Context: an optimization exercise on an open-source flow, tuned for small area, a short achievable clock period and few clock cycles per item. The choices shown serve that exercise and are no tape-out recipe. The RTL was checked by simulation tests, not by an equivalence proof against the original design. Some runs may be left out. An edit can pass the tests and still lose a function that they never use.

**design.v**
```verilog
module LUT (
    input      [3:0]  sel,
    output reg [31:0] value
);
    always @(*) begin
        case (sel)
            4'd0:  value = 32'h2D000000;
            4'd1:  value = 32'h1A90F0F5;
            4'd2:  value = 32'h0E0926A5;
            4'd3:  value = 32'h072023D0;
            4'd4:  value = 32'h03937ABF;
            4'd5:  value = 32'h01C95CAD;
            4'd6:  value = 32'h00E492E5;
            4'd7:  value = 32'h00722D16;
            4'd8:  value = 32'h00391D3F;
            4'd9:  value = 32'h001CC3DD;
            4'd10: value = 32'h000E2487;
            4'd11: value = 32'h00072290;
            4'd12: value = 32'h0003917C;
            4'd13: value = 32'h0001E66E;
            4'd14: value = 32'h0000E557;
            default: value = 32'h0;
        endcase
    end
endmodule
module add_sk (input [31:0] a, input [31:0] b, input cin, output [31:0] s);
  wire [31:0] p = a ^ b;
  wire [31:0] g0 = a & b;
  wire gc0 = g0[0] | (p[0] & cin);
  wire g_0_1 = g0[1] | (p[1] & gc0);
  wire p_0_1 = p[1] & p[0];
  wire g_0_3 = g0[3] | (p[3] & g0[2]);
  wire p_0_3 = p[3] & p[2];
  wire g_0_5 = g0[5] | (p[5] & g0[4]);
  wire p_0_5 = p[5] & p[4];
  wire g_0_7 = g0[7] | (p[7] & g0[6]);
  wire p_0_7 = p[7] & p[6];
  wire g_0_9 = g0[9] | (p[9] & g0[8]);
  wire p_0_9 = p[9] & p[8];
  wire g_0_11 = g0[11] | (p[11] & g0[10]);
  wire p_0_11 = p[11] & p[10];
  wire g_0_13 = g0[13] | (p[13] & g0[12]);
  wire p_0_13 = p[13] & p[12];
  wire g_0_15 = g0[15] | (p[15] & g0[14]);
  wire p_0_15 = p[15] & p[14];
  wire g_0_17 = g0[17] | (p[17] & g0[16]);
  wire p_0_17 = p[17] & p[16];
  wire g_0_19 = g0[19] | (p[19] & g0[18]);
  wire p_0_19 = p[19] & p[18];
  wire g_0_21 = g0[21] | (p[21] & g0[20]);
  wire p_0_21 = p[21] & p[20];
  wire g_0_23 = g0[23] | (p[23] & g0[22]);
  wire p_0_23 = p[23] & p[22];
  wire g_0_25 = g0[25] | (p[25] & g0[24]);
  wire p_0_25 = p[25] & p[24];
  wire g_0_27 = g0[27] | (p[27] & g0[26]);
  wire p_0_27 = p[27] & p[26];
  wire g_0_29 = g0[29] | (p[29] & g0[28]);
  wire p_0_29 = p[29] & p[28];
  wire g_0_31 = g0[31] | (p[31] & g0[30]);
  wire p_0_31 = p[31] & p[30];
  wire g_1_2 = g0[2] | (p[2] & g_0_1);
  wire p_1_2 = p[2] & p_0_1;
  wire g_1_3 = g_0_3 | (p_0_3 & g_0_1);
  wire p_1_3 = p_0_3 & p_0_1;
  wire g_1_6 = g0[6] | (p[6] & g_0_5);
  wire p_1_6 = p[6] & p_0_5;
  wire g_1_7 = g_0_7 | (p_0_7 & g_0_5);
  wire p_1_7 = p_0_7 & p_0_5;
  wire g_1_10 = g0[10] | (p[10] & g_0_9);
  wire p_1_10 = p[10] & p_0_9;
  wire g_1_11 = g_0_11 | (p_0_11 & g_0_9);
  wire p_1_11 = p_0_11 & p_0_9;
  wire g_1_14 = g0[14] | (p[14] & g_0_13);
  wire p_1_14 = p[14] & p_0_13;
  wire g_1_15 = g_0_15 | (p_0_15 & g_0_13);
  wire p_1_15 = p_0_15 & p_0_13;
  wire g_1_18 = g0[18] | (p[18] & g_0_17);
  wire p_1_18 = p[18] & p_0_17;
  wire g_1_19 = g_0_19 | (p_0_19 & g_0_17);
  wire p_1_19 = p_0_19 & p_0_17;
  wire g_1_22 = g0[22] | (p[22] & g_0_21);
  wire p_1_22 = p[22] & p_0_21;
  wire g_1_23 = g_0_23 | (p_0_23 & g_0_21);
  wire p_1_23 = p_0_23 & p_0_21;
  wire g_1_26 = g0[26] | (p[26] & g_0_25);
  wire p_1_26 = p[26] & p_0_25;
  wire g_1_27 = g_0_27 | (p_0_27 & g_0_25);
  wire p_1_27 = p_0_27 & p_0_25;
  wire g_1_30 = g0[30] | (p[30] & g_0_29);
  wire p_1_30 = p[30] & p_0_29;
  wire g_1_31 = g_0_31 | (p_0_31 & g_0_29);
  wire p_1_31 = p_0_31 & p_0_29;
  wire g_2_4 = g0[4] | (p[4] & g_1_3);
  wire p_2_4 = p[4] & p_1_3;
  wire g_2_5 = g_0_5 | (p_0_5 & g_1_3);
  wire p_2_5 = p_0_5 & p_1_3;
  wire g_2_6 = g_1_6 | (p_1_6 & g_1_3);
  wire p_2_6 = p_1_6 & p_1_3;
  wire g_2_7 = g_1_7 | (p_1_7 & g_1_3);
  wire p_2_7 = p_1_7 & p_1_3;
  wire g_2_12 = g0[12] | (p[12] & g_1_11);
  wire p_2_12 = p[12] & p_1_11;
  wire g_2_13 = g_0_13 | (p_0_13 & g_1_11);
  wire p_2_13 = p_0_13 & p_1_11;
  wire g_2_14 = g_1_14 | (p_1_14 & g_1_11);
  wire p_2_14 = p_1_14 & p_1_11;
  wire g_2_15 = g_1_15 | (p_1_15 & g_1_11);
  wire p_2_15 = p_1_15 & p_1_11;
  wire g_2_20 = g0[20] | (p[20] & g_1_19);
  wire p_2_20 = p[20] & p_1_19;
  wire g_2_21 = g_0_21 | (p_0_21 & g_1_19);
  wire p_2_21 = p_0_21 & p_1_19;
  wire g_2_22 = g_1_22 | (p_1_22 & g_1_19);
  wire p_2_22 = p_1_22 & p_1_19;
  wire g_2_23 = g_1_23 | (p_1_23 & g_1_19);
  wire p_2_23 = p_1_23 & p_1_19;
  wire g_2_28 = g0[28] | (p[28] & g_1_27);
  wire p_2_28 = p[28] & p_1_27;
  wire g_2_29 = g_0_29 | (p_0_29 & g_1_27);
  wire p_2_29 = p_0_29 & p_1_27;
  wire g_2_30 = g_1_30 | (p_1_30 & g_1_27);
  wire p_2_30 = p_1_30 & p_1_27;
  wire g_2_31 = g_1_31 | (p_1_31 & g_1_27);
  wire p_2_31 = p_1_31 & p_1_27;
  wire g_3_8 = g0[8] | (p[8] & g_2_7);
  wire p_3_8 = p[8] & p_2_7;
  wire g_3_9 = g_0_9 | (p_0_9 & g_2_7);
  wire p_3_9 = p_0_9 & p_2_7;
  wire g_3_10 = g_1_10 | (p_1_10 & g_2_7);
  wire p_3_10 = p_1_10 & p_2_7;
  wire g_3_11 = g_1_11 | (p_1_11 & g_2_7);
  wire p_3_11 = p_1_11 & p_2_7;
  wire g_3_12 = g_2_12 | (p_2_12 & g_2_7);
  wire p_3_12 = p_2_12 & p_2_7;
  wire g_3_13 = g_2_13 | (p_2_13 & g_2_7);
  wire p_3_13 = p_2_13 & p_2_7;
  wire g_3_14 = g_2_14 | (p_2_14 & g_2_7);
  wire p_3_14 = p_2_14 & p_2_7;
  wire g_3_15 = g_2_15 | (p_2_15 & g_2_7);
  wire p_3_15 = p_2_15 & p_2_7;
  wire g_3_24 = g0[24] | (p[24] & g_2_23);
  wire p_3_24 = p[24] & p_2_23;
  wire g_3_25 = g_0_25 | (p_0_25 & g_2_23);
  wire p_3_25 = p_0_25 & p_2_23;
  wire g_3_26 = g_1_26 | (p_1_26 & g_2_23);
  wire p_3_26 = p_1_26 & p_2_23;
  wire g_3_27 = g_1_27 | (p_1_27 & g_2_23);
  wire p_3_27 = p_1_27 & p_2_23;
  wire g_3_28 = g_2_28 | (p_2_28 & g_2_23);
  wire p_3_28 = p_2_28 & p_2_23;
  wire g_3_29 = g_2_29 | (p_2_29 & g_2_23);
  wire p_3_29 = p_2_29 & p_2_23;
  wire g_3_30 = g_2_30 | (p_2_30 & g_2_23);
  wire p_3_30 = p_2_30 & p_2_23;
  wire g_3_31 = g_2_31 | (p_2_31 & g_2_23);
  wire p_3_31 = p_2_31 & p_2_23;
  wire g_4_16 = g0[16] | (p[16] & g_3_15);
  wire p_4_16 = p[16] & p_3_15;
  wire g_4_17 = g_0_17 | (p_0_17 & g_3_15);
  wire p_4_17 = p_0_17 & p_3_15;
  wire g_4_18 = g_1_18 | (p_1_18 & g_3_15);
  wire p_4_18 = p_1_18 & p_3_15;
  wire g_4_19 = g_1_19 | (p_1_19 & g_3_15);
  wire p_4_19 = p_1_19 & p_3_15;
  wire g_4_20 = g_2_20 | (p_2_20 & g_3_15);
  wire p_4_20 = p_2_20 & p_3_15;
  wire g_4_21 = g_2_21 | (p_2_21 & g_3_15);
  wire p_4_21 = p_2_21 & p_3_15;
  wire g_4_22 = g_2_22 | (p_2_22 & g_3_15);
  wire p_4_22 = p_2_22 & p_3_15;
  wire g_4_23 = g_2_23 | (p_2_23 & g_3_15);
  wire p_4_23 = p_2_23 & p_3_15;
  wire g_4_24 = g_3_24 | (p_3_24 & g_3_15);
  wire p_4_24 = p_3_24 & p_3_15;
  wire g_4_25 = g_3_25 | (p_3_25 & g_3_15);
  wire p_4_25 = p_3_25 & p_3_15;
  wire g_4_26 = g_3_26 | (p_3_26 & g_3_15);
  wire p_4_26 = p_3_26 & p_3_15;
  wire g_4_27 = g_3_27 | (p_3_27 & g_3_15);
  wire p_4_27 = p_3_27 & p_3_15;
  wire g_4_28 = g_3_28 | (p_3_28 & g_3_15);
  wire p_4_28 = p_3_28 & p_3_15;
  wire g_4_29 = g_3_29 | (p_3_29 & g_3_15);
  wire p_4_29 = p_3_29 & p_3_15;
  wire g_4_30 = g_3_30 | (p_3_30 & g_3_15);
  wire p_4_30 = p_3_30 & p_3_15;
  wire g_4_31 = g_3_31 | (p_3_31 & g_3_15);
  wire p_4_31 = p_3_31 & p_3_15;
  assign s = p ^ {g_4_30, g_4_29, g_4_28, g_4_27, g_4_26, g_4_25, g_4_24, g_4_23, g_4_22, g_4_21, g_4_20, g_4_19, g_4_18, g_4_17, g_4_16, g_3_15, g_3_14, g_3_13, g_3_12, g_3_11, g_3_10, g_3_9, g_3_8, g_2_7, g_2_6, g_2_5, g_2_4, g_1_3, g_1_2, g_0_1, gc0, cin};
endmodule
module R_CORDIC (
    input  [31:0] x,
    output [31:0] s,
    output [31:0] c,
    output        cin
);
    wire w1 = x[31] ^ ~x[27];
    wire w2 = x[31] & ~x[27];
    wire w3 = ~x[28] ^ x[24];
    wire w4 = ~x[28] & x[24];
    wire w5 = ~x[29] ^ x[25];
    wire w6 = ~x[29] & x[25];
    wire w7 = ~x[30] ^ x[26];
    wire w8 = ~x[30] & x[26];
    wire w9 = ~x[15] ^ ~x[11];
    wire w10 = ~x[15] & ~x[11];
    wire w11 = ~x[16] ^ ~x[12];
    wire w12 = ~x[16] & ~x[12];
    wire w13 = ~x[17] ^ ~x[13];
    wire w14 = ~x[17] & ~x[13];
    wire w15 = ~x[18] ^ ~x[14] ^ x[10];
    wire w16 = (~x[18] & ~x[14]) | (~x[18] & x[10]) | (~x[14] & x[10]);
    wire w17 = x[8] ^ ~x[6];
    wire w18 = x[8] & ~x[6];
    wire w19 = ~x[19] ^ ~x[15] ^ x[11];
    wire w20 = (~x[19] & ~x[15]) | (~x[19] & x[11]) | (~x[15] & x[11]);
    wire w21 = x[9] ^ ~x[7];
    wire w22 = x[9] & ~x[7];
    wire w23 = ~x[20] ^ ~x[16] ^ x[12];
    wire w24 = (~x[20] & ~x[16]) | (~x[20] & x[12]) | (~x[16] & x[12]);
    wire w25 = x[10] ^ ~x[8];
    wire w26 = x[10] & ~x[8];
    wire w27 = ~x[21] ^ ~x[17] ^ x[13];
    wire w28 = (~x[21] & ~x[17]) | (~x[21] & x[13]) | (~x[17] & x[13]);
    wire w29 = x[11] ^ ~x[9] ^ ~x[6];
    wire w30 = (x[11] & ~x[9]) | (x[11] & ~x[6]) | (~x[9] & ~x[6]);
    wire w31 = ~x[22] ^ ~x[18] ^ x[14];
    wire w32 = (~x[22] & ~x[18]) | (~x[22] & x[14]) | (~x[18] & x[14]);
    wire w33 = x[12] ^ ~x[10] ^ ~x[7];
    wire w34 = (x[12] & ~x[10]) | (x[12] & ~x[7]) | (~x[10] & ~x[7]);
    wire w35 = ~x[23] ^ ~x[19] ^ x[15];
    wire w36 = (~x[23] & ~x[19]) | (~x[23] & x[15]) | (~x[19] & x[15]);
    wire w37 = x[13] ^ ~x[11] ^ ~x[8];
    wire w38 = (x[13] & ~x[11]) | (x[13] & ~x[8]) | (~x[11] & ~x[8]);
    wire w39 = ~x[5] ^ x[2];
    wire w40 = ~x[5] & x[2];
    wire w41 = ~x[24] ^ ~x[20] ^ x[16];
    wire w42 = (~x[24] & ~x[20]) | (~x[24] & x[16]) | (~x[20] & x[16]);
    wire w43 = x[14] ^ ~x[12] ^ ~x[9];
    wire w44 = (x[14] & ~x[12]) | (x[14] & ~x[9]) | (~x[12] & ~x[9]);
    wire w45 = ~x[6] ^ x[3] ^ x[1];
    wire w46 = (~x[6] & x[3]) | (~x[6] & x[1]) | (x[3] & x[1]);
    wire w47 = ~x[25] ^ ~x[21] ^ x[17];
    wire w48 = (~x[25] & ~x[21]) | (~x[25] & x[17]) | (~x[21] & x[17]);
    wire w49 = x[15] ^ ~x[13] ^ ~x[10];
    wire w50 = (x[15] & ~x[13]) | (x[15] & ~x[10]) | (~x[13] & ~x[10]);
    wire w51 = ~x[7] ^ x[4] ^ x[2];
    wire w52 = (~x[7] & x[4]) | (~x[7] & x[2]) | (x[4] & x[2]);
    wire w53 = ~x[26] ^ ~x[22] ^ x[18];
    wire w54 = (~x[26] & ~x[22]) | (~x[26] & x[18]) | (~x[22] & x[18]);
    wire w55 = x[16] ^ ~x[14] ^ ~x[11];
    wire w56 = (x[16] & ~x[14]) | (x[16] & ~x[11]) | (~x[14] & ~x[11]);
    wire w57 = ~x[8] ^ x[5] ^ x[3];
    wire w58 = (~x[8] & x[5]) | (~x[8] & x[3]) | (x[5] & x[3]);
    wire w59 = ~x[27] ^ ~x[23] ^ x[19];
    wire w60 = (~x[27] & ~x[23]) | (~x[27] & x[19]) | (~x[23] & x[19]);
    wire w61 = x[17] ^ ~x[15] ^ ~x[12];
    wire w62 = (x[17] & ~x[15]) | (x[17] & ~x[12]) | (~x[15] & ~x[12]);
    wire w63 = ~x[9] ^ x[6] ^ x[4];
    wire w64 = (~x[9] & x[6]) | (~x[9] & x[4]) | (x[6] & x[4]);
    wire w65 = ~x[28] ^ ~x[24] ^ x[20];
    wire w66 = (~x[28] & ~x[24]) | (~x[28] & x[20]) | (~x[24] & x[20]);
    wire w67 = x[18] ^ ~x[16] ^ ~x[13];
    wire w68 = (x[18] & ~x[16]) | (x[18] & ~x[13]) | (~x[16] & ~x[13]);
    wire w69 = ~x[10] ^ x[7] ^ x[5];
    wire w70 = (~x[10] & x[7]) | (~x[10] & x[5]) | (x[7] & x[5]);
    wire w71 = ~x[29] ^ ~x[25] ^ x[21];
    wire w72 = (~x[29] & ~x[25]) | (~x[29] & x[21]) | (~x[25] & x[21]);
    wire w73 = x[19] ^ ~x[17] ^ ~x[14];
    wire w74 = (x[19] & ~x[17]) | (x[19] & ~x[14]) | (~x[17] & ~x[14]);
    wire w75 = ~x[11] ^ x[8] ^ x[6];
    wire w76 = (~x[11] & x[8]) | (~x[11] & x[6]) | (x[8] & x[6]);
    wire w77 = ~x[30] ^ ~x[26] ^ x[22];
    wire w78 = (~x[30] & ~x[26]) | (~x[30] & x[22]) | (~x[26] & x[22]);
    wire w79 = x[20] ^ ~x[18] ^ ~x[15];
    wire w80 = (x[20] & ~x[18]) | (x[20] & ~x[15]) | (~x[18] & ~x[15]);
    wire w81 = ~x[12] ^ x[9] ^ x[7];
    wire w82 = (~x[12] & x[9]) | (~x[12] & x[7]) | (x[9] & x[7]);
    wire w83 = w1 ^ x[23] ^ x[21];
    wire w84 = (w1 & x[23]) | (w1 & x[21]) | (x[23] & x[21]);
    wire w85 = ~x[19] ^ ~x[16] ^ ~x[13];
    wire w86 = (~x[19] & ~x[16]) | (~x[19] & ~x[13]) | (~x[16] & ~x[13]);
    wire w87 = x[10] ^ x[8] ^ 1'b1;
    wire w88 = (x[10] & x[8]) | (x[10] & 1'b1) | (x[8] & 1'b1);
    wire w89 = w3 ^ x[22] ^ ~x[20];
    wire w90 = (w3 & x[22]) | (w3 & ~x[20]) | (x[22] & ~x[20]);
    wire w91 = ~x[17] ^ ~x[14] ^ x[11];
    wire w92 = (~x[17] & ~x[14]) | (~x[17] & x[11]) | (~x[14] & x[11]);
    wire w93 = x[9] ^ 1'b1 ^ w2;
    wire w94 = (x[9] & 1'b1) | (x[9] & w2) | (1'b1 & w2);
    wire w95 = w5 ^ x[23] ^ ~x[21];
    wire w96 = (w5 & x[23]) | (w5 & ~x[21]) | (x[23] & ~x[21]);
    wire w97 = ~x[18] ^ ~x[15] ^ x[12];
    wire w98 = (~x[18] & ~x[15]) | (~x[18] & x[12]) | (~x[15] & x[12]);
    wire w99 = x[10] ^ 1'b1 ^ w4;
    wire w100 = (x[10] & 1'b1) | (x[10] & w4) | (1'b1 & w4);
    wire w101 = w7 ^ x[24] ^ ~x[22];
    wire w102 = (w7 & x[24]) | (w7 & ~x[22]) | (x[24] & ~x[22]);
    wire w103 = ~x[19] ^ ~x[16] ^ x[13];
    wire w104 = (~x[19] & ~x[16]) | (~x[19] & x[13]) | (~x[16] & x[13]);
    wire w105 = x[11] ^ 1'b1 ^ w6;
    wire w106 = (x[11] & 1'b1) | (x[11] & w6) | (1'b1 & w6);
    wire w107 = x[31] ^ x[27] ^ x[25];
    wire w108 = (x[31] & x[27]) | (x[31] & x[25]) | (x[27] & x[25]);
    wire w109 = ~x[23] ^ ~x[20] ^ ~x[17];
    wire w110 = (~x[23] & ~x[20]) | (~x[23] & ~x[17]) | (~x[20] & ~x[17]);
    wire w111 = x[14] ^ x[12] ^ w8;
    wire w112 = (x[14] & x[12]) | (x[14] & w8) | (x[12] & w8);
    wire w113 = x[28] ^ x[26] ^ ~x[24];
    wire w114 = (x[28] & x[26]) | (x[28] & ~x[24]) | (x[26] & ~x[24]);
    wire w115 = ~x[21] ^ ~x[18] ^ x[15];
    wire w116 = (~x[21] & ~x[18]) | (~x[21] & x[15]) | (~x[18] & x[15]);
    wire w117 = x[13] ^ 1'b1;
    wire w118 = x[13] & 1'b1;
    wire w119 = x[29] ^ x[27] ^ ~x[25];
    wire w120 = (x[29] & x[27]) | (x[29] & ~x[25]) | (x[27] & ~x[25]);
    wire w121 = ~x[22] ^ ~x[19] ^ x[16];
    wire w122 = (~x[22] & ~x[19]) | (~x[22] & x[16]) | (~x[19] & x[16]);
    wire w123 = x[14] ^ 1'b1;
    wire w124 = x[14] & 1'b1;
    wire w125 = x[30] ^ x[28] ^ ~x[26];
    wire w126 = (x[30] & x[28]) | (x[30] & ~x[26]) | (x[28] & ~x[26]);
    wire w127 = ~x[23] ^ ~x[20] ^ x[17];
    wire w128 = (~x[23] & ~x[20]) | (~x[23] & x[17]) | (~x[20] & x[17]);
    wire w129 = x[15] ^ 1'b1;
    wire w130 = x[15] & 1'b1;
    wire w131 = ~x[31] ^ x[29] ^ ~x[27];
    wire w132 = (~x[31] & x[29]) | (~x[31] & ~x[27]) | (x[29] & ~x[27]);
    wire w133 = ~x[24] ^ ~x[21] ^ x[18];
    wire w134 = (~x[24] & ~x[21]) | (~x[24] & x[18]) | (~x[21] & x[18]);
    wire w135 = x[30] ^ ~x[28] ^ ~x[25];
    wire w136 = (x[30] & ~x[28]) | (x[30] & ~x[25]) | (~x[28] & ~x[25]);
    wire w137 = ~x[22] ^ x[19];
    wire w138 = ~x[22] & x[19];
    wire w139 = ~x[31] ^ ~x[29] ^ ~x[26];
    wire w140 = (~x[31] & ~x[29]) | (~x[31] & ~x[26]) | (~x[29] & ~x[26]);
    wire w141 = ~x[30] ^ ~x[27];
    wire w142 = ~x[30] & ~x[27];
    wire w143 = ~x[12] ^ ~x[8] ^ x[4];
    wire w144 = (~x[12] & ~x[8]) | (~x[12] & x[4]) | (~x[8] & x[4]);
    wire w145 = ~x[13] ^ ~x[9] ^ x[5];
    wire w146 = (~x[13] & ~x[9]) | (~x[13] & x[5]) | (~x[9] & x[5]);
    wire w147 = ~x[14] ^ ~x[10] ^ x[6];
    wire w148 = (~x[14] & ~x[10]) | (~x[14] & x[6]) | (~x[10] & x[6]);
    wire w149 = w9 ^ x[7] ^ x[5];
    wire w150 = (w9 & x[7]) | (w9 & x[5]) | (x[7] & x[5]);
    wire w151 = ~x[3] ^ ~x[0];
    wire w152 = ~x[3] & ~x[0];
    wire w153 = w11 ^ x[8] ^ x[6];
    wire w154 = (w11 & x[8]) | (w11 & x[6]) | (x[8] & x[6]);
    wire w155 = ~x[4] ^ ~x[1] ^ w10;
    wire w156 = (~x[4] & ~x[1]) | (~x[4] & w10) | (~x[1] & w10);
    wire w157 = w13 ^ x[9] ^ x[7];
    wire w158 = (w13 & x[9]) | (w13 & x[7]) | (x[9] & x[7]);
    wire w159 = ~x[5] ^ ~x[2] ^ w12;
    wire w160 = (~x[5] & ~x[2]) | (~x[5] & w12) | (~x[2] & w12);
    wire w161 = w15 ^ w17 ^ ~x[3];
    wire w162 = (w15 & w17) | (w15 & ~x[3]) | (w17 & ~x[3]);
    wire w163 = ~x[0] ^ 1'b1 ^ w14;
    wire w164 = (~x[0] & 1'b1) | (~x[0] & w14) | (1'b1 & w14);
    wire w165 = w19 ^ w21 ^ ~x[4];
    wire w166 = (w19 & w21) | (w19 & ~x[4]) | (w21 & ~x[4]);
    wire w167 = ~x[1] ^ w16 ^ w18;
    wire w168 = (~x[1] & w16) | (~x[1] & w18) | (w16 & w18);
    wire w169 = w23 ^ w25 ^ ~x[5];
    wire w170 = (w23 & w25) | (w23 & ~x[5]) | (w25 & ~x[5]);
    wire w171 = ~x[2] ^ w20 ^ w22;
    wire w172 = (~x[2] & w20) | (~x[2] & w22) | (w20 & w22);
    wire w173 = w27 ^ w29 ^ ~x[3];
    wire w174 = (w27 & w29) | (w27 & ~x[3]) | (w29 & ~x[3]);
    wire w175 = x[0] ^ w24 ^ w26;
    wire w176 = (x[0] & w24) | (x[0] & w26) | (w24 & w26);
    wire w177 = w31 ^ w33 ^ ~x[4];
    wire w178 = (w31 & w33) | (w31 & ~x[4]) | (w33 & ~x[4]);
    wire w179 = x[1] ^ w28 ^ w30;
    wire w180 = (x[1] & w28) | (x[1] & w30) | (w28 & w30);
    wire w181 = w35 ^ w37 ^ w39;
    wire w182 = (w35 & w37) | (w35 & w39) | (w37 & w39);
    wire w183 = x[0] ^ w32 ^ w34;
    wire w184 = (x[0] & w32) | (x[0] & w34) | (w32 & w34);
    wire w185 = w41 ^ w43 ^ w45;
    wire w186 = (w41 & w43) | (w41 & w45) | (w43 & w45);
    wire w187 = w36 ^ w38 ^ w40;
    wire w188 = (w36 & w38) | (w36 & w40) | (w38 & w40);
    wire w189 = w47 ^ w49 ^ w51;
    wire w190 = (w47 & w49) | (w47 & w51) | (w49 & w51);
    wire w191 = w42 ^ w44 ^ w46;
    wire w192 = (w42 & w44) | (w42 & w46) | (w44 & w46);
    wire w193 = w53 ^ w55 ^ w57;
    wire w194 = (w53 & w55) | (w53 & w57) | (w55 & w57);
    wire w195 = w48 ^ w50 ^ w52;
    wire w196 = (w48 & w50) | (w48 & w52) | (w50 & w52);
    wire w197 = w59 ^ w61 ^ w63;
    wire w198 = (w59 & w61) | (w59 & w63) | (w61 & w63);
    wire w199 = w54 ^ w56 ^ w58;
    wire w200 = (w54 & w56) | (w54 & w58) | (w56 & w58);
    wire w201 = w65 ^ w67 ^ w69;
    wire w202 = (w65 & w67) | (w65 & w69) | (w67 & w69);
    wire w203 = w60 ^ w62 ^ w64;
    wire w204 = (w60 & w62) | (w60 & w64) | (w62 & w64);
    wire w205 = w71 ^ w73 ^ w75;
    wire w206 = (w71 & w73) | (w71 & w75) | (w73 & w75);
    wire w207 = w66 ^ w68 ^ w70;
    wire w208 = (w66 & w68) | (w66 & w70) | (w68 & w70);
    wire w209 = w77 ^ w79 ^ w81;
    wire w210 = (w77 & w79) | (w77 & w81) | (w79 & w81);
    wire w211 = w72 ^ w74 ^ w76;
    wire w212 = (w72 & w74) | (w72 & w76) | (w74 & w76);
    wire w213 = w83 ^ w85 ^ w87;
    wire w214 = (w83 & w85) | (w83 & w87) | (w85 & w87);
    wire w215 = w78 ^ w80 ^ w82;
    wire w216 = (w78 & w80) | (w78 & w82) | (w80 & w82);
    wire w217 = w89 ^ w91 ^ w93;
    wire w218 = (w89 & w91) | (w89 & w93) | (w91 & w93);
    wire w219 = w84 ^ w86 ^ w88;
    wire w220 = (w84 & w86) | (w84 & w88) | (w86 & w88);
    wire w221 = w95 ^ w97 ^ w99;
    wire w222 = (w95 & w97) | (w95 & w99) | (w97 & w99);
    wire w223 = w90 ^ w92 ^ w94;
    wire w224 = (w90 & w92) | (w90 & w94) | (w92 & w94);
    wire w225 = w101 ^ w103 ^ w105;
    wire w226 = (w101 & w103) | (w101 & w105) | (w103 & w105);
    wire w227 = w96 ^ w98 ^ w100;
    wire w228 = (w96 & w98) | (w96 & w100) | (w98 & w100);
    wire w229 = w107 ^ w109 ^ w111;
    wire w230 = (w107 & w109) | (w107 & w111) | (w109 & w111);
    wire w231 = w102 ^ w104 ^ w106;
    wire w232 = (w102 & w104) | (w102 & w106) | (w104 & w106);
    wire w233 = w113 ^ w115 ^ w117;
    wire w234 = (w113 & w115) | (w113 & w117) | (w115 & w117);
    wire w235 = w108 ^ w110 ^ w112;
    wire w236 = (w108 & w110) | (w108 & w112) | (w110 & w112);
    wire w237 = w119 ^ w121 ^ w123;
    wire w238 = (w119 & w121) | (w119 & w123) | (w121 & w123);
    wire w239 = w114 ^ w116 ^ w118;
    wire w240 = (w114 & w116) | (w114 & w118) | (w116 & w118);
    wire w241 = w125 ^ w127 ^ w129;
    wire w242 = (w125 & w127) | (w125 & w129) | (w127 & w129);
    wire w243 = w120 ^ w122 ^ w124;
    wire w244 = (w120 & w122) | (w120 & w124) | (w122 & w124);
    wire w245 = w131 ^ w133 ^ x[16];
    wire w246 = (w131 & w133) | (w131 & x[16]) | (w133 & x[16]);
    wire w247 = w126 ^ w128 ^ w130;
    wire w248 = (w126 & w128) | (w126 & w130) | (w128 & w130);
    wire w249 = w135 ^ w137 ^ x[17];
    wire w250 = (w135 & w137) | (w135 & x[17]) | (w137 & x[17]);
    wire w251 = 1'b1 ^ w132 ^ w134;
    wire w252 = (1'b1 & w132) | (1'b1 & w134) | (w132 & w134);
    wire w253 = w139 ^ ~x[23] ^ x[20];
    wire w254 = (w139 & ~x[23]) | (w139 & x[20]) | (~x[23] & x[20]);
    wire w255 = x[18] ^ w136 ^ w138;
    wire w256 = (x[18] & w136) | (x[18] & w138) | (w136 & w138);
    wire w257 = w141 ^ ~x[24] ^ x[21];
    wire w258 = (w141 & ~x[24]) | (w141 & x[21]) | (~x[24] & x[21]);
    wire w259 = x[19] ^ 1'b1 ^ w140;
    wire w260 = (x[19] & 1'b1) | (x[19] & w140) | (1'b1 & w140);
    wire w261 = x[31] ^ ~x[28] ^ ~x[25];
    wire w262 = (x[31] & ~x[28]) | (x[31] & ~x[25]) | (~x[28] & ~x[25]);
    wire w263 = x[22] ^ x[20] ^ w142;
    wire w264 = (x[22] & x[20]) | (x[22] & w142) | (x[20] & w142);
    wire w265 = ~x[29] ^ ~x[26] ^ x[23];
    wire w266 = (~x[29] & ~x[26]) | (~x[29] & x[23]) | (~x[26] & x[23]);
    wire w267 = x[21] ^ 1'b1;
    wire w268 = x[21] & 1'b1;
    wire w269 = ~x[30] ^ ~x[27] ^ x[24];
    wire w270 = (~x[30] & ~x[27]) | (~x[30] & x[24]) | (~x[27] & x[24]);
    wire w271 = x[22] ^ 1'b1;
    wire w272 = x[22] & 1'b1;
    wire w273 = x[31] ^ ~x[28] ^ x[25];
    wire w274 = (x[31] & ~x[28]) | (x[31] & x[25]) | (~x[28] & x[25]);
    wire w275 = ~x[29] ^ x[26];
    wire w276 = ~x[29] & x[26];
    wire w277 = ~x[30] ^ x[27];
    wire w278 = ~x[30] & x[27];
    wire w279 = ~x[10] ^ ~x[6];
    wire w280 = ~x[10] & ~x[6];
    wire w281 = ~x[11] ^ ~x[7] ^ x[3];
    wire w282 = (~x[11] & ~x[7]) | (~x[11] & x[3]) | (~x[7] & x[3]);
    wire w283 = w143 ^ x[2] ^ ~x[0];
    wire w284 = (w143 & x[2]) | (w143 & ~x[0]) | (x[2] & ~x[0]);
    wire w285 = w145 ^ x[3] ^ ~x[1];
    wire w286 = (w145 & x[3]) | (w145 & ~x[1]) | (x[3] & ~x[1]);
    wire w287 = w147 ^ x[4] ^ ~x[2];
    wire w288 = (w147 & x[4]) | (w147 & ~x[2]) | (x[4] & ~x[2]);
    wire w289 = w149 ^ w151 ^ 1'b1;
    wire w290 = (w149 & w151) | (w149 & 1'b1) | (w151 & 1'b1);
    wire w291 = w153 ^ w155 ^ w150;
    wire w292 = (w153 & w155) | (w153 & w150) | (w155 & w150);
    wire w293 = w157 ^ w159 ^ w154;
    wire w294 = (w157 & w159) | (w157 & w154) | (w159 & w154);
    wire w295 = w161 ^ w163 ^ w158;
    wire w296 = (w161 & w163) | (w161 & w158) | (w163 & w158);
    wire w297 = w165 ^ w167 ^ w162;
    wire w298 = (w165 & w167) | (w165 & w162) | (w167 & w162);
    wire w299 = w169 ^ w171 ^ w166;
    wire w300 = (w169 & w171) | (w169 & w166) | (w171 & w166);
    wire w301 = w173 ^ w175 ^ w170;
    wire w302 = (w173 & w175) | (w173 & w170) | (w175 & w170);
    wire w303 = w177 ^ w179 ^ w174;
    wire w304 = (w177 & w179) | (w177 & w174) | (w179 & w174);
    wire w305 = w181 ^ w183 ^ w178;
    wire w306 = (w181 & w183) | (w181 & w178) | (w183 & w178);
    wire w307 = w185 ^ w187 ^ w182;
    wire w308 = (w185 & w187) | (w185 & w182) | (w187 & w182);
    wire w309 = w189 ^ w191 ^ w186;
    wire w310 = (w189 & w191) | (w189 & w186) | (w191 & w186);
    wire w311 = w193 ^ w195 ^ w190;
    wire w312 = (w193 & w195) | (w193 & w190) | (w195 & w190);
    wire w313 = w197 ^ w199 ^ w194;
    wire w314 = (w197 & w199) | (w197 & w194) | (w199 & w194);
    wire w315 = w201 ^ w203 ^ w198;
    wire w316 = (w201 & w203) | (w201 & w198) | (w203 & w198);
    wire w317 = w205 ^ w207 ^ w202;
    wire w318 = (w205 & w207) | (w205 & w202) | (w207 & w202);
    wire w319 = w209 ^ w211 ^ w206;
    wire w320 = (w209 & w211) | (w209 & w206) | (w211 & w206);
    wire w321 = w213 ^ w215 ^ w210;
    wire w322 = (w213 & w215) | (w213 & w210) | (w215 & w210);
    wire w323 = w217 ^ w219 ^ w214;
    wire w324 = (w217 & w219) | (w217 & w214) | (w219 & w214);
    wire w325 = w221 ^ w223 ^ w218;
    wire w326 = (w221 & w223) | (w221 & w218) | (w223 & w218);
    wire w327 = w225 ^ w227 ^ w222;
    wire w328 = (w225 & w227) | (w225 & w222) | (w227 & w222);
    wire w329 = w229 ^ w231 ^ w226;
    wire w330 = (w229 & w231) | (w229 & w226) | (w231 & w226);
    wire w331 = w233 ^ w235 ^ w230;
    wire w332 = (w233 & w235) | (w233 & w230) | (w235 & w230);
    wire w333 = w237 ^ w239 ^ w234;
    wire w334 = (w237 & w239) | (w237 & w234) | (w239 & w234);
    wire w335 = w241 ^ w243 ^ w238;
    wire w336 = (w241 & w243) | (w241 & w238) | (w243 & w238);
    wire w337 = w245 ^ w247 ^ w242;
    wire w338 = (w245 & w247) | (w245 & w242) | (w247 & w242);
    wire w339 = w249 ^ w251 ^ w246;
    wire w340 = (w249 & w251) | (w249 & w246) | (w251 & w246);
    wire w341 = w253 ^ w255 ^ w250;
    wire w342 = (w253 & w255) | (w253 & w250) | (w255 & w250);
    wire w343 = w257 ^ w259 ^ w254;
    wire w344 = (w257 & w259) | (w257 & w254) | (w259 & w254);
    wire w345 = w261 ^ w263 ^ w258;
    wire w346 = (w261 & w263) | (w261 & w258) | (w263 & w258);
    wire w347 = w265 ^ w267 ^ w262;
    wire w348 = (w265 & w267) | (w265 & w262) | (w267 & w262);
    wire w349 = w269 ^ w271 ^ w266;
    wire w350 = (w269 & w271) | (w269 & w266) | (w271 & w266);
    wire w351 = w273 ^ x[23] ^ w270;
    wire w352 = (w273 & x[23]) | (w273 & w270) | (x[23] & w270);
    wire w353 = w275 ^ x[24] ^ 1'b1;
    wire w354 = (w275 & x[24]) | (w275 & 1'b1) | (x[24] & 1'b1);
    wire w355 = w277 ^ x[25] ^ 1'b1;
    wire w356 = (w277 & x[25]) | (w277 & 1'b1) | (x[25] & 1'b1);
    wire w357 = x[31] ^ x[28] ^ x[26];
    wire w358 = (x[31] & x[28]) | (x[31] & x[26]) | (x[28] & x[26]);
    wire w359 = x[29] ^ x[27];
    wire w360 = x[29] & x[27];
    wire w361 = x[30] ^ x[28];
    wire w362 = x[30] & x[28];
    wire w363 = ~x[4] ^ ~x[0];
    wire w364 = ~x[4] & ~x[0];
    wire w365 = ~x[5] ^ ~x[1];
    wire w366 = ~x[5] & ~x[1];
    wire w367 = ~x[6] ^ ~x[2];
    wire w368 = ~x[6] & ~x[2];
    wire w369 = ~x[7] ^ ~x[3];
    wire w370 = ~x[7] & ~x[3];
    wire w371 = ~x[8] ^ ~x[4] ^ x[0];
    wire w372 = (~x[8] & ~x[4]) | (~x[8] & x[0]) | (~x[4] & x[0]);
    wire w373 = ~x[9] ^ ~x[5] ^ x[1];
    wire w374 = (~x[9] & ~x[5]) | (~x[9] & x[1]) | (~x[5] & x[1]);
    wire w375 = w279 ^ x[2] ^ x[0];
    wire w376 = (w279 & x[2]) | (w279 & x[0]) | (x[2] & x[0]);
    wire w377 = w281 ^ x[1] ^ w280;
    wire w378 = (w281 & x[1]) | (w281 & w280) | (x[1] & w280);
    wire w379 = w283 ^ 1'b1 ^ w282;
    wire w380 = (w283 & 1'b1) | (w283 & w282) | (1'b1 & w282);
    wire w381 = w285 ^ w144 ^ w284;
    wire w382 = (w285 & w144) | (w285 & w284) | (w144 & w284);
    wire w383 = w287 ^ w146 ^ w286;
    wire w384 = (w287 & w146) | (w287 & w286) | (w146 & w286);
    wire w385 = w289 ^ w148 ^ w288;
    wire w386 = (w289 & w148) | (w289 & w288) | (w148 & w288);
    wire w387 = w291 ^ w152 ^ w290;
    wire w388 = (w291 & w152) | (w291 & w290) | (w152 & w290);
    wire w389 = w293 ^ w156 ^ w292;
    wire w390 = (w293 & w156) | (w293 & w292) | (w156 & w292);
    wire w391 = w295 ^ w160 ^ w294;
    wire w392 = (w295 & w160) | (w295 & w294) | (w160 & w294);
    wire w393 = w297 ^ w164 ^ w296;
    wire w394 = (w297 & w164) | (w297 & w296) | (w164 & w296);
    wire w395 = w299 ^ w168 ^ w298;
    wire w396 = (w299 & w168) | (w299 & w298) | (w168 & w298);
    wire w397 = w301 ^ w172 ^ w300;
    wire w398 = (w301 & w172) | (w301 & w300) | (w172 & w300);
    wire w399 = w303 ^ w176 ^ w302;
    wire w400 = (w303 & w176) | (w303 & w302) | (w176 & w302);
    wire w401 = w305 ^ w180 ^ w304;
    wire w402 = (w305 & w180) | (w305 & w304) | (w180 & w304);
    wire w403 = w307 ^ w184 ^ w306;
    wire w404 = (w307 & w184) | (w307 & w306) | (w184 & w306);
    wire w405 = w309 ^ w188 ^ w308;
    wire w406 = (w309 & w188) | (w309 & w308) | (w188 & w308);
    wire w407 = w311 ^ w192 ^ w310;
    wire w408 = (w311 & w192) | (w311 & w310) | (w192 & w310);
    wire w409 = w313 ^ w196 ^ w312;
    wire w410 = (w313 & w196) | (w313 & w312) | (w196 & w312);
    wire w411 = w315 ^ w200 ^ w314;
    wire w412 = (w315 & w200) | (w315 & w314) | (w200 & w314);
    wire w413 = w317 ^ w204 ^ w316;
    wire w414 = (w317 & w204) | (w317 & w316) | (w204 & w316);
    wire w415 = w319 ^ w208 ^ w318;
    wire w416 = (w319 & w208) | (w319 & w318) | (w208 & w318);
    wire w417 = w321 ^ w212 ^ w320;
    wire w418 = (w321 & w212) | (w321 & w320) | (w212 & w320);
    wire w419 = w323 ^ w216 ^ w322;
    wire w420 = (w323 & w216) | (w323 & w322) | (w216 & w322);
    wire w421 = w325 ^ w220 ^ w324;
    wire w422 = (w325 & w220) | (w325 & w324) | (w220 & w324);
    wire w423 = w327 ^ w224 ^ w326;
    wire w424 = (w327 & w224) | (w327 & w326) | (w224 & w326);
    wire w425 = w329 ^ w228 ^ w328;
    wire w426 = (w329 & w228) | (w329 & w328) | (w228 & w328);
    wire w427 = w331 ^ w232 ^ w330;
    wire w428 = (w331 & w232) | (w331 & w330) | (w232 & w330);
    wire w429 = w333 ^ w236 ^ w332;
    wire w430 = (w333 & w236) | (w333 & w332) | (w236 & w332);
    wire w431 = w335 ^ w240 ^ w334;
    wire w432 = (w335 & w240) | (w335 & w334) | (w240 & w334);
    wire w433 = w337 ^ w244 ^ w336;
    wire w434 = (w337 & w244) | (w337 & w336) | (w244 & w336);
    wire w435 = w339 ^ w248 ^ w338;
    wire w436 = (w339 & w248) | (w339 & w338) | (w248 & w338);
    wire w437 = w341 ^ w252 ^ w340;
    wire w438 = (w341 & w252) | (w341 & w340) | (w252 & w340);
    wire w439 = w343 ^ w256 ^ w342;
    wire w440 = (w343 & w256) | (w343 & w342) | (w256 & w342);
    wire w441 = w345 ^ w260 ^ w344;
    wire w442 = (w345 & w260) | (w345 & w344) | (w260 & w344);
    wire w443 = w347 ^ w264 ^ w346;
    wire w444 = (w347 & w264) | (w347 & w346) | (w264 & w346);
    wire w445 = w349 ^ w268 ^ w348;
    wire w446 = (w349 & w268) | (w349 & w348) | (w268 & w348);
    wire w447 = w351 ^ w272 ^ w350;
    wire w448 = (w351 & w272) | (w351 & w350) | (w272 & w350);
    wire w449 = w353 ^ w274 ^ w352;
    wire w450 = (w353 & w274) | (w353 & w352) | (w274 & w352);
    wire w451 = w355 ^ w276 ^ w354;
    wire w452 = (w355 & w276) | (w355 & w354) | (w276 & w354);
    wire w453 = w357 ^ w278 ^ w356;
    wire w454 = (w357 & w278) | (w357 & w356) | (w278 & w356);
    wire w455 = w359 ^ 1'b1 ^ w358;
    wire w456 = (w359 & 1'b1) | (w359 & w358) | (1'b1 & w358);
    wire w457 = w361 ^ 1'b1 ^ w360;
    wire w458 = (w361 & 1'b1) | (w361 & w360) | (1'b1 & w360);
    wire w459 = ~x[31] ^ x[29] ^ w362;
    wire w460 = (~x[31] & x[29]) | (~x[31] & w362) | (x[29] & w362);
    wire w461 = x[30] ^ 1'b1;
    wire w462 = x[30] & 1'b1;
    wire [23:0] la = {w401, w399, w397, w395, w393, w391, w389, w387, w385, w383, w381, w379, w377, w375, w373, w371, w369, w367, w365, w363, ~x[3], ~x[2], ~x[1], ~x[0]};
    wire [23:0] lb = {w400, w398, w396, w394, w392, w390, w388, w386, w384, w382, w380, w378, w376, w374, w372, w370, w368, w366, w364, 1'b1, 1'b0, 1'b0, 1'b0, 1'b1};
    wire [24:0] lsum = {1'b0, la} + {1'b0, lb};
    assign cin = lsum[24];
    assign s = {1'b1, ~x[31], w461, w459, w457, w455, w453, w451, w449, w447, w445, w443, w441, w439, w437, w435, w433, w431, w429, w427, w425, w423, w421, w419, w417, w415, w413, w411, w409, w407, w405, w403};
    assign c = {1'b0, w462, w460, w458, w456, w454, w452, w450, w448, w446, w444, w442, w440, w438, w436, w434, w432, w430, w428, w426, w424, w422, w420, w418, w416, w414, w412, w410, w408, w406, w404, w402};
endmodule
module R_CORDIC_Unit (
    input signed [31:0]      i_data_1,
    input signed [31:0]      i_data_2,
    input signed [31:0]      angle,
    input                    en,
    input                    rst,
    input                    clk,
    output signed [31:0]     o_data_1,
    output signed [31:0]     o_data_2,
    output                   done_flag
);
    reg        busy, done;
    reg  [4:0] cnt;
    reg signed [31:0] bx, by, ba;
    reg               bc;
    reg        [31:0] t;       
    reg        [3:0]  shx;     
    reg        [3:0]  shy_n;   
    reg               fin;     
    wire m1 = cnt == 5'd15;
    wire m2 = cnt == 5'd16;
    wire m3 = cnt == 5'd17;
    wire [4:0]  cnt_n = en ? 5'd0 : busy ? cnt + 5'd1 : cnt;
    wire        fin_n = !en && busy && (m1 || m2);
    wire [31:0] t_n;
    LUT lut (.sel(cnt_n[3:0]), .value(t_n));
    wire neg  = ba[31];
    wire negx = neg & ~fin;
    wire cinx = negx | (fin & bc);
    wire signed [31:0] sx = bx >>> shx;
    wire signed [31:0] sy = by >>> ~shy_n;
    wire [31:0] nx, ny, na;
    add_sk add_x (.a(bx), .b(sy ^ {32{negx}}), .cin(cinx), .s(nx));
    add_sk add_y (.a(by), .b(sx ^ {32{~neg}}), .cin(~neg), .s(ny));
    add_sk add_a (.a(ba), .b(t  ^ {32{~neg}}), .cin(~neg), .s(na));
    wire [31:0] ks, kc;
    wire        kci;
    R_CORDIC gain (.x(ba), .s(ks), .c(kc), .cin(kci));
    always @(posedge clk or posedge rst) begin
        if (rst) begin
            busy <= 1'b0;
            done <= 1'b0;
            cnt  <= 5'd0;
        end else begin
            done <= busy && m3;
            cnt  <= cnt_n;
            if (en)
                busy <= 1'b1;
            else if (m3)
                busy <= 1'b0;
        end
    end
    always @(posedge clk) begin
        bc    <= kci;
        t     <= t_n;
        fin   <= fin_n;
        shx   <= cnt_n[3:0];
        shy_n <= fin_n ? 4'hF : ~cnt_n[3:0];
        if (en) begin
            bx <= i_data_1;
            by <= i_data_2;
            ba <= angle;
        end else if (m1 | m2) begin
            bx <= ks;
            by <= kc;
            ba <= m1 ? by : nx;
        end else begin
            bx <= nx;
            by <= ny;
            if (cnt == 5'd14)
                ba <= nx;
            else if (!m3)
                ba <= na;
        end
    end
    assign o_data_1  = ba;
    assign o_data_2  = bx;
    assign done_flag = done;
endmodule
```
**run.sh**
```bash
#!/bin/bash
# synth_recipe.tcl (not shown) runs the flow's synth.tcl, then flattens the netlist and writes it again
# the make line also repeats each setting of config.mk as NAME=value (left out here)
make -C /OpenROAD-flow-scripts/flow DESIGN_CONFIG=/design/flow/config.mk WORK_HOME=/design/flow/orfs CLKGATE_MAP_FILE= SYNTH_SCRIPT=/design/flow/synth_recipe.tcl finish
```
**constraint.sdc**
```tcl
create_clock -name core_clock -period 10.0 [get_ports {clk}]
set_input_delay 2.0000 -clock core_clock [delete_from_list [all_inputs] [get_ports {clk}]]
set_output_delay 2.0000 -clock core_clock [all_outputs]
set_load 0.01 [all_outputs]
```
**config.mk**
```make
export PLATFORM = sky130hd
export DESIGN_NAME = R_CORDIC_Unit
export DESIGN_NICKNAME = R_CORDIC_Unit
export VERILOG_FILES = /design/flow/design.v
export SDC_FILE = /design/flow/constraint.sdc
export NUM_CORES = 4
export LEC_CHECK = 0
export CAP_MARGIN = 20
export CORE_MARGIN = 2
export CORE_UTILIZATION = 60
export PLACE_DENSITY = 0.7
export SETUP_SLACK_MARGIN = 5
export SLEW_MARGIN = 20
```
**Run 1: wires at chosen ports, followed through buffers**

(2 px per um)
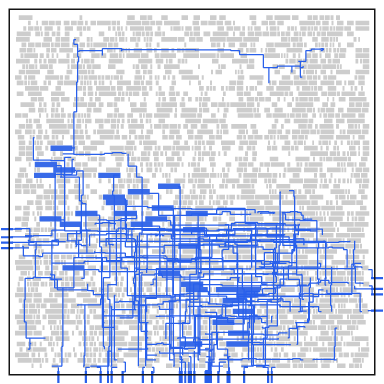
o_data_1 -> blue  # direction output, edge 24 south, 4 east, 4 west, end cells 32, wire 6710 um
Port Buffer Count: 163
ports placed on the boundary: 164

**Run 1: signal wires on met3**

(2 px per um)
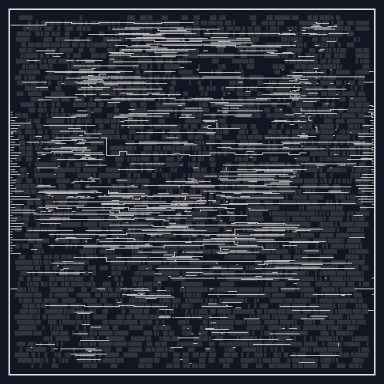
wire length on this layer = 7610 um
nets with wire on the layer = 443
share of all routed wire = 11%
main direction = horizontal
longest straight run = 94.5 um
Detailed Route WL: 68.6 mm
vias post-DR: 16800

**Run 1: the worst timing path**

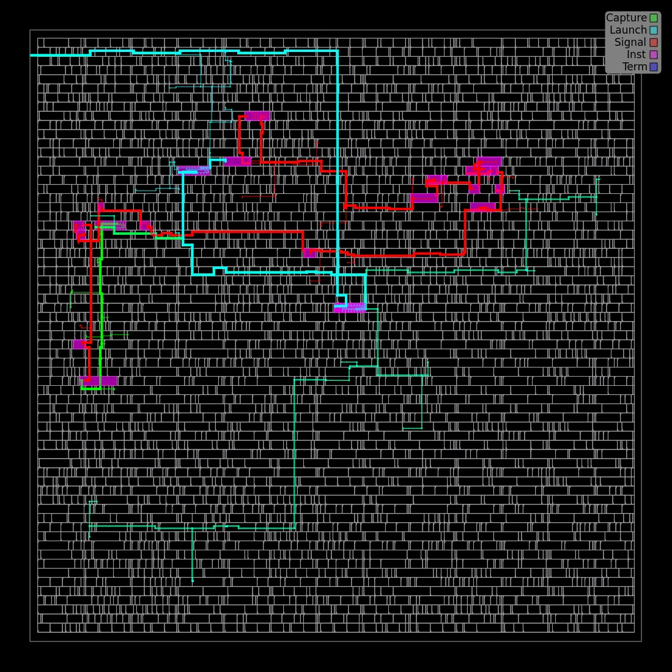
Finished Layout Cells: 2628
minimum period implied by the final worst setup slack: 4.91 ns
Total Neg Setup Slack: 0 ns
final critical-path setup slack: 5.09 ns

==> impl_metrics.toml, run 1 <==
[outcome]
run_status = "timing/DRC/antenna clean"

[worst_setup_path]
wp_buf_inv = 1
worst_r2r_startpoint = "shy_n[0]"
crit_path_start = "shy_n[0]"
worstPathMaxFanout = 12
critical-path-top-delay-family = "compound AO/OA/AOI/OAI gates"

[yosys]
asyncSetResetFlopFracSynth_pct = 4.90
syn_area_per_cell_um2 = 9.05
yosysTopAreaCellShare_pct = 21.6
yosysTopAreaCell = "sky130_fd_sc_hd__fa_1"
yosys.area_share.simple_pct = 10.0
netlist_top_cells_count = "sky130_fd_sc_hd__inv_1, sky130_fd_sc_hd__fa_1, sky130_fd_sc_hd__nand2_1"
synth_compound_area_share_pct = 16.2

[global_route]
grt_first_pass_wirelength_mm = 101
use_met2_pct = 65.8
use_met3_pct = 9.69
number_of_antenna_violations_at_the_first_check_in_global_routing = 0

[hold_path]
holdPathEnd = "cnt[4]"
timing.hold.worst.class = "reg -> reg"
min_delay_path_depth = 2

[place]
detailedPlace.worstSlack_ns = 4.74

[sta]
worst_slew_pin_slew_ns = 1.10
final.setup_skew_ns = 0.0167
clock.fmax_mhz = 204
finalSetupViolCount = 0

[finish]
largest_class = "multi-input gates"
multi_input_area_share_pct = 66.9
clockNetworkAreaShare_pct = 2.73
finish.utilization_pct = 69.0
area_occupied_by_registers_um2 = 3220
nMultiInputCombCells = 1609
layout.cells.most_common = "sky130_fd_sc_hd__inv_1"

[detailed_routing]
detailedRoute.firstIterationViolations = 1828
drc_violation_count_after_routing = 0

[floorplanning]
initial_core_util_pct = 60.5
design.die.area_um2 = 33100
chipWidth_um = 182

[flow_run]
max_cap_viols = 0

[cts]
tritoncts_num_sinks = 143
Testbench counts for the RTL of run 1, summed over its fixed seeds: cycles 9,736, items 512.
**Run 1: placement view**

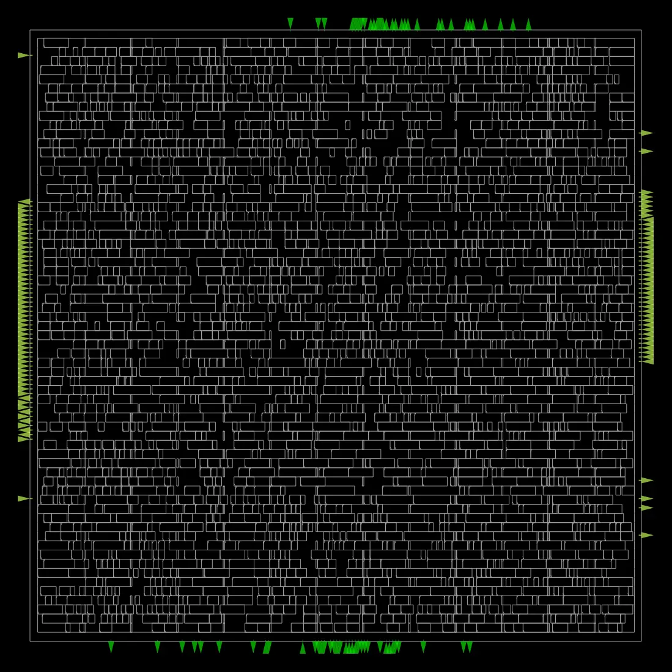

--- run 2 (diff from run 1) ---
--- a/config.mk
+++ b/config.mk
@@ -5,6 +5,7 @@
 export SDC_FILE = /design/flow/constraint.sdc
 export NUM_CORES = 4
 export LEC_CHECK = 0
+export ABC_AREA = 1
 export CAP_MARGIN = 20
 export CORE_MARGIN = 2
 export CORE_UTILIZATION = 60
**Run 2: placement view**

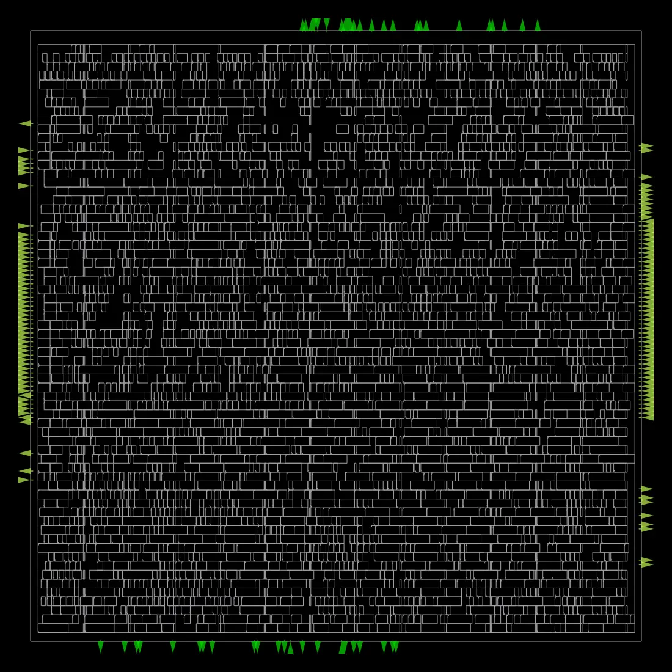
number of rows created at floorplan: 66
count of inserted tapcells: 442
share of the final layout cell area in sequential cells: 14.2%

**Run 2: wires at chosen ports, followed through buffers**

(2 px per um)
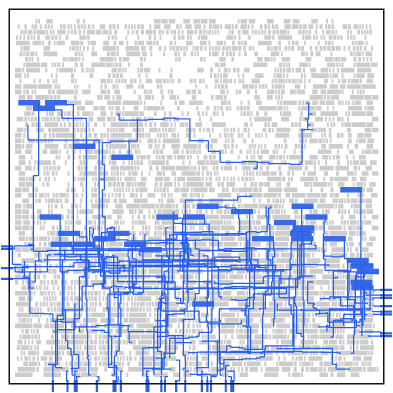

==> run 2 against run 1 <==
Compared with the run above:
- maximum frequency rose by 4.1%
- worst hold slack improved by 0.066 ns
- global-route usage fell by 0.42 points
- non-clock buffer count rose by 17
- cell area rose by 4.6%
==> impl_metrics.toml, run 2 <==
[floorplanning]
fp.dieH_um = 186
floorplan.io_pins = 164
chipWidth_um = 186
initial_core_util_pct = 61.1
design.die.area_um2 = 34800
core_region_area_um2 = 32700

[global_route]
grt_pass1_vias = 19100
grt_remaining_overflow = 0
grt_first_pass_wirelength_mm = 109
globalRouteMet1Util_pct = 51.9
grt_max_degree = 78
grt.busiest_layer = "met2"
number_of_antenna_violations_at_the_first_check_in_global_routing = 1
use_met2_pct = 65.2

[place]
placedInstanceArea_um2 = 21700
place.port_buffers = 163
detailedPlace.worstSlack_ns = 4.00
routabilityCongestion = 1.04

[yosys]
synth_compound_area_share_pct = 12.6
synth.most_common_cell = "sky130_fd_sc_hd__nand2_1"
yosysWarnings = 2
yosysTopAreaCell = "sky130_fd_sc_hd__fa_1"
syn_inst = 2727
yosys.area_share.xor_xnor_pct = 5.32
number_of_enable_flip_flop_cells_after_synthesis = 32
syn_area_per_cell_um2 = 7.33
yosys.area_share.simple_pct = 23.0
yosysTopAreaCellShare_pct = 20.5
synth.mux.area_fraction_pct = 1.20
asyncSetResetFlopFracSynth_pct = 4.90
netlist_top_cells_count = "sky130_fd_sc_hd__nand2_1, sky130_fd_sc_hd__inv_1, sky130_fd_sc_hd__fa_1"
dominantRegCellSynth = "sky130_fd_sc_hd__dfxtp_1"
synthAdderAreaFrac_pct = 30.7

[detailed_routing]
detailedRoute.firstIterationViolations = 2215
dr.max_layer_used = "met4"
drt_pass1_iterations = 8
wl_met1_mm = 27.0
drc_violation_count_after_routing = 0
antenna_violating_nets_post_route = 0

[finish]
area_occupied_by_registers_um2 = 3230
layout.cells.most_common = "sky130_fd_sc_hd__nand2_1"
nFlopsAndLatches = 143
multi_input_area_share_pct = 64.3
area_growth_syn_to_layout_pct = 13.4
nNonClkInverters = 426
finish.utilization_pct = 69.3
layout_common_cells = "sky130_fd_sc_hd__nand2_1, sky130_fd_sc_hd__inv_1, sky130_fd_sc_hd__fa_1, sky130_fd_sc_hd__nand3_1, sky130_fd_sc_hd__o21ai_0"
layout.cells.non_filler = 3310
fraction_of_layout_cells_with_a_size_suffix_above_1_pct = 5.37
nMultiInputCombCells = 2051
num-nonclk-buffers = 215
clockNetworkAreaShare_pct = 2.86
largest_class = "multi-input gates"
num-clock-buffers = 21
n_antenna_cell = 1

[cts]
worst_setup_hold_path_clk_slew_ns = 0.07
cts_htree_levels = 4
cts-resized-gates = 6
tritoncts_num_sinks = 143
tritoncts = "yes"
cts_hold_repair.buffers = 0

[sta]
rsz0062_at_grt = "true"
final.setup_skew_ns = 0.0127
setup_tns_ns = 0
finalSetupViolCount = 0
worst_slew_pin_slew_ns = 0.945
clock.fmax_mhz = 212
postLayoutSetupSlackWorst_ns = 5.29
layout_min_cycle_time_ns = 4.71
finalCritPeriodShare_pct = 47.1

[hold_path]
timing.hold.worst.class = "reg -> reg"
min-delay-start = "cnt[4]"
min_delay_path_depth = 2
holdPathEnd = "done"

[worst_setup_path]
critical-path-top-delay-family = "adder cells"
critPathCaptureType = "flop"
crit_required_ns = 10.29
crit_path_top_delay_cell = "sky130_fd_sc_hd__edfxtp_1"
worst_r2r_startpoint = "ba[11]"
worstPathMaxFanout = 7
crit_path_start_kind = "flop"
arrival_ns = 5.00
number_of_cells_on_the_worst_reg_to_reg_path = 14
crit_path_start = "ba[11]"
worstSetupPathType = "reg -> reg"
timing.rr.end = "bc"
wp_buf_inv = 4

[outcome]
run_status = "timing/DRC/antenna clean"

[flow_run]
max_cap_viols = 0
**Run 2: signal wires on met3**

(2 px per um)
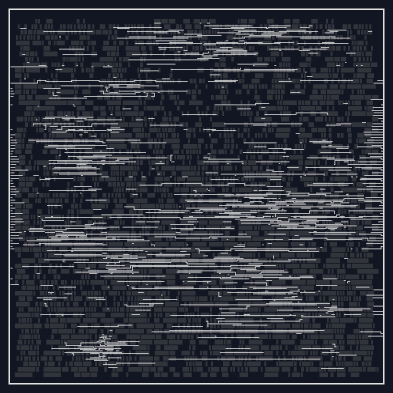
main direction = horizontal
nets with wire on the layer = 473
longest straight run = 81.0 um
share of all routed wire = 11%
Detailed Route WL: 72.4 mm
vias post-DR: 19600
global-route met3 utilization: 10.5%

**Run 2: the worst timing path**

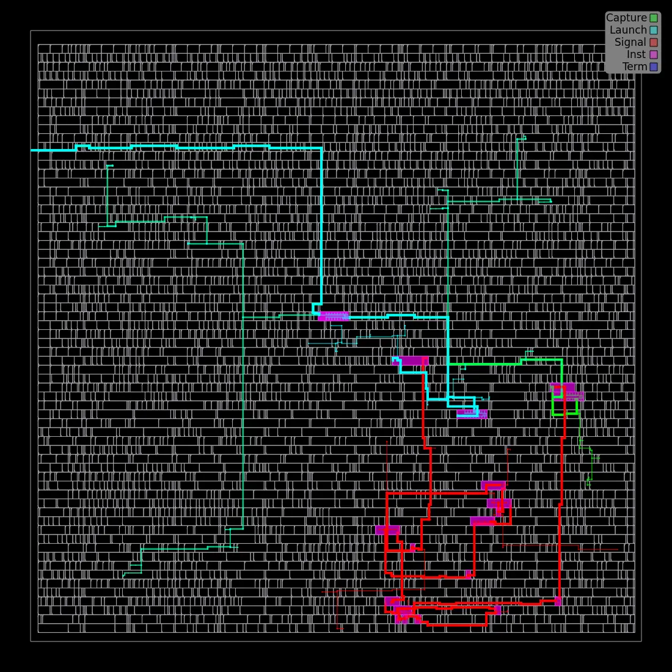

--- run 3 (diff from run 2) ---
--- a/design.v
+++ b/design.v
@@ -679,7 +679,6 @@
     reg  [4:0] cnt;
     reg signed [31:0] bx, by, ba;
     reg               bc;
-    reg        [31:0] t;       
     reg        [3:0]  shx;     
     reg        [3:0]  shy_n;   
     reg               fin;     
@@ -688,8 +687,8 @@
     wire m3 = cnt == 5'd17;
     wire [4:0]  cnt_n = en ? 5'd0 : busy ? cnt + 5'd1 : cnt;
     wire        fin_n = !en && busy && (m1 || m2);
-    wire [31:0] t_n;
-    LUT lut (.sel(cnt_n[3:0]), .value(t_n));
+    wire [31:0] t;
+    LUT lut (.sel(cnt[3:0]), .value(t));
     wire neg  = ba[31];
     wire negx = neg & ~fin;
     wire cinx = negx | (fin & bc);
@@ -718,7 +717,6 @@
     end
     always @(posedge clk) begin
         bc    <= kci;
-        t     <= t_n;
         fin   <= fin_n;
         shx   <= cnt_n[3:0];
         shy_n <= fin_n ? 4'hF : ~cnt_n[3:0];
--- a/config.mk
+++ b/config.mk
@@ -5,7 +5,6 @@
 export SDC_FILE = /design/flow/constraint.sdc
 export NUM_CORES = 4
 export LEC_CHECK = 0
-export ABC_AREA = 1
 export CAP_MARGIN = 20
 export CORE_MARGIN = 2
 export CORE_UTILIZATION = 60
**Run 3: the worst timing path**

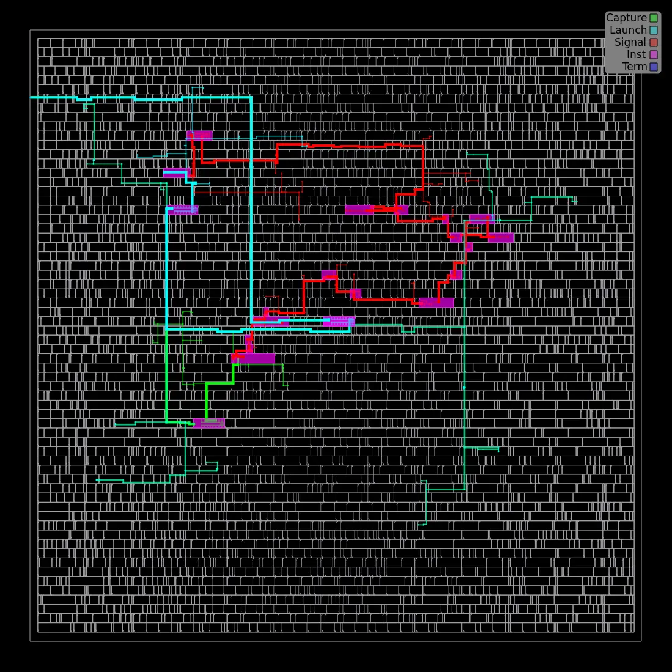
post-layout utilization of the core: 69.2%
Finished Layout Cells: 2592
final critical-path setup slack: 5.21 ns
minimum period implied by the final worst setup slack: 4.79 ns

**Run 3: signal wires on met3**

(2 px per um)
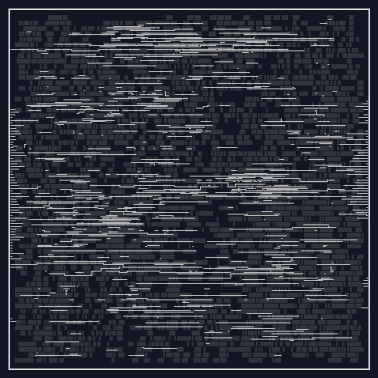
longest straight run = 81.2 um
share of all routed wire = 10%
Detailed Route WL: 66.9 mm
global-route met3 utilization: 9.18%
vias post-DR: 16700

==> run 3 against run 2 <==
Compared with the run above:
- critical path type unchanged
- register-to-register slack got worse by 0.08 ns
- critical path depth is 4 higher
- critical endpoint is now ba[17]
- still clean
- cell count fell by 22%
==> impl_metrics.toml, run 3 <==
[cts]
cts_hold_repair.buffers = 0
tritoncts_num_sinks = 113
cts_htree_levels = 4

[flow_run]
max_cap_viols = 0

[yosys]
yosys.area_share.xor_xnor_pct = 7.75
syn_inst = 2080
yosysTopAreaCell = "sky130_fd_sc_hd__fa_1"
yosysWarnings = 2
synth.most_common_cell = "sky130_fd_sc_hd__inv_1"
syn_area_per_cell_um2 = 8.86
netlist_top_cells_count = "sky130_fd_sc_hd__inv_1, sky130_fd_sc_hd__fa_1, sky130_fd_sc_hd__nand2_1"
number_of_enable_flip_flop_cells_after_synthesis = 32

[floorplanning]
initial_core_util_pct = 60.5
core_region_area_um2 = 30400
tap_cells = 396

[finish]
layout_common_cells = "sky130_fd_sc_hd__inv_1, sky130_fd_sc_hd__fa_1, sky130_fd_sc_hd__nand2_1, sky130_fd_sc_hd__clkdlybuf4s50_1, sky130_fd_sc_hd__ha_1"
nMultiInputCombCells = 1615
area_growth_syn_to_layout_pct = 14.3
seq-cell-share_pct = 12.5
layout.cells.most_common = "sky130_fd_sc_hd__inv_1"
n_antenna_cell = 0
nFlopsAndLatches = 113
clockNetworkAreaShare_pct = 2.92
num-nonclk-buffers = 197

[hold_path]
min_delay_path_depth = 2
min-delay-start = "cnt[4]"

[place]
routabilityCongestion = 0.969
detailedPlace.worstSlack_ns = 4.70
place.port_buffers = 163

[worst_setup_path]
crit_path_top_delay_cell = "sky130_fd_sc_hd__mux4_2"
arrival_ns = 4.97
critical-path-top-delay-family = "compound AO/OA/AOI/OAI gates"
critPathCaptureType = "flop"
worstPathMaxFanout = 19
wp_buf_inv = 2
number_of_cells_on_the_worst_reg_to_reg_path = 18
timing.rr.end = "ba[17]"

[detailed_routing]
drt_pass1_iterations = 6
dr.max_layer_used = "met4"

[sta]
finalSetupViolCount = 0
final.setup_skew_ns = 0.0145

[global_route]
number_of_antenna_violations_at_the_first_check_in_global_routing = 0
use_met2_pct = 64.6
grt_remaining_overflow = 0
grt_max_degree = 81
grt_pass1_vias = 16300

[outcome]
run_status = "timing/DRC/antenna clean"
Testbench counts for the RTL of run 3, summed over its fixed seeds: cycles 9,736, items 512.
**Run 3: signal metal coverage by tile**

(2 px per um) 36 x 36 tiles, from white (low) to dark blue (high), scaled to the fullest tile. Values are wire area over tile area, all layers added.
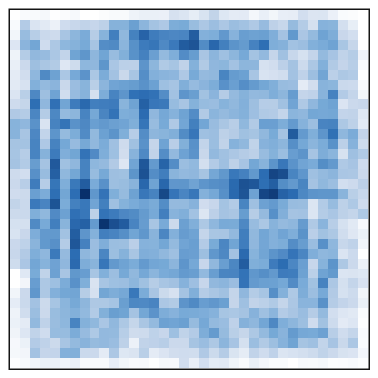
tiles over half the peak = 31%
nearly empty tiles = 1.5%
mean over tiles = 0.36
Routed wire per std cell: 25.8 um
combined global-route utilization of all metal layers: 42.2%

**Run 3: wires at chosen ports, followed through buffers**

(3 px per um)
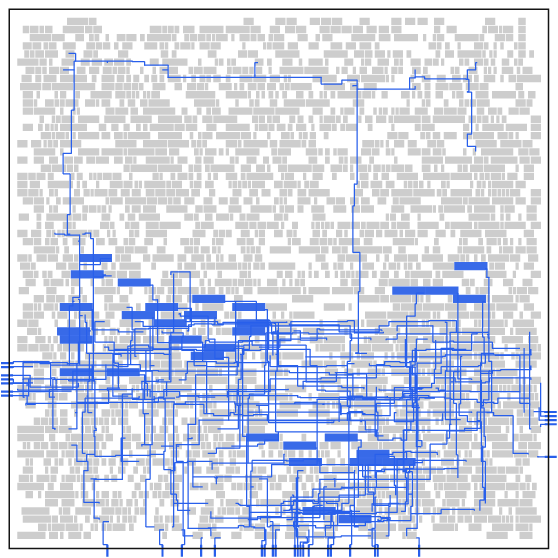

--- run 4 (diff from run 3) ---
--- a/config.mk
+++ b/config.mk
@@ -7,7 +7,7 @@
 export LEC_CHECK = 0
 export CAP_MARGIN = 20
 export CORE_MARGIN = 2
-export CORE_UTILIZATION = 60
-export PLACE_DENSITY = 0.7
+export CORE_UTILIZATION = 75
+export PLACE_DENSITY = 0.85
 export SETUP_SLACK_MARGIN = 5
 export SLEW_MARGIN = 20
**Run 4: wires at chosen ports, followed through buffers**

(3 px per um)
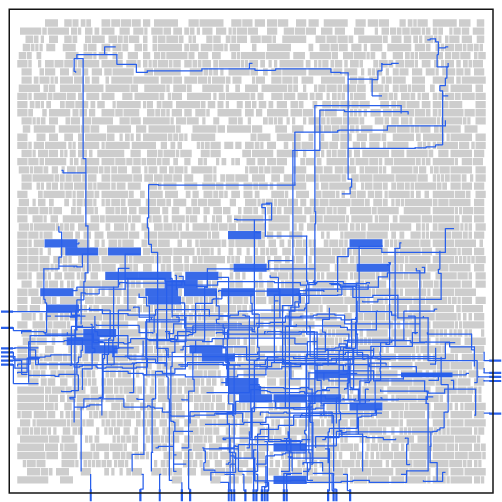

**Run 4: placement view**

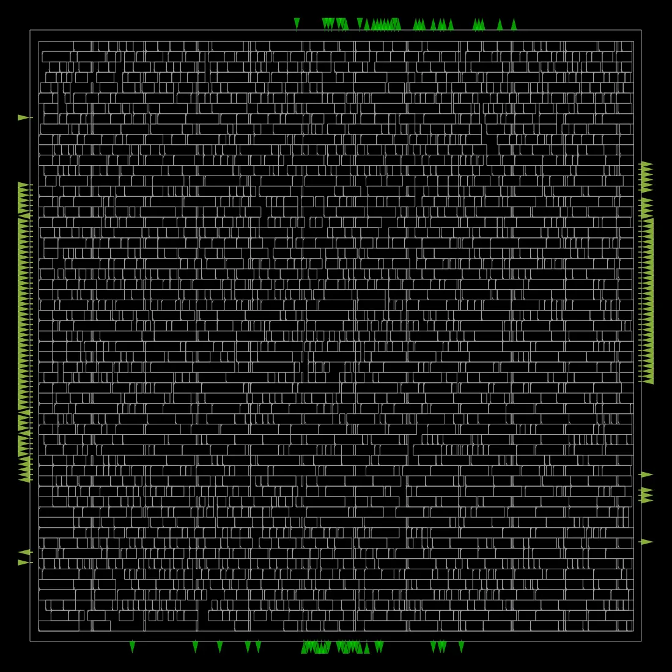
Finished Layout Cells: 2531
number of rows created at floorplan: 57
count of flip-flops and latches: 113
count of inserted tapcells: 324

**Run 4: ports around the boundary**

(3 px per um) Pins as bars across the die edge, other pins in gray.
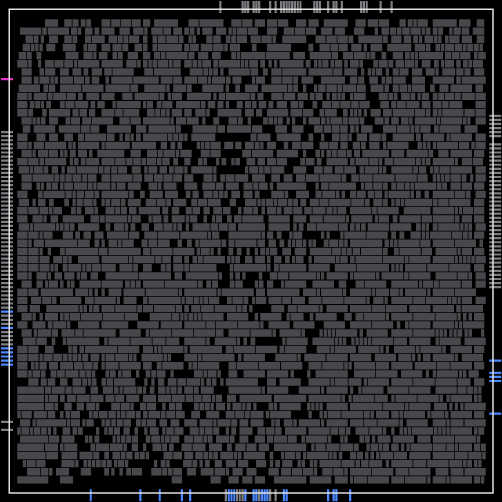
clk -> magenta  # pins 1, direction input, edge west
o_data_1 -> blue  # pins 32, direction output, edge 20 south, 7 west, 5 east
all pins by edge = 61 west, 47 east, 29 north, 27 south
Die Span Y: 161 um
die extent in x: 161 um

==> run 4 against run 3 <==
Compared with the run above:
- cell count shrank 2.4%
- wire length increased by 7.5%
- synthesized cell count unchanged
- global-route usage up 13 points
- area after synthesis did not move
- non-clock buffer count rose by 7
- largest cell class unchanged
- highest routed layer is now met5
==> impl_metrics.toml, run 4 <==
[yosys]
synth.most_common_cell = "sky130_fd_sc_hd__inv_1"
syn_inst = 2080
yosysWarnings = 2
syn_area_per_cell_um2 = 8.86
yosys.area_share.simple_pct = 10.8
yosys.area_share.xor_xnor_pct = 7.75
yosysTopAreaCell = "sky130_fd_sc_hd__fa_1"
asyncSetResetFlopFracSynth_pct = 6.19
netlist_top_cells_count = "sky130_fd_sc_hd__inv_1, sky130_fd_sc_hd__fa_1, sky130_fd_sc_hd__nand2_1"
synthAdderAreaFrac_pct = 33.3
dominantRegCellSynth = "sky130_fd_sc_hd__dfxtp_1"
synth_compound_area_share_pct = 17.2
synth.mux.area_fraction_pct = 9.13
number_of_enable_flip_flop_cells_after_synthesis = 32

[finish]
area_growth_syn_to_layout_pct = 13.8
nMultiInputCombCells = 1615
layout.cells.most_common = "sky130_fd_sc_hd__inv_1"
n_antenna_cell = 4
num-nonclk-buffers = 204
layout_common_cells = "sky130_fd_sc_hd__inv_1, sky130_fd_sc_hd__fa_1, sky130_fd_sc_hd__nand2_1, sky130_fd_sc_hd__clkdlybuf4s50_1, sky130_fd_sc_hd__ha_1"
clockNetworkAreaShare_pct = 2.59
nNonClkInverters = 239
multi_input_area_share_pct = 69.1
fraction_of_layout_cells_with_a_size_suffix_above_1_pct = 8.22
num-clock-buffers = 18
area_occupied_by_registers_um2 = 2630
seq-cell-share_pct = 12.6
finish.utilization_pct = 86.5
largest_class = "multi-input gates"

[cts]
worst_setup_hold_path_clk_slew_ns = 0.06
tritoncts_num_sinks = 113
cts-resized-gates = 1
cts_hold_repair.buffers = 0
tritoncts = "yes"

[worst_setup_path]
critical-path-top-delay-family = "adder cells"
crit_path_start = "ba[17]"
arrival_ns = 5.26
worstSetupPathType = "reg -> reg"
worst_r2r_startpoint = "ba[17]"
number_of_cells_on_the_worst_reg_to_reg_path = 12
timing.rr.end = "bc"
worstPathMaxFanout = 6
crit_path_top_delay_cell = "sky130_fd_sc_hd__inv_1"

[sta]
postLayoutSetupSlackWorst_ns = 4.96
finalCritPeriodShare_pct = 50.4
rsz0062_at_grt = "true"
layout_min_cycle_time_ns = 5.04
clock.fmax_mhz = 199
final.setup_skew_ns = 0.0176
worst_slew_pin_slew_ns = 1.09
setup_tns_ns = 0

[detailed_routing]
detail_route.wl_per_cell_um = 28.4
detailedRoute.firstIterationViolations = 3259
drt_wl_total_mm = 71.9
wl_met1_mm = 22.7
dr.max_layer_used = "met5"
routed-via-count = 18300
drc_violation_count_after_routing = 0
drt_pass1_iterations = 14

[global_route]
globalRouteMet1Util_pct = 65.4
number_of_antenna_violations_at_the_first_check_in_global_routing = 7
use_met2_pct = 80.0
grt_remaining_overflow = 0
use_met3_pct = 24.8
grt_pass1_vias = 17800
grt_first_pass_wirelength_mm = 105
grt.busiest_layer = "met2"
grt_max_degree = 97

[hold_path]
holdPathEnd = "done"
min-delay-start = "busy"
min_delay_path_depth = 2
timing.hold.worst.class = "reg -> reg"

[flow_run]
max_cap_viols = 0

[place]
detailedPlace.worstSlack_ns = 4.77
place.port_buffers = 163

[outcome]
run_status = "timing/DRC/antenna clean"

[floorplanning]
initial_core_util_pct = 76.0
design.die.area_um2 = 25800
floorplan.io_pins = 164
core_region_area_um2 = 24200
**Run 4: signal metal coverage by tile**

(2 px per um) 32 x 32 tiles, from white (low) to dark blue (high), scaled to the fullest tile. Values are wire area over tile area, all layers added.
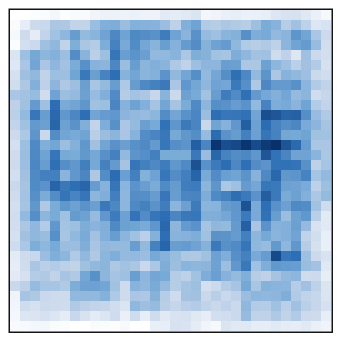

--- run 5 (diff from run 4) ---
==> flow/run.sh (new file) <==
#!/bin/bash
set -euo pipefail
export BUFFER_PORTS_ARGS="-buffer_cell sky130_fd_sc_hd__buf_1"
export SETUP_SLACK_MARGIN=6
bash standard.sh > standard.log 2>&1
==> standard.sh (new file) <==
#!/bin/bash
# synth_recipe.tcl (not shown) runs the flow's synth.tcl, then flattens the netlist and writes it again
# the make line also repeats each setting of config.mk as NAME=value (left out here)
make -C /OpenROAD-flow-scripts/flow DESIGN_CONFIG=/design/flow/config.mk WORK_HOME=/design/flow/orfs CLKGATE_MAP_FILE= SYNTH_SCRIPT=/design/flow/synth_recipe.tcl "${@:-finish}"
--- a/config.mk
+++ b/config.mk
@@ -7,7 +7,6 @@
 export LEC_CHECK = 0
 export CAP_MARGIN = 20
 export CORE_MARGIN = 2
-export CORE_UTILIZATION = 75
-export PLACE_DENSITY = 0.85
-export SETUP_SLACK_MARGIN = 5
+export CORE_UTILIZATION = 60
+export PLACE_DENSITY = 0.7
 export SLEW_MARGIN = 20
removed: run.sh
**Run 5: signal metal coverage by tile**

(2 px per um) 36 x 36 tiles, from white (low) to dark blue (high), scaled to the fullest tile. Values are wire area over tile area, all layers added.
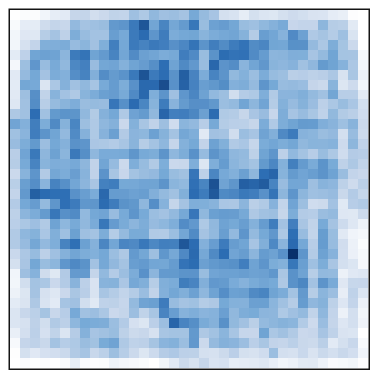
Detailed Route WL: 73.7 mm
Routed wire per std cell: 26.9 um
combined global-route utilization of all metal layers: 45.4%
vias post-DR: 17900

**Run 5: placement view**

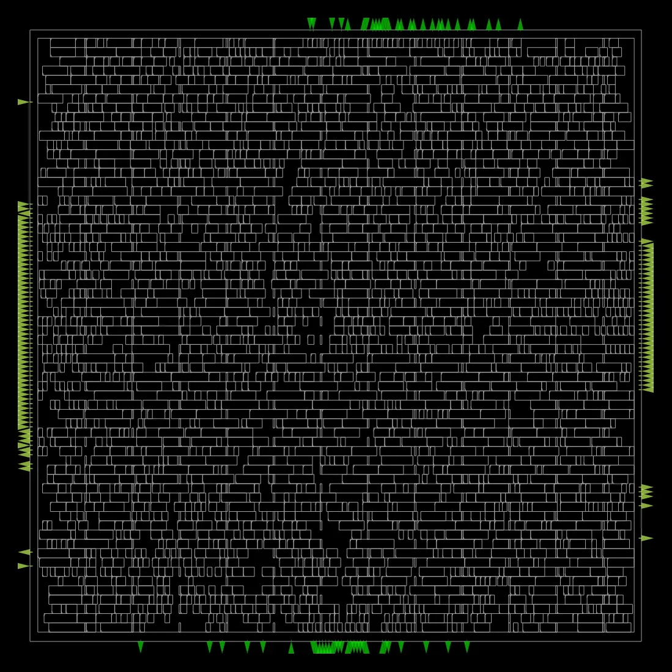
Core Footprint: 30400 um^2
post-layout utilization of the core: 74.6%
Layout fillers: 2257
Finished Layout Cells: 2743
share of the final layout cell area in sequential cells: 11.6%

==> run 5 against run 4 <==
Compared with the run above:
- register-to-register slack improved by 0.71 ns
- critical endpoint is now ba[30]
- highest routed layer unchanged
- sequential cell count did not move
- non-clock buffer count increased by 144
- largest cell class unchanged
- maximum frequency increased by 16%
==> impl_metrics.toml, run 5 <==
[yosys]
syn_area_per_cell_um2 = 8.86
yosys.area_share.simple_pct = 10.8
synth.most_common_cell = "sky130_fd_sc_hd__inv_1"
asyncSetResetFlopFracSynth_pct = 6.19
yosysTopAreaCellShare_pct = 22.3
synth_compound_area_share_pct = 17.2
number_of_enable_flip_flop_cells_after_synthesis = 32
dominantRegCellSynth = "sky130_fd_sc_hd__dfxtp_1"
synth.mux.area_fraction_pct = 9.13
synthAdderAreaFrac_pct = 33.3

[finish]
largest_class = "multi-input gates"
nNonClkInverters = 239
layout.cells.most_common = "sky130_fd_sc_hd__inv_1"
fraction_of_layout_cells_with_a_size_suffix_above_1_pct = 21.9
nMultiInputCombCells = 1614
layout_common_cells = "sky130_fd_sc_hd__inv_1, sky130_fd_sc_hd__fa_1, sky130_fd_sc_hd__nand2_1, sky130_fd_sc_hd__buf_1"
num-clock-buffers = 17
nFlopsAndLatches = 113
multi_input_area_share_pct = 69.0

[worst_setup_path]
timing.rr.end = "ba[30]"
crit_path_start_kind = "flop"
worstPathMaxFanout = 6
crit_path_start = "shy_n[0]"
crit_path_top_delay_cell = "sky130_fd_sc_hd__dfxtp_4"
worstSetupPathType = "reg -> reg"
arrival_ns = 4.53
worst_r2r_startpoint = "shy_n[0]"
critical-path-top-delay-family = "compound AO/OA/AOI/OAI gates"
crit_required_ns = 10.21
critPathCaptureType = "flop"

[global_route]
globalRouteMet1Util_pct = 59.5
grt.busiest_layer = "met2"
number_of_antenna_violations_at_the_first_check_in_global_routing = 1
use_met3_pct = 11.0
grt_max_degree = 84
grt_pass1_vias = 17100
grt_first_pass_wirelength_mm = 105

[sta]
rsz0062_at_grt = "true"
postLayoutSetupSlackWorst_ns = 5.68
worst_slew_pin_slew_ns = 1.22
clock.fmax_mhz = 231
layout_min_cycle_time_ns = 4.32
setup_tns_ns = 0
finalCritPeriodShare_pct = 43.2
final.setup_skew_ns = 0.0225

[floorplanning]
floorplan.io_pins = 164
initial_core_util_pct = 60.5

[cts]
tritoncts_num_sinks = 113
tritoncts = "yes"
worst_setup_hold_path_clk_slew_ns = 0.08

[place]
place.port_buffers = 163
routabilityCongestion = 1.02

[hold_path]
min_delay_path_depth = 2
timing.hold.worst.class = "reg -> reg"
holdPathEnd = "done"

[detailed_routing]
drc_violation_count_after_routing = 0
drt_pass1_iterations = 6
detailedRoute.firstIterationViolations = 2313
dr.max_layer_used = "met5"

[outcome]
run_status = "timing/DRC/antenna clean"
**Run 5: ports around the boundary**

(3 px per um) Pins as bars across the die edge, other pins in gray.
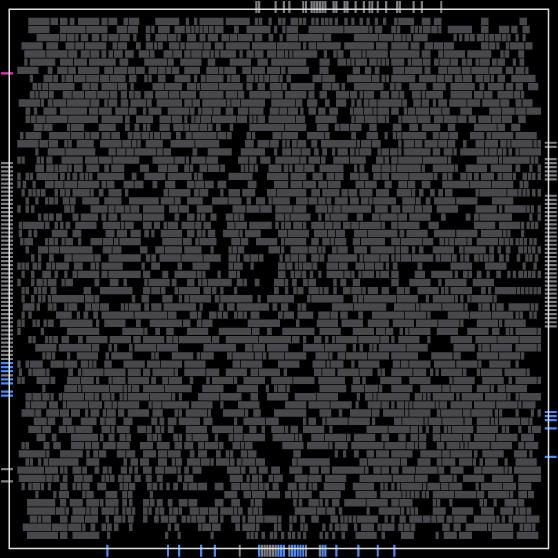
o_data_1 -> blue  # pins 32, direction output, edge 20 south, 7 west, 5 east
clk -> magenta  # pins 1, direction input, edge west
all pins by edge = 60 west, 46 east, 30 south, 28 north
Die Span Y: 179 um
die extent in x: 179 um

**Run 5: signal wires on met3**

(2 px per um)
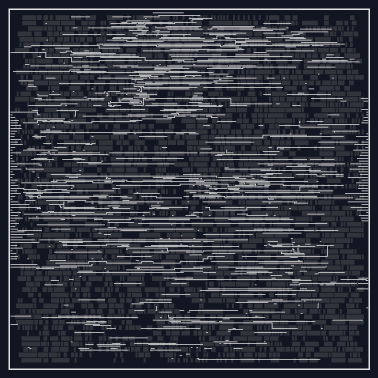

--- run 6 (diff from run 5) ---
==> flow/run.sh (replaced) <==
#!/bin/bash
# The standard layout; the only change is the cell used to buffer the
# ports (a plain buf_1 instead of the default choice). Every input and
# output port is still buffered. Make's output goes to standard.log.
set -euo pipefail
export BUFFER_PORTS_ARGS="-buffer_cell sky130_fd_sc_hd__buf_1"
bash standard.sh > standard.log 2>&1
--- a/config.mk
+++ b/config.mk
@@ -9,4 +9,5 @@
 export CORE_MARGIN = 2
 export CORE_UTILIZATION = 60
 export PLACE_DENSITY = 0.7
+export SETUP_SLACK_MARGIN = 5
 export SLEW_MARGIN = 20
**Run 6: signal wires on met3**

(2 px per um)
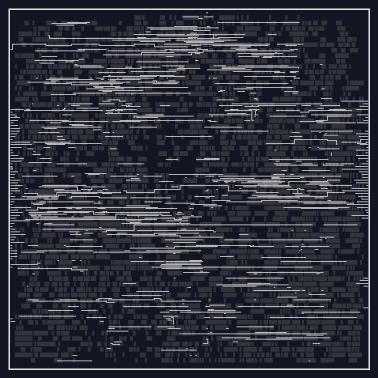
share of all routed wire = 11%
longest straight run = 89.0 um
wire length on this layer = 7050 um
nets with wire on the layer = 418
vias post-DR: 16800
global-route met3 utilization: 8.08%
Detailed Route WL: 67.0 mm

**Run 6: signal metal coverage by tile**

(2 px per um) 36 x 36 tiles, from white (low) to dark blue (high), scaled to the fullest tile. Values are wire area over tile area, all layers added.
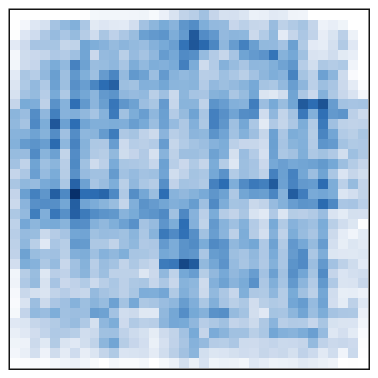
Routed wire per std cell: 25.8 um
combined global-route utilization of all metal layers: 42.1%

==> run 6 against run 5 <==
Compared with the run above:
- cell area fell by 12%
- non-clock buffer count fell by 143
- wire length fell by 9.1%
- highest routed layer unchanged
==> impl_metrics.toml, run 6 <==
[sta]
finalSetupViolCount = 0
clock.fmax_mhz = 208
final.setup_skew_ns = 0.0149
postLayoutSetupSlackWorst_ns = 5.19

[detailed_routing]
drt_pass1_iterations = 6
detailedRoute.firstIterationViolations = 2017
dr.max_layer_used = "met5"

[cts]
cts_hold_repair.buffers = 0
tritoncts_num_sinks = 113
cts-resized-gates = 2
worst_setup_hold_path_clk_slew_ns = 0.07
tritoncts = "yes"
cts_htree_levels = 4

[yosys]
number_of_enable_flip_flop_cells_after_synthesis = 32
yosysTopAreaCell = "sky130_fd_sc_hd__fa_1"
yosys.area_share.simple_pct = 10.8
yosys.area_share.xor_xnor_pct = 7.75
netlist_top_cells_count = "sky130_fd_sc_hd__inv_1, sky130_fd_sc_hd__fa_1, sky130_fd_sc_hd__nand2_1"
yosysTopAreaCellShare_pct = 22.3
syn_area_per_cell_um2 = 8.86

[place]
place.port_buffers = 163

[hold_path]
min-delay-start = "cnt[4]"
holdPathEnd = "done"
timing.hold.worst.class = "reg -> reg"
min_delay_path_depth = 2

[global_route]
grt_remaining_overflow = 0
number_of_antenna_violations_at_the_first_check_in_global_routing = 1
grt.busiest_layer = "met2"
grt_pass1_vias = 16000
globalRouteMet1Util_pct = 56.9
grt_first_pass_wirelength_mm = 97.6

[worst_setup_path]
crit_path_top_delay_cell = "sky130_fd_sc_hd__mux4_2"
crit_path_start = "shy_n[0]"
number_of_cells_on_the_worst_reg_to_reg_path = 18
wp_buf_inv = 2
crit_path_start_kind = "flop"
worstSetupPathType = "reg -> reg"
crit_required_ns = 10.15
worstPathMaxFanout = 12
critPathCaptureType = "flop"

[finish]
num-clock-buffers = 18
layout.cells.non_filler = 2598
finish.utilization_pct = 66.0
layout.cells.most_common = "sky130_fd_sc_hd__inv_1"
clockNetworkAreaShare_pct = 2.83
n_antenna_cell = 0
layout_common_cells = "sky130_fd_sc_hd__inv_1, sky130_fd_sc_hd__fa_1, sky130_fd_sc_hd__nand2_1, sky130_fd_sc_hd__buf_1, sky130_fd_sc_hd__ha_1"
fraction_of_layout_cells_with_a_size_suffix_above_1_pct = 8.13
nFlopsAndLatches = 113
num-nonclk-buffers = 205

[floorplanning]
initial_core_util_pct = 60.5
floorplan.io_pins = 164
core_region_area_um2 = 30400
chipWidth_um = 179

[outcome]
run_status = "timing/DRC/antenna clean"
**Run 6: placement view**

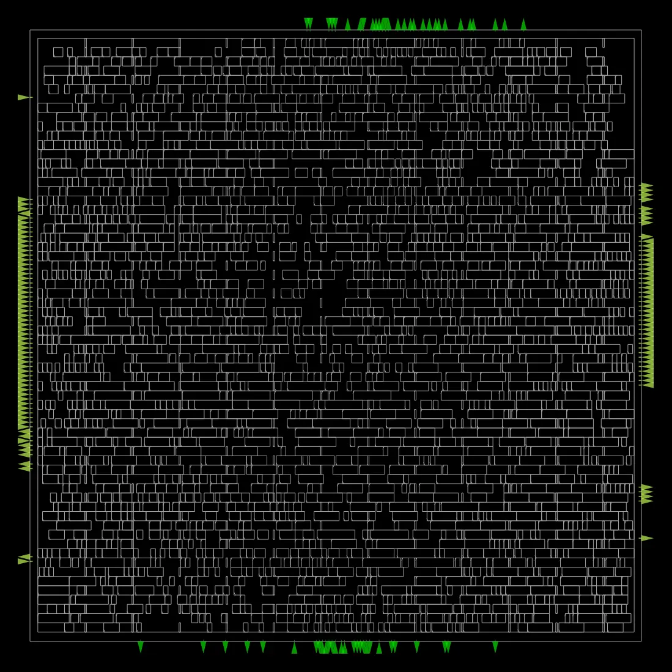
number of rows created at floorplan: 64
share of the final layout cell area in sequential cells: 13.1%

**Run 6: ports around the boundary**

(3 px per um) Pins as bars across the die edge, other pins in gray.
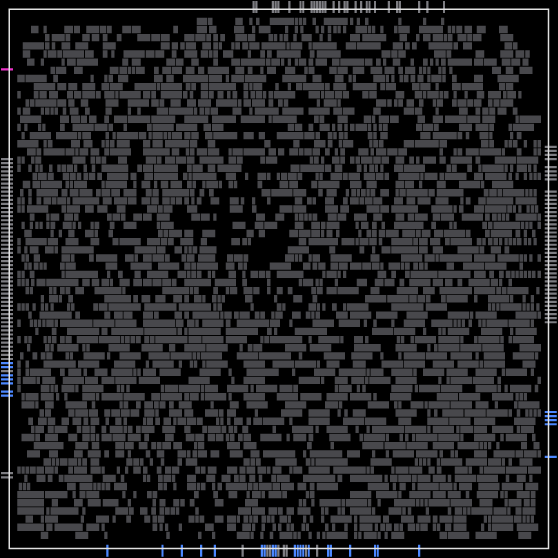

--- run 7 (diff from run 6) ---
--- a/design.v
+++ b/design.v
@@ -1,24 +1,24 @@
 module LUT (
-    input      [3:0]  sel,
+    input      [4:0]  sel,
     output reg [31:0] value
 );
     always @(*) begin
         case (sel)
-            4'd0:  value = 32'h2D000000;
-            4'd1:  value = 32'h1A90F0F5;
-            4'd2:  value = 32'h0E0926A5;
-            4'd3:  value = 32'h072023D0;
-            4'd4:  value = 32'h03937ABF;
-            4'd5:  value = 32'h01C95CAD;
-            4'd6:  value = 32'h00E492E5;
-            4'd7:  value = 32'h00722D16;
-            4'd8:  value = 32'h00391D3F;
-            4'd9:  value = 32'h001CC3DD;
-            4'd10: value = 32'h000E2487;
-            4'd11: value = 32'h00072290;
-            4'd12: value = 32'h0003917C;
-            4'd13: value = 32'h0001E66E;
-            4'd14: value = 32'h0000E557;
+            5'd0:  value = 32'h2D000000;
+            5'd1:  value = 32'h1A90F0F5;
+            5'd2:  value = 32'h0E0926A5;
+            5'd3:  value = 32'h072023D0;
+            5'd4:  value = 32'h03937ABF;
+            5'd5:  value = 32'h01C95CAD;
+            5'd6:  value = 32'h00E492E5;
+            5'd7:  value = 32'h00722D16;
+            5'd8:  value = 32'h00391D3F;
+            5'd9:  value = 32'h001CC3DD;
+            5'd10: value = 32'h000E2487;
+            5'd11: value = 32'h00072290;
+            5'd12: value = 32'h0003917C;
+            5'd13: value = 32'h0001E66E;
+            5'd14: value = 32'h0000E557;
             default: value = 32'h0;
         endcase
     end
@@ -682,14 +682,16 @@
     reg        [3:0]  shx;     
     reg        [3:0]  shy_n;   
     reg               fin;     
+    reg               hold;    
     wire m1 = cnt == 5'd15;
     wire m2 = cnt == 5'd16;
     wire m3 = cnt == 5'd17;
     wire [4:0]  cnt_n = en ? 5'd0 : busy ? cnt + 5'd1 : cnt;
     wire        fin_n = !en && busy && (m1 || m2);
     wire [31:0] t;
-    LUT lut (.sel(cnt[3:0]), .value(t));
+    LUT lut (.sel(cnt), .value(t));
     wire neg  = ba[31];
+    wire nega = neg | hold;
     wire negx = neg & ~fin;
     wire cinx = negx | (fin & bc);
     wire signed [31:0] sx = bx >>> shx;
@@ -697,7 +699,7 @@
     wire [31:0] nx, ny, na;
     add_sk add_x (.a(bx), .b(sy ^ {32{negx}}), .cin(cinx), .s(nx));
     add_sk add_y (.a(by), .b(sx ^ {32{~neg}}), .cin(~neg), .s(ny));
-    add_sk add_a (.a(ba), .b(t  ^ {32{~neg}}), .cin(~neg), .s(na));
+    add_sk add_a (.a(ba), .b(t  ^ {32{~nega}}), .cin(~nega), .s(na));
     wire [31:0] ks, kc;
     wire        kci;
     R_CORDIC gain (.x(ba), .s(ks), .c(kc), .cin(kci));
@@ -718,6 +720,7 @@
     always @(posedge clk) begin
         bc    <= kci;
         fin   <= fin_n;
+        hold  <= !en && busy && m2;
         shx   <= cnt_n[3:0];
         shy_n <= fin_n ? 4'hF : ~cnt_n[3:0];
         if (en) begin
@@ -731,10 +734,7 @@
         end else begin
             bx <= nx;
             by <= ny;
-            if (cnt == 5'd14)
-                ba <= nx;
-            else if (!m3)
-                ba <= na;
+            ba <= cnt == 5'd14 ? nx : na;
         end
     end
     assign o_data_1  = ba;
**Run 7: ports around the boundary**

(3 px per um) Pins as bars across the die edge, other pins in gray.
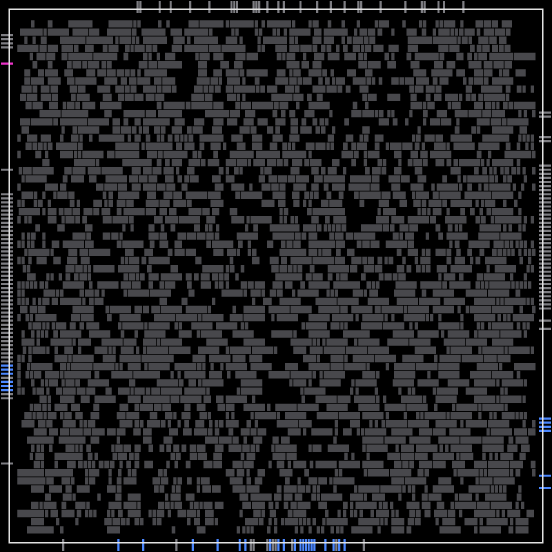
o_data_1 -> blue  # pins 32, direction output, edge 20 south, 6 east, 6 west
clk -> magenta  # pins 1, direction input, edge west
die extent in x: 177 um
Die Span Y: 177 um

**Run 7: placement view**

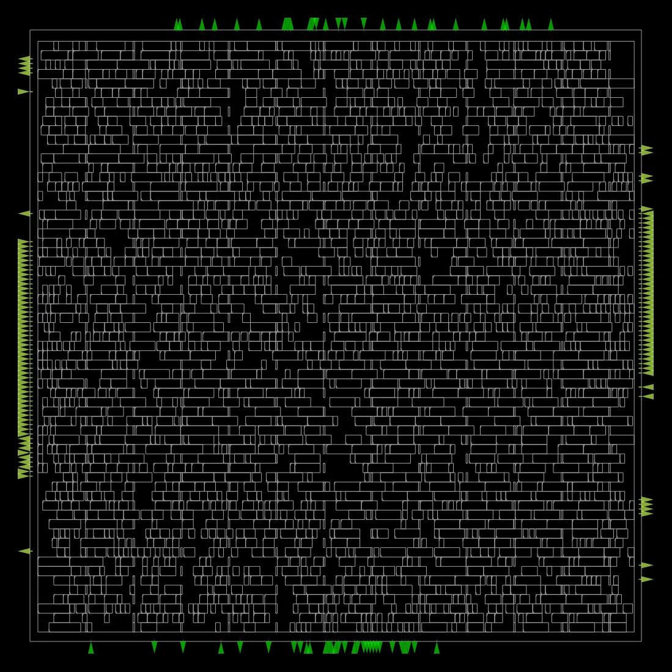
count of flip-flops and latches: 114
post-layout utilization of the core: 66.3%

==> run 7 against run 6 <==
Compared with the run above:
- non-clock buffer count fell by 9
- sequential cell count up 1
- cell area is 2.2% lower
- area after synthesis fell by 2.1%
- clock skew increased by 0.00052 ns
==> impl_metrics.toml, run 7 <==
[outcome]
run_status = "timing/DRC/antenna clean"

[floorplanning]
design.die.area_um2 = 31500
floorplan.io_pins = 164
tap_cells = 390
core_region_area_um2 = 29600

[worst_setup_path]
critPathCaptureType = "flop"
crit_path_start = "ba[13]"
worstPathMaxFanout = 7
wp_buf_inv = 5
worst_r2r_startpoint = "ba[13]"
critical-path-top-delay-family = "adder cells"
timing.rr.end = "bc"
worstSetupPathType = "reg -> reg"
crit_path_start_kind = "flop"

[yosys]
yosysTopAreaCellShare_pct = 22.8
syn_area_per_cell_um2 = 8.83
yosys.area_share.simple_pct = 10.5
synth_compound_area_share_pct = 16.6
synth.most_common_cell = "sky130_fd_sc_hd__inv_1"
synth.mux.area_fraction_pct = 11.0
yosysTopAreaCell = "sky130_fd_sc_hd__fa_1"

[cts]
cts-resized-gates = 2
tritoncts = "yes"
cts_hold_repair.buffers = 0
cts_htree_levels = 4

[detailed_routing]
detailedRoute.firstIterationViolations = 1697
routed-via-count = 16100
dr.max_layer_used = "met5"
drt_pass1_iterations = 9
drc_violation_count_after_routing = 0
drt_wl_total_mm = 63.0

[finish]
area_growth_syn_to_layout_pct = 8.98
layout_common_cells = "sky130_fd_sc_hd__inv_1, sky130_fd_sc_hd__fa_1, sky130_fd_sc_hd__nand2_1, sky130_fd_sc_hd__ha_1, sky130_fd_sc_hd__buf_1"
multi_input_area_share_pct = 73.5
n_antenna_cell = 0
num-nonclk-buffers = 196
nNonClkInverters = 240
nMultiInputCombCells = 1583
area_occupied_by_registers_um2 = 2330
largest_class = "multi-input gates"
num-clock-buffers = 23
seq-cell-share_pct = 11.9

[sta]
worst_slew_pin_slew_ns = 0.985
finalSetupViolCount = 0
rsz0062_at_grt = "true"
postLayoutSetupSlackWorst_ns = 5.21
clock.fmax_mhz = 209
final.setup_skew_ns = 0.0155

[flow_run]
max_cap_viols = 0

[global_route]
grt_remaining_overflow = 0
use_met2_pct = 61.8
grt_pass1_vias = 15700
gr-usage-all-layers_pct = 40.3
grt.busiest_layer = "met2"

[place]
place.port_buffers = 163
routabilityCongestion = 1.00

[hold_path]
min_delay_path_depth = 2
timing.hold.worst.class = "reg -> reg"
min-delay-start = "by[1]"
Testbench counts for the RTL of run 7, summed over its fixed seeds: cycles 9,736, items 512.
**Run 7: wires at chosen ports, followed through buffers**

(3 px per um)
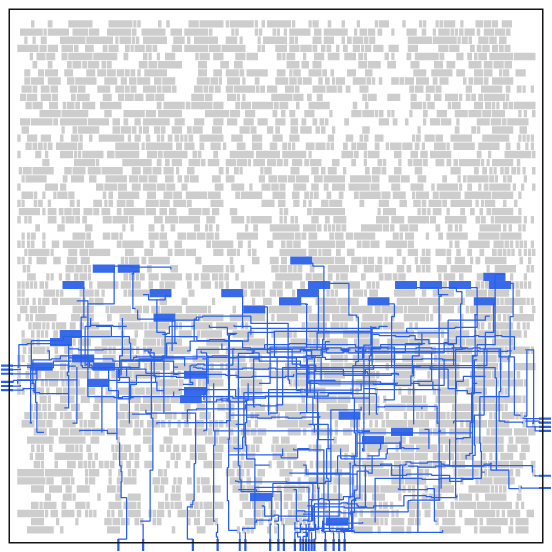

--- run 8 (diff from run 7) ---
--- a/config.mk
+++ b/config.mk
@@ -8,6 +8,8 @@
 export CAP_MARGIN = 20
 export CORE_MARGIN = 2
 export CORE_UTILIZATION = 60
+export CTS_CLUSTER_DIAMETER = 100
+export CTS_CLUSTER_SIZE = 30
 export PLACE_DENSITY = 0.7
 export SETUP_SLACK_MARGIN = 5
 export SLEW_MARGIN = 20
**Run 8: signal metal coverage by tile**

(2 px per um) 35 x 35 tiles, from white (low) to dark blue (high), scaled to the fullest tile. Values are wire area over tile area, all layers added.
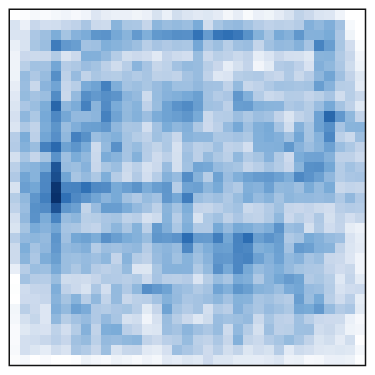
fullest tile = 0.96
nearly empty tiles = 1.3%
tiles over half the peak = 16%
densest ninth of the die = west
mean over tiles = 0.34
vias post-DR: 16100
Routed wire per std cell: 24.7 um
Detailed Route WL: 63.0 mm
combined global-route utilization of all metal layers: 40.3%

**Run 8: the worst timing path**

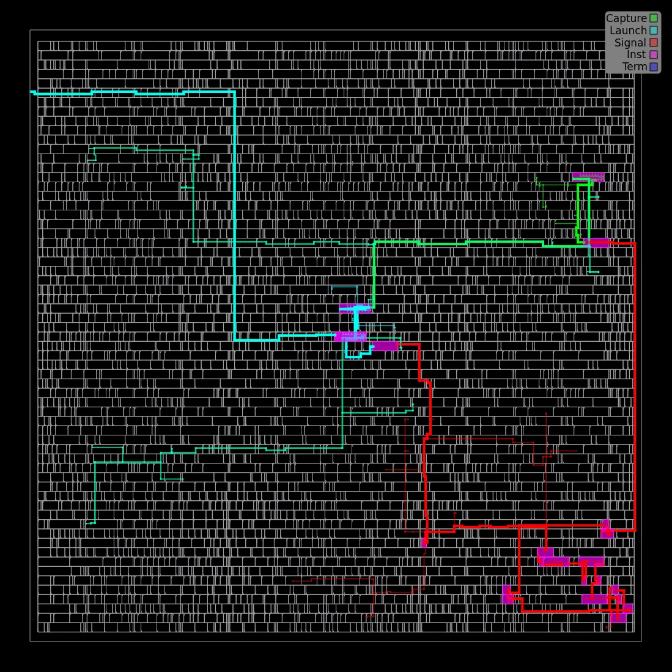
minimum period implied by the final worst setup slack: 4.79 ns
Finished Layout Cells: 2555
final critical-path setup slack: 5.21 ns

==> run 8 against run 7 <==
Compared with the run above:
- worst setup slack unchanged
- sequential share of layout area unchanged
- largest cell class unchanged
- still clean
- critical endpoint unchanged
- non-clock buffer count unchanged
- first-iteration DRC count unchanged
- critical path type unchanged
- utilization unchanged
==> impl_metrics.toml, run 8 <==
[outcome]
run_status = "timing/DRC/antenna clean"

[worst_setup_path]
worstSetupPathType = "reg -> reg"
worst_r2r_startpoint = "ba[13]"
critPathCaptureType = "flop"
number_of_cells_on_the_worst_reg_to_reg_path = 16
crit_path_top_delay_cell = "sky130_fd_sc_hd__dfxtp_1"
timing.rr.end = "bc"
critical-path-top-delay-family = "adder cells"

[yosys]
yosysTopAreaCell = "sky130_fd_sc_hd__fa_1"
synthAdderAreaFrac_pct = 34.0
synth_compound_area_share_pct = 16.6
asyncSetResetFlopFracSynth_pct = 6.14
yosysTopAreaCellShare_pct = 22.8
netlist_top_cells_count = "sky130_fd_sc_hd__inv_1, sky130_fd_sc_hd__fa_1, sky130_fd_sc_hd__nand2_1"
number_of_enable_flip_flop_cells_after_synthesis = 0
syn_area_per_cell_um2 = 8.83
synth.most_common_cell = "sky130_fd_sc_hd__inv_1"
yosys.area_share.simple_pct = 10.5
syn_inst = 2041
synth.mux.area_fraction_pct = 11.0

[finish]
nMultiInputCombCells = 1583
seq-cell-share_pct = 11.9
area_growth_syn_to_layout_pct = 8.98
num-clock-buffers = 23
layout_common_cells = "sky130_fd_sc_hd__inv_1, sky130_fd_sc_hd__fa_1, sky130_fd_sc_hd__nand2_1, sky130_fd_sc_hd__ha_1, sky130_fd_sc_hd__buf_1"
multi_input_area_share_pct = 73.5
nNonClkInverters = 240
nFlopsAndLatches = 114
largest_class = "multi-input gates"
finish.utilization_pct = 66.3
fraction_of_layout_cells_with_a_size_suffix_above_1_pct = 6.93
num-nonclk-buffers = 196
num-fill-cells = 2600

[global_route]
grt_max_degree = 82
use_met2_pct = 61.8
number_of_antenna_violations_at_the_first_check_in_global_routing = 1
grt_pass1_vias = 15700
grt.busiest_layer = "met2"
grt_remaining_overflow = 0

[sta]
clock.fmax_mhz = 209
worst_slew_pin_slew_ns = 0.985
rsz0062_at_grt = "true"
setup_tns_ns = 0
final.setup_skew_ns = 0.0155
finalSetupViolCount = 0

[floorplanning]
fp.dieH_um = 177
floorplan.io_pins = 164
chipWidth_um = 177
initial_core_util_pct = 60.8
placement_rows = 63
design.die.area_um2 = 31500

[flow_run]
max_cap_viols = 0

[cts]
tritoncts_num_sinks = 114
cts_hold_repair.buffers = 0
cts-resized-gates = 2

[detailed_routing]
drc_violation_count_after_routing = 0
dr.max_layer_used = "met5"
drt_pass1_iterations = 9
wl_met1_mm = 25.6
detailedRoute.firstIterationViolations = 1697

[hold_path]
timing.hold.worst.class = "reg -> reg"
min_delay_path_depth = 2
min-delay-start = "by[1]"

[place]
placedInstanceArea_um2 = 18900
**Run 8: signal wires on met3**

(2 px per um)
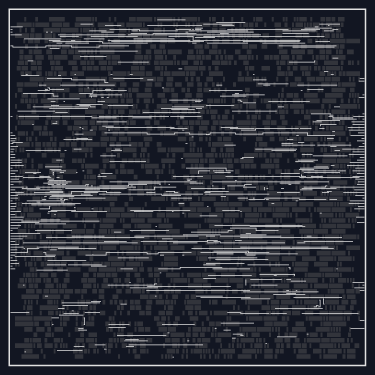
global-route met3 utilization: 8.68%

--- run 9 (diff from run 8) ---
==> flow/run.sh (replaced) <==
#!/bin/bash
set -euo pipefail
export BUFFER_PORTS_ARGS="-buffer_cell sky130_fd_sc_hd__buf_1"
export SETUP_SLACK_MARGIN=5.5
bash standard.sh > standard.log 2>&1
--- a/config.mk
+++ b/config.mk
@@ -8,8 +8,5 @@
 export CAP_MARGIN = 20
 export CORE_MARGIN = 2
 export CORE_UTILIZATION = 60
-export CTS_CLUSTER_DIAMETER = 100
-export CTS_CLUSTER_SIZE = 30
 export PLACE_DENSITY = 0.7
-export SETUP_SLACK_MARGIN = 5
 export SLEW_MARGIN = 20
**Run 9: signal metal coverage by tile**

(2 px per um) 35 x 35 tiles, from white (low) to dark blue (high), scaled to the fullest tile. Values are wire area over tile area, all layers added.
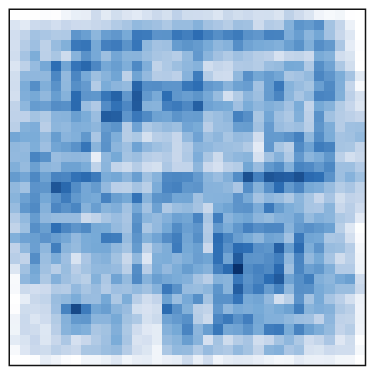
Detailed Route WL: 65.9 mm
combined global-route utilization of all metal layers: 42.1%

**Run 9: wires at chosen ports, followed through buffers**

(3 px per um)
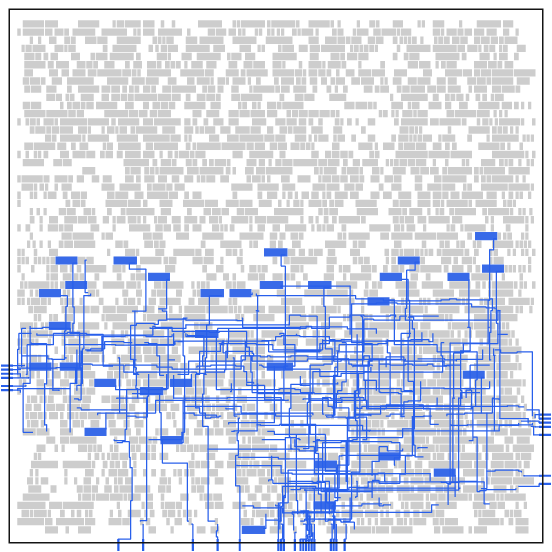
o_data_1 -> blue  # direction output, edge 19 south, 7 east, 6 west, end cells 32, wire 6140 um

==> run 9 against run 8 <==
Compared with the run above:
- utilization is 2.2 points higher
- sequential share of layout area down 0.29 points
- worst hold slack improved by 0.043 ns
- register-to-register slack improved by 0.41 ns
==> impl_metrics.toml, run 9 <==
[sta]
finalSetupViolCount = 0
setup_tns_ns = 0
clock.fmax_mhz = 228
finalCritPeriodShare_pct = 43.9
final.setup_skew_ns = 0.0128
rsz0062_at_grt = "false"
postLayoutSetupSlackWorst_ns = 5.61

[hold_path]
holdPathEnd = "ba[1]"
min-delay-start = "by[1]"
timing.hold.worst.class = "reg -> reg"

[finish]
multi_input_area_share_pct = 71.9
layout.cells.non_filler = 2607
largest_class = "multi-input gates"
clockNetworkAreaShare_pct = 2.90
num-nonclk-buffers = 248
layout_common_cells = "sky130_fd_sc_hd__inv_1, sky130_fd_sc_hd__fa_1, sky130_fd_sc_hd__nand2_1, sky130_fd_sc_hd__buf_1, sky130_fd_sc_hd__ha_1"
n_antenna_cell = 0
fraction_of_layout_cells_with_a_size_suffix_above_1_pct = 11.5

[yosys]
yosysWarnings = 2
yosysTopAreaCell = "sky130_fd_sc_hd__fa_1"
netlist_top_cells_count = "sky130_fd_sc_hd__inv_1, sky130_fd_sc_hd__fa_1, sky130_fd_sc_hd__nand2_1"
synthAdderAreaFrac_pct = 34.0
dominantRegCellSynth = "sky130_fd_sc_hd__dfxtp_1"
synth.mux.area_fraction_pct = 11.0
synth.most_common_cell = "sky130_fd_sc_hd__inv_1"
number_of_enable_flip_flop_cells_after_synthesis = 0
asyncSetResetFlopFracSynth_pct = 6.14

[detailed_routing]
antenna_violating_nets_post_route = 0
detail_route.wl_per_cell_um = 25.3
detailedRoute.firstIterationViolations = 1943
routed-via-count = 16700
wl_met1_mm = 26.1
drc_violation_count_after_routing = 0
drt_pass1_iterations = 6

[cts]
cts_hold_repair.buffers = 0
worst_setup_hold_path_clk_slew_ns = 0.06
tritoncts_num_sinks = 114
cts-resized-gates = 24

[floorplanning]
initial_core_util_pct = 60.8
chipWidth_um = 177
floorplan.io_pins = 164
placement_rows = 63
fp.dieH_um = 177
design.die.area_um2 = 31500

[global_route]
number_of_antenna_violations_at_the_first_check_in_global_routing = 0
grt.busiest_layer = "met2"
globalRouteMet1Util_pct = 56.6
use_met2_pct = 64.2
grt_pass1_vias = 16000
grt_remaining_overflow = 0
grt_max_degree = 98

[worst_setup_path]
worstPathMaxFanout = 14
crit_path_top_delay_cell = "sky130_fd_sc_hd__mux4_2"
number_of_cells_on_the_worst_reg_to_reg_path = 14
arrival_ns = 4.78
critPathCaptureType = "flop"
critical-path-top-delay-family = "compound AO/OA/AOI/OAI gates"

[place]
routabilityCongestion = 0.997
place.port_buffers = 163
placedInstanceArea_um2 = 18900
detailedPlace.worstSlack_ns = 4.78

[outcome]
run_status = "timing/DRC/antenna clean"
**Run 9: placement view**

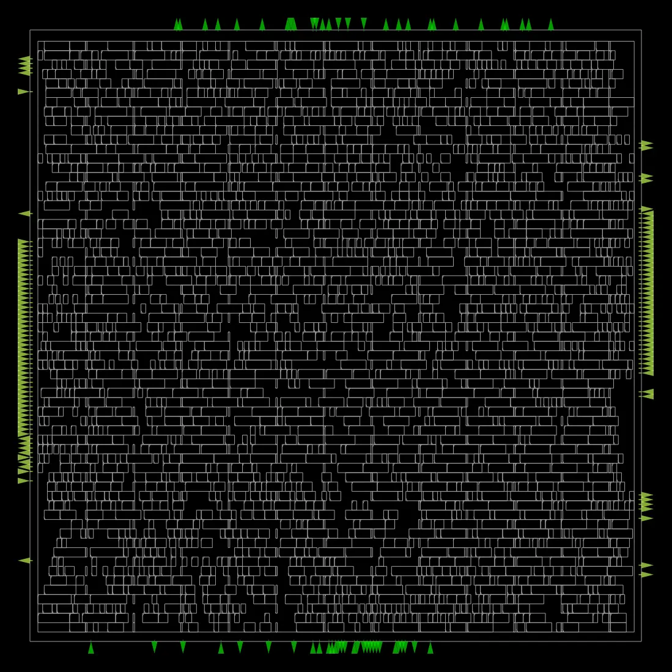
Layout fillers: 2492
post-layout utilization of the core: 68.5%
share of the final layout cell area in sequential cells: 11.6%
count of inserted tapcells: 390

**Run 9: signal wires on met3**

(2 px per um)
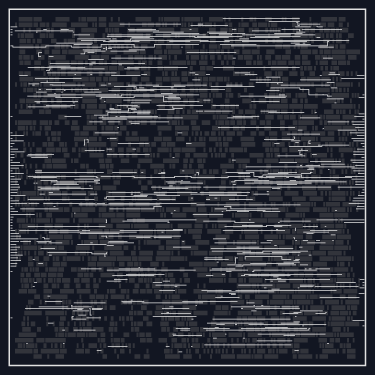

--- run 10 (diff from run 9) ---
==> flow/run.sh (replaced) <==
#!/bin/bash
set -euo pipefail
export BUFFER_PORTS_ARGS="-buffer_cell sky130_fd_sc_hd__buf_1"
export SETUP_SLACK_MARGIN=5.25
bash standard.sh > standard.log 2>&1
**Run 10: signal wires on met3**

(2 px per um)
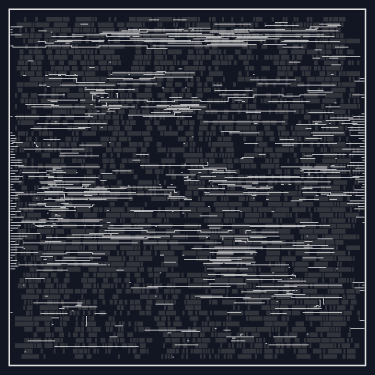
share of all routed wire = 9.7%
nets with wire on the layer = 394
wire length on this layer = 6150 um
longest straight run = 70.8 um
vias post-DR: 16200
global-route met3 utilization: 8.74%
Detailed Route WL: 63.6 mm

**Run 10: the worst timing path**

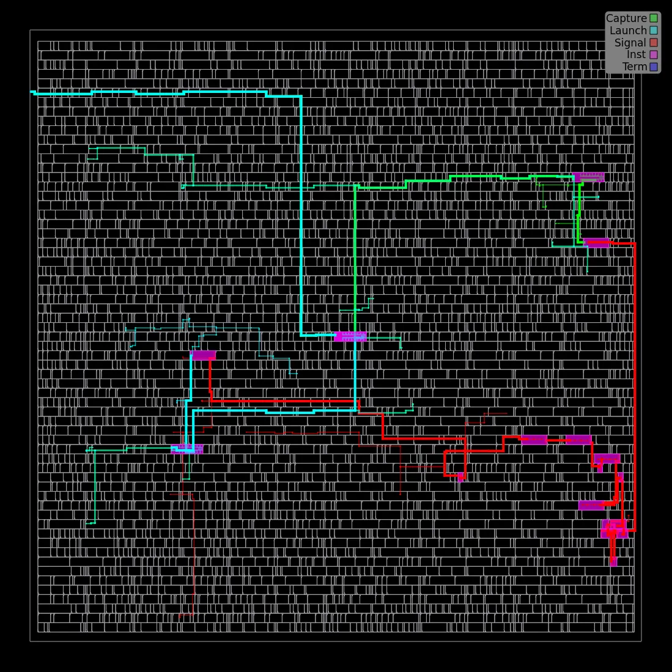
Finished Layout Cells: 2568
post-layout utilization of the core: 66.9%
final critical-path setup slack: 5.36 ns
minimum period implied by the final worst setup slack: 4.64 ns

**Run 10: placement view**

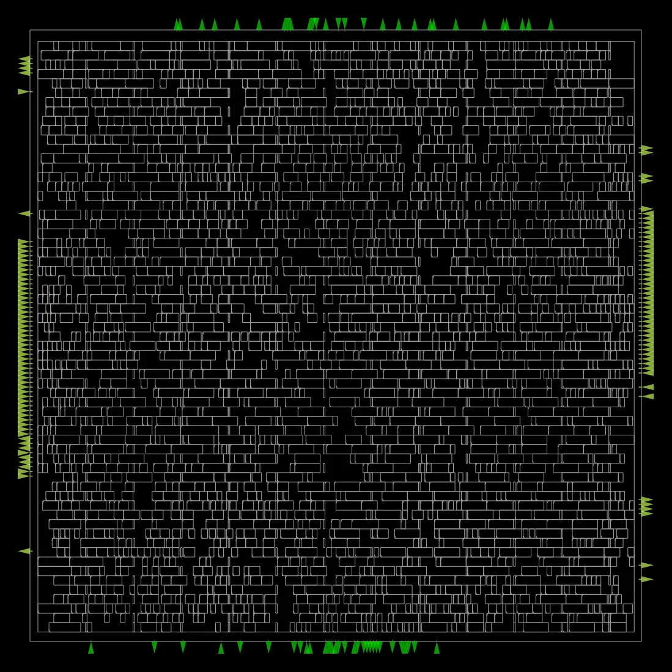
number of rows created at floorplan: 63
Core Footprint: 29600 um^2
Layout fillers: 2571

==> run 10 against run 9 <==
Compared with the run above:
- worst setup slack worse by 0.25 ns
- cell area down 2.4%
- non-clock buffer count down 40
- clock skew up 0.0021 ns
- first-iteration DRC count down 10%
==> impl_metrics.toml, run 10 <==
[yosys]
synth.yosys.seq_area_share_pct = 12.9
synthAdderAreaFrac_pct = 34.0
netlist_top_cells_count = "sky130_fd_sc_hd__inv_1, sky130_fd_sc_hd__fa_1, sky130_fd_sc_hd__nand2_1"
number_of_enable_flip_flop_cells_after_synthesis = 0
synth.most_common_cell = "sky130_fd_sc_hd__inv_1"
syn_inst = 2041
yosys.area_share.xor_xnor_pct = 7.72
syn_area_per_cell_um2 = 8.83
asyncSetResetFlopFracSynth_pct = 6.14
yosysWarnings = 2
yosysTopAreaCellShare_pct = 22.8
yosys.area_share.simple_pct = 10.5
synth.mux.area_fraction_pct = 11.0
dominantRegCellSynth = "sky130_fd_sc_hd__dfxtp_1"
synth_compound_area_share_pct = 16.6
yosysTopAreaCell = "sky130_fd_sc_hd__fa_1"

[detailed_routing]
drc_violation_count_after_routing = 0
detail_route.wl_per_cell_um = 24.7
antenna_violating_nets_post_route = 0
dr.max_layer_used = "met5"
wl_met1_mm = 25.7
detailedRoute.firstIterationViolations = 1746

[place]
routabilityCongestion = 1.00
detailedPlace.worstSlack_ns = 4.87

[finish]
seq-cell-share_pct = 11.8
n_antenna_cell = 0
layout.cells.most_common = "sky130_fd_sc_hd__inv_1"
nNonClkInverters = 241
clockNetworkAreaShare_pct = 2.90
layout_common_cells = "sky130_fd_sc_hd__inv_1, sky130_fd_sc_hd__fa_1, sky130_fd_sc_hd__nand2_1, sky130_fd_sc_hd__buf_1, sky130_fd_sc_hd__ha_1"
multi_input_area_share_pct = 73.2
nMultiInputCombCells = 1583
area_occupied_by_registers_um2 = 2340
largest_class = "multi-input gates"
area_growth_syn_to_layout_pct = 9.92
num-nonclk-buffers = 208
nFlopsAndLatches = 114

[sta]
finalSetupViolCount = 0
rsz0062_at_grt = "true"
final.setup_skew_ns = 0.0149
setup_tns_ns = 0
clock.fmax_mhz = 216

[global_route]
use_met2_pct = 62.0
grt.busiest_layer = "met2"
grt_remaining_overflow = 0
grt_pass1_vias = 15800
globalRouteMet1Util_pct = 54.9
grt_max_degree = 82
number_of_antenna_violations_at_the_first_check_in_global_routing = 1
gr-usage-all-layers_pct = 40.7
grt_first_pass_wirelength_mm = 93.8

[outcome]
run_status = "timing/DRC/antenna clean"

[floorplanning]
design.die.area_um2 = 31500
chipWidth_um = 177
tap_cells = 390
fp.dieH_um = 177
initial_core_util_pct = 60.8

[worst_setup_path]
number_of_cells_on_the_worst_reg_to_reg_path = 12
arrival_ns = 4.94
critical-path-top-delay-family = "adder cells"
crit_path_start = "ba[22]"
crit_path_start_kind = "flop"
wp_buf_inv = 3
worstSetupPathType = "reg -> reg"
critPathCaptureType = "flop"
worst_r2r_startpoint = "ba[22]"
timing.rr.end = "bc"
crit_path_top_delay_cell = "sky130_fd_sc_hd__dfxtp_1"
worstPathMaxFanout = 8

[hold_path]
min-delay-start = "by[1]"
holdPathEnd = "ba[1]"
min_delay_path_depth = 2
timing.hold.worst.class = "reg -> reg"

[cts]
cts-resized-gates = 14
cts_htree_levels = 4
tritoncts_num_sinks = 114
tritoncts = "yes"
**Run 10: signal metal coverage by tile**

(2 px per um) 35 x 35 tiles, from white (low) to dark blue (high), scaled to the fullest tile. Values are wire area over tile area, all layers added.
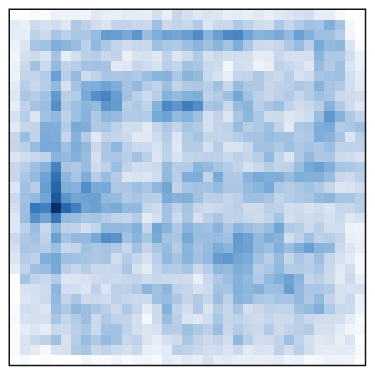

--- run 11 (diff from run 10) ---
==> flow/run.sh (replaced) <==
#!/bin/bash
set -euo pipefail
export BUFFER_PORTS_ARGS="-buffer_cell sky130_fd_sc_hd__buf_1"
export SETUP_SLACK_MARGIN=5.75
bash standard.sh > standard.log 2>&1
**Run 11: signal metal coverage by tile**

(2 px per um) 35 x 35 tiles, from white (low) to dark blue (high), scaled to the fullest tile. Values are wire area over tile area, all layers added.
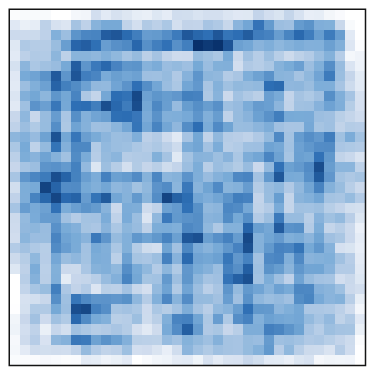
emptiest ninth of the die = south-west
fullest tile = 0.88
tiles over half the peak = 34%
Detailed Route WL: 67.6 mm
Routed wire per std cell: 25.7 um

**Run 11: wires at chosen ports, followed through buffers**

(3 px per um)
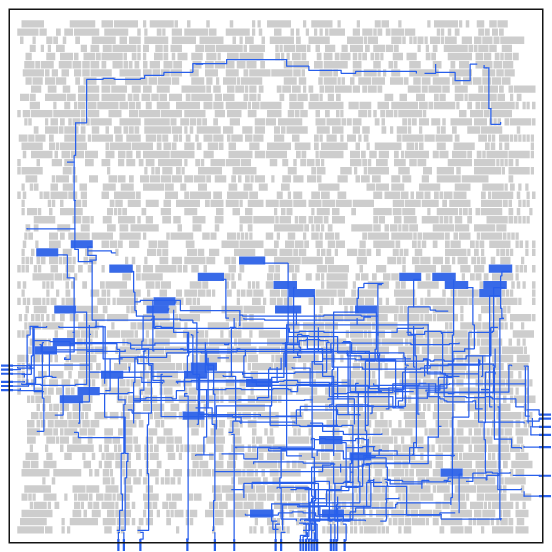

**Run 11: ports around the boundary**

(3 px per um) Pins as bars across the die edge, other pins in gray.
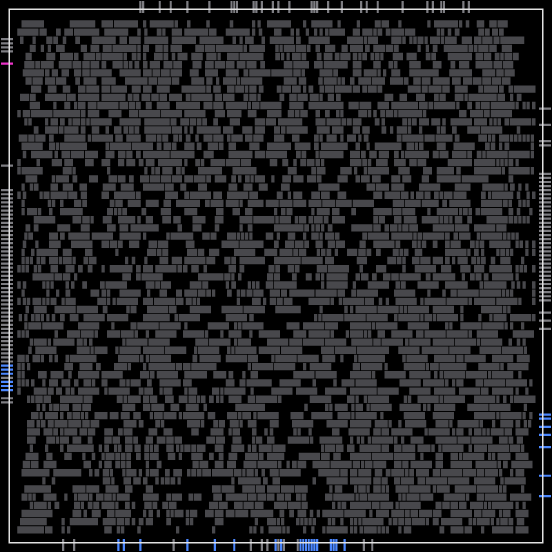
o_data_1 -> blue  # pins 32, direction output, edge 19 south, 7 east, 6 west
clk -> magenta  # pins 1, direction input, edge west

==> run 11 against run 10 <==
Compared with the run above:
- non-clock buffer count up 62
- still clean
- synthesized cell count unchanged
- critical path type unchanged
- first-iteration DRC count up 24%
- cell count up 2.4%
==> impl_metrics.toml, run 11 <==
[worst_setup_path]
worstSetupPathType = "reg -> reg"
critPathCaptureType = "flop"
crit_required_ns = 10.32
wp_buf_inv = 3
number_of_cells_on_the_worst_reg_to_reg_path = 17
crit_path_start_kind = "flop"
crit_path_top_delay_cell = "sky130_fd_sc_hd__mux4_2"
crit_path_start = "shy_n[0]"
timing.rr.end = "ba[27]"
critical_path.most_common_cell = "sky130_fd_sc_hd__buf_6"
worst_r2r_startpoint = "shy_n[0]"

[yosys]
syn_area_per_cell_um2 = 8.83
synth.yosys.seq_area_share_pct = 12.9
syn_inst = 2041
synthAdderAreaFrac_pct = 34.0
number_of_enable_flip_flop_cells_after_synthesis = 0
yosysWarnings = 2
synth_compound_area_share_pct = 16.6
netlist_top_cells_count = "sky130_fd_sc_hd__inv_1, sky130_fd_sc_hd__fa_1, sky130_fd_sc_hd__nand2_1"
dominantRegCellSynth = "sky130_fd_sc_hd__dfxtp_1"
synth.most_common_cell = "sky130_fd_sc_hd__inv_1"
yosysTopAreaCellShare_pct = 22.8
asyncSetResetFlopFracSynth_pct = 6.14
yosysTopAreaCell = "sky130_fd_sc_hd__fa_1"
synth.mux.area_fraction_pct = 11.0

[finish]
finish.utilization_pct = 70.5
area_occupied_by_registers_um2 = 2370
num-nonclk-buffers = 270
largest_class = "multi-input gates"
layout_common_cells = "sky130_fd_sc_hd__inv_1, sky130_fd_sc_hd__fa_1, sky130_fd_sc_hd__nand2_1, sky130_fd_sc_hd__buf_1, sky130_fd_sc_hd__ha_1"
layout.cells.most_common = "sky130_fd_sc_hd__inv_1"
nNonClkInverters = 240
num-clock-buffers = 23
layout.cells.non_filler = 2629
clockNetworkAreaShare_pct = 2.68
seq-cell-share_pct = 11.4
fraction_of_layout_cells_with_a_size_suffix_above_1_pct = 15.1
multi_input_area_share_pct = 71.5
nMultiInputCombCells = 1583
area_growth_syn_to_layout_pct = 15.9
n_antenna_cell = 0
num-fill-cells = 2376

[detailed_routing]
routed-via-count = 17000
wl_met1_mm = 26.1
drc_violation_count_after_routing = 0
drt_pass1_iterations = 7
dr.max_layer_used = "met5"
antenna_violating_nets_post_route = 0
detailedRoute.firstIterationViolations = 2168

[sta]
postLayoutSetupSlackWorst_ns = 5.78
finalCritPeriodShare_pct = 42.2
setup_tns_ns = 0
finalSetupViolCount = 0
rsz0062_at_grt = "true"
worst_slew_pin_slew_ns = 1.00
final.setup_skew_ns = 0.0113

[place]
routabilityCongestion = 0.994
placedInstanceArea_um2 = 18900
detailedPlace.worstSlack_ns = 4.93
place.port_buffers = 163

[cts]
tritoncts_num_sinks = 114
cts-resized-gates = 62
tritoncts = "yes"
cts_htree_levels = 4
worst_setup_hold_path_clk_slew_ns = 0.07
cts_hold_repair.buffers = 0

[floorplanning]
chipWidth_um = 177
tap_cells = 390
initial_core_util_pct = 60.8
design.die.area_um2 = 31500
floorplan.io_pins = 164
core_region_area_um2 = 29600
fp.dieH_um = 177

[hold_path]
min-delay-start = "by[1]"
timing.hold.worst.class = "reg -> reg"
holdPathEnd = "ba[1]"
min_delay_path_depth = 2

[global_route]
grt_max_degree = 90
gr-usage-all-layers_pct = 42.6
grt_pass1_vias = 16200
grt_first_pass_wirelength_mm = 97.9
globalRouteMet1Util_pct = 56.8
grt_remaining_overflow = 0
use_met2_pct = 63.5
grt.busiest_layer = "met2"

[flow_run]
max_cap_viols = 0

[outcome]
run_status = "timing/DRC/antenna clean"
**Run 11: signal wires on met3**

(2 px per um)
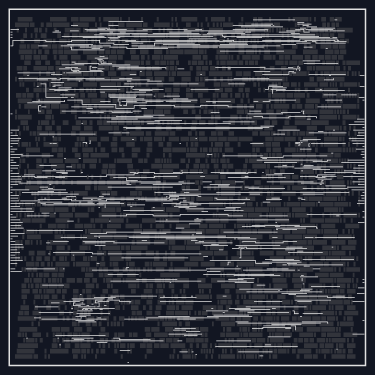

--- run 12 (diff from run 11) ---
--- a/design.v
+++ b/design.v
@@ -1,26 +1,25 @@
 module LUT (
-    input      [4:0]  sel,
+    input      [3:0]  lo_n,     
+    input      [3:0]  hi_n,     
     output reg [31:0] value
 );
     always @(*) begin
-        case (sel)
-            5'd0:  value = 32'h2D000000;
-            5'd1:  value = 32'h1A90F0F5;
-            5'd2:  value = 32'h0E0926A5;
-            5'd3:  value = 32'h072023D0;
-            5'd4:  value = 32'h03937ABF;
-            5'd5:  value = 32'h01C95CAD;
-            5'd6:  value = 32'h00E492E5;
-            5'd7:  value = 32'h00722D16;
-            5'd8:  value = 32'h00391D3F;
-            5'd9:  value = 32'h001CC3DD;
-            5'd10: value = 32'h000E2487;
-            5'd11: value = 32'h00072290;
-            5'd12: value = 32'h0003917C;
-            5'd13: value = 32'h0001E66E;
-            5'd14: value = 32'h0000E557;
-            default: value = 32'h0;
-        endcase
+        value = 32'h0;
+        if (!hi_n[0] && !lo_n[0]) value = value | 32'h2D000000;   
+        if (!hi_n[0] && !lo_n[1]) value = value | 32'h1A90F0F5;   
+        if (!hi_n[0] && !lo_n[2]) value = value | 32'h0E0926A5;   
+        if (!hi_n[0] && !lo_n[3]) value = value | 32'h072023D0;   
+        if (!hi_n[1] && !lo_n[0]) value = value | 32'h03937ABF;   
+        if (!hi_n[1] && !lo_n[1]) value = value | 32'h01C95CAD;   
+        if (!hi_n[1] && !lo_n[2]) value = value | 32'h00E492E5;   
+        if (!hi_n[1] && !lo_n[3]) value = value | 32'h00722D16;   
+        if (!hi_n[2] && !lo_n[0]) value = value | 32'h00391D3F;   
+        if (!hi_n[2] && !lo_n[1]) value = value | 32'h001CC3DD;   
+        if (!hi_n[2] && !lo_n[2]) value = value | 32'h000E2487;   
+        if (!hi_n[2] && !lo_n[3]) value = value | 32'h00072290;   
+        if (!hi_n[3] && !lo_n[0]) value = value | 32'h0003917C;   
+        if (!hi_n[3] && !lo_n[1]) value = value | 32'h0001E66E;   
+        if (!hi_n[3] && !lo_n[2]) value = value | 32'h0000E557;   
     end
 endmodule
 module add_sk (input [31:0] a, input [31:0] b, input cin, output [31:0] s);
@@ -189,6 +188,26 @@
   wire p_4_31 = p_3_31 & p_3_15;
   assign s = p ^ {g_4_30, g_4_29, g_4_28, g_4_27, g_4_26, g_4_25, g_4_24, g_4_23, g_4_22, g_4_21, g_4_20, g_4_19, g_4_18, g_4_17, g_4_16, g_3_15, g_3_14, g_3_13, g_3_12, g_3_11, g_3_10, g_3_9, g_3_8, g_2_7, g_2_6, g_2_5, g_2_4, g_1_3, g_1_2, g_0_1, gc0, cin};
 endmodule
+module rsh (
+    input  [31:0] d,
+    input  [3:0]  lo,
+    input  [3:0]  hi,
+    output [31:0] q
+);
+    wire [46:0] de = {{15{d[31]}}, d};
+    wire [43:0] t;
+    genvar j;
+    generate
+        for (j = 0; j < 44; j = j + 1) begin : s1
+            assign t[j] = (lo[0] & de[j]) | (lo[1] & de[j + 1]) |
+                          (lo[2] & de[j + 2]) | (lo[3] & de[j + 3]);
+        end
+        for (j = 0; j < 32; j = j + 1) begin : s2
+            assign q[j] = (hi[0] & t[j]) | (hi[1] & t[j + 4]) |
+                          (hi[2] & t[j + 8]) | (hi[3] & t[j + 12]);
+        end
+    endgenerate
+endmodule
 module R_CORDIC (
     input  [31:0] x,
     output [31:0] s,
@@ -659,8 +678,55 @@
     wire w462 = x[30] & 1'b1;
     wire [23:0] la = {w401, w399, w397, w395, w393, w391, w389, w387, w385, w383, w381, w379, w377, w375, w373, w371, w369, w367, w365, w363, ~x[3], ~x[2], ~x[1], ~x[0]};
     wire [23:0] lb = {w400, w398, w396, w394, w392, w390, w388, w386, w384, w382, w380, w378, w376, w374, w372, w370, w368, w366, w364, 1'b1, 1'b0, 1'b0, 1'b0, 1'b1};
-    wire [24:0] lsum = {1'b0, la} + {1'b0, lb};
-    assign cin = lsum[24];
+    wire [23:0] lg = la & lb;
+    wire [23:0] lp = la | lb;
+    wire cg1 = lg[1] | (lp[1] & lg[0]);
+    wire cp1 = lp[1] & lp[0];
+    wire cg2 = lg[3] | (lp[3] & lg[2]);
+    wire cp2 = lp[3] & lp[2];
+    wire cg3 = lg[5] | (lp[5] & lg[4]);
+    wire cp3 = lp[5] & lp[4];
+    wire cg4 = lg[7] | (lp[7] & lg[6]);
+    wire cp4 = lp[7] & lp[6];
+    wire cg5 = lg[9] | (lp[9] & lg[8]);
+    wire cp5 = lp[9] & lp[8];
+    wire cg6 = lg[11] | (lp[11] & lg[10]);
+    wire cp6 = lp[11] & lp[10];
+    wire cg7 = lg[13] | (lp[13] & lg[12]);
+    wire cp7 = lp[13] & lp[12];
+    wire cg8 = lg[15] | (lp[15] & lg[14]);
+    wire cp8 = lp[15] & lp[14];
+    wire cg9 = lg[17] | (lp[17] & lg[16]);
+    wire cp9 = lp[17] & lp[16];
+    wire cg10 = lg[19] | (lp[19] & lg[18]);
+    wire cp10 = lp[19] & lp[18];
+    wire cg11 = lg[21] | (lp[21] & lg[20]);
+    wire cp11 = lp[21] & lp[20];
+    wire cg12 = lg[23] | (lp[23] & lg[22]);
+    wire cp12 = lp[23] & lp[22];
+    wire cg13 = cg2 | (cp2 & cg1);
+    wire cp13 = cp2 & cp1;
+    wire cg14 = cg4 | (cp4 & cg3);
+    wire cp14 = cp4 & cp3;
+    wire cg15 = cg6 | (cp6 & cg5);
+    wire cp15 = cp6 & cp5;
+    wire cg16 = cg8 | (cp8 & cg7);
+    wire cp16 = cp8 & cp7;
+    wire cg17 = cg10 | (cp10 & cg9);
+    wire cp17 = cp10 & cp9;
+    wire cg18 = cg12 | (cp12 & cg11);
+    wire cp18 = cp12 & cp11;
+    wire cg19 = cg14 | (cp14 & cg13);
+    wire cp19 = cp14 & cp13;
+    wire cg20 = cg16 | (cp16 & cg15);
+    wire cp20 = cp16 & cp15;
+    wire cg21 = cg18 | (cp18 & cg17);
+    wire cp21 = cp18 & cp17;
+    wire cg22 = cg20 | (cp20 & cg19);
+    wire cp22 = cp20 & cp19;
+    wire cg23 = cg21 | (cp21 & cg22);
+    wire cp23 = cp21 & cp22;
+    assign cin = cg23;
     assign s = {1'b1, ~x[31], w461, w459, w457, w455, w453, w451, w449, w447, w445, w443, w441, w439, w437, w435, w433, w431, w429, w427, w425, w423, w421, w419, w417, w415, w413, w411, w409, w407, w405, w403};
     assign c = {1'b0, w462, w460, w458, w456, w454, w452, w450, w448, w446, w444, w442, w440, w438, w436, w434, w432, w430, w428, w426, w424, w422, w420, w418, w416, w414, w412, w410, w408, w406, w404, w402};
 endmodule
@@ -679,30 +745,35 @@
     reg  [4:0] cnt;
     reg signed [31:0] bx, by, ba;
     reg               bc;
-    reg        [3:0]  shx;     
-    reg        [3:0]  shy_n;   
+    reg        [3:0]  sxl, sxh;    
+    reg        [3:0]  syl, syh;    
+    reg        [3:0]  tl_n, th_n;  
     reg               fin;     
     reg               hold;    
+    reg               sgx;     
+    reg               sgy_n;   
+    reg               sga_n;   
     wire m1 = cnt == 5'd15;
     wire m2 = cnt == 5'd16;
     wire m3 = cnt == 5'd17;
     wire [4:0]  cnt_n = en ? 5'd0 : busy ? cnt + 5'd1 : cnt;
-    wire        fin_n = !en && busy && (m1 || m2);
+    wire        fin_n  = !en && busy && (m1 || m2);
+    wire        hold_n = !en && busy && m2;
     wire [31:0] t;
-    LUT lut (.sel(cnt), .value(t));
-    wire neg  = ba[31];
-    wire nega = neg | hold;
-    wire negx = neg & ~fin;
-    wire cinx = negx | (fin & bc);
-    wire signed [31:0] sx = bx >>> shx;
-    wire signed [31:0] sy = by >>> ~shy_n;
+    LUT lut (.lo_n(tl_n), .hi_n(th_n), .value(t));
+    wire cinx = sgx | (fin & bc);
+    wire [31:0] sx, sy;
+    rsh rsh_x (.d(bx), .lo(sxl), .hi(sxh), .q(sx));
+    rsh rsh_y (.d(by), .lo(syl), .hi(syh), .q(sy));
     wire [31:0] nx, ny, na;
-    add_sk add_x (.a(bx), .b(sy ^ {32{negx}}), .cin(cinx), .s(nx));
-    add_sk add_y (.a(by), .b(sx ^ {32{~neg}}), .cin(~neg), .s(ny));
-    add_sk add_a (.a(ba), .b(t  ^ {32{~nega}}), .cin(~nega), .s(na));
+    add_sk add_x (.a(bx), .b(sy ^ {32{sgx}}),   .cin(cinx),  .s(nx));
+    add_sk add_y (.a(by), .b(sx ^ {32{sgy_n}}), .cin(sgy_n), .s(ny));
+    add_sk add_a (.a(ba), .b(t  ^ {32{sga_n}}), .cin(sga_n), .s(na));
     wire [31:0] ks, kc;
     wire        kci;
     R_CORDIC gain (.x(ba), .s(ks), .c(kc), .cin(kci));
+    wire [31:0] ba_n = en ? angle : m1 ? by : (m2 || cnt == 5'd14) ? nx : na;
+    wire        sg_n = en ? angle[31] : na[31];
     always @(posedge clk or posedge rst) begin
         if (rst) begin
             busy <= 1'b0;
@@ -720,21 +791,26 @@
     always @(posedge clk) begin
         bc    <= kci;
         fin   <= fin_n;
-        hold  <= !en && busy && m2;
-        shx   <= cnt_n[3:0];
-        shy_n <= fin_n ? 4'hF : ~cnt_n[3:0];
+        hold  <= hold_n;
+        sxl   <= 4'd1 << cnt_n[1:0];
+        sxh   <= 4'd1 << cnt_n[3:2];
+        syl   <= fin_n ? 4'd1 : 4'd1 << cnt_n[1:0];
+        syh   <= fin_n ? 4'd1 : 4'd1 << cnt_n[3:2];
+        tl_n  <= fin_n ? 4'b0111 : ~(4'd1 << cnt_n[1:0]);
+        th_n  <= fin_n ? 4'b0111 : ~(4'd1 << cnt_n[3:2]);
+        sgx   <= sg_n & ~fin_n;
+        sgy_n <= ~sg_n;
+        sga_n <= ~(sg_n | hold_n);
+        ba    <= ba_n;
         if (en) begin
             bx <= i_data_1;
             by <= i_data_2;
-            ba <= angle;
         end else if (m1 | m2) begin
             bx <= ks;
             by <= kc;
-            ba <= m1 ? by : nx;
         end else begin
             bx <= nx;
             by <= ny;
-            ba <= cnt == 5'd14 ? nx : na;
         end
     end
     assign o_data_1  = ba;
==> flow/run.sh (replaced) <==
#!/bin/bash
set -euo pipefail
export BUFFER_PORTS_ARGS="-buffer_cell sky130_fd_sc_hd__buf_1"
export SETUP_SLACK_MARGIN=5.5
bash standard.sh > standard.log 2>&1
**Run 12: signal wires on met3**

(2 px per um)
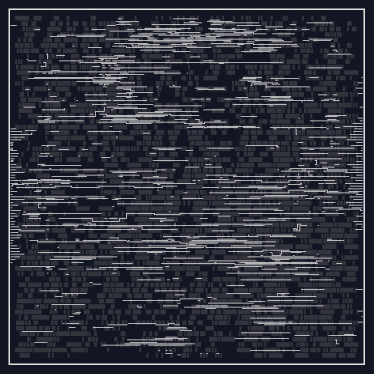
wire length on this layer = 6820 um
share of all routed wire = 10%
nets with wire on the layer = 421
longest straight run = 102 um
global-route met3 utilization: 9.09%
Detailed Route WL: 67.1 mm
vias post-DR: 17300

**Run 12: placement view**

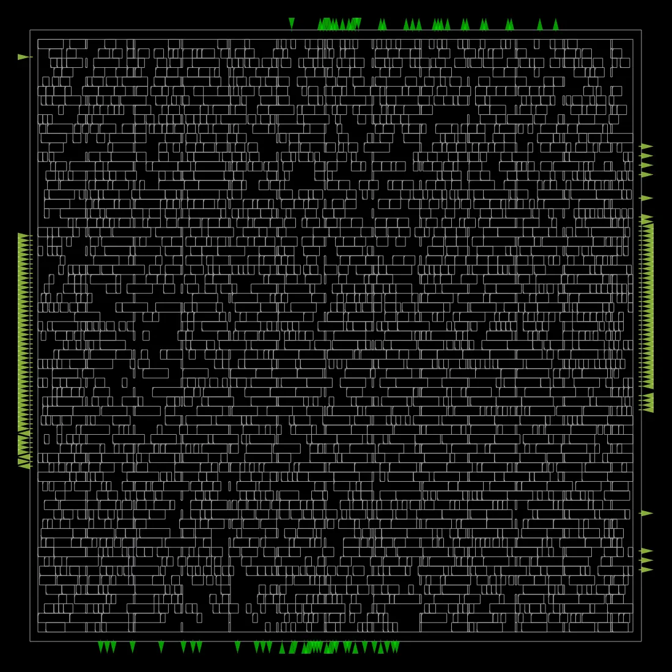
Core Footprint: 29500 um^2
Layout fillers: 2570
share of the final layout cell area in sequential cells: 14.0%
post-layout utilization of the core: 66.0%

==> run 12 against run 11 <==
Compared with the run above:
- still clean on timing, DRC and antenna
- via count up 1.9%
- cell count shrank 1.6%
- clock skew increased by 0.0073 ns
- global-route usage rose by 0.38 points
- die area is 0.63% lower
- maximum frequency is 5.2% lower
- utilization down 4.4 points
- sequential cell count grew 18
- worst hold slack worse by 0.037 ns
==> impl_metrics.toml, run 12 <==
[yosys]
synthAdderAreaFrac_pct = 32.7
yosysTopAreaCell = "sky130_fd_sc_hd__fa_1"
yosys.area_share.simple_pct = 10.6
yosysWarnings = 2
synth.yosys.seq_area_share_pct = 14.9
synth.mux.area_fraction_pct = 1.83
yosys.area_share.xor_xnor_pct = 7.87
yosysTopAreaCellShare_pct = 22.9
asyncSetResetFlopFracSynth_pct = 5.30
syn_area_per_cell_um2 = 8.54

[detailed_routing]
antenna_violating_nets_post_route = 0
detail_route.wl_per_cell_um = 25.9
drt_pass1_iterations = 8
wl_met1_mm = 25.4
dr.max_layer_used = "met4"

[sta]
clock.fmax_mhz = 225
finalCritPeriodShare_pct = 44.5
layout_min_cycle_time_ns = 4.45
postLayoutSetupSlackWorst_ns = 5.55
worst_slew_pin_slew_ns = 1.05

[place]
routabilityCongestion = 0.993
detailedPlace.worstSlack_ns = 4.98
place.port_buffers = 163

[floorplanning]
initial_core_util_pct = 60.8
floorplan.io_pins = 164
tap_cells = 390
placement_rows = 63

[worst_setup_path]
crit_path_start = "th_n[2]"
critical_path.most_common_cell = "sky130_fd_sc_hd__a21oi_1"
crit_required_ns = 10.34
critPathCaptureType = "flop"
worstPathMaxFanout = 17
wp_buf_inv = 0
number_of_cells_on_the_worst_reg_to_reg_path = 14
crit_path_top_delay_cell = "sky130_fd_sc_hd__dfxtp_2"
timing.rr.end = "ba[31]"
arrival_ns = 4.79
worst_r2r_startpoint = "th_n[2]"
crit_path_start_kind = "flop"

[global_route]
grt_max_degree = 101
number_of_antenna_violations_at_the_first_check_in_global_routing = 0
use_met2_pct = 67.5
grt.busiest_layer = "met2"
grt_pass1_vias = 16400

[finish]
num-nonclk-buffers = 192
layout_common_cells = "sky130_fd_sc_hd__inv_1, sky130_fd_sc_hd__fa_1, sky130_fd_sc_hd__nand2_1, sky130_fd_sc_hd__buf_1, sky130_fd_sc_hd__a22oi_1"
n_antenna_cell = 0
nFlopsAndLatches = 132
nMultiInputCombCells = 1603
clockNetworkAreaShare_pct = 2.98
nNonClkInverters = 238
area_growth_syn_to_layout_pct = 8.67
layout.cells.most_common = "sky130_fd_sc_hd__inv_1"
fraction_of_layout_cells_with_a_size_suffix_above_1_pct = 5.74

[hold_path]
timing.hold.worst.class = "reg -> reg"
min_delay_path_depth = 2
holdPathEnd = "cnt[4]"

[cts]
cts_hold_repair.buffers = 0
cts_htree_levels = 4
tritoncts_num_sinks = 132

[outcome]
run_status = "timing/DRC/antenna clean"

[flow_run]
max_cap_viols = 0
Testbench counts for the RTL of run 12, summed over its fixed seeds: cycles 9,736, items 512.
**Run 12: ports around the boundary**

(3 px per um) Pins as bars across the die edge, other pins in gray.
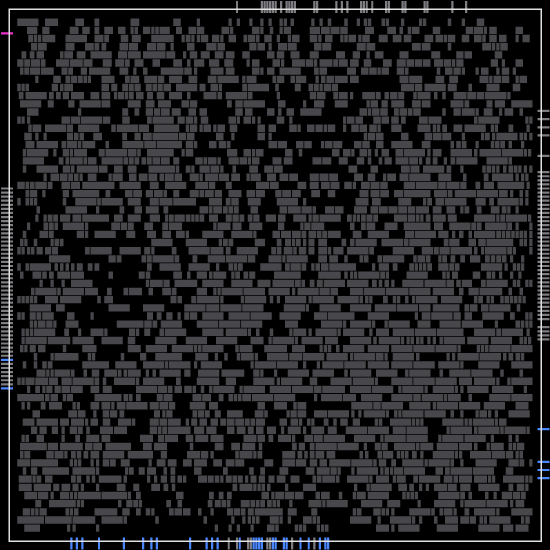
o_data_1 -> blue  # pins 32, direction output, edge 26 south, 4 east, 2 west
clk -> magenta  # pins 1, direction input, edge west
all pins by edge = 51 west, 50 east, 34 south, 29 north
die extent in x: 177 um
Die Span Y: 177 um

**Run 12: the worst timing path**

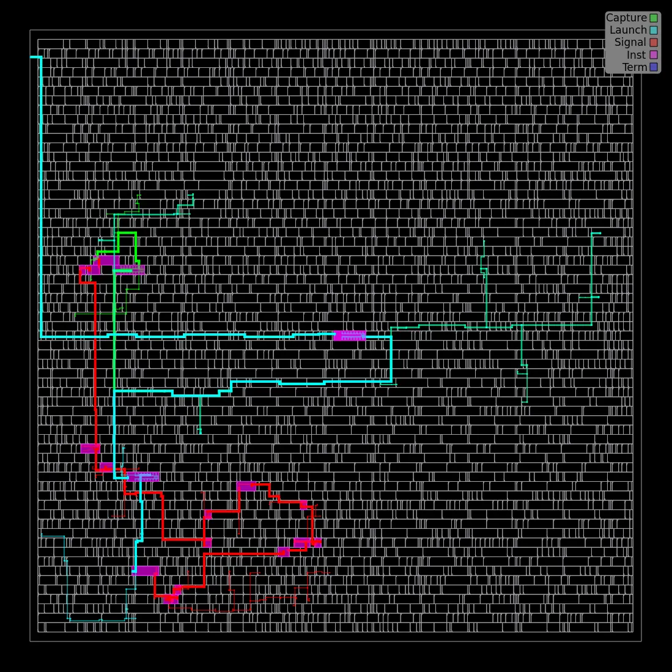

--- run 13 (diff from run 12) ---
==> flow/run.sh (replaced) <==
#!/bin/bash
set -euo pipefail
export BUFFER_PORTS_ARGS="-buffer_cell sky130_fd_sc_hd__buf_1"
export SETUP_SLACK_MARGIN=6
bash standard.sh > standard.log 2>&1
**Run 13: the worst timing path**

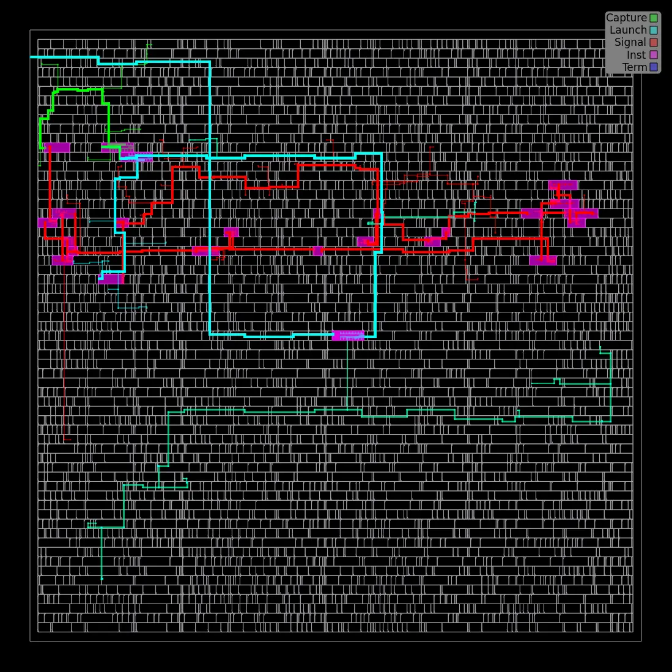
final critical-path setup slack: 5.85 ns
minimum period implied by the final worst setup slack: 4.15 ns
Finished Layout Cells: 2663
post-layout utilization of the core: 70.7%

**Run 13: wires at chosen ports, followed through buffers**

(3 px per um)
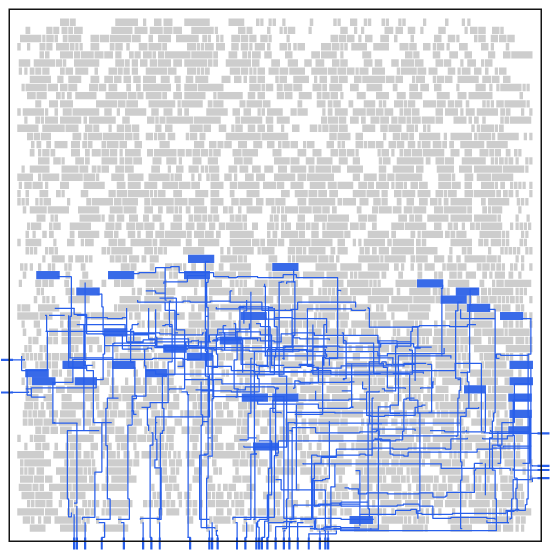

**Run 13: signal metal coverage by tile**

(2 px per um) 35 x 35 tiles, from white (low) to dark blue (high), scaled to the fullest tile. Values are wire area over tile area, all layers added.
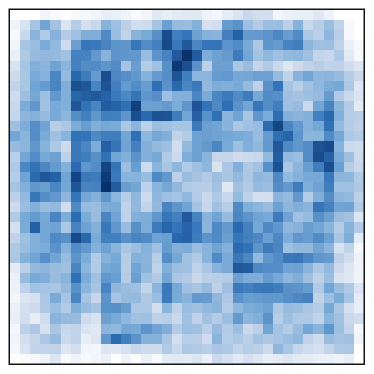
mean over tiles = 0.39
fullest tile = 0.89
nearly empty tiles = 1.1%
tiles over half the peak = 38%
combined global-route utilization of all metal layers: 44.5%
Detailed Route WL: 69.8 mm
Routed wire per std cell: 26.2 um
vias post-DR: 17800

==> run 13 against run 12 <==
Compared with the run above:
- still clean
- non-clock buffer count is 76 higher
- die area stayed put
- sequential cell count stayed put
- utilization is 4.7 points higher
- register-to-register slack better by 0.30 ns
- sequential share of layout area is 0.57 points lower
- cell count is 2.9% higher
- global-route usage is 1.5 points higher
- critical path type unchanged
- critical endpoint is now bx[29]
==> impl_metrics.toml, run 13 <==
[floorplanning]
placement_rows = 63
fp.dieH_um = 177
design.die.area_um2 = 31300
chipWidth_um = 177
initial_core_util_pct = 60.8
tap_cells = 390
floorplan.io_pins = 164

[yosys]
synth.most_common_cell = "sky130_fd_sc_hd__inv_1"
yosysTopAreaCell = "sky130_fd_sc_hd__fa_1"
syn_inst = 2098
synthAdderAreaFrac_pct = 32.7
yosysWarnings = 2
asyncSetResetFlopFracSynth_pct = 5.30
netlist_top_cells_count = "sky130_fd_sc_hd__inv_1, sky130_fd_sc_hd__fa_1, sky130_fd_sc_hd__nand2_1"
yosys.area_share.xor_xnor_pct = 7.87
number_of_enable_flip_flop_cells_after_synthesis = 0
synth.mux.area_fraction_pct = 1.83
syn_area_per_cell_um2 = 8.54
synth.yosys.seq_area_share_pct = 14.9
dominantRegCellSynth = "sky130_fd_sc_hd__dfxtp_1"
yosys.area_share.simple_pct = 10.6
synth_compound_area_share_pct = 24.3

[place]
place.port_buffers = 163
placedInstanceArea_um2 = 18700
detailedPlace.worstSlack_ns = 5.27
routabilityCongestion = 0.994

[finish]
num-nonclk-buffers = 268
n_antenna_cell = 0
num-fill-cells = 2471
nMultiInputCombCells = 1603
area_occupied_by_registers_um2 = 2800
fraction_of_layout_cells_with_a_size_suffix_above_1_pct = 14.7
largest_class = "multi-input gates"
clockNetworkAreaShare_pct = 2.85
area_growth_syn_to_layout_pct = 16.3
multi_input_area_share_pct = 69.6
layout.cells.most_common = "sky130_fd_sc_hd__inv_1"
nNonClkInverters = 238
layout_common_cells = "sky130_fd_sc_hd__inv_1, sky130_fd_sc_hd__fa_1, sky130_fd_sc_hd__nand2_1, sky130_fd_sc_hd__buf_1, sky130_fd_sc_hd__ha_1"

[sta]
clock.fmax_mhz = 241
final.setup_skew_ns = 0.0174
rsz0062_at_grt = "true"
worst_slew_pin_slew_ns = 1.20
finalSetupViolCount = 0
finalCritPeriodShare_pct = 41.5

[worst_setup_path]
crit_path_start_kind = "flop"
crit_path_start = "syl[0]"
wp_buf_inv = 3
critical-path-top-delay-family = "compound AO/OA/AOI/OAI gates"
crit_required_ns = 10.35
critPathCaptureType = "flop"
crit_path_top_delay_cell = "sky130_fd_sc_hd__fa_2"
worstSetupPathType = "reg -> reg"
arrival_ns = 4.51
worst_r2r_startpoint = "syl[0]"
number_of_cells_on_the_worst_reg_to_reg_path = 19

[global_route]
grt_pass1_vias = 17000
grt_first_pass_wirelength_mm = 103
use_met2_pct = 66.8
number_of_antenna_violations_at_the_first_check_in_global_routing = 0
grt.busiest_layer = "met2"
grt_remaining_overflow = 0
grt_max_degree = 87

[cts]
cts-resized-gates = 115
cts_hold_repair.buffers = 0
tritoncts = "yes"
cts_htree_levels = 4
tritoncts_num_sinks = 132

[detailed_routing]
drt_pass1_iterations = 9
wl_met1_mm = 26.1
drc_violation_count_after_routing = 0

[hold_path]
holdPathEnd = "cnt[4]"
min_delay_path_depth = 2
timing.hold.worst.class = "reg -> reg"

[flow_run]
max_cap_viols = 0

[outcome]
run_status = "timing/DRC/antenna clean"
**Run 13: placement view**

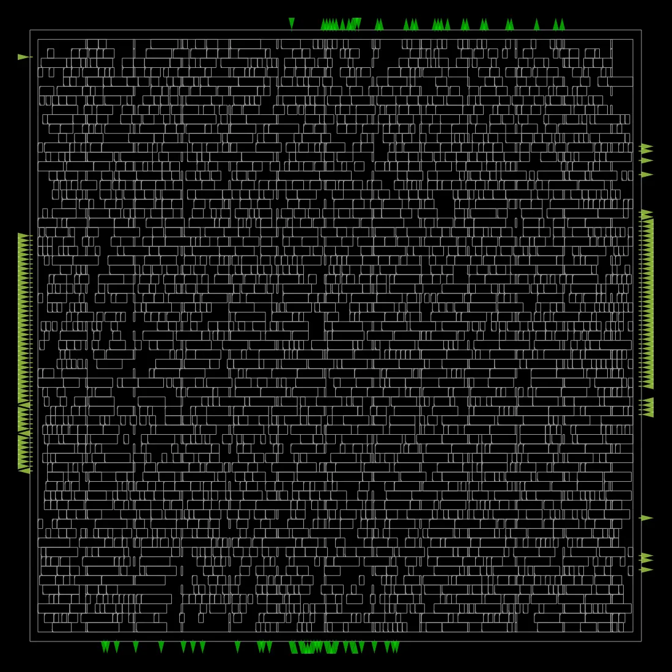

--- run 14 (diff from run 13) ---
--- a/design.v
+++ b/design.v
@@ -1,25 +1,24 @@
 module LUT (
-    input      [3:0]  lo_n,     
-    input      [3:0]  hi_n,     
+    input      [14:0] step,     
     output reg [31:0] value
 );
     always @(*) begin
         value = 32'h0;
-        if (!hi_n[0] && !lo_n[0]) value = value | 32'h2D000000;   
-        if (!hi_n[0] && !lo_n[1]) value = value | 32'h1A90F0F5;   
-        if (!hi_n[0] && !lo_n[2]) value = value | 32'h0E0926A5;   
-        if (!hi_n[0] && !lo_n[3]) value = value | 32'h072023D0;   
-        if (!hi_n[1] && !lo_n[0]) value = value | 32'h03937ABF;   
-        if (!hi_n[1] && !lo_n[1]) value = value | 32'h01C95CAD;   
-        if (!hi_n[1] && !lo_n[2]) value = value | 32'h00E492E5;   
-        if (!hi_n[1] && !lo_n[3]) value = value | 32'h00722D16;   
-        if (!hi_n[2] && !lo_n[0]) value = value | 32'h00391D3F;   
-        if (!hi_n[2] && !lo_n[1]) value = value | 32'h001CC3DD;   
-        if (!hi_n[2] && !lo_n[2]) value = value | 32'h000E2487;   
-        if (!hi_n[2] && !lo_n[3]) value = value | 32'h00072290;   
-        if (!hi_n[3] && !lo_n[0]) value = value | 32'h0003917C;   
-        if (!hi_n[3] && !lo_n[1]) value = value | 32'h0001E66E;   
-        if (!hi_n[3] && !lo_n[2]) value = value | 32'h0000E557;   
+        if (step[0]) value = value | 32'h2D000000;
+        if (step[1]) value = value | 32'h1A90F0F5;
+        if (step[2]) value = value | 32'h0E0926A5;
+        if (step[3]) value = value | 32'h072023D0;
+        if (step[4]) value = value | 32'h03937ABF;
+        if (step[5]) value = value | 32'h01C95CAD;
+        if (step[6]) value = value | 32'h00E492E5;
+        if (step[7]) value = value | 32'h00722D16;
+        if (step[8]) value = value | 32'h00391D3F;
+        if (step[9]) value = value | 32'h001CC3DD;
+        if (step[10]) value = value | 32'h000E2487;
+        if (step[11]) value = value | 32'h00072290;
+        if (step[12]) value = value | 32'h0003917C;
+        if (step[13]) value = value | 32'h0001E66E;
+        if (step[14]) value = value | 32'h0000E557;
     end
 endmodule
 module add_sk (input [31:0] a, input [31:0] b, input cin, output [31:0] s);
@@ -747,7 +746,7 @@
     reg               bc;
     reg        [3:0]  sxl, sxh;    
     reg        [3:0]  syl, syh;    
-    reg        [3:0]  tl_n, th_n;  
+    reg        [14:0] oh;          
     reg               fin;     
     reg               hold;    
     reg               sgx;     
@@ -760,7 +759,7 @@
     wire        fin_n  = !en && busy && (m1 || m2);
     wire        hold_n = !en && busy && m2;
     wire [31:0] t;
-    LUT lut (.lo_n(tl_n), .hi_n(th_n), .value(t));
+    LUT lut (.step(oh), .value(t));
     wire cinx = sgx | (fin & bc);
     wire [31:0] sx, sy;
     rsh rsh_x (.d(bx), .lo(sxl), .hi(sxh), .q(sx));
@@ -796,8 +795,7 @@
         sxh   <= 4'd1 << cnt_n[3:2];
         syl   <= fin_n ? 4'd1 : 4'd1 << cnt_n[1:0];
         syh   <= fin_n ? 4'd1 : 4'd1 << cnt_n[3:2];
-        tl_n  <= fin_n ? 4'b0111 : ~(4'd1 << cnt_n[1:0]);
-        th_n  <= fin_n ? 4'b0111 : ~(4'd1 << cnt_n[3:2]);
+        oh    <= en ? 15'd1 : oh << 1;
         sgx   <= sg_n & ~fin_n;
         sgy_n <= ~sg_n;
         sga_n <= ~(sg_n | hold_n);
==> flow/run.sh (replaced) <==
#!/bin/bash
set -euo pipefail
export BUFFER_PORTS_ARGS="-buffer_cell sky130_fd_sc_hd__buf_1"
export SETUP_SLACK_MARGIN=5.5
bash standard.sh > standard.log 2>&1
**Run 14: placement view**

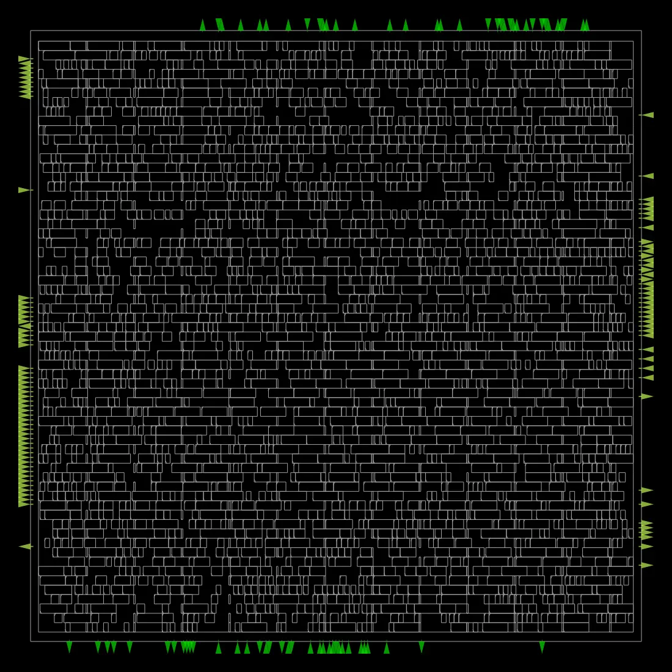
share of the final layout cell area in sequential cells: 14.5%
post-layout utilization of the core: 66.2%
count of flip-flops and latches: 139
Finished Layout Cells: 2588

**Run 14: the worst timing path**

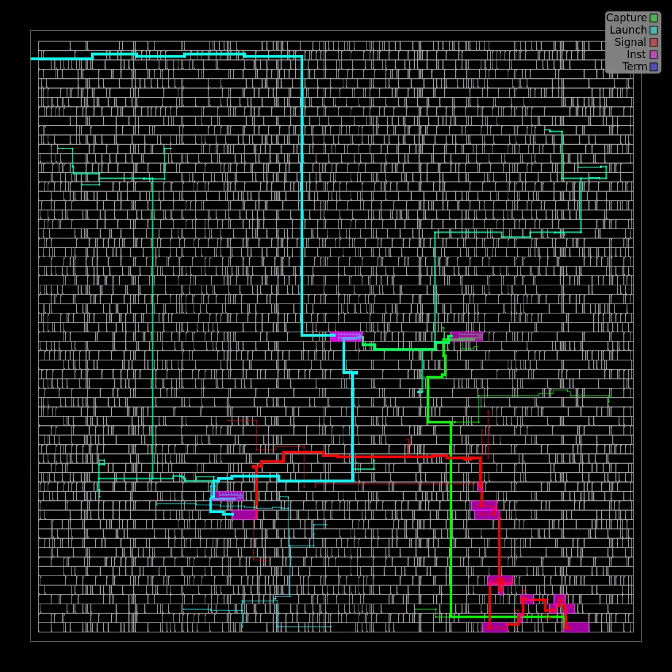
final critical-path setup slack: 5.61 ns
minimum period implied by the final worst setup slack: 4.39 ns

**Run 14: ports around the boundary**

(3 px per um) Pins as bars across the die edge, other pins in gray.
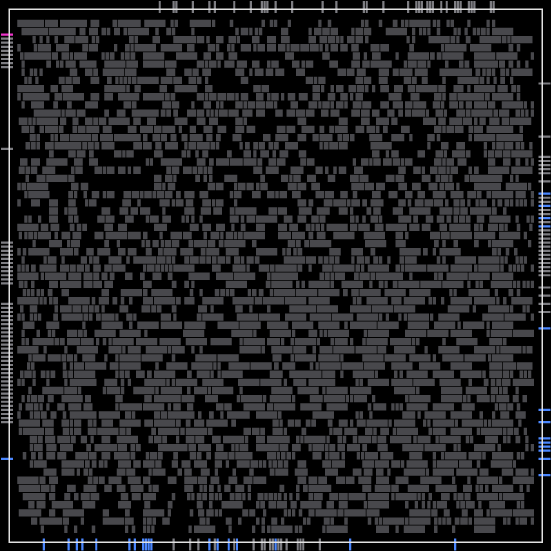
clk -> magenta  # pins 1, direction input, edge west
o_data_1 -> blue  # pins 32, direction output, edge 18 south, 13 east, 1 west
Die Span Y: 177 um
die extent in x: 177 um

==> run 14 against run 13 <==
Compared with the run above:
- still clean
- cell count down 2.8%
- area after synthesis up 0.43%
- clock skew up 0.0093 ns
- sequential cell count up 7
- cell area down 6.1%
- critical path depth down 8
- first-iteration DRC count down 16%
- worst setup slack worse by 0.23 ns
- utilization down 4.5 points
- wire length down 9.4%
- critical endpoint is now bc
==> impl_metrics.toml, run 14 <==
[finish]
fraction_of_layout_cells_with_a_size_suffix_above_1_pct = 5.37
area_occupied_by_registers_um2 = 2830
layout.cells.most_common = "sky130_fd_sc_hd__inv_1"
n_antenna_cell = 0
num-fill-cells = 2588
nNonClkInverters = 233
multi_input_area_share_pct = 71.3
num-nonclk-buffers = 190
clockNetworkAreaShare_pct = 3.00
num-clock-buffers = 21
area_growth_syn_to_layout_pct = 8.74
largest_class = "multi-input gates"
layout_common_cells = "sky130_fd_sc_hd__inv_1, sky130_fd_sc_hd__fa_1, sky130_fd_sc_hd__nand2_1, sky130_fd_sc_hd__buf_1, sky130_fd_sc_hd__a22oi_1"
nMultiInputCombCells = 1604

[yosys]
yosysTopAreaCellShare_pct = 22.8
yosysTopAreaCell = "sky130_fd_sc_hd__fa_1"
synth.yosys.seq_area_share_pct = 15.7
number_of_enable_flip_flop_cells_after_synthesis = 0
syn_area_per_cell_um2 = 8.60
asyncSetResetFlopFracSynth_pct = 5.04
syn_inst = 2091
yosys.area_share.xor_xnor_pct = 8.08
synthAdderAreaFrac_pct = 32.5
synth_top_family_by_area = "adder cells"
dominantRegCellSynth = "sky130_fd_sc_hd__dfxtp_1"
synth.mux.area_fraction_pct = 1.83
yosysWarnings = 2
synth.most_common_cell = "sky130_fd_sc_hd__inv_1"
netlist_top_cells_count = "sky130_fd_sc_hd__inv_1, sky130_fd_sc_hd__fa_1, sky130_fd_sc_hd__nand2_1"
yosys.area_share.simple_pct = 11.4

[worst_setup_path]
crit_required_ns = 10.34
worst_r2r_startpoint = "ba[19]"
crit_path_start = "ba[19]"
worstPathMaxFanout = 8
critical-path-top-delay-family = "adder cells"
worstSetupPathType = "reg -> reg"
cells_along_the_critical_path = "inv_1 -> fa_1 -> fa_1 -> inv_1 -> fa_1 -> fa_1 -> nand2_1 -> a311o_1 -> and2_1 -> o311ai_1 -> o221ai_1"
critical_path.most_common_cell = "sky130_fd_sc_hd__fa_1"
critPathCaptureType = "flop"
crit_path_start_kind = "flop"
arrival_ns = 4.73
wp_buf_inv = 2
number_of_cells_on_the_worst_reg_to_reg_path = 11
timing.rr.end = "bc"

[global_route]
globalRouteMet1Util_pct = 51.3
gr-usage-all-layers_pct = 40.7
use_met3_pct = 8.38
number_of_antenna_violations_at_the_first_check_in_global_routing = 0
grt_max_degree = 88
grt_first_pass_wirelength_mm = 94.3
grt.busiest_layer = "met2"
grt_remaining_overflow = 0
use_met2_pct = 63.5
grt_pass1_vias = 16200

[hold_path]
min-delay-start = "oh[0]"
timing.hold.worst.class = "reg -> reg"
min_delay_path_depth = 1
holdPathEnd = "oh[1]"

[floorplanning]
tap_cells = 390
floorplan.io_pins = 164
design.die.area_um2 = 31400
initial_core_util_pct = 60.9
placement_rows = 63

[place]
detailedPlace.worstSlack_ns = 5.36
place.port_buffers = 163
routabilityCongestion = 0.994
placedInstanceArea_um2 = 18800
detailedPlacementHpwl_mm = 49.5

[sta]
clock.fmax_mhz = 228
setup_tns_ns = 0
finalCritPeriodShare_pct = 43.9
worst_slew_pin_slew_ns = 0.983
rsz0062_at_grt = "false"
finalSetupViolCount = 0
final.setup_skew_ns = 0.0267

[cts]
tritoncts = "yes"
cts_htree_levels = 4
tritoncts_num_sinks = 139
worst_setup_hold_path_clk_slew_ns = 0.08
cts_hold_repair.buffers = 0
cts-resized-gates = 5

[outcome]
run_status = "timing/DRC/antenna clean"

[detailed_routing]
drt_pass1_iterations = 7
routed-via-count = 16800
drt_wl_total_mm = 63.2
dr.max_layer_used = "met4"
wl_met1_mm = 24.4
detailedRoute.firstIterationViolations = 1957
drc_violation_count_after_routing = 0
antenna_violating_nets_post_route = 0
detail_route.wl_per_cell_um = 24.4

[flow_run]
max_cap_viols = 0
Testbench counts for the RTL of run 14, summed over its fixed seeds: cycles 9,736, items 512.
**Run 14: signal wires on met3**

(2 px per um)
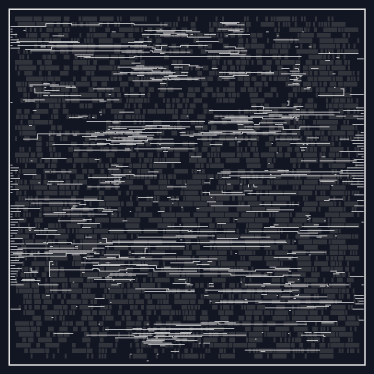

--- run 15 (diff from run 14) ---
--- a/config.mk
+++ b/config.mk
@@ -8,5 +8,6 @@
 export CAP_MARGIN = 20
 export CORE_MARGIN = 2
 export CORE_UTILIZATION = 60
+export CTS_BUF_LIST = sky130_fd_sc_hd__clkbuf_8 sky130_fd_sc_hd__clkbuf_16
 export PLACE_DENSITY = 0.7
 export SLEW_MARGIN = 20
**Run 15: signal wires on met3**

(2 px per um)
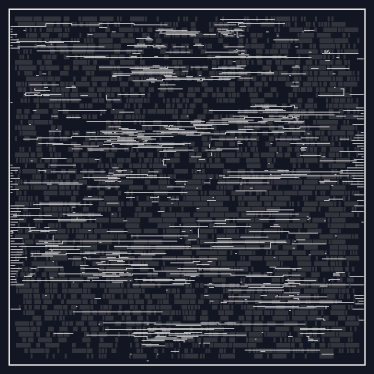
longest straight run = 113 um
share of all routed wire = 9.8%
wire length on this layer = 6180 um
nets with wire on the layer = 391
Detailed Route WL: 63.0 mm
global-route met3 utilization: 8.38%

**Run 15: placement view**

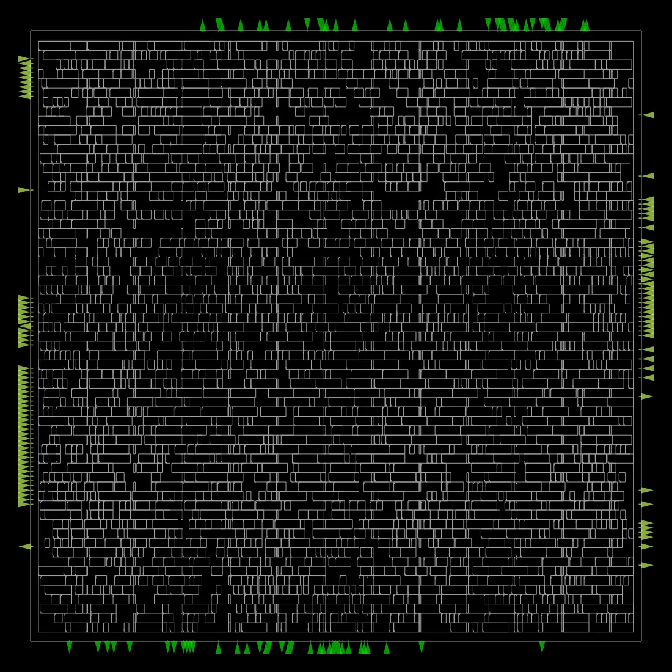
Core Footprint: 29600 um^2
Layout fillers: 2588

==> run 15 against run 14 <==
Compared with the run above:
- global-route usage about the same
- cell count unchanged
- largest cell class unchanged
- highest routed layer unchanged
- first-iteration DRC count shrank 3.7%
- worst setup slack gained 0.0038 ns
- count of clock-buffer cells in the layout down 4
- still clean
- maximum frequency hardly changed
- register-to-register slack hardly changed
- cell area hardly changed
==> impl_metrics.toml, run 15 <==
[floorplanning]
placement_rows = 63
initial_core_util_pct = 60.9
fp.dieH_um = 177
chipWidth_um = 177
tap_cells = 390
design.die.area_um2 = 31400
floorplan.io_pins = 164

[hold_path]
holdPathEnd = "oh[1]"
timing.hold.worst.class = "reg -> reg"
min-delay-start = "oh[0]"
min_delay_path_depth = 1

[cts]
cts_hold_repair.buffers = 0
worst_setup_hold_path_clk_slew_ns = 0.08
tritoncts_num_sinks = 139
tritoncts = "yes"
cts-resized-gates = 5

[global_route]
grt_remaining_overflow = 0
grt_pass1_vias = 16200
globalRouteMet1Util_pct = 51.3
grt_max_degree = 88
use_met2_pct = 63.4
number_of_antenna_violations_at_the_first_check_in_global_routing = 0

[worst_setup_path]
critical-path-top-delay-family = "adder cells"
crit_path_top_delay_cell = "sky130_fd_sc_hd__dfxtp_1"
timing.rr.end = "bc"
cells_along_the_critical_path = "inv_1 -> fa_1 -> fa_1 -> inv_1 -> fa_1 -> fa_1 -> nand2_1 -> a311o_1 -> and2_1 -> o311ai_1 -> o221ai_1"
critPathCaptureType = "flop"
crit_required_ns = 10.34
arrival_ns = 4.72
worstPathMaxFanout = 8
wp_buf_inv = 2
worst_r2r_startpoint = "ba[19]"
crit_path_start_kind = "flop"
critical_path.most_common_cell = "sky130_fd_sc_hd__fa_1"
number_of_cells_on_the_worst_reg_to_reg_path = 11
crit_path_start = "ba[19]"

[finish]
seq-cell-share_pct = 14.5
nFlopsAndLatches = 139
layout_common_cells = "sky130_fd_sc_hd__inv_1, sky130_fd_sc_hd__fa_1, sky130_fd_sc_hd__nand2_1, sky130_fd_sc_hd__buf_1, sky130_fd_sc_hd__a22oi_1"
nMultiInputCombCells = 1604
area_occupied_by_registers_um2 = 2830
clockNetworkAreaShare_pct = 3.00
finish.utilization_pct = 66.2
area_growth_syn_to_layout_pct = 8.72
num-nonclk-buffers = 190
num-clock-buffers = 17
layout.cells.most_common = "sky130_fd_sc_hd__inv_1"
largest_class = "multi-input gates"
fraction_of_layout_cells_with_a_size_suffix_above_1_pct = 5.32
layout.cells.non_filler = 2588

[yosys]
syn_inst = 2091
yosys.area_share.simple_pct = 11.4
number_of_enable_flip_flop_cells_after_synthesis = 0
synthAdderAreaFrac_pct = 32.5
yosysTopAreaCellShare_pct = 22.8
synth_compound_area_share_pct = 23.1
yosys.area_share.xor_xnor_pct = 8.08
synth.most_common_cell = "sky130_fd_sc_hd__inv_1"
yosysTopAreaCell = "sky130_fd_sc_hd__fa_1"
yosysWarnings = 2
syn_area_per_cell_um2 = 8.60
yosys_register_bits = 139
synth_top_family_by_area = "adder cells"

[sta]
finalSetupViolCount = 0
clock.fmax_mhz = 228
postLayoutSetupSlackWorst_ns = 5.62
worst_slew_pin_slew_ns = 0.989
layout_min_cycle_time_ns = 4.38
finalCritPeriodShare_pct = 43.8
rsz0062_at_grt = "false"

[detailed_routing]
dr.max_layer_used = "met4"
drc_violation_count_after_routing = 0
detailedRoute.firstIterationViolations = 1884
antenna_violating_nets_post_route = 0
drt_pass1_iterations = 7

[place]
detailedPlace.worstSlack_ns = 5.36
routabilityCongestion = 0.994
placedInstanceArea_um2 = 18800
place.port_buffers = 163

[outcome]
run_status = "timing/DRC/antenna clean"
**Run 15: signal metal coverage by tile**

(2 px per um) 35 x 35 tiles, from white (low) to dark blue (high), scaled to the fullest tile. Values are wire area over tile area, all layers added.
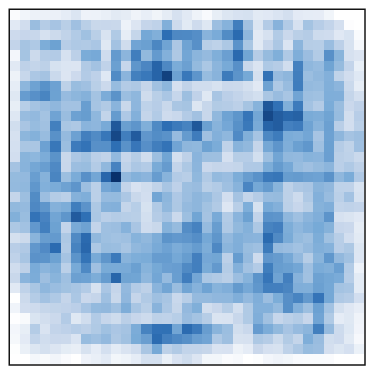
nearly empty tiles = 1.3%
densest ninth of the die = west
tiles over half the peak = 25%
fullest tile = 0.92
mean over tiles = 0.35
Routed wire per std cell: 24.4 um
vias post-DR: 16700
combined global-route utilization of all metal layers: 40.7%

**Run 15: ports around the boundary**

(3 px per um) Pins as bars across the die edge, other pins in gray.
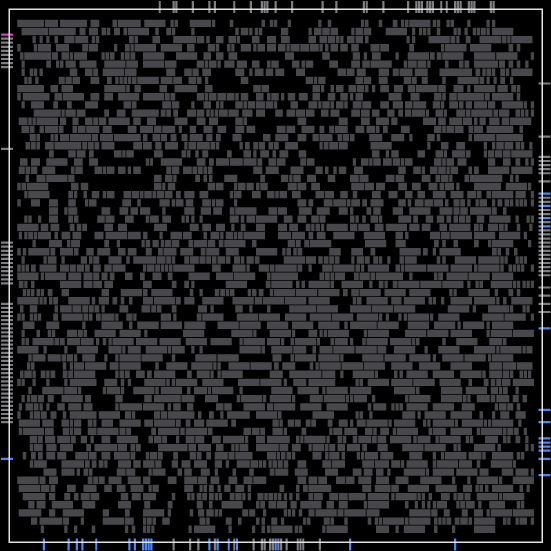

--- run 16 (diff from run 15) ---
==> flow/run.sh (replaced) <==
#!/bin/bash
set -euo pipefail
export BUFFER_PORTS_ARGS="-buffer_cell sky130_fd_sc_hd__buf_1"
export SETUP_SLACK_MARGIN=5.75
bash standard.sh > standard.log 2>&1
--- a/config.mk
+++ b/config.mk
@@ -8,6 +8,5 @@
 export CAP_MARGIN = 20
 export CORE_MARGIN = 2
 export CORE_UTILIZATION = 60
-export CTS_BUF_LIST = sky130_fd_sc_hd__clkbuf_8 sky130_fd_sc_hd__clkbuf_16
 export PLACE_DENSITY = 0.7
 export SLEW_MARGIN = 20
**Run 16: ports around the boundary**

(3 px per um) Pins as bars across the die edge, other pins in gray.
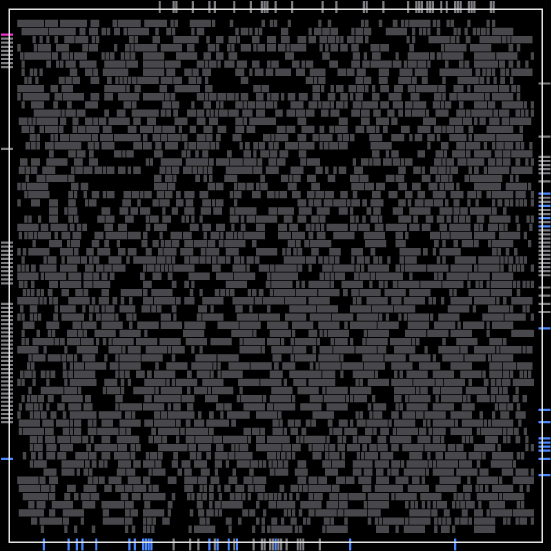
o_data_1 -> blue  # pins 32, direction output, edge 18 south, 13 east, 1 west
clk -> magenta  # pins 1, direction input, edge west
all pins by edge = 52 west, 42 east, 35 south, 35 north

**Run 16: the worst timing path**

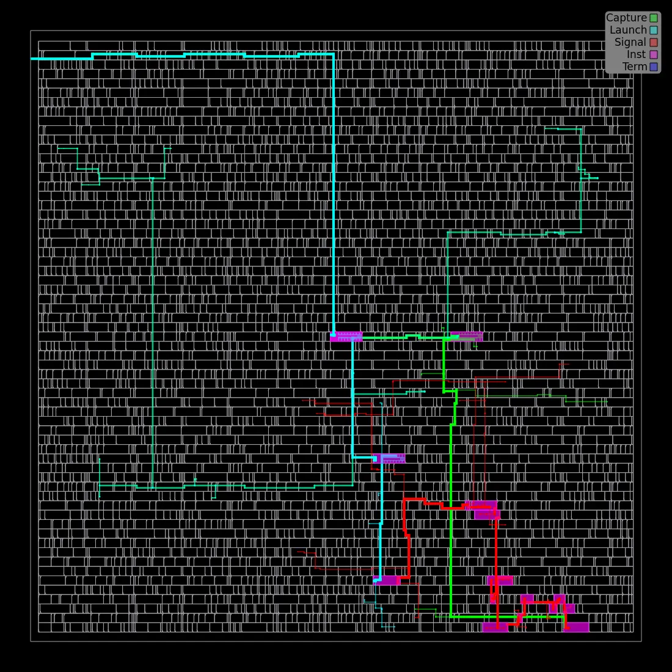
post-layout utilization of the core: 68.1%
Finished Layout Cells: 2613
final critical-path setup slack: 5.83 ns
minimum period implied by the final worst setup slack: 4.17 ns

**Run 16: placement view**

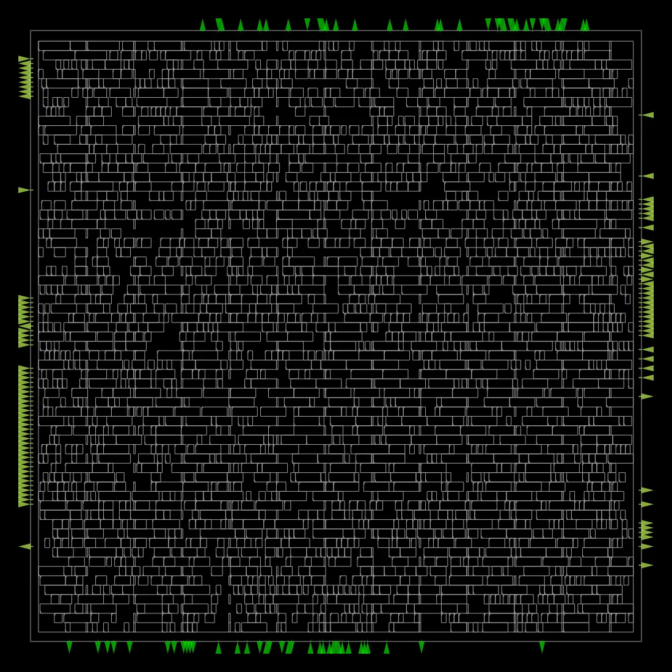
Layout fillers: 2522
share of the final layout cell area in sequential cells: 14.2%

==> run 16 against run 15 <==
Compared with the run above:
- count of clock-buffer cells in the layout increased by 4
- first-iteration DRC count increased by 2.5%
- clock skew decreased by 0.0035 ns
- cell count increased by 0.97%
- global-route usage increased by 0.21 points
- still clean on timing, DRC and antenna
==> impl_metrics.toml, run 16 <==
[outcome]
run_status = "timing/DRC/antenna clean"

[detailed_routing]
routed-via-count = 16800
drt_wl_total_mm = 64.4
detailedRoute.firstIterationViolations = 1931
wl_met1_mm = 24.8
drt_pass1_iterations = 8
dr.max_layer_used = "met4"
drc_violation_count_after_routing = 0

[worst_setup_path]
critical_path.most_common_cell = "sky130_fd_sc_hd__fa_1"
timing.rr.end = "bc"
critical-path-top-delay-family = "adder cells"
worst_r2r_startpoint = "ba[15]"
worstSetupPathType = "reg -> reg"
crit_path_start = "ba[15]"
crit_path_start_kind = "flop"
crit_required_ns = 10.33
cells_along_the_critical_path = "inv_1 -> fa_1 -> fa_1 -> inv_1 -> fa_1 -> fa_1 -> nand2_1 -> a311o_1 -> and2_1 -> o311ai_1 -> o221ai_1"
worstPathMaxFanout = 7
critPathCaptureType = "flop"
crit_path_top_delay_cell = "sky130_fd_sc_hd__fa_1"
number_of_cells_on_the_worst_reg_to_reg_path = 11

[yosys]
yosysTopAreaCell = "sky130_fd_sc_hd__fa_1"
synthAdderAreaFrac_pct = 32.5
yosysTopAreaCellShare_pct = 22.8
yosysWarnings = 2
synth_top_family_by_area = "adder cells"
yosys.area_share.simple_pct = 11.4
dominantRegCellSynth = "sky130_fd_sc_hd__dfxtp_1"
synth.mux.area_fraction_pct = 1.83
asyncSetResetFlopFracSynth_pct = 5.04
synth.yosys.seq_area_share_pct = 15.7
yosys.area_share.xor_xnor_pct = 8.08
number_of_enable_flip_flop_cells_after_synthesis = 0
syn_inst = 2091
synth.most_common_cell = "sky130_fd_sc_hd__inv_1"

[floorplanning]
floorplan.io_pins = 164
placement_rows = 63
chipWidth_um = 177
fp.dieH_um = 177
initial_core_util_pct = 60.9
design.die.area_um2 = 31400
tap_cells = 390

[sta]
setup_tns_ns = 0
clock.fmax_mhz = 240
rsz0062_at_grt = "true"
worst_slew_pin_slew_ns = 0.999
final.setup_skew_ns = 0.0227
finalCritPeriodShare_pct = 41.7
finalSetupViolCount = 0

[global_route]
globalRouteMet1Util_pct = 51.2
grt_first_pass_wirelength_mm = 94.7
grt_pass1_vias = 16200
grt.busiest_layer = "met2"
grt_max_degree = 88
use_met2_pct = 63.4
grt_remaining_overflow = 0
gr-usage-all-layers_pct = 40.9

[hold_path]
min-delay-start = "oh[4]"
timing.hold.worst.class = "reg -> reg"
holdPathEnd = "oh[5]"

[finish]
nFlopsAndLatches = 139
area_occupied_by_registers_um2 = 2860
fraction_of_layout_cells_with_a_size_suffix_above_1_pct = 8.95
n_antenna_cell = 0
largest_class = "multi-input gates"
multi_input_area_share_pct = 70.7
num-nonclk-buffers = 215
layout_common_cells = "sky130_fd_sc_hd__inv_1, sky130_fd_sc_hd__fa_1, sky130_fd_sc_hd__nand2_1, sky130_fd_sc_hd__buf_1, sky130_fd_sc_hd__ha_1"
nMultiInputCombCells = 1604
num-clock-buffers = 21
area_growth_syn_to_layout_pct = 11.8

[place]
detailedPlace.worstSlack_ns = 5.36
routabilityCongestion = 0.994
place.port_buffers = 163

[cts]
cts_hold_repair.buffers = 0
tritoncts_num_sinks = 139
cts_htree_levels = 4
worst_setup_hold_path_clk_slew_ns = 0.08
tritoncts = "yes"
cts-resized-gates = 36

[flow_run]
max_cap_viols = 0
**Run 16: signal wires on met3**

(2 px per um)
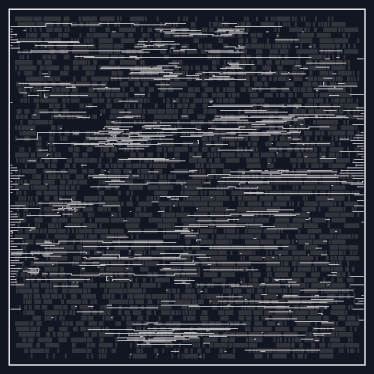

--- run 17 (diff from run 16) ---
==> flow/run.sh (replaced) <==
#!/bin/bash
set -euo pipefail
export BUFFER_PORTS_ARGS="-buffer_cell sky130_fd_sc_hd__buf_1"
export SETUP_SLACK_MARGIN=6
bash standard.sh > standard.log 2>&1
**Run 17: signal wires on met3**

(2 px per um)
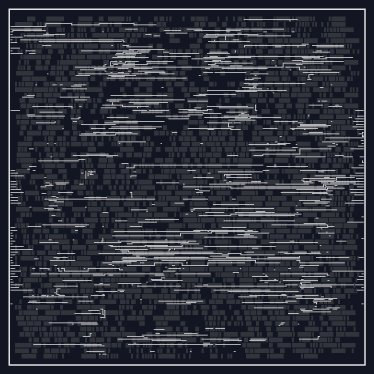
nets with wire on the layer = 413
main direction = horizontal
wire length on this layer = 6350 um
longest straight run = 104 um
share of all routed wire = 9.4%
vias post-DR: 17600
global-route met3 utilization: 8.18%
Detailed Route WL: 67.3 mm

**Run 17: ports around the boundary**

(3 px per um) Pins as bars across the die edge, other pins in gray.
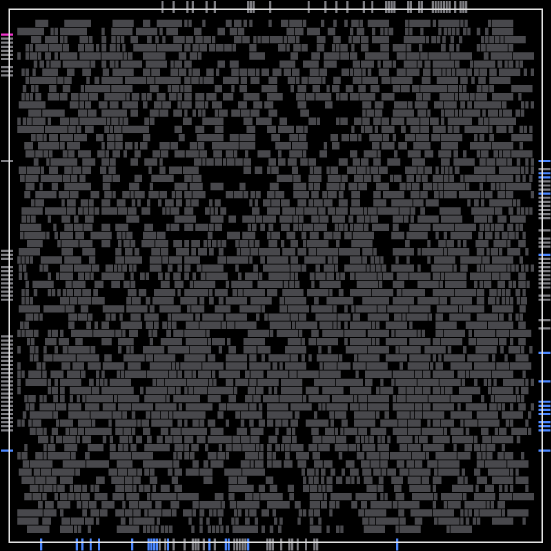
o_data_1 -> blue  # pins 32, direction output, edge 16 south, 15 east, 1 west
clk -> magenta  # pins 1, direction input, edge west

==> run 17 against run 16 <==
Compared with the run above:
- still clean on timing, DRC and antenna
- non-clock buffer count is 81 higher
- register-to-register slack improved by 0.07 ns
- count of clock-buffer cells in the layout fell by 2
- area after synthesis did not move
- first-iteration DRC count grew 5.5%
- sequential share of layout area down 0.51 points
- synthesized cell count stayed put
- cell area is 5.3% higher
- cell count is 3.1% higher
- critical path depth increased by 8
==> impl_metrics.toml, run 17 <==
[finish]
layout_common_cells = "sky130_fd_sc_hd__inv_1, sky130_fd_sc_hd__fa_1, sky130_fd_sc_hd__nand2_1, sky130_fd_sc_hd__buf_1, sky130_fd_sc_hd__ha_1"
layout.cells.most_common = "sky130_fd_sc_hd__inv_1"
clockNetworkAreaShare_pct = 2.83
nMultiInputCombCells = 1604
multi_input_area_share_pct = 68.6
finish.utilization_pct = 71.7
area_growth_syn_to_layout_pct = 17.7
num-clock-buffers = 19
nFlopsAndLatches = 139
fraction_of_layout_cells_with_a_size_suffix_above_1_pct = 16.4
seq-cell-share_pct = 13.7
n_antenna_cell = 1
num-nonclk-buffers = 296
layout.cells.non_filler = 2695
nNonClkInverters = 233

[worst_setup_path]
crit_path_start = "syl[2]"
cells_along_the_critical_path = "buf_12 -> a22oi_2 -> nand2_2 -> a22oi_2 -> nand2_2 -> xnor2_2 -> fa_2 -> fa_2 -> nand2b_4 -> a21oi_4 -> o21ai_4 -> a211oi_4 -> buf_6 -> nor2_4 -> o31ai_4 -> a31oi_1 -> xnor2_1 -> nand2_1 -> a31oi_1"
crit_required_ns = 10.38
worst_r2r_startpoint = "syl[2]"
wp_buf_inv = 2
number_of_cells_on_the_worst_reg_to_reg_path = 19
critical-path-top-delay-family = "compound AO/OA/AOI/OAI gates"
crit_path_top_delay_cell = "sky130_fd_sc_hd__fa_2"
worstPathMaxFanout = 8
critPathCaptureType = "flop"
crit_path_start_kind = "flop"
worstSetupPathType = "reg -> reg"
timing.rr.end = "ba[28]"

[place]
detailedPlacementHpwl_mm = 50.6
detailedPlace.worstSlack_ns = 5.07
placedInstanceArea_um2 = 18800
routabilityCongestion = 1.03
place.port_buffers = 163

[yosys]
synth_top_family_by_area = "adder cells"
synth_compound_area_share_pct = 23.1
yosysWarnings = 2
yosys.area_share.xor_xnor_pct = 8.08
synth.yosys.seq_area_share_pct = 15.7
asyncSetResetFlopFracSynth_pct = 5.04
yosysTopAreaCellShare_pct = 22.8
yosys.area_share.simple_pct = 11.4
synth.mux.area_fraction_pct = 1.83
synth.most_common_cell = "sky130_fd_sc_hd__inv_1"
number_of_enable_flip_flop_cells_after_synthesis = 0
yosys_register_bits = 139

[global_route]
grt.busiest_layer = "met2"
grt_max_degree = 110
globalRouteMet1Util_pct = 53.4
gr-usage-all-layers_pct = 42.5
grt_remaining_overflow = 0
use_met2_pct = 67.8

[sta]
clock.fmax_mhz = 244
finalCritPeriodShare_pct = 41.0
postLayoutSetupSlackWorst_ns = 5.90
rsz0062_at_grt = "true"
worst_slew_pin_slew_ns = 1.13
final.setup_skew_ns = 0.0181
layout_min_cycle_time_ns = 4.10

[outcome]
run_status = "timing/DRC/antenna clean"

[detailed_routing]
detail_route.wl_per_cell_um = 25.0
wl_met1_mm = 25.2
dr.max_layer_used = "met4"

[cts]
cts-resized-gates = 89
tritoncts_num_sinks = 139
cts_htree_levels = 4
worst_setup_hold_path_clk_slew_ns = 0.07

[floorplanning]
chipWidth_um = 177
floorplan.io_pins = 164
initial_core_util_pct = 60.9

[hold_path]
min-delay-start = "oh[6]"
holdPathEnd = "oh[7]"
min_delay_path_depth = 1
timing.hold.worst.class = "reg -> reg"
**Run 17: wires at chosen ports, followed through buffers**

(3 px per um)
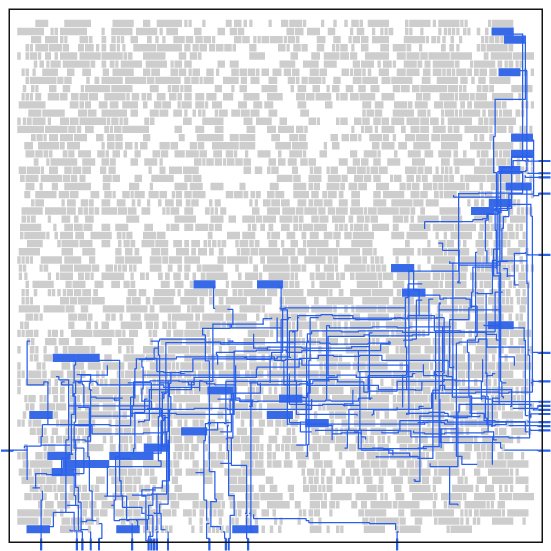
o_data_1 -> blue  # direction output, edge 16 south, 15 east, 1 west, end cells 32, wire 5970 um

**Run 17: the worst timing path**

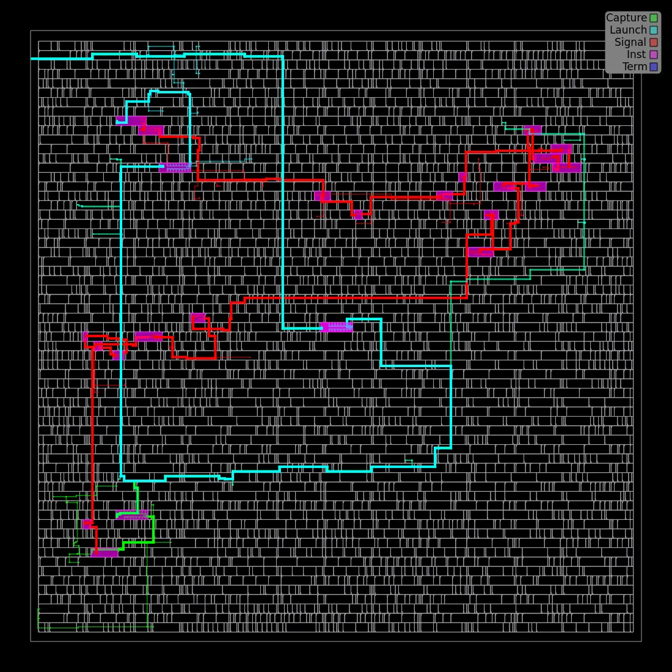

--- run 18 (diff from run 17) ---
==> flow/run.sh (replaced) <==
#!/bin/bash
set -euo pipefail
export BUFFER_PORTS_ARGS="-buffer_cell sky130_fd_sc_hd__buf_1"
export SETUP_SLACK_MARGIN=6.25
bash standard.sh > standard.log 2>&1
**Run 18: the worst timing path**

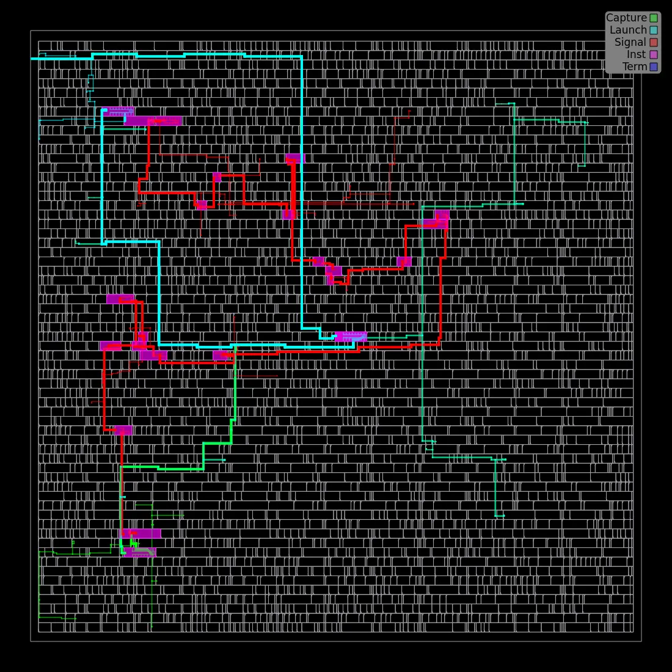
Finished Layout Cells: 2738
post-layout utilization of the core: 75.8%
minimum period implied by the final worst setup slack: 4.03 ns

**Run 18: wires at chosen ports, followed through buffers**

(3 px per um)
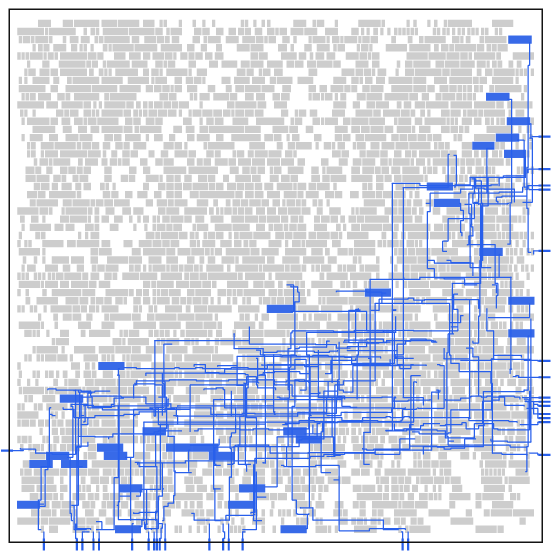
o_data_1 -> blue  # direction output, edge 17 south, 14 east, 1 west, end cells 32, wire 6030 um

**Run 18: ports around the boundary**

(3 px per um) Pins as bars across the die edge, other pins in gray.
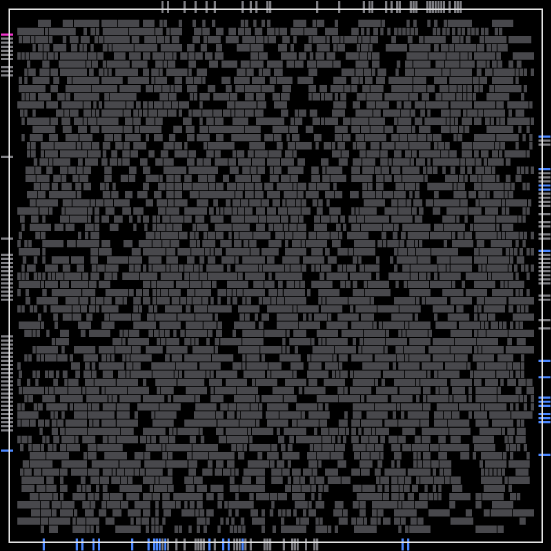
clk -> magenta  # pins 1, direction input, edge west
o_data_1 -> blue  # pins 32, direction output, edge 17 south, 14 east, 1 west
all pins by edge = 49 west, 41 south, 40 east, 34 north

==> run 18 against run 17 <==
Compared with the run above:
- worst hold slack worse by 0.0064 ns
- cell count grew 1.6%
- cell area up 5.8%
- worst setup slack gained 0.067 ns
- utilization is 4.1 points higher
- wire length grew 4.3%
- sequential share of layout area fell by 0.57 points
- critical path type unchanged
- highest routed layer unchanged
==> impl_metrics.toml, run 18 <==
[outcome]
run_status = "timing/DRC/antenna clean"

[global_route]
globalRouteMet1Util_pct = 55.1
number_of_antenna_violations_at_the_first_check_in_global_routing = 0
grt_max_degree = 71
use_met2_pct = 68.5
gr-usage-all-layers_pct = 44.4
grt.busiest_layer = "met2"
grt_first_pass_wirelength_mm = 102
grt_pass1_vias = 17500
use_met3_pct = 9.69

[yosys]
dominantRegCellSynth = "sky130_fd_sc_hd__dfxtp_1"
yosys.area_share.xor_xnor_pct = 8.08
synthAdderAreaFrac_pct = 32.5
number_of_enable_flip_flop_cells_after_synthesis = 0
netlist_top_cells_count = "sky130_fd_sc_hd__inv_1, sky130_fd_sc_hd__fa_1, sky130_fd_sc_hd__nand2_1"
yosys_register_bits = 139
yosysWarnings = 2
synth_compound_area_share_pct = 23.1
synth.mux.area_fraction_pct = 1.83
yosysTopAreaCellShare_pct = 22.8
yosys.area_share.simple_pct = 11.4
asyncSetResetFlopFracSynth_pct = 5.04
synth_top_family_by_area = "adder cells"
syn_area_per_cell_um2 = 8.60
synth.yosys.seq_area_share_pct = 15.7

[worst_setup_path]
crit_path_start_kind = "flop"
critPathCaptureType = "flop"
worstSetupPathType = "reg -> reg"
critical-path-top-delay-family = "compound AO/OA/AOI/OAI gates"
worstPathMaxFanout = 16
arrival_ns = 4.39
cells_along_the_critical_path = "buf_12 -> a22oi_1 -> nand2_2 -> a22o_1 -> a221oi_2 -> xnor2_1 -> ha_1 -> nand3_1 -> or3_4 -> a211oi_4 -> buf_6 -> nor2_4 -> o31ai_4 -> buf_6 -> buf_4 -> a31oi_4 -> xnor2_2 -> nand2b_4 -> a22o_1"
wp_buf_inv = 4
crit_required_ns = 10.36
timing.rr.end = "ba[26]"
worst_r2r_startpoint = "syl[3]"

[detailed_routing]
wl_met1_mm = 25.6
antenna_violating_nets_post_route = 0
dr.max_layer_used = "met4"
detailedRoute.firstIterationViolations = 2193
drt_wl_total_mm = 70.2

[finish]
layout_common_cells = "sky130_fd_sc_hd__inv_1, sky130_fd_sc_hd__fa_1, sky130_fd_sc_hd__nand2_1, sky130_fd_sc_hd__buf_1, sky130_fd_sc_hd__buf_4"
fraction_of_layout_cells_with_a_size_suffix_above_1_pct = 22.8
num-fill-cells = 2171
seq-cell-share_pct = 13.2
area_occupied_by_registers_um2 = 2950
nNonClkInverters = 233
multi_input_area_share_pct = 67.9
largest_class = "multi-input gates"
n_antenna_cell = 0
clockNetworkAreaShare_pct = 2.66

[cts]
tritoncts = "yes"
cts_hold_repair.buffers = 0
worst_setup_hold_path_clk_slew_ns = 0.07
cts_htree_levels = 4
cts-resized-gates = 264

[sta]
setup_tns_ns = 0
clock.fmax_mhz = 248
worst_slew_pin_slew_ns = 1.06
postLayoutSetupSlackWorst_ns = 5.97
finalCritPeriodShare_pct = 40.3

[floorplanning]
fp.dieH_um = 177
core_region_area_um2 = 29600
design.die.area_um2 = 31400

[hold_path]
min-delay-start = "oh[9]"
timing.hold.worst.class = "reg -> reg"
holdPathEnd = "oh[10]"
min_delay_path_depth = 1

[place]
place.port_buffers = 163
detailedPlace.worstSlack_ns = 5.12
routabilityCongestion = 0.988
placedInstanceArea_um2 = 18800

[flow_run]
max_cap_viols = 0
**Run 18: placement view**

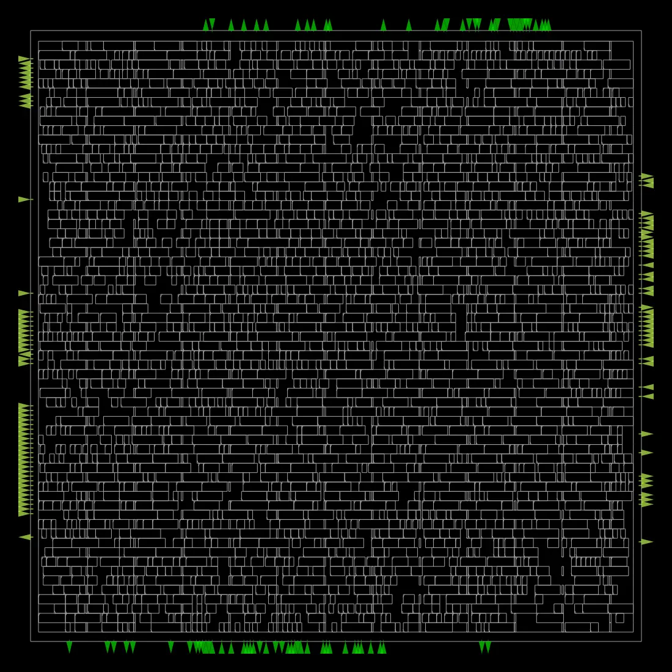

--- run 19 (diff from run 18) ---
==> flow/run.sh (replaced) <==
#!/bin/bash
set -euo pipefail
export BUFFER_PORTS_ARGS="-buffer_cell sky130_fd_sc_hd__buf_1"
export SETUP_SLACK_MARGIN=5.75
bash standard.sh > standard.log 2>&1
--- a/config.mk
+++ b/config.mk
@@ -8,5 +8,6 @@
 export CAP_MARGIN = 20
 export CORE_MARGIN = 2
 export CORE_UTILIZATION = 60
+export CTS_BUF_LIST = sky130_fd_sc_hd__clkbuf_8
 export PLACE_DENSITY = 0.7
 export SLEW_MARGIN = 20
**Run 19: placement view**

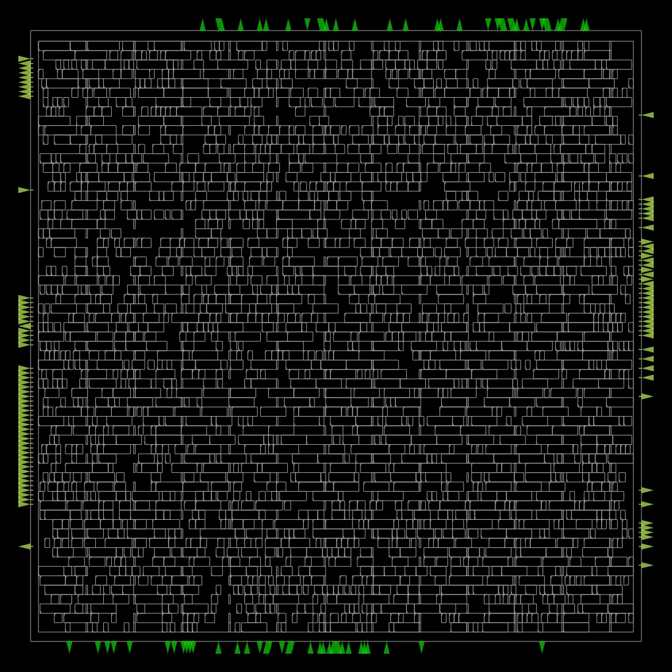
Layout fillers: 2551
Finished Layout Cells: 2613
share of the final layout cell area in sequential cells: 14.3%

**Run 19: ports around the boundary**

(3 px per um) Pins as bars across the die edge, other pins in gray.
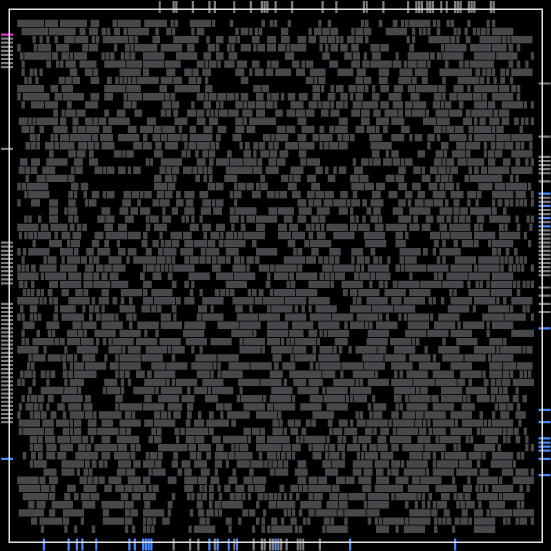
o_data_1 -> blue  # pins 32, direction output, edge 18 south, 13 east, 1 west
clk -> magenta  # pins 1, direction input, edge west

==> run 19 against run 18 <==
Compared with the run above:
- still clean on timing, DRC and antenna
- worst hold slack worse by 0.020 ns
- utilization fell by 8.3 points
- global-route usage is 3.5 points lower
- non-clock buffer count is 125 lower
- first-iteration DRC count down 16%
- clock skew rose by 0.026 ns
==> impl_metrics.toml, run 19 <==
[outcome]
run_status = "timing/DRC/antenna clean"

[cts]
worst_setup_hold_path_clk_slew_ns = 0.10
tritoncts_num_sinks = 139
cts_htree_levels = 4
cts_hold_repair.buffers = 0
tritoncts = "yes"
cts-resized-gates = 37

[global_route]
grt.busiest_layer = "met2"
grt_pass1_vias = 16200
grt_first_pass_wirelength_mm = 94.6
number_of_antenna_violations_at_the_first_check_in_global_routing = 0
grt_max_degree = 88
use_met2_pct = 63.1
grt_remaining_overflow = 0
use_met3_pct = 8.98

[worst_setup_path]
cells_along_the_critical_path = "buf_12 -> a22oi_2 -> nand2_2 -> a22oi_2 -> nand2_2 -> xnor2_2 -> fa_2 -> fa_2 -> nand2b_4 -> a21oi_4 -> o21ai_4 -> a211oi_4 -> buf_6 -> nor2_4 -> o31ai_4 -> a21oi_2 -> xor2_1 -> mux2i_1 -> mux2_2"
arrival_ns = 4.62
wp_buf_inv = 2
timing.rr.end = "bx[27]"
worstSetupPathType = "reg -> reg"
worstPathMaxFanout = 8
crit_required_ns = 10.42
crit_path_start = "syl[2]"
crit_path_start_kind = "flop"
crit_path_top_delay_cell = "sky130_fd_sc_hd__fa_2"
critPathCaptureType = "flop"
number_of_cells_on_the_worst_reg_to_reg_path = 19
critical-path-top-delay-family = "compound AO/OA/AOI/OAI gates"
worst_r2r_startpoint = "syl[2]"

[hold_path]
min-delay-start = "oh[4]"
holdPathEnd = "oh[5]"
timing.hold.worst.class = "reg -> reg"
min_delay_path_depth = 1

[yosys]
yosysTopAreaCellShare_pct = 22.8
yosys.area_share.xor_xnor_pct = 8.08
dominantRegCellSynth = "sky130_fd_sc_hd__dfxtp_1"
syn_area_per_cell_um2 = 8.60
syn_inst = 2091
yosys_register_bits = 139
yosys.area_share.simple_pct = 11.4
synth.most_common_cell = "sky130_fd_sc_hd__inv_1"
synth_top_family_by_area = "adder cells"
synth_compound_area_share_pct = 23.1
synth.mux.area_fraction_pct = 1.83
yosysWarnings = 2
synthTopCellsByArea = "sky130_fd_sc_hd__fa_1, sky130_fd_sc_hd__dfxtp_1, sky130_fd_sc_hd__ha_1"
asyncSetResetFlopFracSynth_pct = 5.04
synthAdderAreaFrac_pct = 32.5
number_of_enable_flip_flop_cells_after_synthesis = 0
synth.yosys.seq_area_share_pct = 15.7
yosysTopAreaCell = "sky130_fd_sc_hd__fa_1"
netlist_top_cells_count = "sky130_fd_sc_hd__inv_1, sky130_fd_sc_hd__fa_1, sky130_fd_sc_hd__nand2_1"

[detailed_routing]
antenna_violating_nets_post_route = 0
dr.max_layer_used = "met4"
drt_pass1_iterations = 7
detailedRoute.firstIterationViolations = 1847
wl_met1_mm = 24.5

[sta]
final.hold.worst_slack_ns = 0.531
postLayoutSetupSlackWorst_ns = 5.80
final.setup_skew_ns = 0.0398
worst_slew_pin_slew_ns = 0.990
rsz0062_at_grt = "true"
layout_min_cycle_time_ns = 4.20
clock.fmax_mhz = 238
finalCritPeriodShare_pct = 42.0

[finish]
multi_input_area_share_pct = 71.4
nMultiInputCombCells = 1604
area_occupied_by_registers_um2 = 2860
n_antenna_cell = 0
layout.cells.most_common = "sky130_fd_sc_hd__inv_1"
largest_class = "multi-input gates"
finish.utilization_pct = 67.5
nNonClkInverters = 233
num-nonclk-buffers = 215
layout_common_cells = "sky130_fd_sc_hd__inv_1, sky130_fd_sc_hd__fa_1, sky130_fd_sc_hd__nand2_1, sky130_fd_sc_hd__buf_1, sky130_fd_sc_hd__ha_1"
num-clock-buffers = 17
fraction_of_layout_cells_with_a_size_suffix_above_1_pct = 9.18

[place]
place.port_buffers = 163
detailedPlace.worstSlack_ns = 5.36

[floorplanning]
design.die.area_um2 = 31400
chipWidth_um = 177
placement_rows = 63
core_region_area_um2 = 29600
fp.dieH_um = 177
tap_cells = 390

[flow_run]
max_cap_viols = 0
**Run 19: signal metal coverage by tile**

(2 px per um) 35 x 35 tiles, from white (low) to dark blue (high), scaled to the fullest tile. Values are wire area over tile area, all layers added.
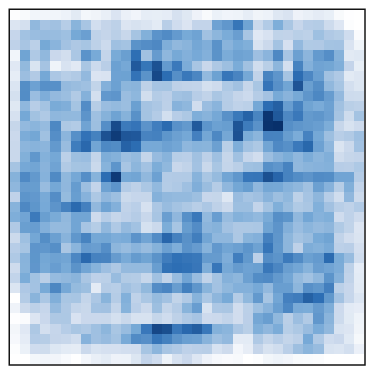
Detailed Route WL: 63.9 mm
vias post-DR: 16800
combined global-route utilization of all metal layers: 40.9%
Routed wire per std cell: 24.5 um

**Run 19: signal wires on met3**

(2 px per um)
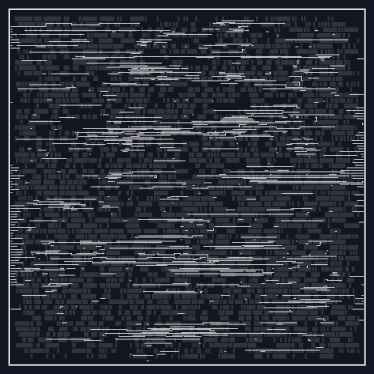

--- run 20 (diff from run 19) ---
--- a/design.v
+++ b/design.v
@@ -193,18 +193,21 @@
     input  [3:0]  hi,
     output [31:0] q
 );
+    wire [31:0] t;
     wire [46:0] de = {{15{d[31]}}, d};
-    wire [43:0] t;
+    wire [43:0] te = {{12{d[31]}}, t};
     genvar j;
     generate
-        for (j = 0; j < 44; j = j + 1) begin : s1
+        for (j = 0; j < 31; j = j + 1) begin : s1
             assign t[j] = (lo[0] & de[j]) | (lo[1] & de[j + 1]) |
                           (lo[2] & de[j + 2]) | (lo[3] & de[j + 3]);
         end
-        for (j = 0; j < 32; j = j + 1) begin : s2
-            assign q[j] = (hi[0] & t[j]) | (hi[1] & t[j + 4]) |
-                          (hi[2] & t[j + 8]) | (hi[3] & t[j + 12]);
+        assign t[31] = d[31];
+        for (j = 0; j < 31; j = j + 1) begin : s2
+            assign q[j] = (hi[0] & te[j]) | (hi[1] & te[j + 4]) |
+                          (hi[2] & te[j + 8]) | (hi[3] & te[j + 12]);
         end
+        assign q[31] = d[31];
     endgenerate
 endmodule
 module R_CORDIC (
==> flow/run.sh (replaced) <==
#!/bin/bash
set -euo pipefail
export BUFFER_PORTS_ARGS="-buffer_cell sky130_fd_sc_hd__buf_1"
export SETUP_SLACK_MARGIN=5.5
bash standard.sh > standard.log 2>&1
--- a/config.mk
+++ b/config.mk
@@ -8,6 +8,5 @@
 export CAP_MARGIN = 20
 export CORE_MARGIN = 2
 export CORE_UTILIZATION = 60
-export CTS_BUF_LIST = sky130_fd_sc_hd__clkbuf_8
 export PLACE_DENSITY = 0.7
 export SLEW_MARGIN = 20
**Run 20: signal wires on met3**

(2 px per um)
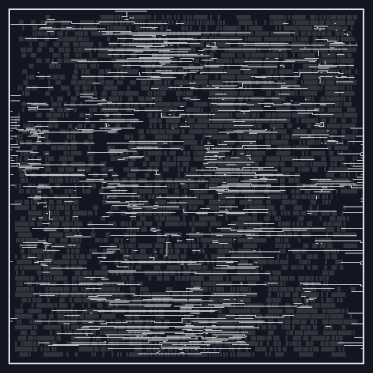
global-route met3 utilization: 10.1%
vias post-DR: 17100
Detailed Route WL: 66.6 mm

**Run 20: wires at chosen ports, followed through buffers**

(3 px per um)
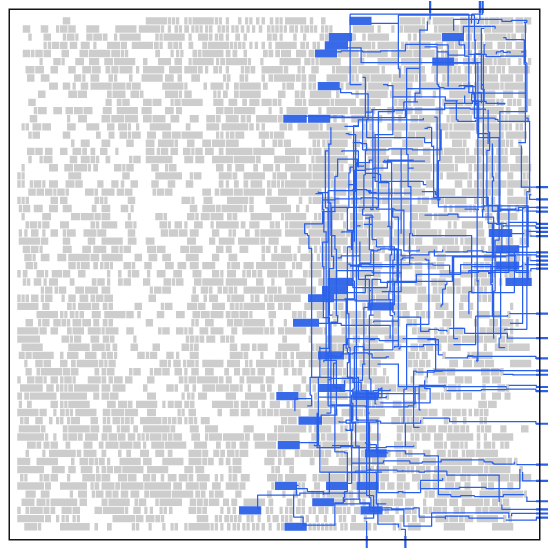
o_data_1 -> blue  # direction output, edge 27 east, 3 north, 2 south, end cells 32, wire 5860 um

==> run 20 against run 19 <==
Compared with the run above:
- worst setup slack worse by 0.24 ns
- cell area rose by 0.16%
- worst hold slack got worse by 0.036 ns
- via count rose by 2.0%
- highest routed layer unchanged
==> impl_metrics.toml, run 20 <==
[global_route]
globalRouteMet1Util_pct = 55.2
use_met2_pct = 68.9
gr-usage-all-layers_pct = 43.0
grt_first_pass_wirelength_mm = 99.8
grt_pass1_vias = 16700
number_of_antenna_violations_at_the_first_check_in_global_routing = 0
grt.busiest_layer = "met2"

[yosys]
synth_top_family_by_area = "adder cells"
netlist_top_cells_count = "sky130_fd_sc_hd__nand2_1, sky130_fd_sc_hd__inv_1, sky130_fd_sc_hd__fa_1"
yosys.area_share.simple_pct = 12.6
synth_compound_area_share_pct = 21.6
asyncSetResetFlopFracSynth_pct = 5.04
syn_area_per_cell_um2 = 8.51
synth.mux.area_fraction_pct = 1.72
syn_inst = 2095
yosys.area_share.xor_xnor_pct = 8.01
yosysWarnings = 2
synthAdderAreaFrac_pct = 33.1
yosys_register_bits = 139

[worst_setup_path]
critical-path-top-delay-family = "adder cells"
worstPathMaxFanout = 7
arrival_ns = 4.84

[cts]
cts-resized-gates = 25
worst_setup_hold_path_clk_slew_ns = 0.07
cts_htree_levels = 4
cts_hold_repair.buffers = 0
tritoncts_num_sinks = 139

[finish]
multi_input_area_share_pct = 69.3
largest_class = "multi-input gates"
fraction_of_layout_cells_with_a_size_suffix_above_1_pct = 8.47
nMultiInputCombCells = 1625
layout.cells.most_common = "sky130_fd_sc_hd__nand2_1"
n_antenna_cell = 0
nFlopsAndLatches = 139
clockNetworkAreaShare_pct = 3.00
area_growth_syn_to_layout_pct = 12.2
layout_common_cells = "sky130_fd_sc_hd__nand2_1, sky130_fd_sc_hd__fa_1, sky130_fd_sc_hd__inv_1, sky130_fd_sc_hd__buf_1, sky130_fd_sc_hd__a22oi_1"

[floorplanning]
core_region_area_um2 = 29400
tap_cells = 390

[sta]
final.hold.worst_slack_ns = 0.495
final.setup_skew_ns = 0.0189
setup_tns_ns = 0
postLayoutSetupSlackWorst_ns = 5.56

[detailed_routing]
dr.max_layer_used = "met4"
wl_met1_mm = 25.3

[place]
detailedPlace.worstSlack_ns = 5.07
placedInstanceArea_um2 = 18700
routabilityCongestion = 0.993
place.port_buffers = 163
detailedPlacementHpwl_mm = 51.2

[outcome]
run_status = "timing/DRC/antenna clean"

[hold_path]
min_delay_path_depth = 1
Testbench counts for the RTL of run 20, summed over its fixed seeds: cycles 9,736, items 512.
**Run 20: placement view**

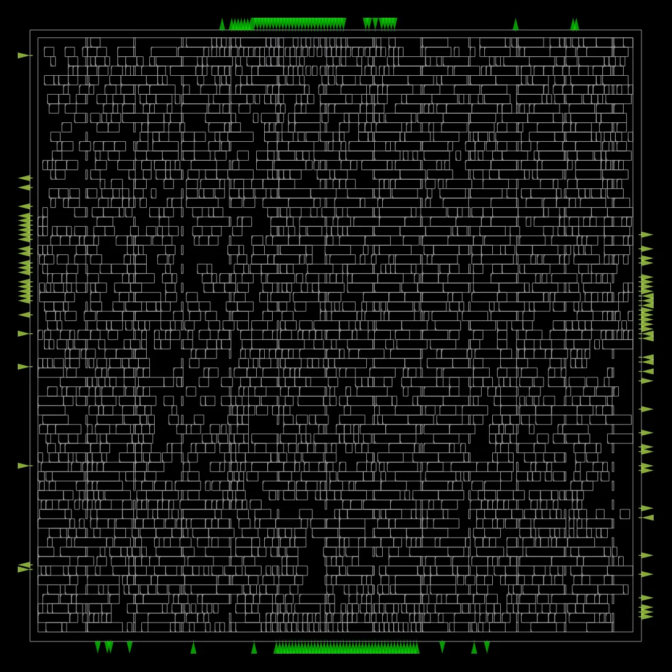
Layout fillers: 2475
Finished Layout Cells: 2656
share of the final layout cell area in sequential cells: 14.4%

**Run 20: signal metal coverage by tile**

(2 px per um) 35 x 35 tiles, from white (low) to dark blue (high), scaled to the fullest tile. Values are wire area over tile area, all layers added.
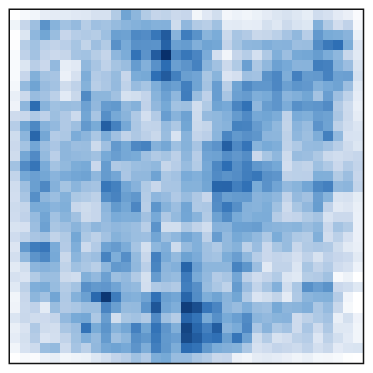

--- run 21 (diff from run 20) ---
--- a/design.v
+++ b/design.v
@@ -193,21 +193,18 @@
     input  [3:0]  hi,
     output [31:0] q
 );
-    wire [31:0] t;
     wire [46:0] de = {{15{d[31]}}, d};
-    wire [43:0] te = {{12{d[31]}}, t};
+    wire [43:0] t;
     genvar j;
     generate
-        for (j = 0; j < 31; j = j + 1) begin : s1
+        for (j = 0; j < 44; j = j + 1) begin : s1
             assign t[j] = (lo[0] & de[j]) | (lo[1] & de[j + 1]) |
                           (lo[2] & de[j + 2]) | (lo[3] & de[j + 3]);
         end
-        assign t[31] = d[31];
-        for (j = 0; j < 31; j = j + 1) begin : s2
-            assign q[j] = (hi[0] & te[j]) | (hi[1] & te[j + 4]) |
-                          (hi[2] & te[j + 8]) | (hi[3] & te[j + 12]);
+        for (j = 0; j < 32; j = j + 1) begin : s2
+            assign q[j] = (hi[0] & t[j]) | (hi[1] & t[j + 4]) |
+                          (hi[2] & t[j + 8]) | (hi[3] & t[j + 12]);
         end
-        assign q[31] = d[31];
     endgenerate
 endmodule
 module R_CORDIC (
@@ -744,25 +741,31 @@
     output                   done_flag
 );
     reg        busy, done;
-    reg  [4:0] cnt;
     reg signed [31:0] bx, by, ba;
     reg               bc;
     reg        [3:0]  sxl, sxh;    
     reg        [3:0]  syl, syh;    
-    reg        [14:0] oh;          
+    reg        [17:0] oh;          
     reg               fin;     
     reg               hold;    
     reg               sgx;     
     reg               sgy_n;   
     reg               sga_n;   
-    wire m1 = cnt == 5'd15;
-    wire m2 = cnt == 5'd16;
-    wire m3 = cnt == 5'd17;
-    wire [4:0]  cnt_n = en ? 5'd0 : busy ? cnt + 5'd1 : cnt;
+    wire m1 = oh[15];
+    wire m2 = oh[16];
+    wire m3 = oh[17];
     wire        fin_n  = !en && busy && (m1 || m2);
     wire        hold_n = !en && busy && m2;
+    wire [3:0]  nl = en ? 4'd1 : {oh[2] | oh[6] | oh[10],
+                                  oh[1] | oh[5] | oh[9]  | oh[13],
+                                  oh[0] | oh[4] | oh[8]  | oh[12],
+                                  oh[3] | oh[7] | oh[11]};
+    wire [3:0]  nh = en ? 4'd1 : {oh[11] | oh[12] | oh[13],
+                                  oh[7]  | oh[8]  | oh[9]  | oh[10],
+                                  oh[3]  | oh[4]  | oh[5]  | oh[6],
+                                  oh[0]  | oh[1]  | oh[2]};
     wire [31:0] t;
-    LUT lut (.step(oh), .value(t));
+    LUT lut (.step(oh[14:0]), .value(t));
     wire cinx = sgx | (fin & bc);
     wire [31:0] sx, sy;
     rsh rsh_x (.d(bx), .lo(sxl), .hi(sxh), .q(sx));
@@ -774,16 +777,14 @@
     wire [31:0] ks, kc;
     wire        kci;
     R_CORDIC gain (.x(ba), .s(ks), .c(kc), .cin(kci));
-    wire [31:0] ba_n = en ? angle : m1 ? by : (m2 || cnt == 5'd14) ? nx : na;
+    wire [31:0] ba_n = en ? angle : m1 ? by : (m2 || oh[14]) ? nx : na;
     wire        sg_n = en ? angle[31] : na[31];
     always @(posedge clk or posedge rst) begin
         if (rst) begin
             busy <= 1'b0;
             done <= 1'b0;
-            cnt  <= 5'd0;
         end else begin
             done <= busy && m3;
-            cnt  <= cnt_n;
             if (en)
                 busy <= 1'b1;
             else if (m3)
@@ -794,11 +795,11 @@
         bc    <= kci;
         fin   <= fin_n;
         hold  <= hold_n;
-        sxl   <= 4'd1 << cnt_n[1:0];
-        sxh   <= 4'd1 << cnt_n[3:2];
-        syl   <= fin_n ? 4'd1 : 4'd1 << cnt_n[1:0];
-        syh   <= fin_n ? 4'd1 : 4'd1 << cnt_n[3:2];
-        oh    <= en ? 15'd1 : oh << 1;
+        sxl   <= nl;
+        sxh   <= nh;
+        syl   <= fin_n ? 4'd1 : nl;
+        syh   <= fin_n ? 4'd1 : nh;
+        oh    <= en ? 18'd1 : oh << 1;
         sgx   <= sg_n & ~fin_n;
         sgy_n <= ~sg_n;
         sga_n <= ~(sg_n | hold_n);
==> flow/run.sh (replaced) <==
#!/bin/bash
set -euo pipefail
export BUFFER_PORTS_ARGS="-buffer_cell sky130_fd_sc_hd__buf_1"
export SETUP_SLACK_MARGIN=5.75
bash standard.sh > standard.log 2>&1
**Run 21: signal metal coverage by tile**

(2 px per um) 35 x 35 tiles, from white (low) to dark blue (high), scaled to the fullest tile. Values are wire area over tile area, all layers added.
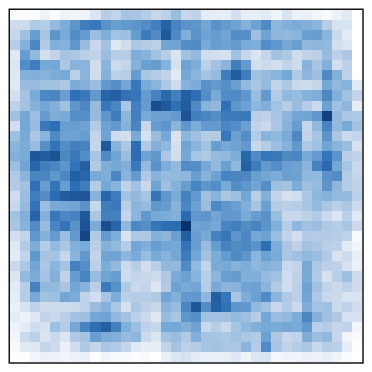
combined global-route utilization of all metal layers: 43.0%
vias post-DR: 17000

**Run 21: ports around the boundary**

(3 px per um) Pins as bars across the die edge, other pins in gray.
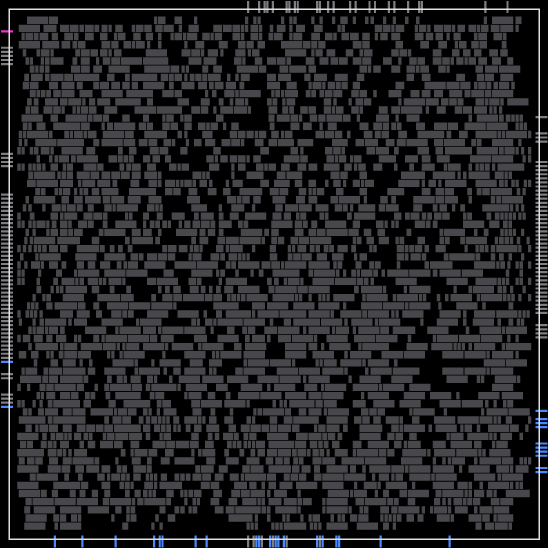
Die Span Y: 176 um
die extent in x: 176 um

**Run 21: placement view**

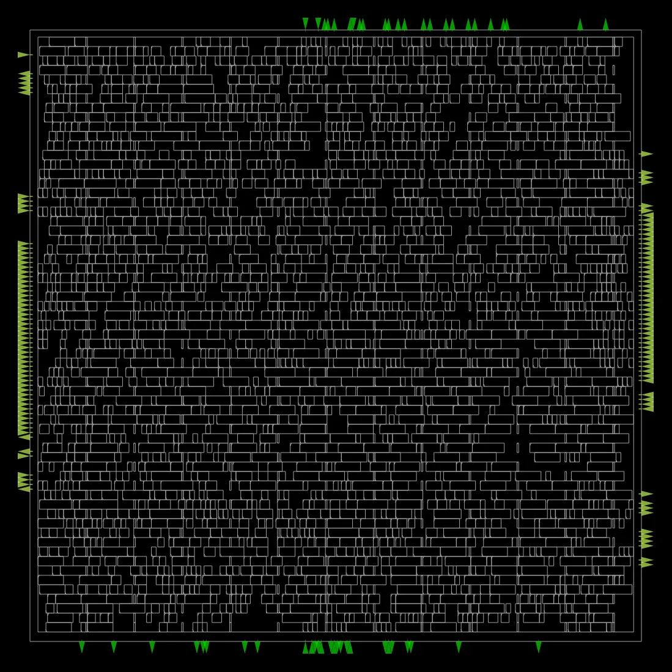
count of flip-flops and latches: 137
Core Footprint: 29400 um^2

==> run 21 against run 20 <==
Compared with the run above:
- via count decreased by 0.57%
- maximum frequency shrank 2.1%
- non-clock buffer count decreased by 34
- register-to-register slack got worse by 0.096 ns
- synthesized cell count shrank 1.3%
- sequential share of layout area fell by 0.051 points
- highest routed layer unchanged
- worst hold slack worse by 0.058 ns
==> impl_metrics.toml, run 21 <==
[global_route]
use_met3_pct = 7.88
globalRouteMet1Util_pct = 57.7
grt_first_pass_wirelength_mm = 98.7
number_of_antenna_violations_at_the_first_check_in_global_routing = 0
grt_pass1_vias = 16300
use_met2_pct = 64.5
grt_max_degree = 95
grt_remaining_overflow = 0

[detailed_routing]
drc_violation_count_after_routing = 0
drt_pass1_iterations = 6
dr.max_layer_used = "met4"
drt_wl_total_mm = 66.5

[worst_setup_path]
arrival_ns = 4.95
timing.rr.end = "bc"
cells_along_the_critical_path = "inv_8 -> fa_1 -> fa_1 -> inv_1 -> fa_1 -> fa_1 -> a222oi_1 -> o211ai_1 -> a2111oi_2 -> a2111oi_2 -> maj3_2 -> maj3_2 -> maj3_2 -> a21oi_2"
worstSetupPathType = "reg -> reg"
critical-path-top-delay-family = "adder cells"
critical_path.most_common_cell = "sky130_fd_sc_hd__fa_1"
crit_path_top_delay_cell = "sky130_fd_sc_hd__fa_1"
number_of_cells_on_the_worst_reg_to_reg_path = 14
worstPathMaxFanout = 3
crit_path_start = "ba[15]"
wp_buf_inv = 2
crit_path_start_kind = "flop"
critPathCaptureType = "flop"
crit_required_ns = 10.41

[finish]
layout.cells.most_common = "sky130_fd_sc_hd__inv_1"
area_growth_syn_to_layout_pct = 11.7
fraction_of_layout_cells_with_a_size_suffix_above_1_pct = 9.18
area_occupied_by_registers_um2 = 2840
n_antenna_cell = 0
layout_common_cells = "sky130_fd_sc_hd__inv_1, sky130_fd_sc_hd__nand2_1, sky130_fd_sc_hd__fa_1, sky130_fd_sc_hd__buf_1, sky130_fd_sc_hd__a22oi_1"
num-clock-buffers = 18
finish.utilization_pct = 67.5
seq-cell-share_pct = 14.3
largest_class = "multi-input gates"
num-nonclk-buffers = 217
num-fill-cells = 2533
multi_input_area_share_pct = 70.6
nMultiInputCombCells = 1588

[hold_path]
min_delay_path_depth = 1
timing.hold.worst.class = "reg -> reg"
holdPathEnd = "busy"
min-delay-start = "oh[17]"

[yosys]
synthAdderAreaFrac_pct = 32.7
netlist_top_cells_count = "sky130_fd_sc_hd__inv_1, sky130_fd_sc_hd__nand2_1, sky130_fd_sc_hd__fa_1"
number_of_enable_flip_flop_cells_after_synthesis = 0
synthTopCellsByArea = "sky130_fd_sc_hd__fa_1, sky130_fd_sc_hd__dfxtp_1, sky130_fd_sc_hd__ha_1"
yosys_register_bits = 137
syn_inst = 2068
synth.mux.area_fraction_pct = 1.53
synth.yosys.seq_area_share_pct = 15.5
yosys.area_share.simple_pct = 12.0
yosysTopAreaCell = "sky130_fd_sc_hd__fa_1"
dominantRegCellSynth = "sky130_fd_sc_hd__dfxtp_1"
syn_area_per_cell_um2 = 8.60
asyncSetResetFlopFracSynth_pct = 1.46
yosys.area_share.xor_xnor_pct = 7.74
synth.most_common_cell = "sky130_fd_sc_hd__inv_1"

[floorplanning]
design.die.area_um2 = 31000
placement_rows = 63
initial_core_util_pct = 60.5
tap_cells = 390

[cts]
tritoncts = "yes"
worst_setup_hold_path_clk_slew_ns = 0.07
cts_htree_levels = 4
tritoncts_num_sinks = 137
cts-resized-gates = 44

[sta]
postLayoutSetupSlackWorst_ns = 5.46
final.hold.worst_slack_ns = 0.437
finalSetupViolCount = 0
rsz0062_at_grt = "true"
worst_slew_pin_slew_ns = 1.06
layout_min_cycle_time_ns = 4.54
setup_tns_ns = 0
finalCritPeriodShare_pct = 45.4

[place]
place.port_buffers = 163
detailedPlacementHpwl_mm = 51.2
routabilityCongestion = 1.00
detailedPlace.worstSlack_ns = 5.14

[flow_run]
max_cap_viols = 0

[outcome]
run_status = "timing/DRC/antenna clean"
Testbench counts for the RTL of run 21, summed over its fixed seeds: cycles 9,736, items 512.
**Run 21: signal wires on met3**

(2 px per um)
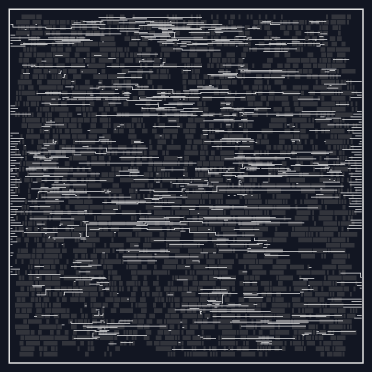

--- run 22 (diff from run 21) ---
--- a/design.v
+++ b/design.v
@@ -211,7 +211,7 @@
     input  [31:0] x,
     output [31:0] s,
     output [31:0] c,
-    output        cin
+    output [4:0]  cin       
 );
     wire w1 = x[31] ^ ~x[27];
     wire w2 = x[31] & ~x[27];
@@ -687,45 +687,41 @@
     wire cp3 = lp[5] & lp[4];
     wire cg4 = lg[7] | (lp[7] & lg[6]);
     wire cp4 = lp[7] & lp[6];
-    wire cg5 = lg[9] | (lp[9] & lg[8]);
-    wire cp5 = lp[9] & lp[8];
-    wire cg6 = lg[11] | (lp[11] & lg[10]);
-    wire cp6 = lp[11] & lp[10];
-    wire cg7 = lg[13] | (lp[13] & lg[12]);
-    wire cp7 = lp[13] & lp[12];
-    wire cg8 = lg[15] | (lp[15] & lg[14]);
-    wire cp8 = lp[15] & lp[14];
-    wire cg9 = lg[17] | (lp[17] & lg[16]);
-    wire cp9 = lp[17] & lp[16];
-    wire cg10 = lg[19] | (lp[19] & lg[18]);
-    wire cp10 = lp[19] & lp[18];
-    wire cg11 = lg[21] | (lp[21] & lg[20]);
-    wire cp11 = lp[21] & lp[20];
-    wire cg12 = lg[23] | (lp[23] & lg[22]);
-    wire cp12 = lp[23] & lp[22];
-    wire cg13 = cg2 | (cp2 & cg1);
-    wire cp13 = cp2 & cp1;
-    wire cg14 = cg4 | (cp4 & cg3);
-    wire cp14 = cp4 & cp3;
-    wire cg15 = cg6 | (cp6 & cg5);
-    wire cp15 = cp6 & cp5;
-    wire cg16 = cg8 | (cp8 & cg7);
-    wire cp16 = cp8 & cp7;
-    wire cg17 = cg10 | (cp10 & cg9);
-    wire cp17 = cp10 & cp9;
-    wire cg18 = cg12 | (cp12 & cg11);
-    wire cp18 = cp12 & cp11;
-    wire cg19 = cg14 | (cp14 & cg13);
-    wire cp19 = cp14 & cp13;
-    wire cg20 = cg16 | (cp16 & cg15);
-    wire cp20 = cp16 & cp15;
-    wire cg21 = cg18 | (cp18 & cg17);
-    wire cp21 = cp18 & cp17;
-    wire cg22 = cg20 | (cp20 & cg19);
-    wire cp22 = cp20 & cp19;
-    wire cg23 = cg21 | (cp21 & cg22);
-    wire cp23 = cp21 & cp22;
-    assign cin = cg23;
+    wire cg5 = cg2 | (cp2 & cg1);
+    wire cp5 = cp2 & cp1;
+    wire cg6 = cg4 | (cp4 & cg3);
+    wire cp6 = cp4 & cp3;
+    wire cg7 = cg6 | (cp6 & cg5);
+    wire cp7 = cp6 & cp5;
+    wire cg8 = lg[9] | (lp[9] & lg[8]);
+    wire cp8 = lp[9] & lp[8];
+    wire cg9 = lg[11] | (lp[11] & lg[10]);
+    wire cp9 = lp[11] & lp[10];
+    wire cg10 = lg[13] | (lp[13] & lg[12]);
+    wire cp10 = lp[13] & lp[12];
+    wire cg11 = lg[15] | (lp[15] & lg[14]);
+    wire cp11 = lp[15] & lp[14];
+    wire cg12 = cg9 | (cp9 & cg8);
+    wire cp12 = cp9 & cp8;
+    wire cg13 = cg11 | (cp11 & cg10);
+    wire cp13 = cp11 & cp10;
+    wire cg14 = cg13 | (cp13 & cg12);
+    wire cp14 = cp13 & cp12;
+    wire cg15 = lg[17] | (lp[17] & lg[16]);
+    wire cp15 = lp[17] & lp[16];
+    wire cg16 = lg[19] | (lp[19] & lg[18]);
+    wire cp16 = lp[19] & lp[18];
+    wire cg17 = lg[21] | (lp[21] & lg[20]);
+    wire cp17 = lp[21] & lp[20];
+    wire cg18 = lg[23] | (lp[23] & lg[22]);
+    wire cp18 = lp[23] & lp[22];
+    wire cg19 = cg16 | (cp16 & cg15);
+    wire cp19 = cp16 & cp15;
+    wire cg20 = cg18 | (cp18 & cg17);
+    wire cp20 = cp18 & cp17;
+    wire cg21 = cg20 | (cp20 & cg19);
+    wire cp21 = cp20 & cp19;
+    assign cin = {cg21, cp21, cg14, cp14, cg7};
     assign s = {1'b1, ~x[31], w461, w459, w457, w455, w453, w451, w449, w447, w445, w443, w441, w439, w437, w435, w433, w431, w429, w427, w425, w423, w421, w419, w417, w415, w413, w411, w409, w407, w405, w403};
     assign c = {1'b0, w462, w460, w458, w456, w454, w452, w450, w448, w446, w444, w442, w440, w438, w436, w434, w432, w430, w428, w426, w424, w422, w420, w418, w416, w414, w412, w410, w408, w406, w404, w402};
 endmodule
@@ -742,7 +738,7 @@
 );
     reg        busy, done;
     reg signed [31:0] bx, by, ba;
-    reg               bc;
+    reg        [4:0]  bc;          
     reg        [3:0]  sxl, sxh;    
     reg        [3:0]  syl, syh;    
     reg        [17:0] oh;          
@@ -766,7 +762,8 @@
                                   oh[0]  | oh[1]  | oh[2]};
     wire [31:0] t;
     LUT lut (.step(oh[14:0]), .value(t));
-    wire cinx = sgx | (fin & bc);
+    wire c24  = bc[4] | (bc[3] & (bc[2] | (bc[1] & bc[0])));
+    wire cinx = sgx | (fin & c24);
     wire [31:0] sx, sy;
     rsh rsh_x (.d(bx), .lo(sxl), .hi(sxh), .q(sx));
     rsh rsh_y (.d(by), .lo(syl), .hi(syh), .q(sy));
@@ -775,7 +772,7 @@
     add_sk add_y (.a(by), .b(sx ^ {32{sgy_n}}), .cin(sgy_n), .s(ny));
     add_sk add_a (.a(ba), .b(t  ^ {32{sga_n}}), .cin(sga_n), .s(na));
     wire [31:0] ks, kc;
-    wire        kci;
+    wire [4:0]  kci;
     R_CORDIC gain (.x(ba), .s(ks), .c(kc), .cin(kci));
     wire [31:0] ba_n = en ? angle : m1 ? by : (m2 || oh[14]) ? nx : na;
     wire        sg_n = en ? angle[31] : na[31];
--- a/config.mk
+++ b/config.mk
@@ -8,5 +8,6 @@
 export CAP_MARGIN = 20
 export CORE_MARGIN = 2
 export CORE_UTILIZATION = 60
+export CTS_BUF_LIST = sky130_fd_sc_hd__clkbuf_8
 export PLACE_DENSITY = 0.7
 export SLEW_MARGIN = 20
**Run 22: signal wires on met3**

(2 px per um)
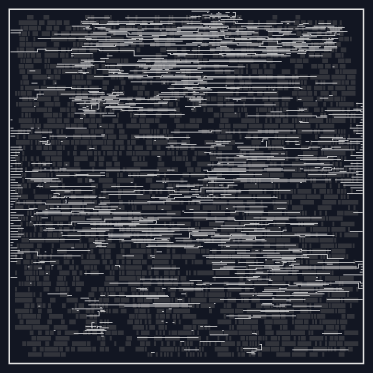
longest straight run = 72.0 um
wire length on this layer = 9030 um
nets with wire on the layer = 475
share of all routed wire = 13%
main direction = horizontal
global-route met3 utilization: 10.0%
vias post-DR: 17200
Detailed Route WL: 69.4 mm

**Run 22: ports around the boundary**

(3 px per um) Pins as bars across the die edge, other pins in gray.
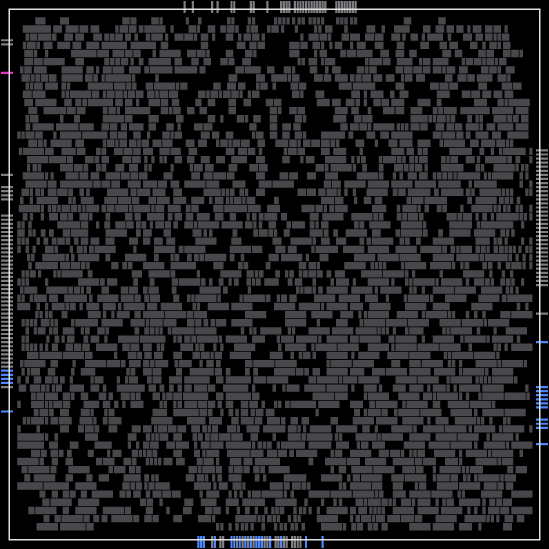
clk -> magenta  # pins 1, direction input, edge west
o_data_1 -> blue  # pins 32, direction output, edge 16 south, 11 east, 5 west
all pins by edge = 52 west, 46 east, 33 south, 33 north
Die Span Y: 176 um
die extent in x: 176 um

**Run 22: signal metal coverage by tile**

(2 px per um) 35 x 35 tiles, from white (low) to dark blue (high), scaled to the fullest tile. Values are wire area over tile area, all layers added.
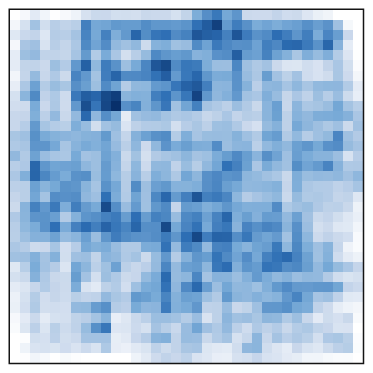
nearly empty tiles = 2.0%
tiles over half the peak = 32%
emptiest ninth of the die = south-west
fullest tile = 0.97
Routed wire per std cell: 26.9 um
combined global-route utilization of all metal layers: 44.0%

==> run 22 against run 21 <==
Compared with the run above:
- count of clock-buffer cells in the layout down 1
- register-to-register slack better by 0.29 ns
- first-iteration DRC count up 24%
- clock skew up 0.012 ns
- sequential cell count up 4
- critical path type unchanged
- maximum frequency up 6.8%
- highest routed layer unchanged
- non-clock buffer count unchanged
- area after synthesis up 0.25%
- still clean on timing, DRC and antenna
==> impl_metrics.toml, run 22 <==
[hold_path]
min-delay-start = "oh[17]"
min_delay_path_depth = 1
timing.hold.worst.class = "reg -> reg"

[floorplanning]
placement_rows = 63
core_region_area_um2 = 29500
floorplan.io_pins = 164
initial_core_util_pct = 60.4
tap_cells = 390

[sta]
rsz0062_at_grt = "true"
worst_slew_pin_slew_ns = 1.17
postLayoutSetupSlackWorst_ns = 5.75

[yosys]
synth_compound_area_share_pct = 23.1
netlist_top_cells_count = "sky130_fd_sc_hd__inv_1, sky130_fd_sc_hd__nand2_1, sky130_fd_sc_hd__fa_1"
synth_top_family_by_area = "adder cells"
yosysWarnings = 2

[outcome]
run_status = "timing/DRC/antenna clean"

[worst_setup_path]
cells_along_the_critical_path = "or3_4 -> or3_4 -> or4b_4 -> xor2_2 -> ha_1 -> nor2b_1 -> o2111ai_2 -> a21o_1 -> nand2_2 -> o221a_2 -> or2_4 -> fa_2 -> nand2_1 -> o211ai_1 -> o21ai_1 -> o21ai_0"
crit_path_start = "oh[1]"
timing.rr.end = "ba[16]"
wp_buf_inv = 0

[finish]
layout.cells.most_common = "sky130_fd_sc_hd__inv_1"
clockNetworkAreaShare_pct = 2.10
num-clock-buffers = 17
nMultiInputCombCells = 1577
num-fill-cells = 2604
layout_common_cells = "sky130_fd_sc_hd__inv_1, sky130_fd_sc_hd__nand2_1, sky130_fd_sc_hd__fa_1, sky130_fd_sc_hd__buf_1, sky130_fd_sc_hd__a22oi_1"

[cts]
worst_setup_hold_path_clk_slew_ns = 0.11
tritoncts_num_sinks = 141
tritoncts = "yes"

[detailed_routing]
antenna_violating_nets_post_route = 0
drc_violation_count_after_routing = 0

[global_route]
grt.busiest_layer = "met2"

[place]
place.port_buffers = 163
detailedPlacementHpwl_mm = 52.8
Testbench counts for the RTL of run 22, summed over its fixed seeds: cycles 9,736, items 512.
**Run 22: the worst timing path**

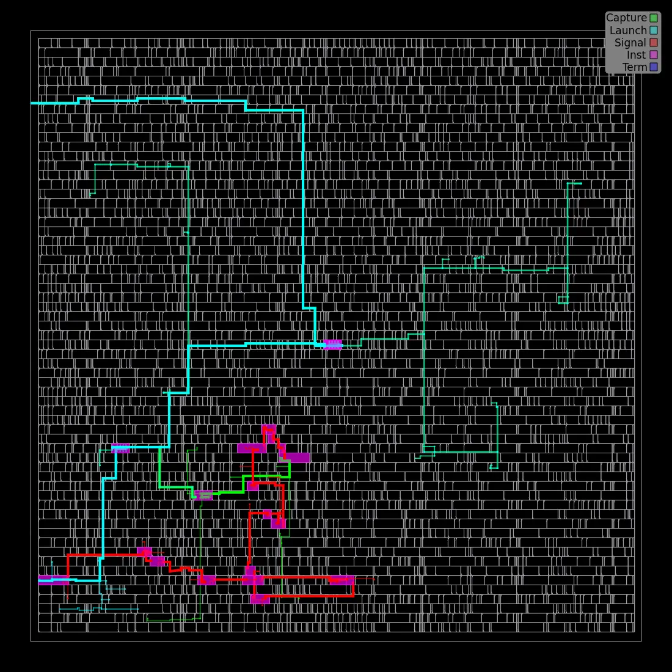

--- run 23 (diff from run 22) ---
==> flow/run.sh (replaced) <==
#!/bin/bash
set -euo pipefail
export BUFFER_PORTS_ARGS="-buffer_cell sky130_fd_sc_hd__buf_1"
export SETUP_SLACK_MARGIN=5.5
bash standard.sh > standard.log 2>&1
**Run 23: the worst timing path**

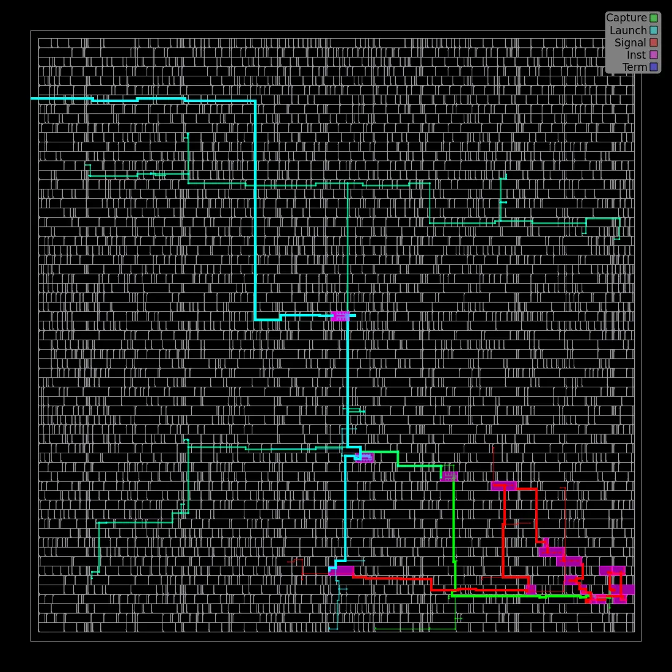
final critical-path setup slack: 5.58 ns
post-layout utilization of the core: 66.1%
minimum period implied by the final worst setup slack: 4.42 ns
Finished Layout Cells: 2589

**Run 23: signal wires on met3**

(2 px per um)
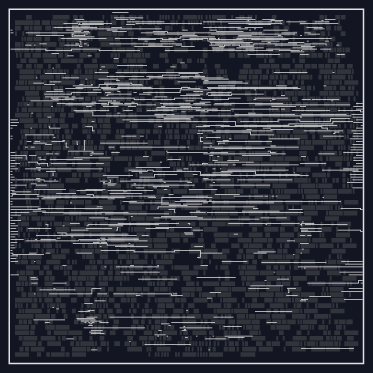
vias post-DR: 17000
global-route met3 utilization: 8.55%
Detailed Route WL: 67.7 mm

==> run 23 against run 22 <==
Compared with the run above:
- first-iteration DRC count decreased by 5.9%
- maximum frequency decreased by 4.0%
- cell area decreased by 1.4%
- largest cell class unchanged
- synthesized cell count unchanged
- area after synthesis unchanged
- wire length decreased by 2.4%
==> impl_metrics.toml, run 23 <==
[worst_setup_path]
critPathCaptureType = "flop"
crit_required_ns = 10.41
wp_buf_inv = 2
crit_path_top_delay_cell = "sky130_fd_sc_hd__fa_1"
critical-path-top-delay-family = "adder cells"
critical_path.most_common_cell = "sky130_fd_sc_hd__maj3_1"

[detailed_routing]
antenna_violating_nets_post_route = 0
dr.max_layer_used = "met4"
detailedRoute.firstIterationViolations = 2339
detail_route.wl_per_cell_um = 26.2

[yosys]
syn_area_per_cell_um2 = 8.66
yosys_register_bits = 141
yosysWarnings = 2
synthAdderAreaFrac_pct = 32.7
synth.yosys.seq_area_share_pct = 15.9
yosysTopAreaCell = "sky130_fd_sc_hd__fa_1"
synth_top_family_by_area = "adder cells"
synth.most_common_cell = "sky130_fd_sc_hd__inv_1"
number_of_enable_flip_flop_cells_after_synthesis = 0

[cts]
tritoncts = "yes"
worst_setup_hold_path_clk_slew_ns = 0.10
cts_htree_levels = 4

[floorplanning]
chipWidth_um = 176
design.die.area_um2 = 31100
core_region_area_um2 = 29500
floorplan.io_pins = 164

[finish]
layout_common_cells = "sky130_fd_sc_hd__inv_1, sky130_fd_sc_hd__nand2_1, sky130_fd_sc_hd__fa_1, sky130_fd_sc_hd__buf_1, sky130_fd_sc_hd__a22oi_1"
clockNetworkAreaShare_pct = 1.84
num-nonclk-buffers = 222
area_occupied_by_registers_um2 = 2900
multi_input_area_share_pct = 70.7

[hold_path]
timing.hold.worst.class = "reg -> reg"

[sta]
finalSetupViolCount = 0
worst_slew_pin_slew_ns = 0.996
final.setup_skew_ns = 0.0188
finalCritPeriodShare_pct = 44.2
clock.fmax_mhz = 226

[global_route]
grt.busiest_layer = "met2"
grt_max_degree = 91
grt_pass1_vias = 16200

[place]
detailedPlacementHpwl_mm = 53.0

[outcome]
run_status = "timing/DRC/antenna clean"
**Run 23: ports around the boundary**

(3 px per um) Pins as bars across the die edge, other pins in gray.
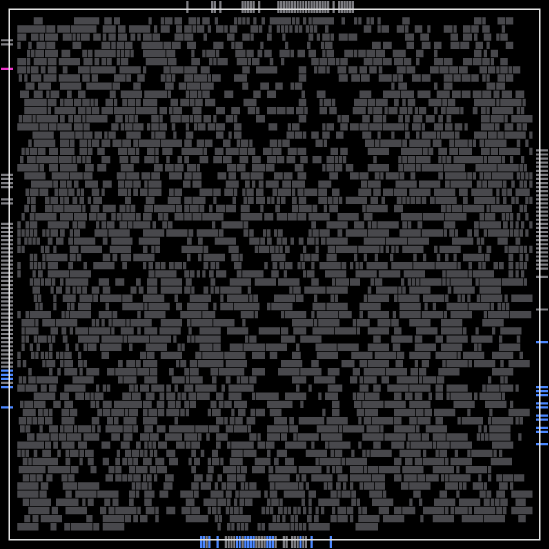

**Run 23: wires at chosen ports, followed through buffers**

(3 px per um)
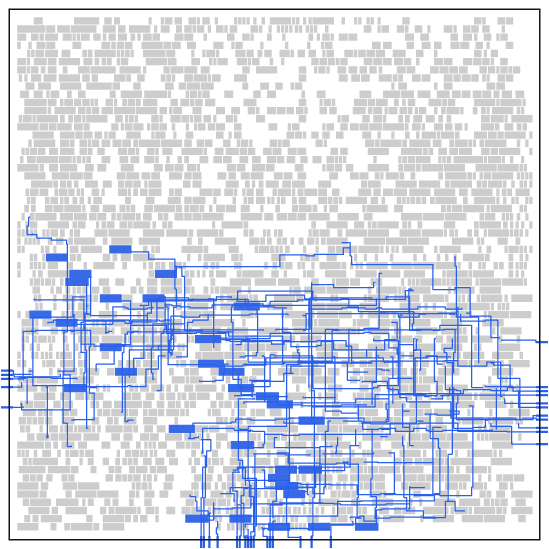

--- run 24 (diff from run 23) ---
==> flow/run.sh (replaced) <==
#!/bin/bash
set -euo pipefail
export BUFFER_PORTS_ARGS="-buffer_cell sky130_fd_sc_hd__buf_1"
export SETUP_SLACK_MARGIN=5.75
bash standard.sh > standard.log 2>&1
--- a/config.mk
+++ b/config.mk
@@ -9,5 +9,5 @@
 export CORE_MARGIN = 2
 export CORE_UTILIZATION = 60
 export CTS_BUF_LIST = sky130_fd_sc_hd__clkbuf_8
-export PLACE_DENSITY = 0.7
+export PLACE_DENSITY = 0.8
 export SLEW_MARGIN = 20
**Run 24: wires at chosen ports, followed through buffers**

(3 px per um)
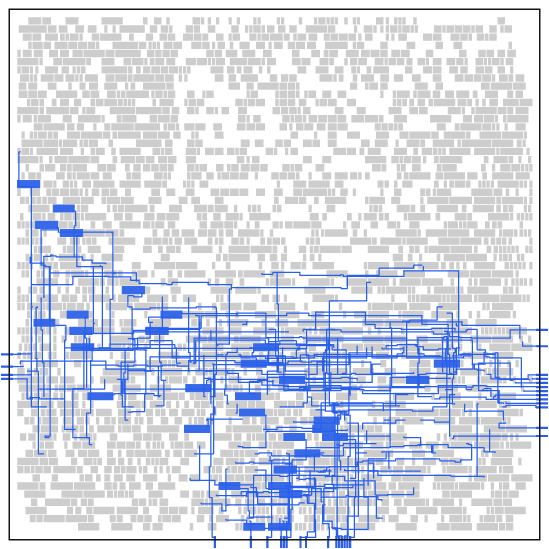
o_data_1 -> blue  # direction output, edge 15 south, 13 east, 4 west, end cells 32, wire 6020 um

**Run 24: signal metal coverage by tile**

(2 px per um) 35 x 35 tiles, from white (low) to dark blue (high), scaled to the fullest tile. Values are wire area over tile area, all layers added.
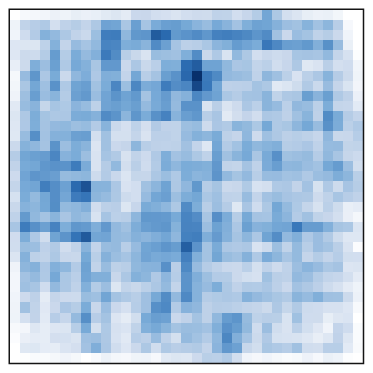
fullest tile = 1.1
nearly empty tiles = 1.3%
tiles over half the peak = 18%
combined global-route utilization of all metal layers: 44.1%
Routed wire per std cell: 26.6 um
vias post-DR: 16900
Detailed Route WL: 68.6 mm

==> run 24 against run 23 <==
Compared with the run above:
- critical path depth is 2 higher
- sequential cell count stayed put
- area after synthesis stayed put
- register-to-register slack better by 0.17 ns
- largest cell class unchanged
==> impl_metrics.toml, run 24 <==
[detailed_routing]
drc_violation_count_after_routing = 0
dr.max_layer_used = "met4"
drt_pass1_iterations = 10
antenna_violating_nets_post_route = 0

[global_route]
grt_first_pass_wirelength_mm = 101
grt_max_degree = 94
number_of_antenna_violations_at_the_first_check_in_global_routing = 0
grt_pass1_vias = 16500
grt_remaining_overflow = 0
use_met2_pct = 66.5
grt.busiest_layer = "met2"
globalRouteMet1Util_pct = 57.7
use_met3_pct = 11.0

[finish]
area_growth_syn_to_layout_pct = 10.5
nFlopsAndLatches = 141
num-nonclk-buffers = 217
nNonClkInverters = 226
num-clock-buffers = 19
layout_common_cells = "sky130_fd_sc_hd__inv_1, sky130_fd_sc_hd__nand2_1, sky130_fd_sc_hd__fa_1, sky130_fd_sc_hd__buf_1, sky130_fd_sc_hd__a22oi_1"
clockNetworkAreaShare_pct = 2.05
num-fill-cells = 2507
largest_class = "multi-input gates"
n_antenna_cell = 0
seq-cell-share_pct = 15.0
multi_input_area_share_pct = 70.6
area_occupied_by_registers_um2 = 2950
nMultiInputCombCells = 1577

[yosys]
yosysTopAreaCellShare_pct = 23.0
syn_inst = 2059
synthTopCellsByArea = "sky130_fd_sc_hd__fa_1, sky130_fd_sc_hd__dfxtp_1, sky130_fd_sc_hd__ha_1"
synth_top_family_by_area = "adder cells"
asyncSetResetFlopFracSynth_pct = 1.42
netlist_top_cells_count = "sky130_fd_sc_hd__inv_1, sky130_fd_sc_hd__nand2_1, sky130_fd_sc_hd__fa_1"
yosysTopAreaCell = "sky130_fd_sc_hd__fa_1"
synth.most_common_cell = "sky130_fd_sc_hd__inv_1"
dominantRegCellSynth = "sky130_fd_sc_hd__dfxtp_1"
syn_area_per_cell_um2 = 8.66
yosys_register_bits = 141
synth_compound_area_share_pct = 23.1
number_of_enable_flip_flop_cells_after_synthesis = 0
yosys.area_share.simple_pct = 11.2
synth.yosys.seq_area_share_pct = 15.9

[sta]
final.hold.worst_slack_ns = 0.443
clock.fmax_mhz = 235
worst_slew_pin_slew_ns = 1.23
setup_tns_ns = 0
finalSetupViolCount = 0
rsz0062_at_grt = "true"
final.setup_skew_ns = 0.0246

[worst_setup_path]
crit_path_top_delay_cell = "sky130_fd_sc_hd__fa_1"
worstSetupPathType = "reg -> reg"
crit_path_start = "ba[16]"
crit_path_start_kind = "flop"
crit_required_ns = 10.40
timing.rr.end = "bc[4]"
number_of_cells_on_the_worst_reg_to_reg_path = 14
worstPathMaxFanout = 4
critPathCaptureType = "flop"
critical-path-top-delay-family = "adder cells"
wp_buf_inv = 2
arrival_ns = 4.65

[cts]
tritoncts = "yes"
cts-resized-gates = 58
total_cts_buffers = 17
worst_setup_hold_path_clk_slew_ns = 0.10
tritoncts_num_sinks = 141
cts_hold_repair.buffers = 0
cts_htree_levels = 4

[floorplanning]
floorplan.io_pins = 164
initial_core_util_pct = 60.4
design.die.area_um2 = 31100
fp.dieH_um = 176
placement_rows = 63
tap_cells = 390
chipWidth_um = 176
core_region_area_um2 = 29500

[flow_run]
max_cap_viols = 0

[place]
routabilityCongestion = 1.01
placedInstanceArea_um2 = 18600
detailedPlacementHpwl_mm = 52.6
detailedPlace.worstSlack_ns = 5.32
place.port_buffers = 163

[hold_path]
timing.hold.worst.class = "reg -> reg"
holdPathEnd = "busy"
min-delay-start = "oh[17]"
min_delay_path_depth = 1

[outcome]
run_status = "timing/DRC/antenna clean"
**Run 24: the worst timing path**

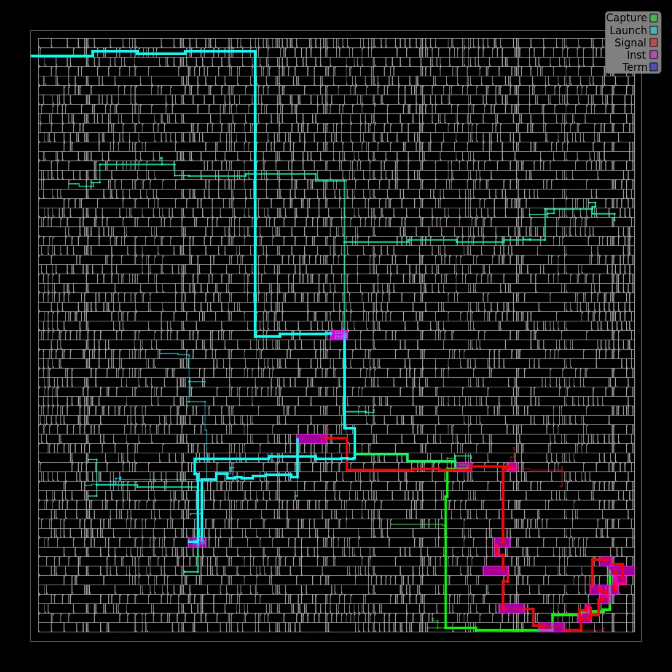
Finished Layout Cells: 2583
final critical-path setup slack: 5.75 ns
minimum period implied by the final worst setup slack: 4.25 ns
post-layout utilization of the core: 66.8%

**Run 24: placement view**

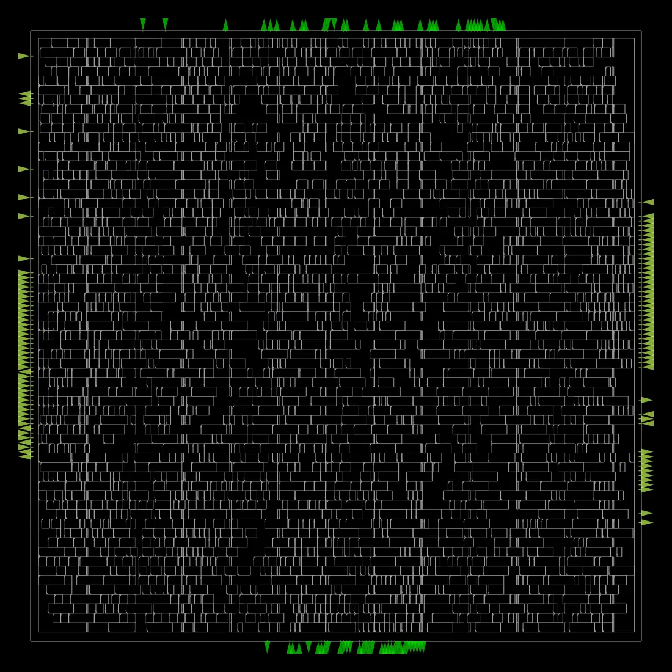

--- run 25 (diff from run 24) ---
--- a/config.mk
+++ b/config.mk
@@ -9,5 +9,5 @@
 export CORE_MARGIN = 2
 export CORE_UTILIZATION = 60
 export CTS_BUF_LIST = sky130_fd_sc_hd__clkbuf_8
-export PLACE_DENSITY = 0.8
+export PLACE_DENSITY = 0.9
 export SLEW_MARGIN = 20
**Run 25: placement view**

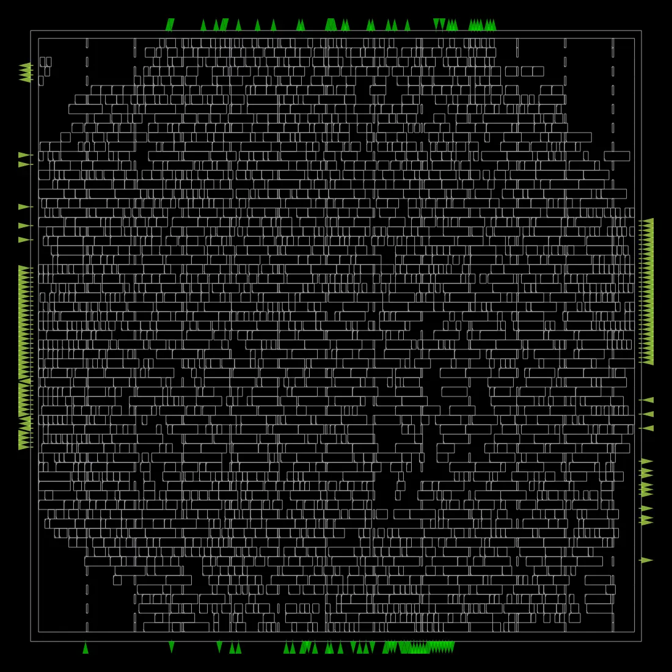
count of flip-flops and latches: 141
share of the final layout cell area in sequential cells: 14.6%

**Run 25: signal metal coverage by tile**

(2 px per um) 35 x 35 tiles, from white (low) to dark blue (high), scaled to the fullest tile. Values are wire area over tile area, all layers added.
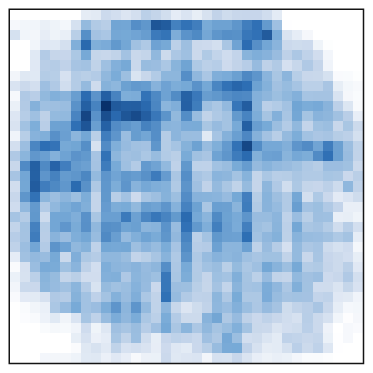
tiles over half the peak = 24%
fullest tile = 1.0
nearly empty tiles = 6.3%
combined global-route utilization of all metal layers: 41.8%
Routed wire per std cell: 25.5 um
Detailed Route WL: 66.4 mm

**Run 25: wires at chosen ports, followed through buffers**

(3 px per um)
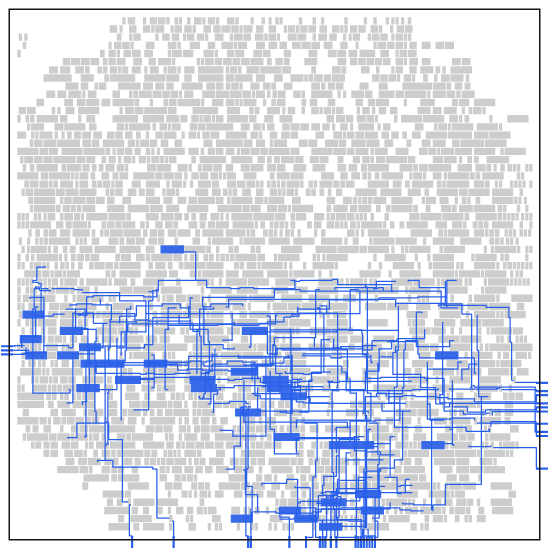
o_data_1 -> blue  # direction output, edge 19 south, 10 east, 3 west, end cells 32, wire 5340 um

==> run 25 against run 24 <==
Compared with the run above:
- still clean on timing, DRC and antenna
- utilization grew 1.3 points
- non-clock buffer count is 27 higher
- worst setup slack got worse by 0.031 ns
- register-to-register slack got worse by 0.03 ns
- sequential cell count unchanged
- worst hold slack better by 0.0013 ns
- synthesized cell count did not move
- area after synthesis stayed put
- maximum frequency is 0.71% lower
- critical path type unchanged
==> impl_metrics.toml, run 25 <==
[global_route]
number_of_antenna_violations_at_the_first_check_in_global_routing = 1
use_met2_pct = 63.4
grt_remaining_overflow = 0
grt_pass1_vias = 16300
use_met3_pct = 8.07

[outcome]
run_status = "timing/DRC/antenna clean"

[detailed_routing]
drt_pass1_iterations = 10
dr.max_layer_used = "met4"
routed-via-count = 17300
drc_violation_count_after_routing = 0

[worst_setup_path]
arrival_ns = 4.63
cells_along_the_critical_path = "or3_4 -> or3_4 -> nor3_1 -> mux2i_1 -> fa_1 -> nor2b_1 -> o21a_1 -> nor2_1 -> fa_1 -> nand2_1 -> and3_1 -> a211oi_1 -> a21oi_1"
critPathCaptureType = "flop"
number_of_cells_on_the_worst_reg_to_reg_path = 13
critical-path-top-delay-family = "simple AND/OR/NAND/NOR gates"
crit_path_start = "oh[1]"
crit_required_ns = 10.35
wp_buf_inv = 0
timing.rr.end = "ba[4]"

[yosys]
synth.mux.area_fraction_pct = 1.37
synthAdderAreaFrac_pct = 32.7
yosysTopAreaCellShare_pct = 23.0
number_of_enable_flip_flop_cells_after_synthesis = 0
syn_inst = 2059
synth.yosys.seq_area_share_pct = 15.9
synth_compound_area_share_pct = 23.1
yosys_register_bits = 141
synth.most_common_cell = "sky130_fd_sc_hd__inv_1"
asyncSetResetFlopFracSynth_pct = 1.42

[floorplanning]
floorplan.io_pins = 164
fp.dieH_um = 176
placement_rows = 63
core_region_area_um2 = 29500
tap_cells = 390

[finish]
largest_class = "multi-input gates"
area_occupied_by_registers_um2 = 2940
num-fill-cells = 2440
area_growth_syn_to_layout_pct = 12.7
fraction_of_layout_cells_with_a_size_suffix_above_1_pct = 12.1
multi_input_area_share_pct = 69.9
layout.cells.non_filler = 2609
n_antenna_cell = 0
num-clock-buffers = 20
layout_common_cells = "sky130_fd_sc_hd__inv_1, sky130_fd_sc_hd__nand2_1, sky130_fd_sc_hd__fa_1, sky130_fd_sc_hd__buf_1, sky130_fd_sc_hd__ha_1"

[place]
detailedPlacementHpwl_mm = 50.7
routabilityCongestion = 1.09
place.port_buffers = 163

[hold_path]
min_delay_path_depth = 1
holdPathEnd = "busy"
min-delay-start = "oh[17]"
timing.hold.worst.class = "reg -> reg"

[cts]
worst_setup_hold_path_clk_slew_ns = 0.09
total_cts_buffers = 17
tritoncts_num_sinks = 141
tritoncts = "yes"

[sta]
worst_slew_pin_slew_ns = 1.11
final.setup_skew_ns = 0.0221
finalSetupViolCount = 0

[flow_run]
max_cap_viols = 0

re-timing with driven ports:
In the flow no input, the clock included, has a driving cell. The finished layouts below were timed again as built, in two steps. Step 1 (the two cells are an assumption about what drives the block):
set clk [get_ports {clk}]
set_driving_cell -lib_cell sky130_fd_sc_hd__clkbuf_16 $clk
set_driving_cell -lib_cell sky130_fd_sc_hd__buf_2 [delete_from_list [all_inputs] $clk]
Step 2 adds t to the input delays and takes it off the output delays; t is the mean of the earliest and latest rising clock arrival at the registers after step 1. Input paths then give back, and output paths get back, about the clock's delay inside the block. Three values: ideal, step 1, step 2; two values: the first two.
| run | shift t [ns] | setup WS [ns] | worst setup path after step 2 | latest minus earliest clock arrival (ns) | worst slew at a driven data input, ns |
|---|---|---|---|---|---|
| run 1 | 0.512 | 5.095 / 5.095 / 4.992 | input to register | 0.017 / 0.017 | 0.06 |
| run 2 | 0.514 | 5.287 / 5.287 / 5.287 | register to register | 0.013 / 0.013 | 0.05 |
| run 3 | 0.502 | 5.209 / 5.209 / 5.079 | input to register | 0.015 / 0.014 | 0.06 |
| run 4 | 0.487 | 4.965 / 4.965 / 4.965 | register to register | 0.018 / 0.017 | 0.07 |
| run 5 | 0.506 | 5.676 / 5.676 / 5.676 | register to register | 0.023 / 0.023 | 0.05 |
| run 6 | 0.480 | 5.185 / 5.185 / 5.185 | register to register | 0.015 / 0.015 | 0.06 |
| run 7 | 0.500 | 5.208 / 5.208 / 5.208 | register to register | 0.015 / 0.016 | 0.05 |
| run 8 | 0.500 | 5.208 / 5.208 / 5.208 | register to register | 0.015 / 0.016 | 0.05 |
| run 9 | 0.504 | 5.614 / 5.614 / 5.474 | input to register | 0.012 / 0.013 | 0.06 |
| run 10 | 0.496 | 5.363 / 5.363 / 5.363 | register to register | 0.015 / 0.015 | 0.05 |
| run 11 | 0.512 | 5.777 / 5.777 / 5.355 | input to register | 0.011 / 0.011 | 0.05 |
| run 12 | 0.506 | 5.546 / 5.546 / 5.546 | register to register | 0.018 / 0.018 | 0.06 |
| run 13 | 0.516 | 5.846 / 5.846 / 5.531 | input to register | 0.017 / 0.017 | 0.06 |
| run 14 | 0.508 | 5.614 / 5.614 / 5.614 | register to register | 0.026 / 0.027 | 0.07 |
| run 15 | 0.508 | 5.618 / 5.618 / 5.618 | register to register | 0.026 / 0.027 | 0.07 |
| run 16 | 0.504 | 5.830 / 5.830 / 5.830 | register to register | 0.023 / 0.023 | 0.07 |
| run 17 | 0.508 | 5.901 / 5.901 / 5.677 | input to register | 0.018 / 0.018 | 0.08 |
| run 18 | 0.517 | 5.968 / 5.968 / 5.855 | input to register | 0.014 / 0.014 | 0.08 |
| run 19 | 0.561 | 5.796 / 5.796 / 5.796 | register to register | 0.040 / 0.040 | 0.07 |
| run 20 | 0.512 | 5.560 / 5.560 / 5.560 | register to register | 0.019 / 0.019 | 0.07 |
| run 21 | 0.518 | 5.464 / 5.464 / 5.464 | register to register | 0.015 / 0.015 | 0.06 |
| run 22 | 0.555 | 5.754 / 5.754 / 5.611 | input to register | 0.027 / 0.027 | 0.07 |
| run 23 | 0.557 | 5.578 / 5.578 / 5.578 | register to register | 0.019 / 0.019 | 0.08 |
| run 24 | 0.551 | 5.749 / 5.749 / 5.537 | input to register | 0.025 / 0.025 | 0.05 |
| run 25 | 0.561 | 5.719 / 5.719 / 5.646 | input to register | 0.022 / 0.022 | 0.04 |
After both steps every run listed still meets setup and hold. The setup slack of run 11, which loses most, moves by 0.000 ns with the drivers and by -0.422 ns with both steps.
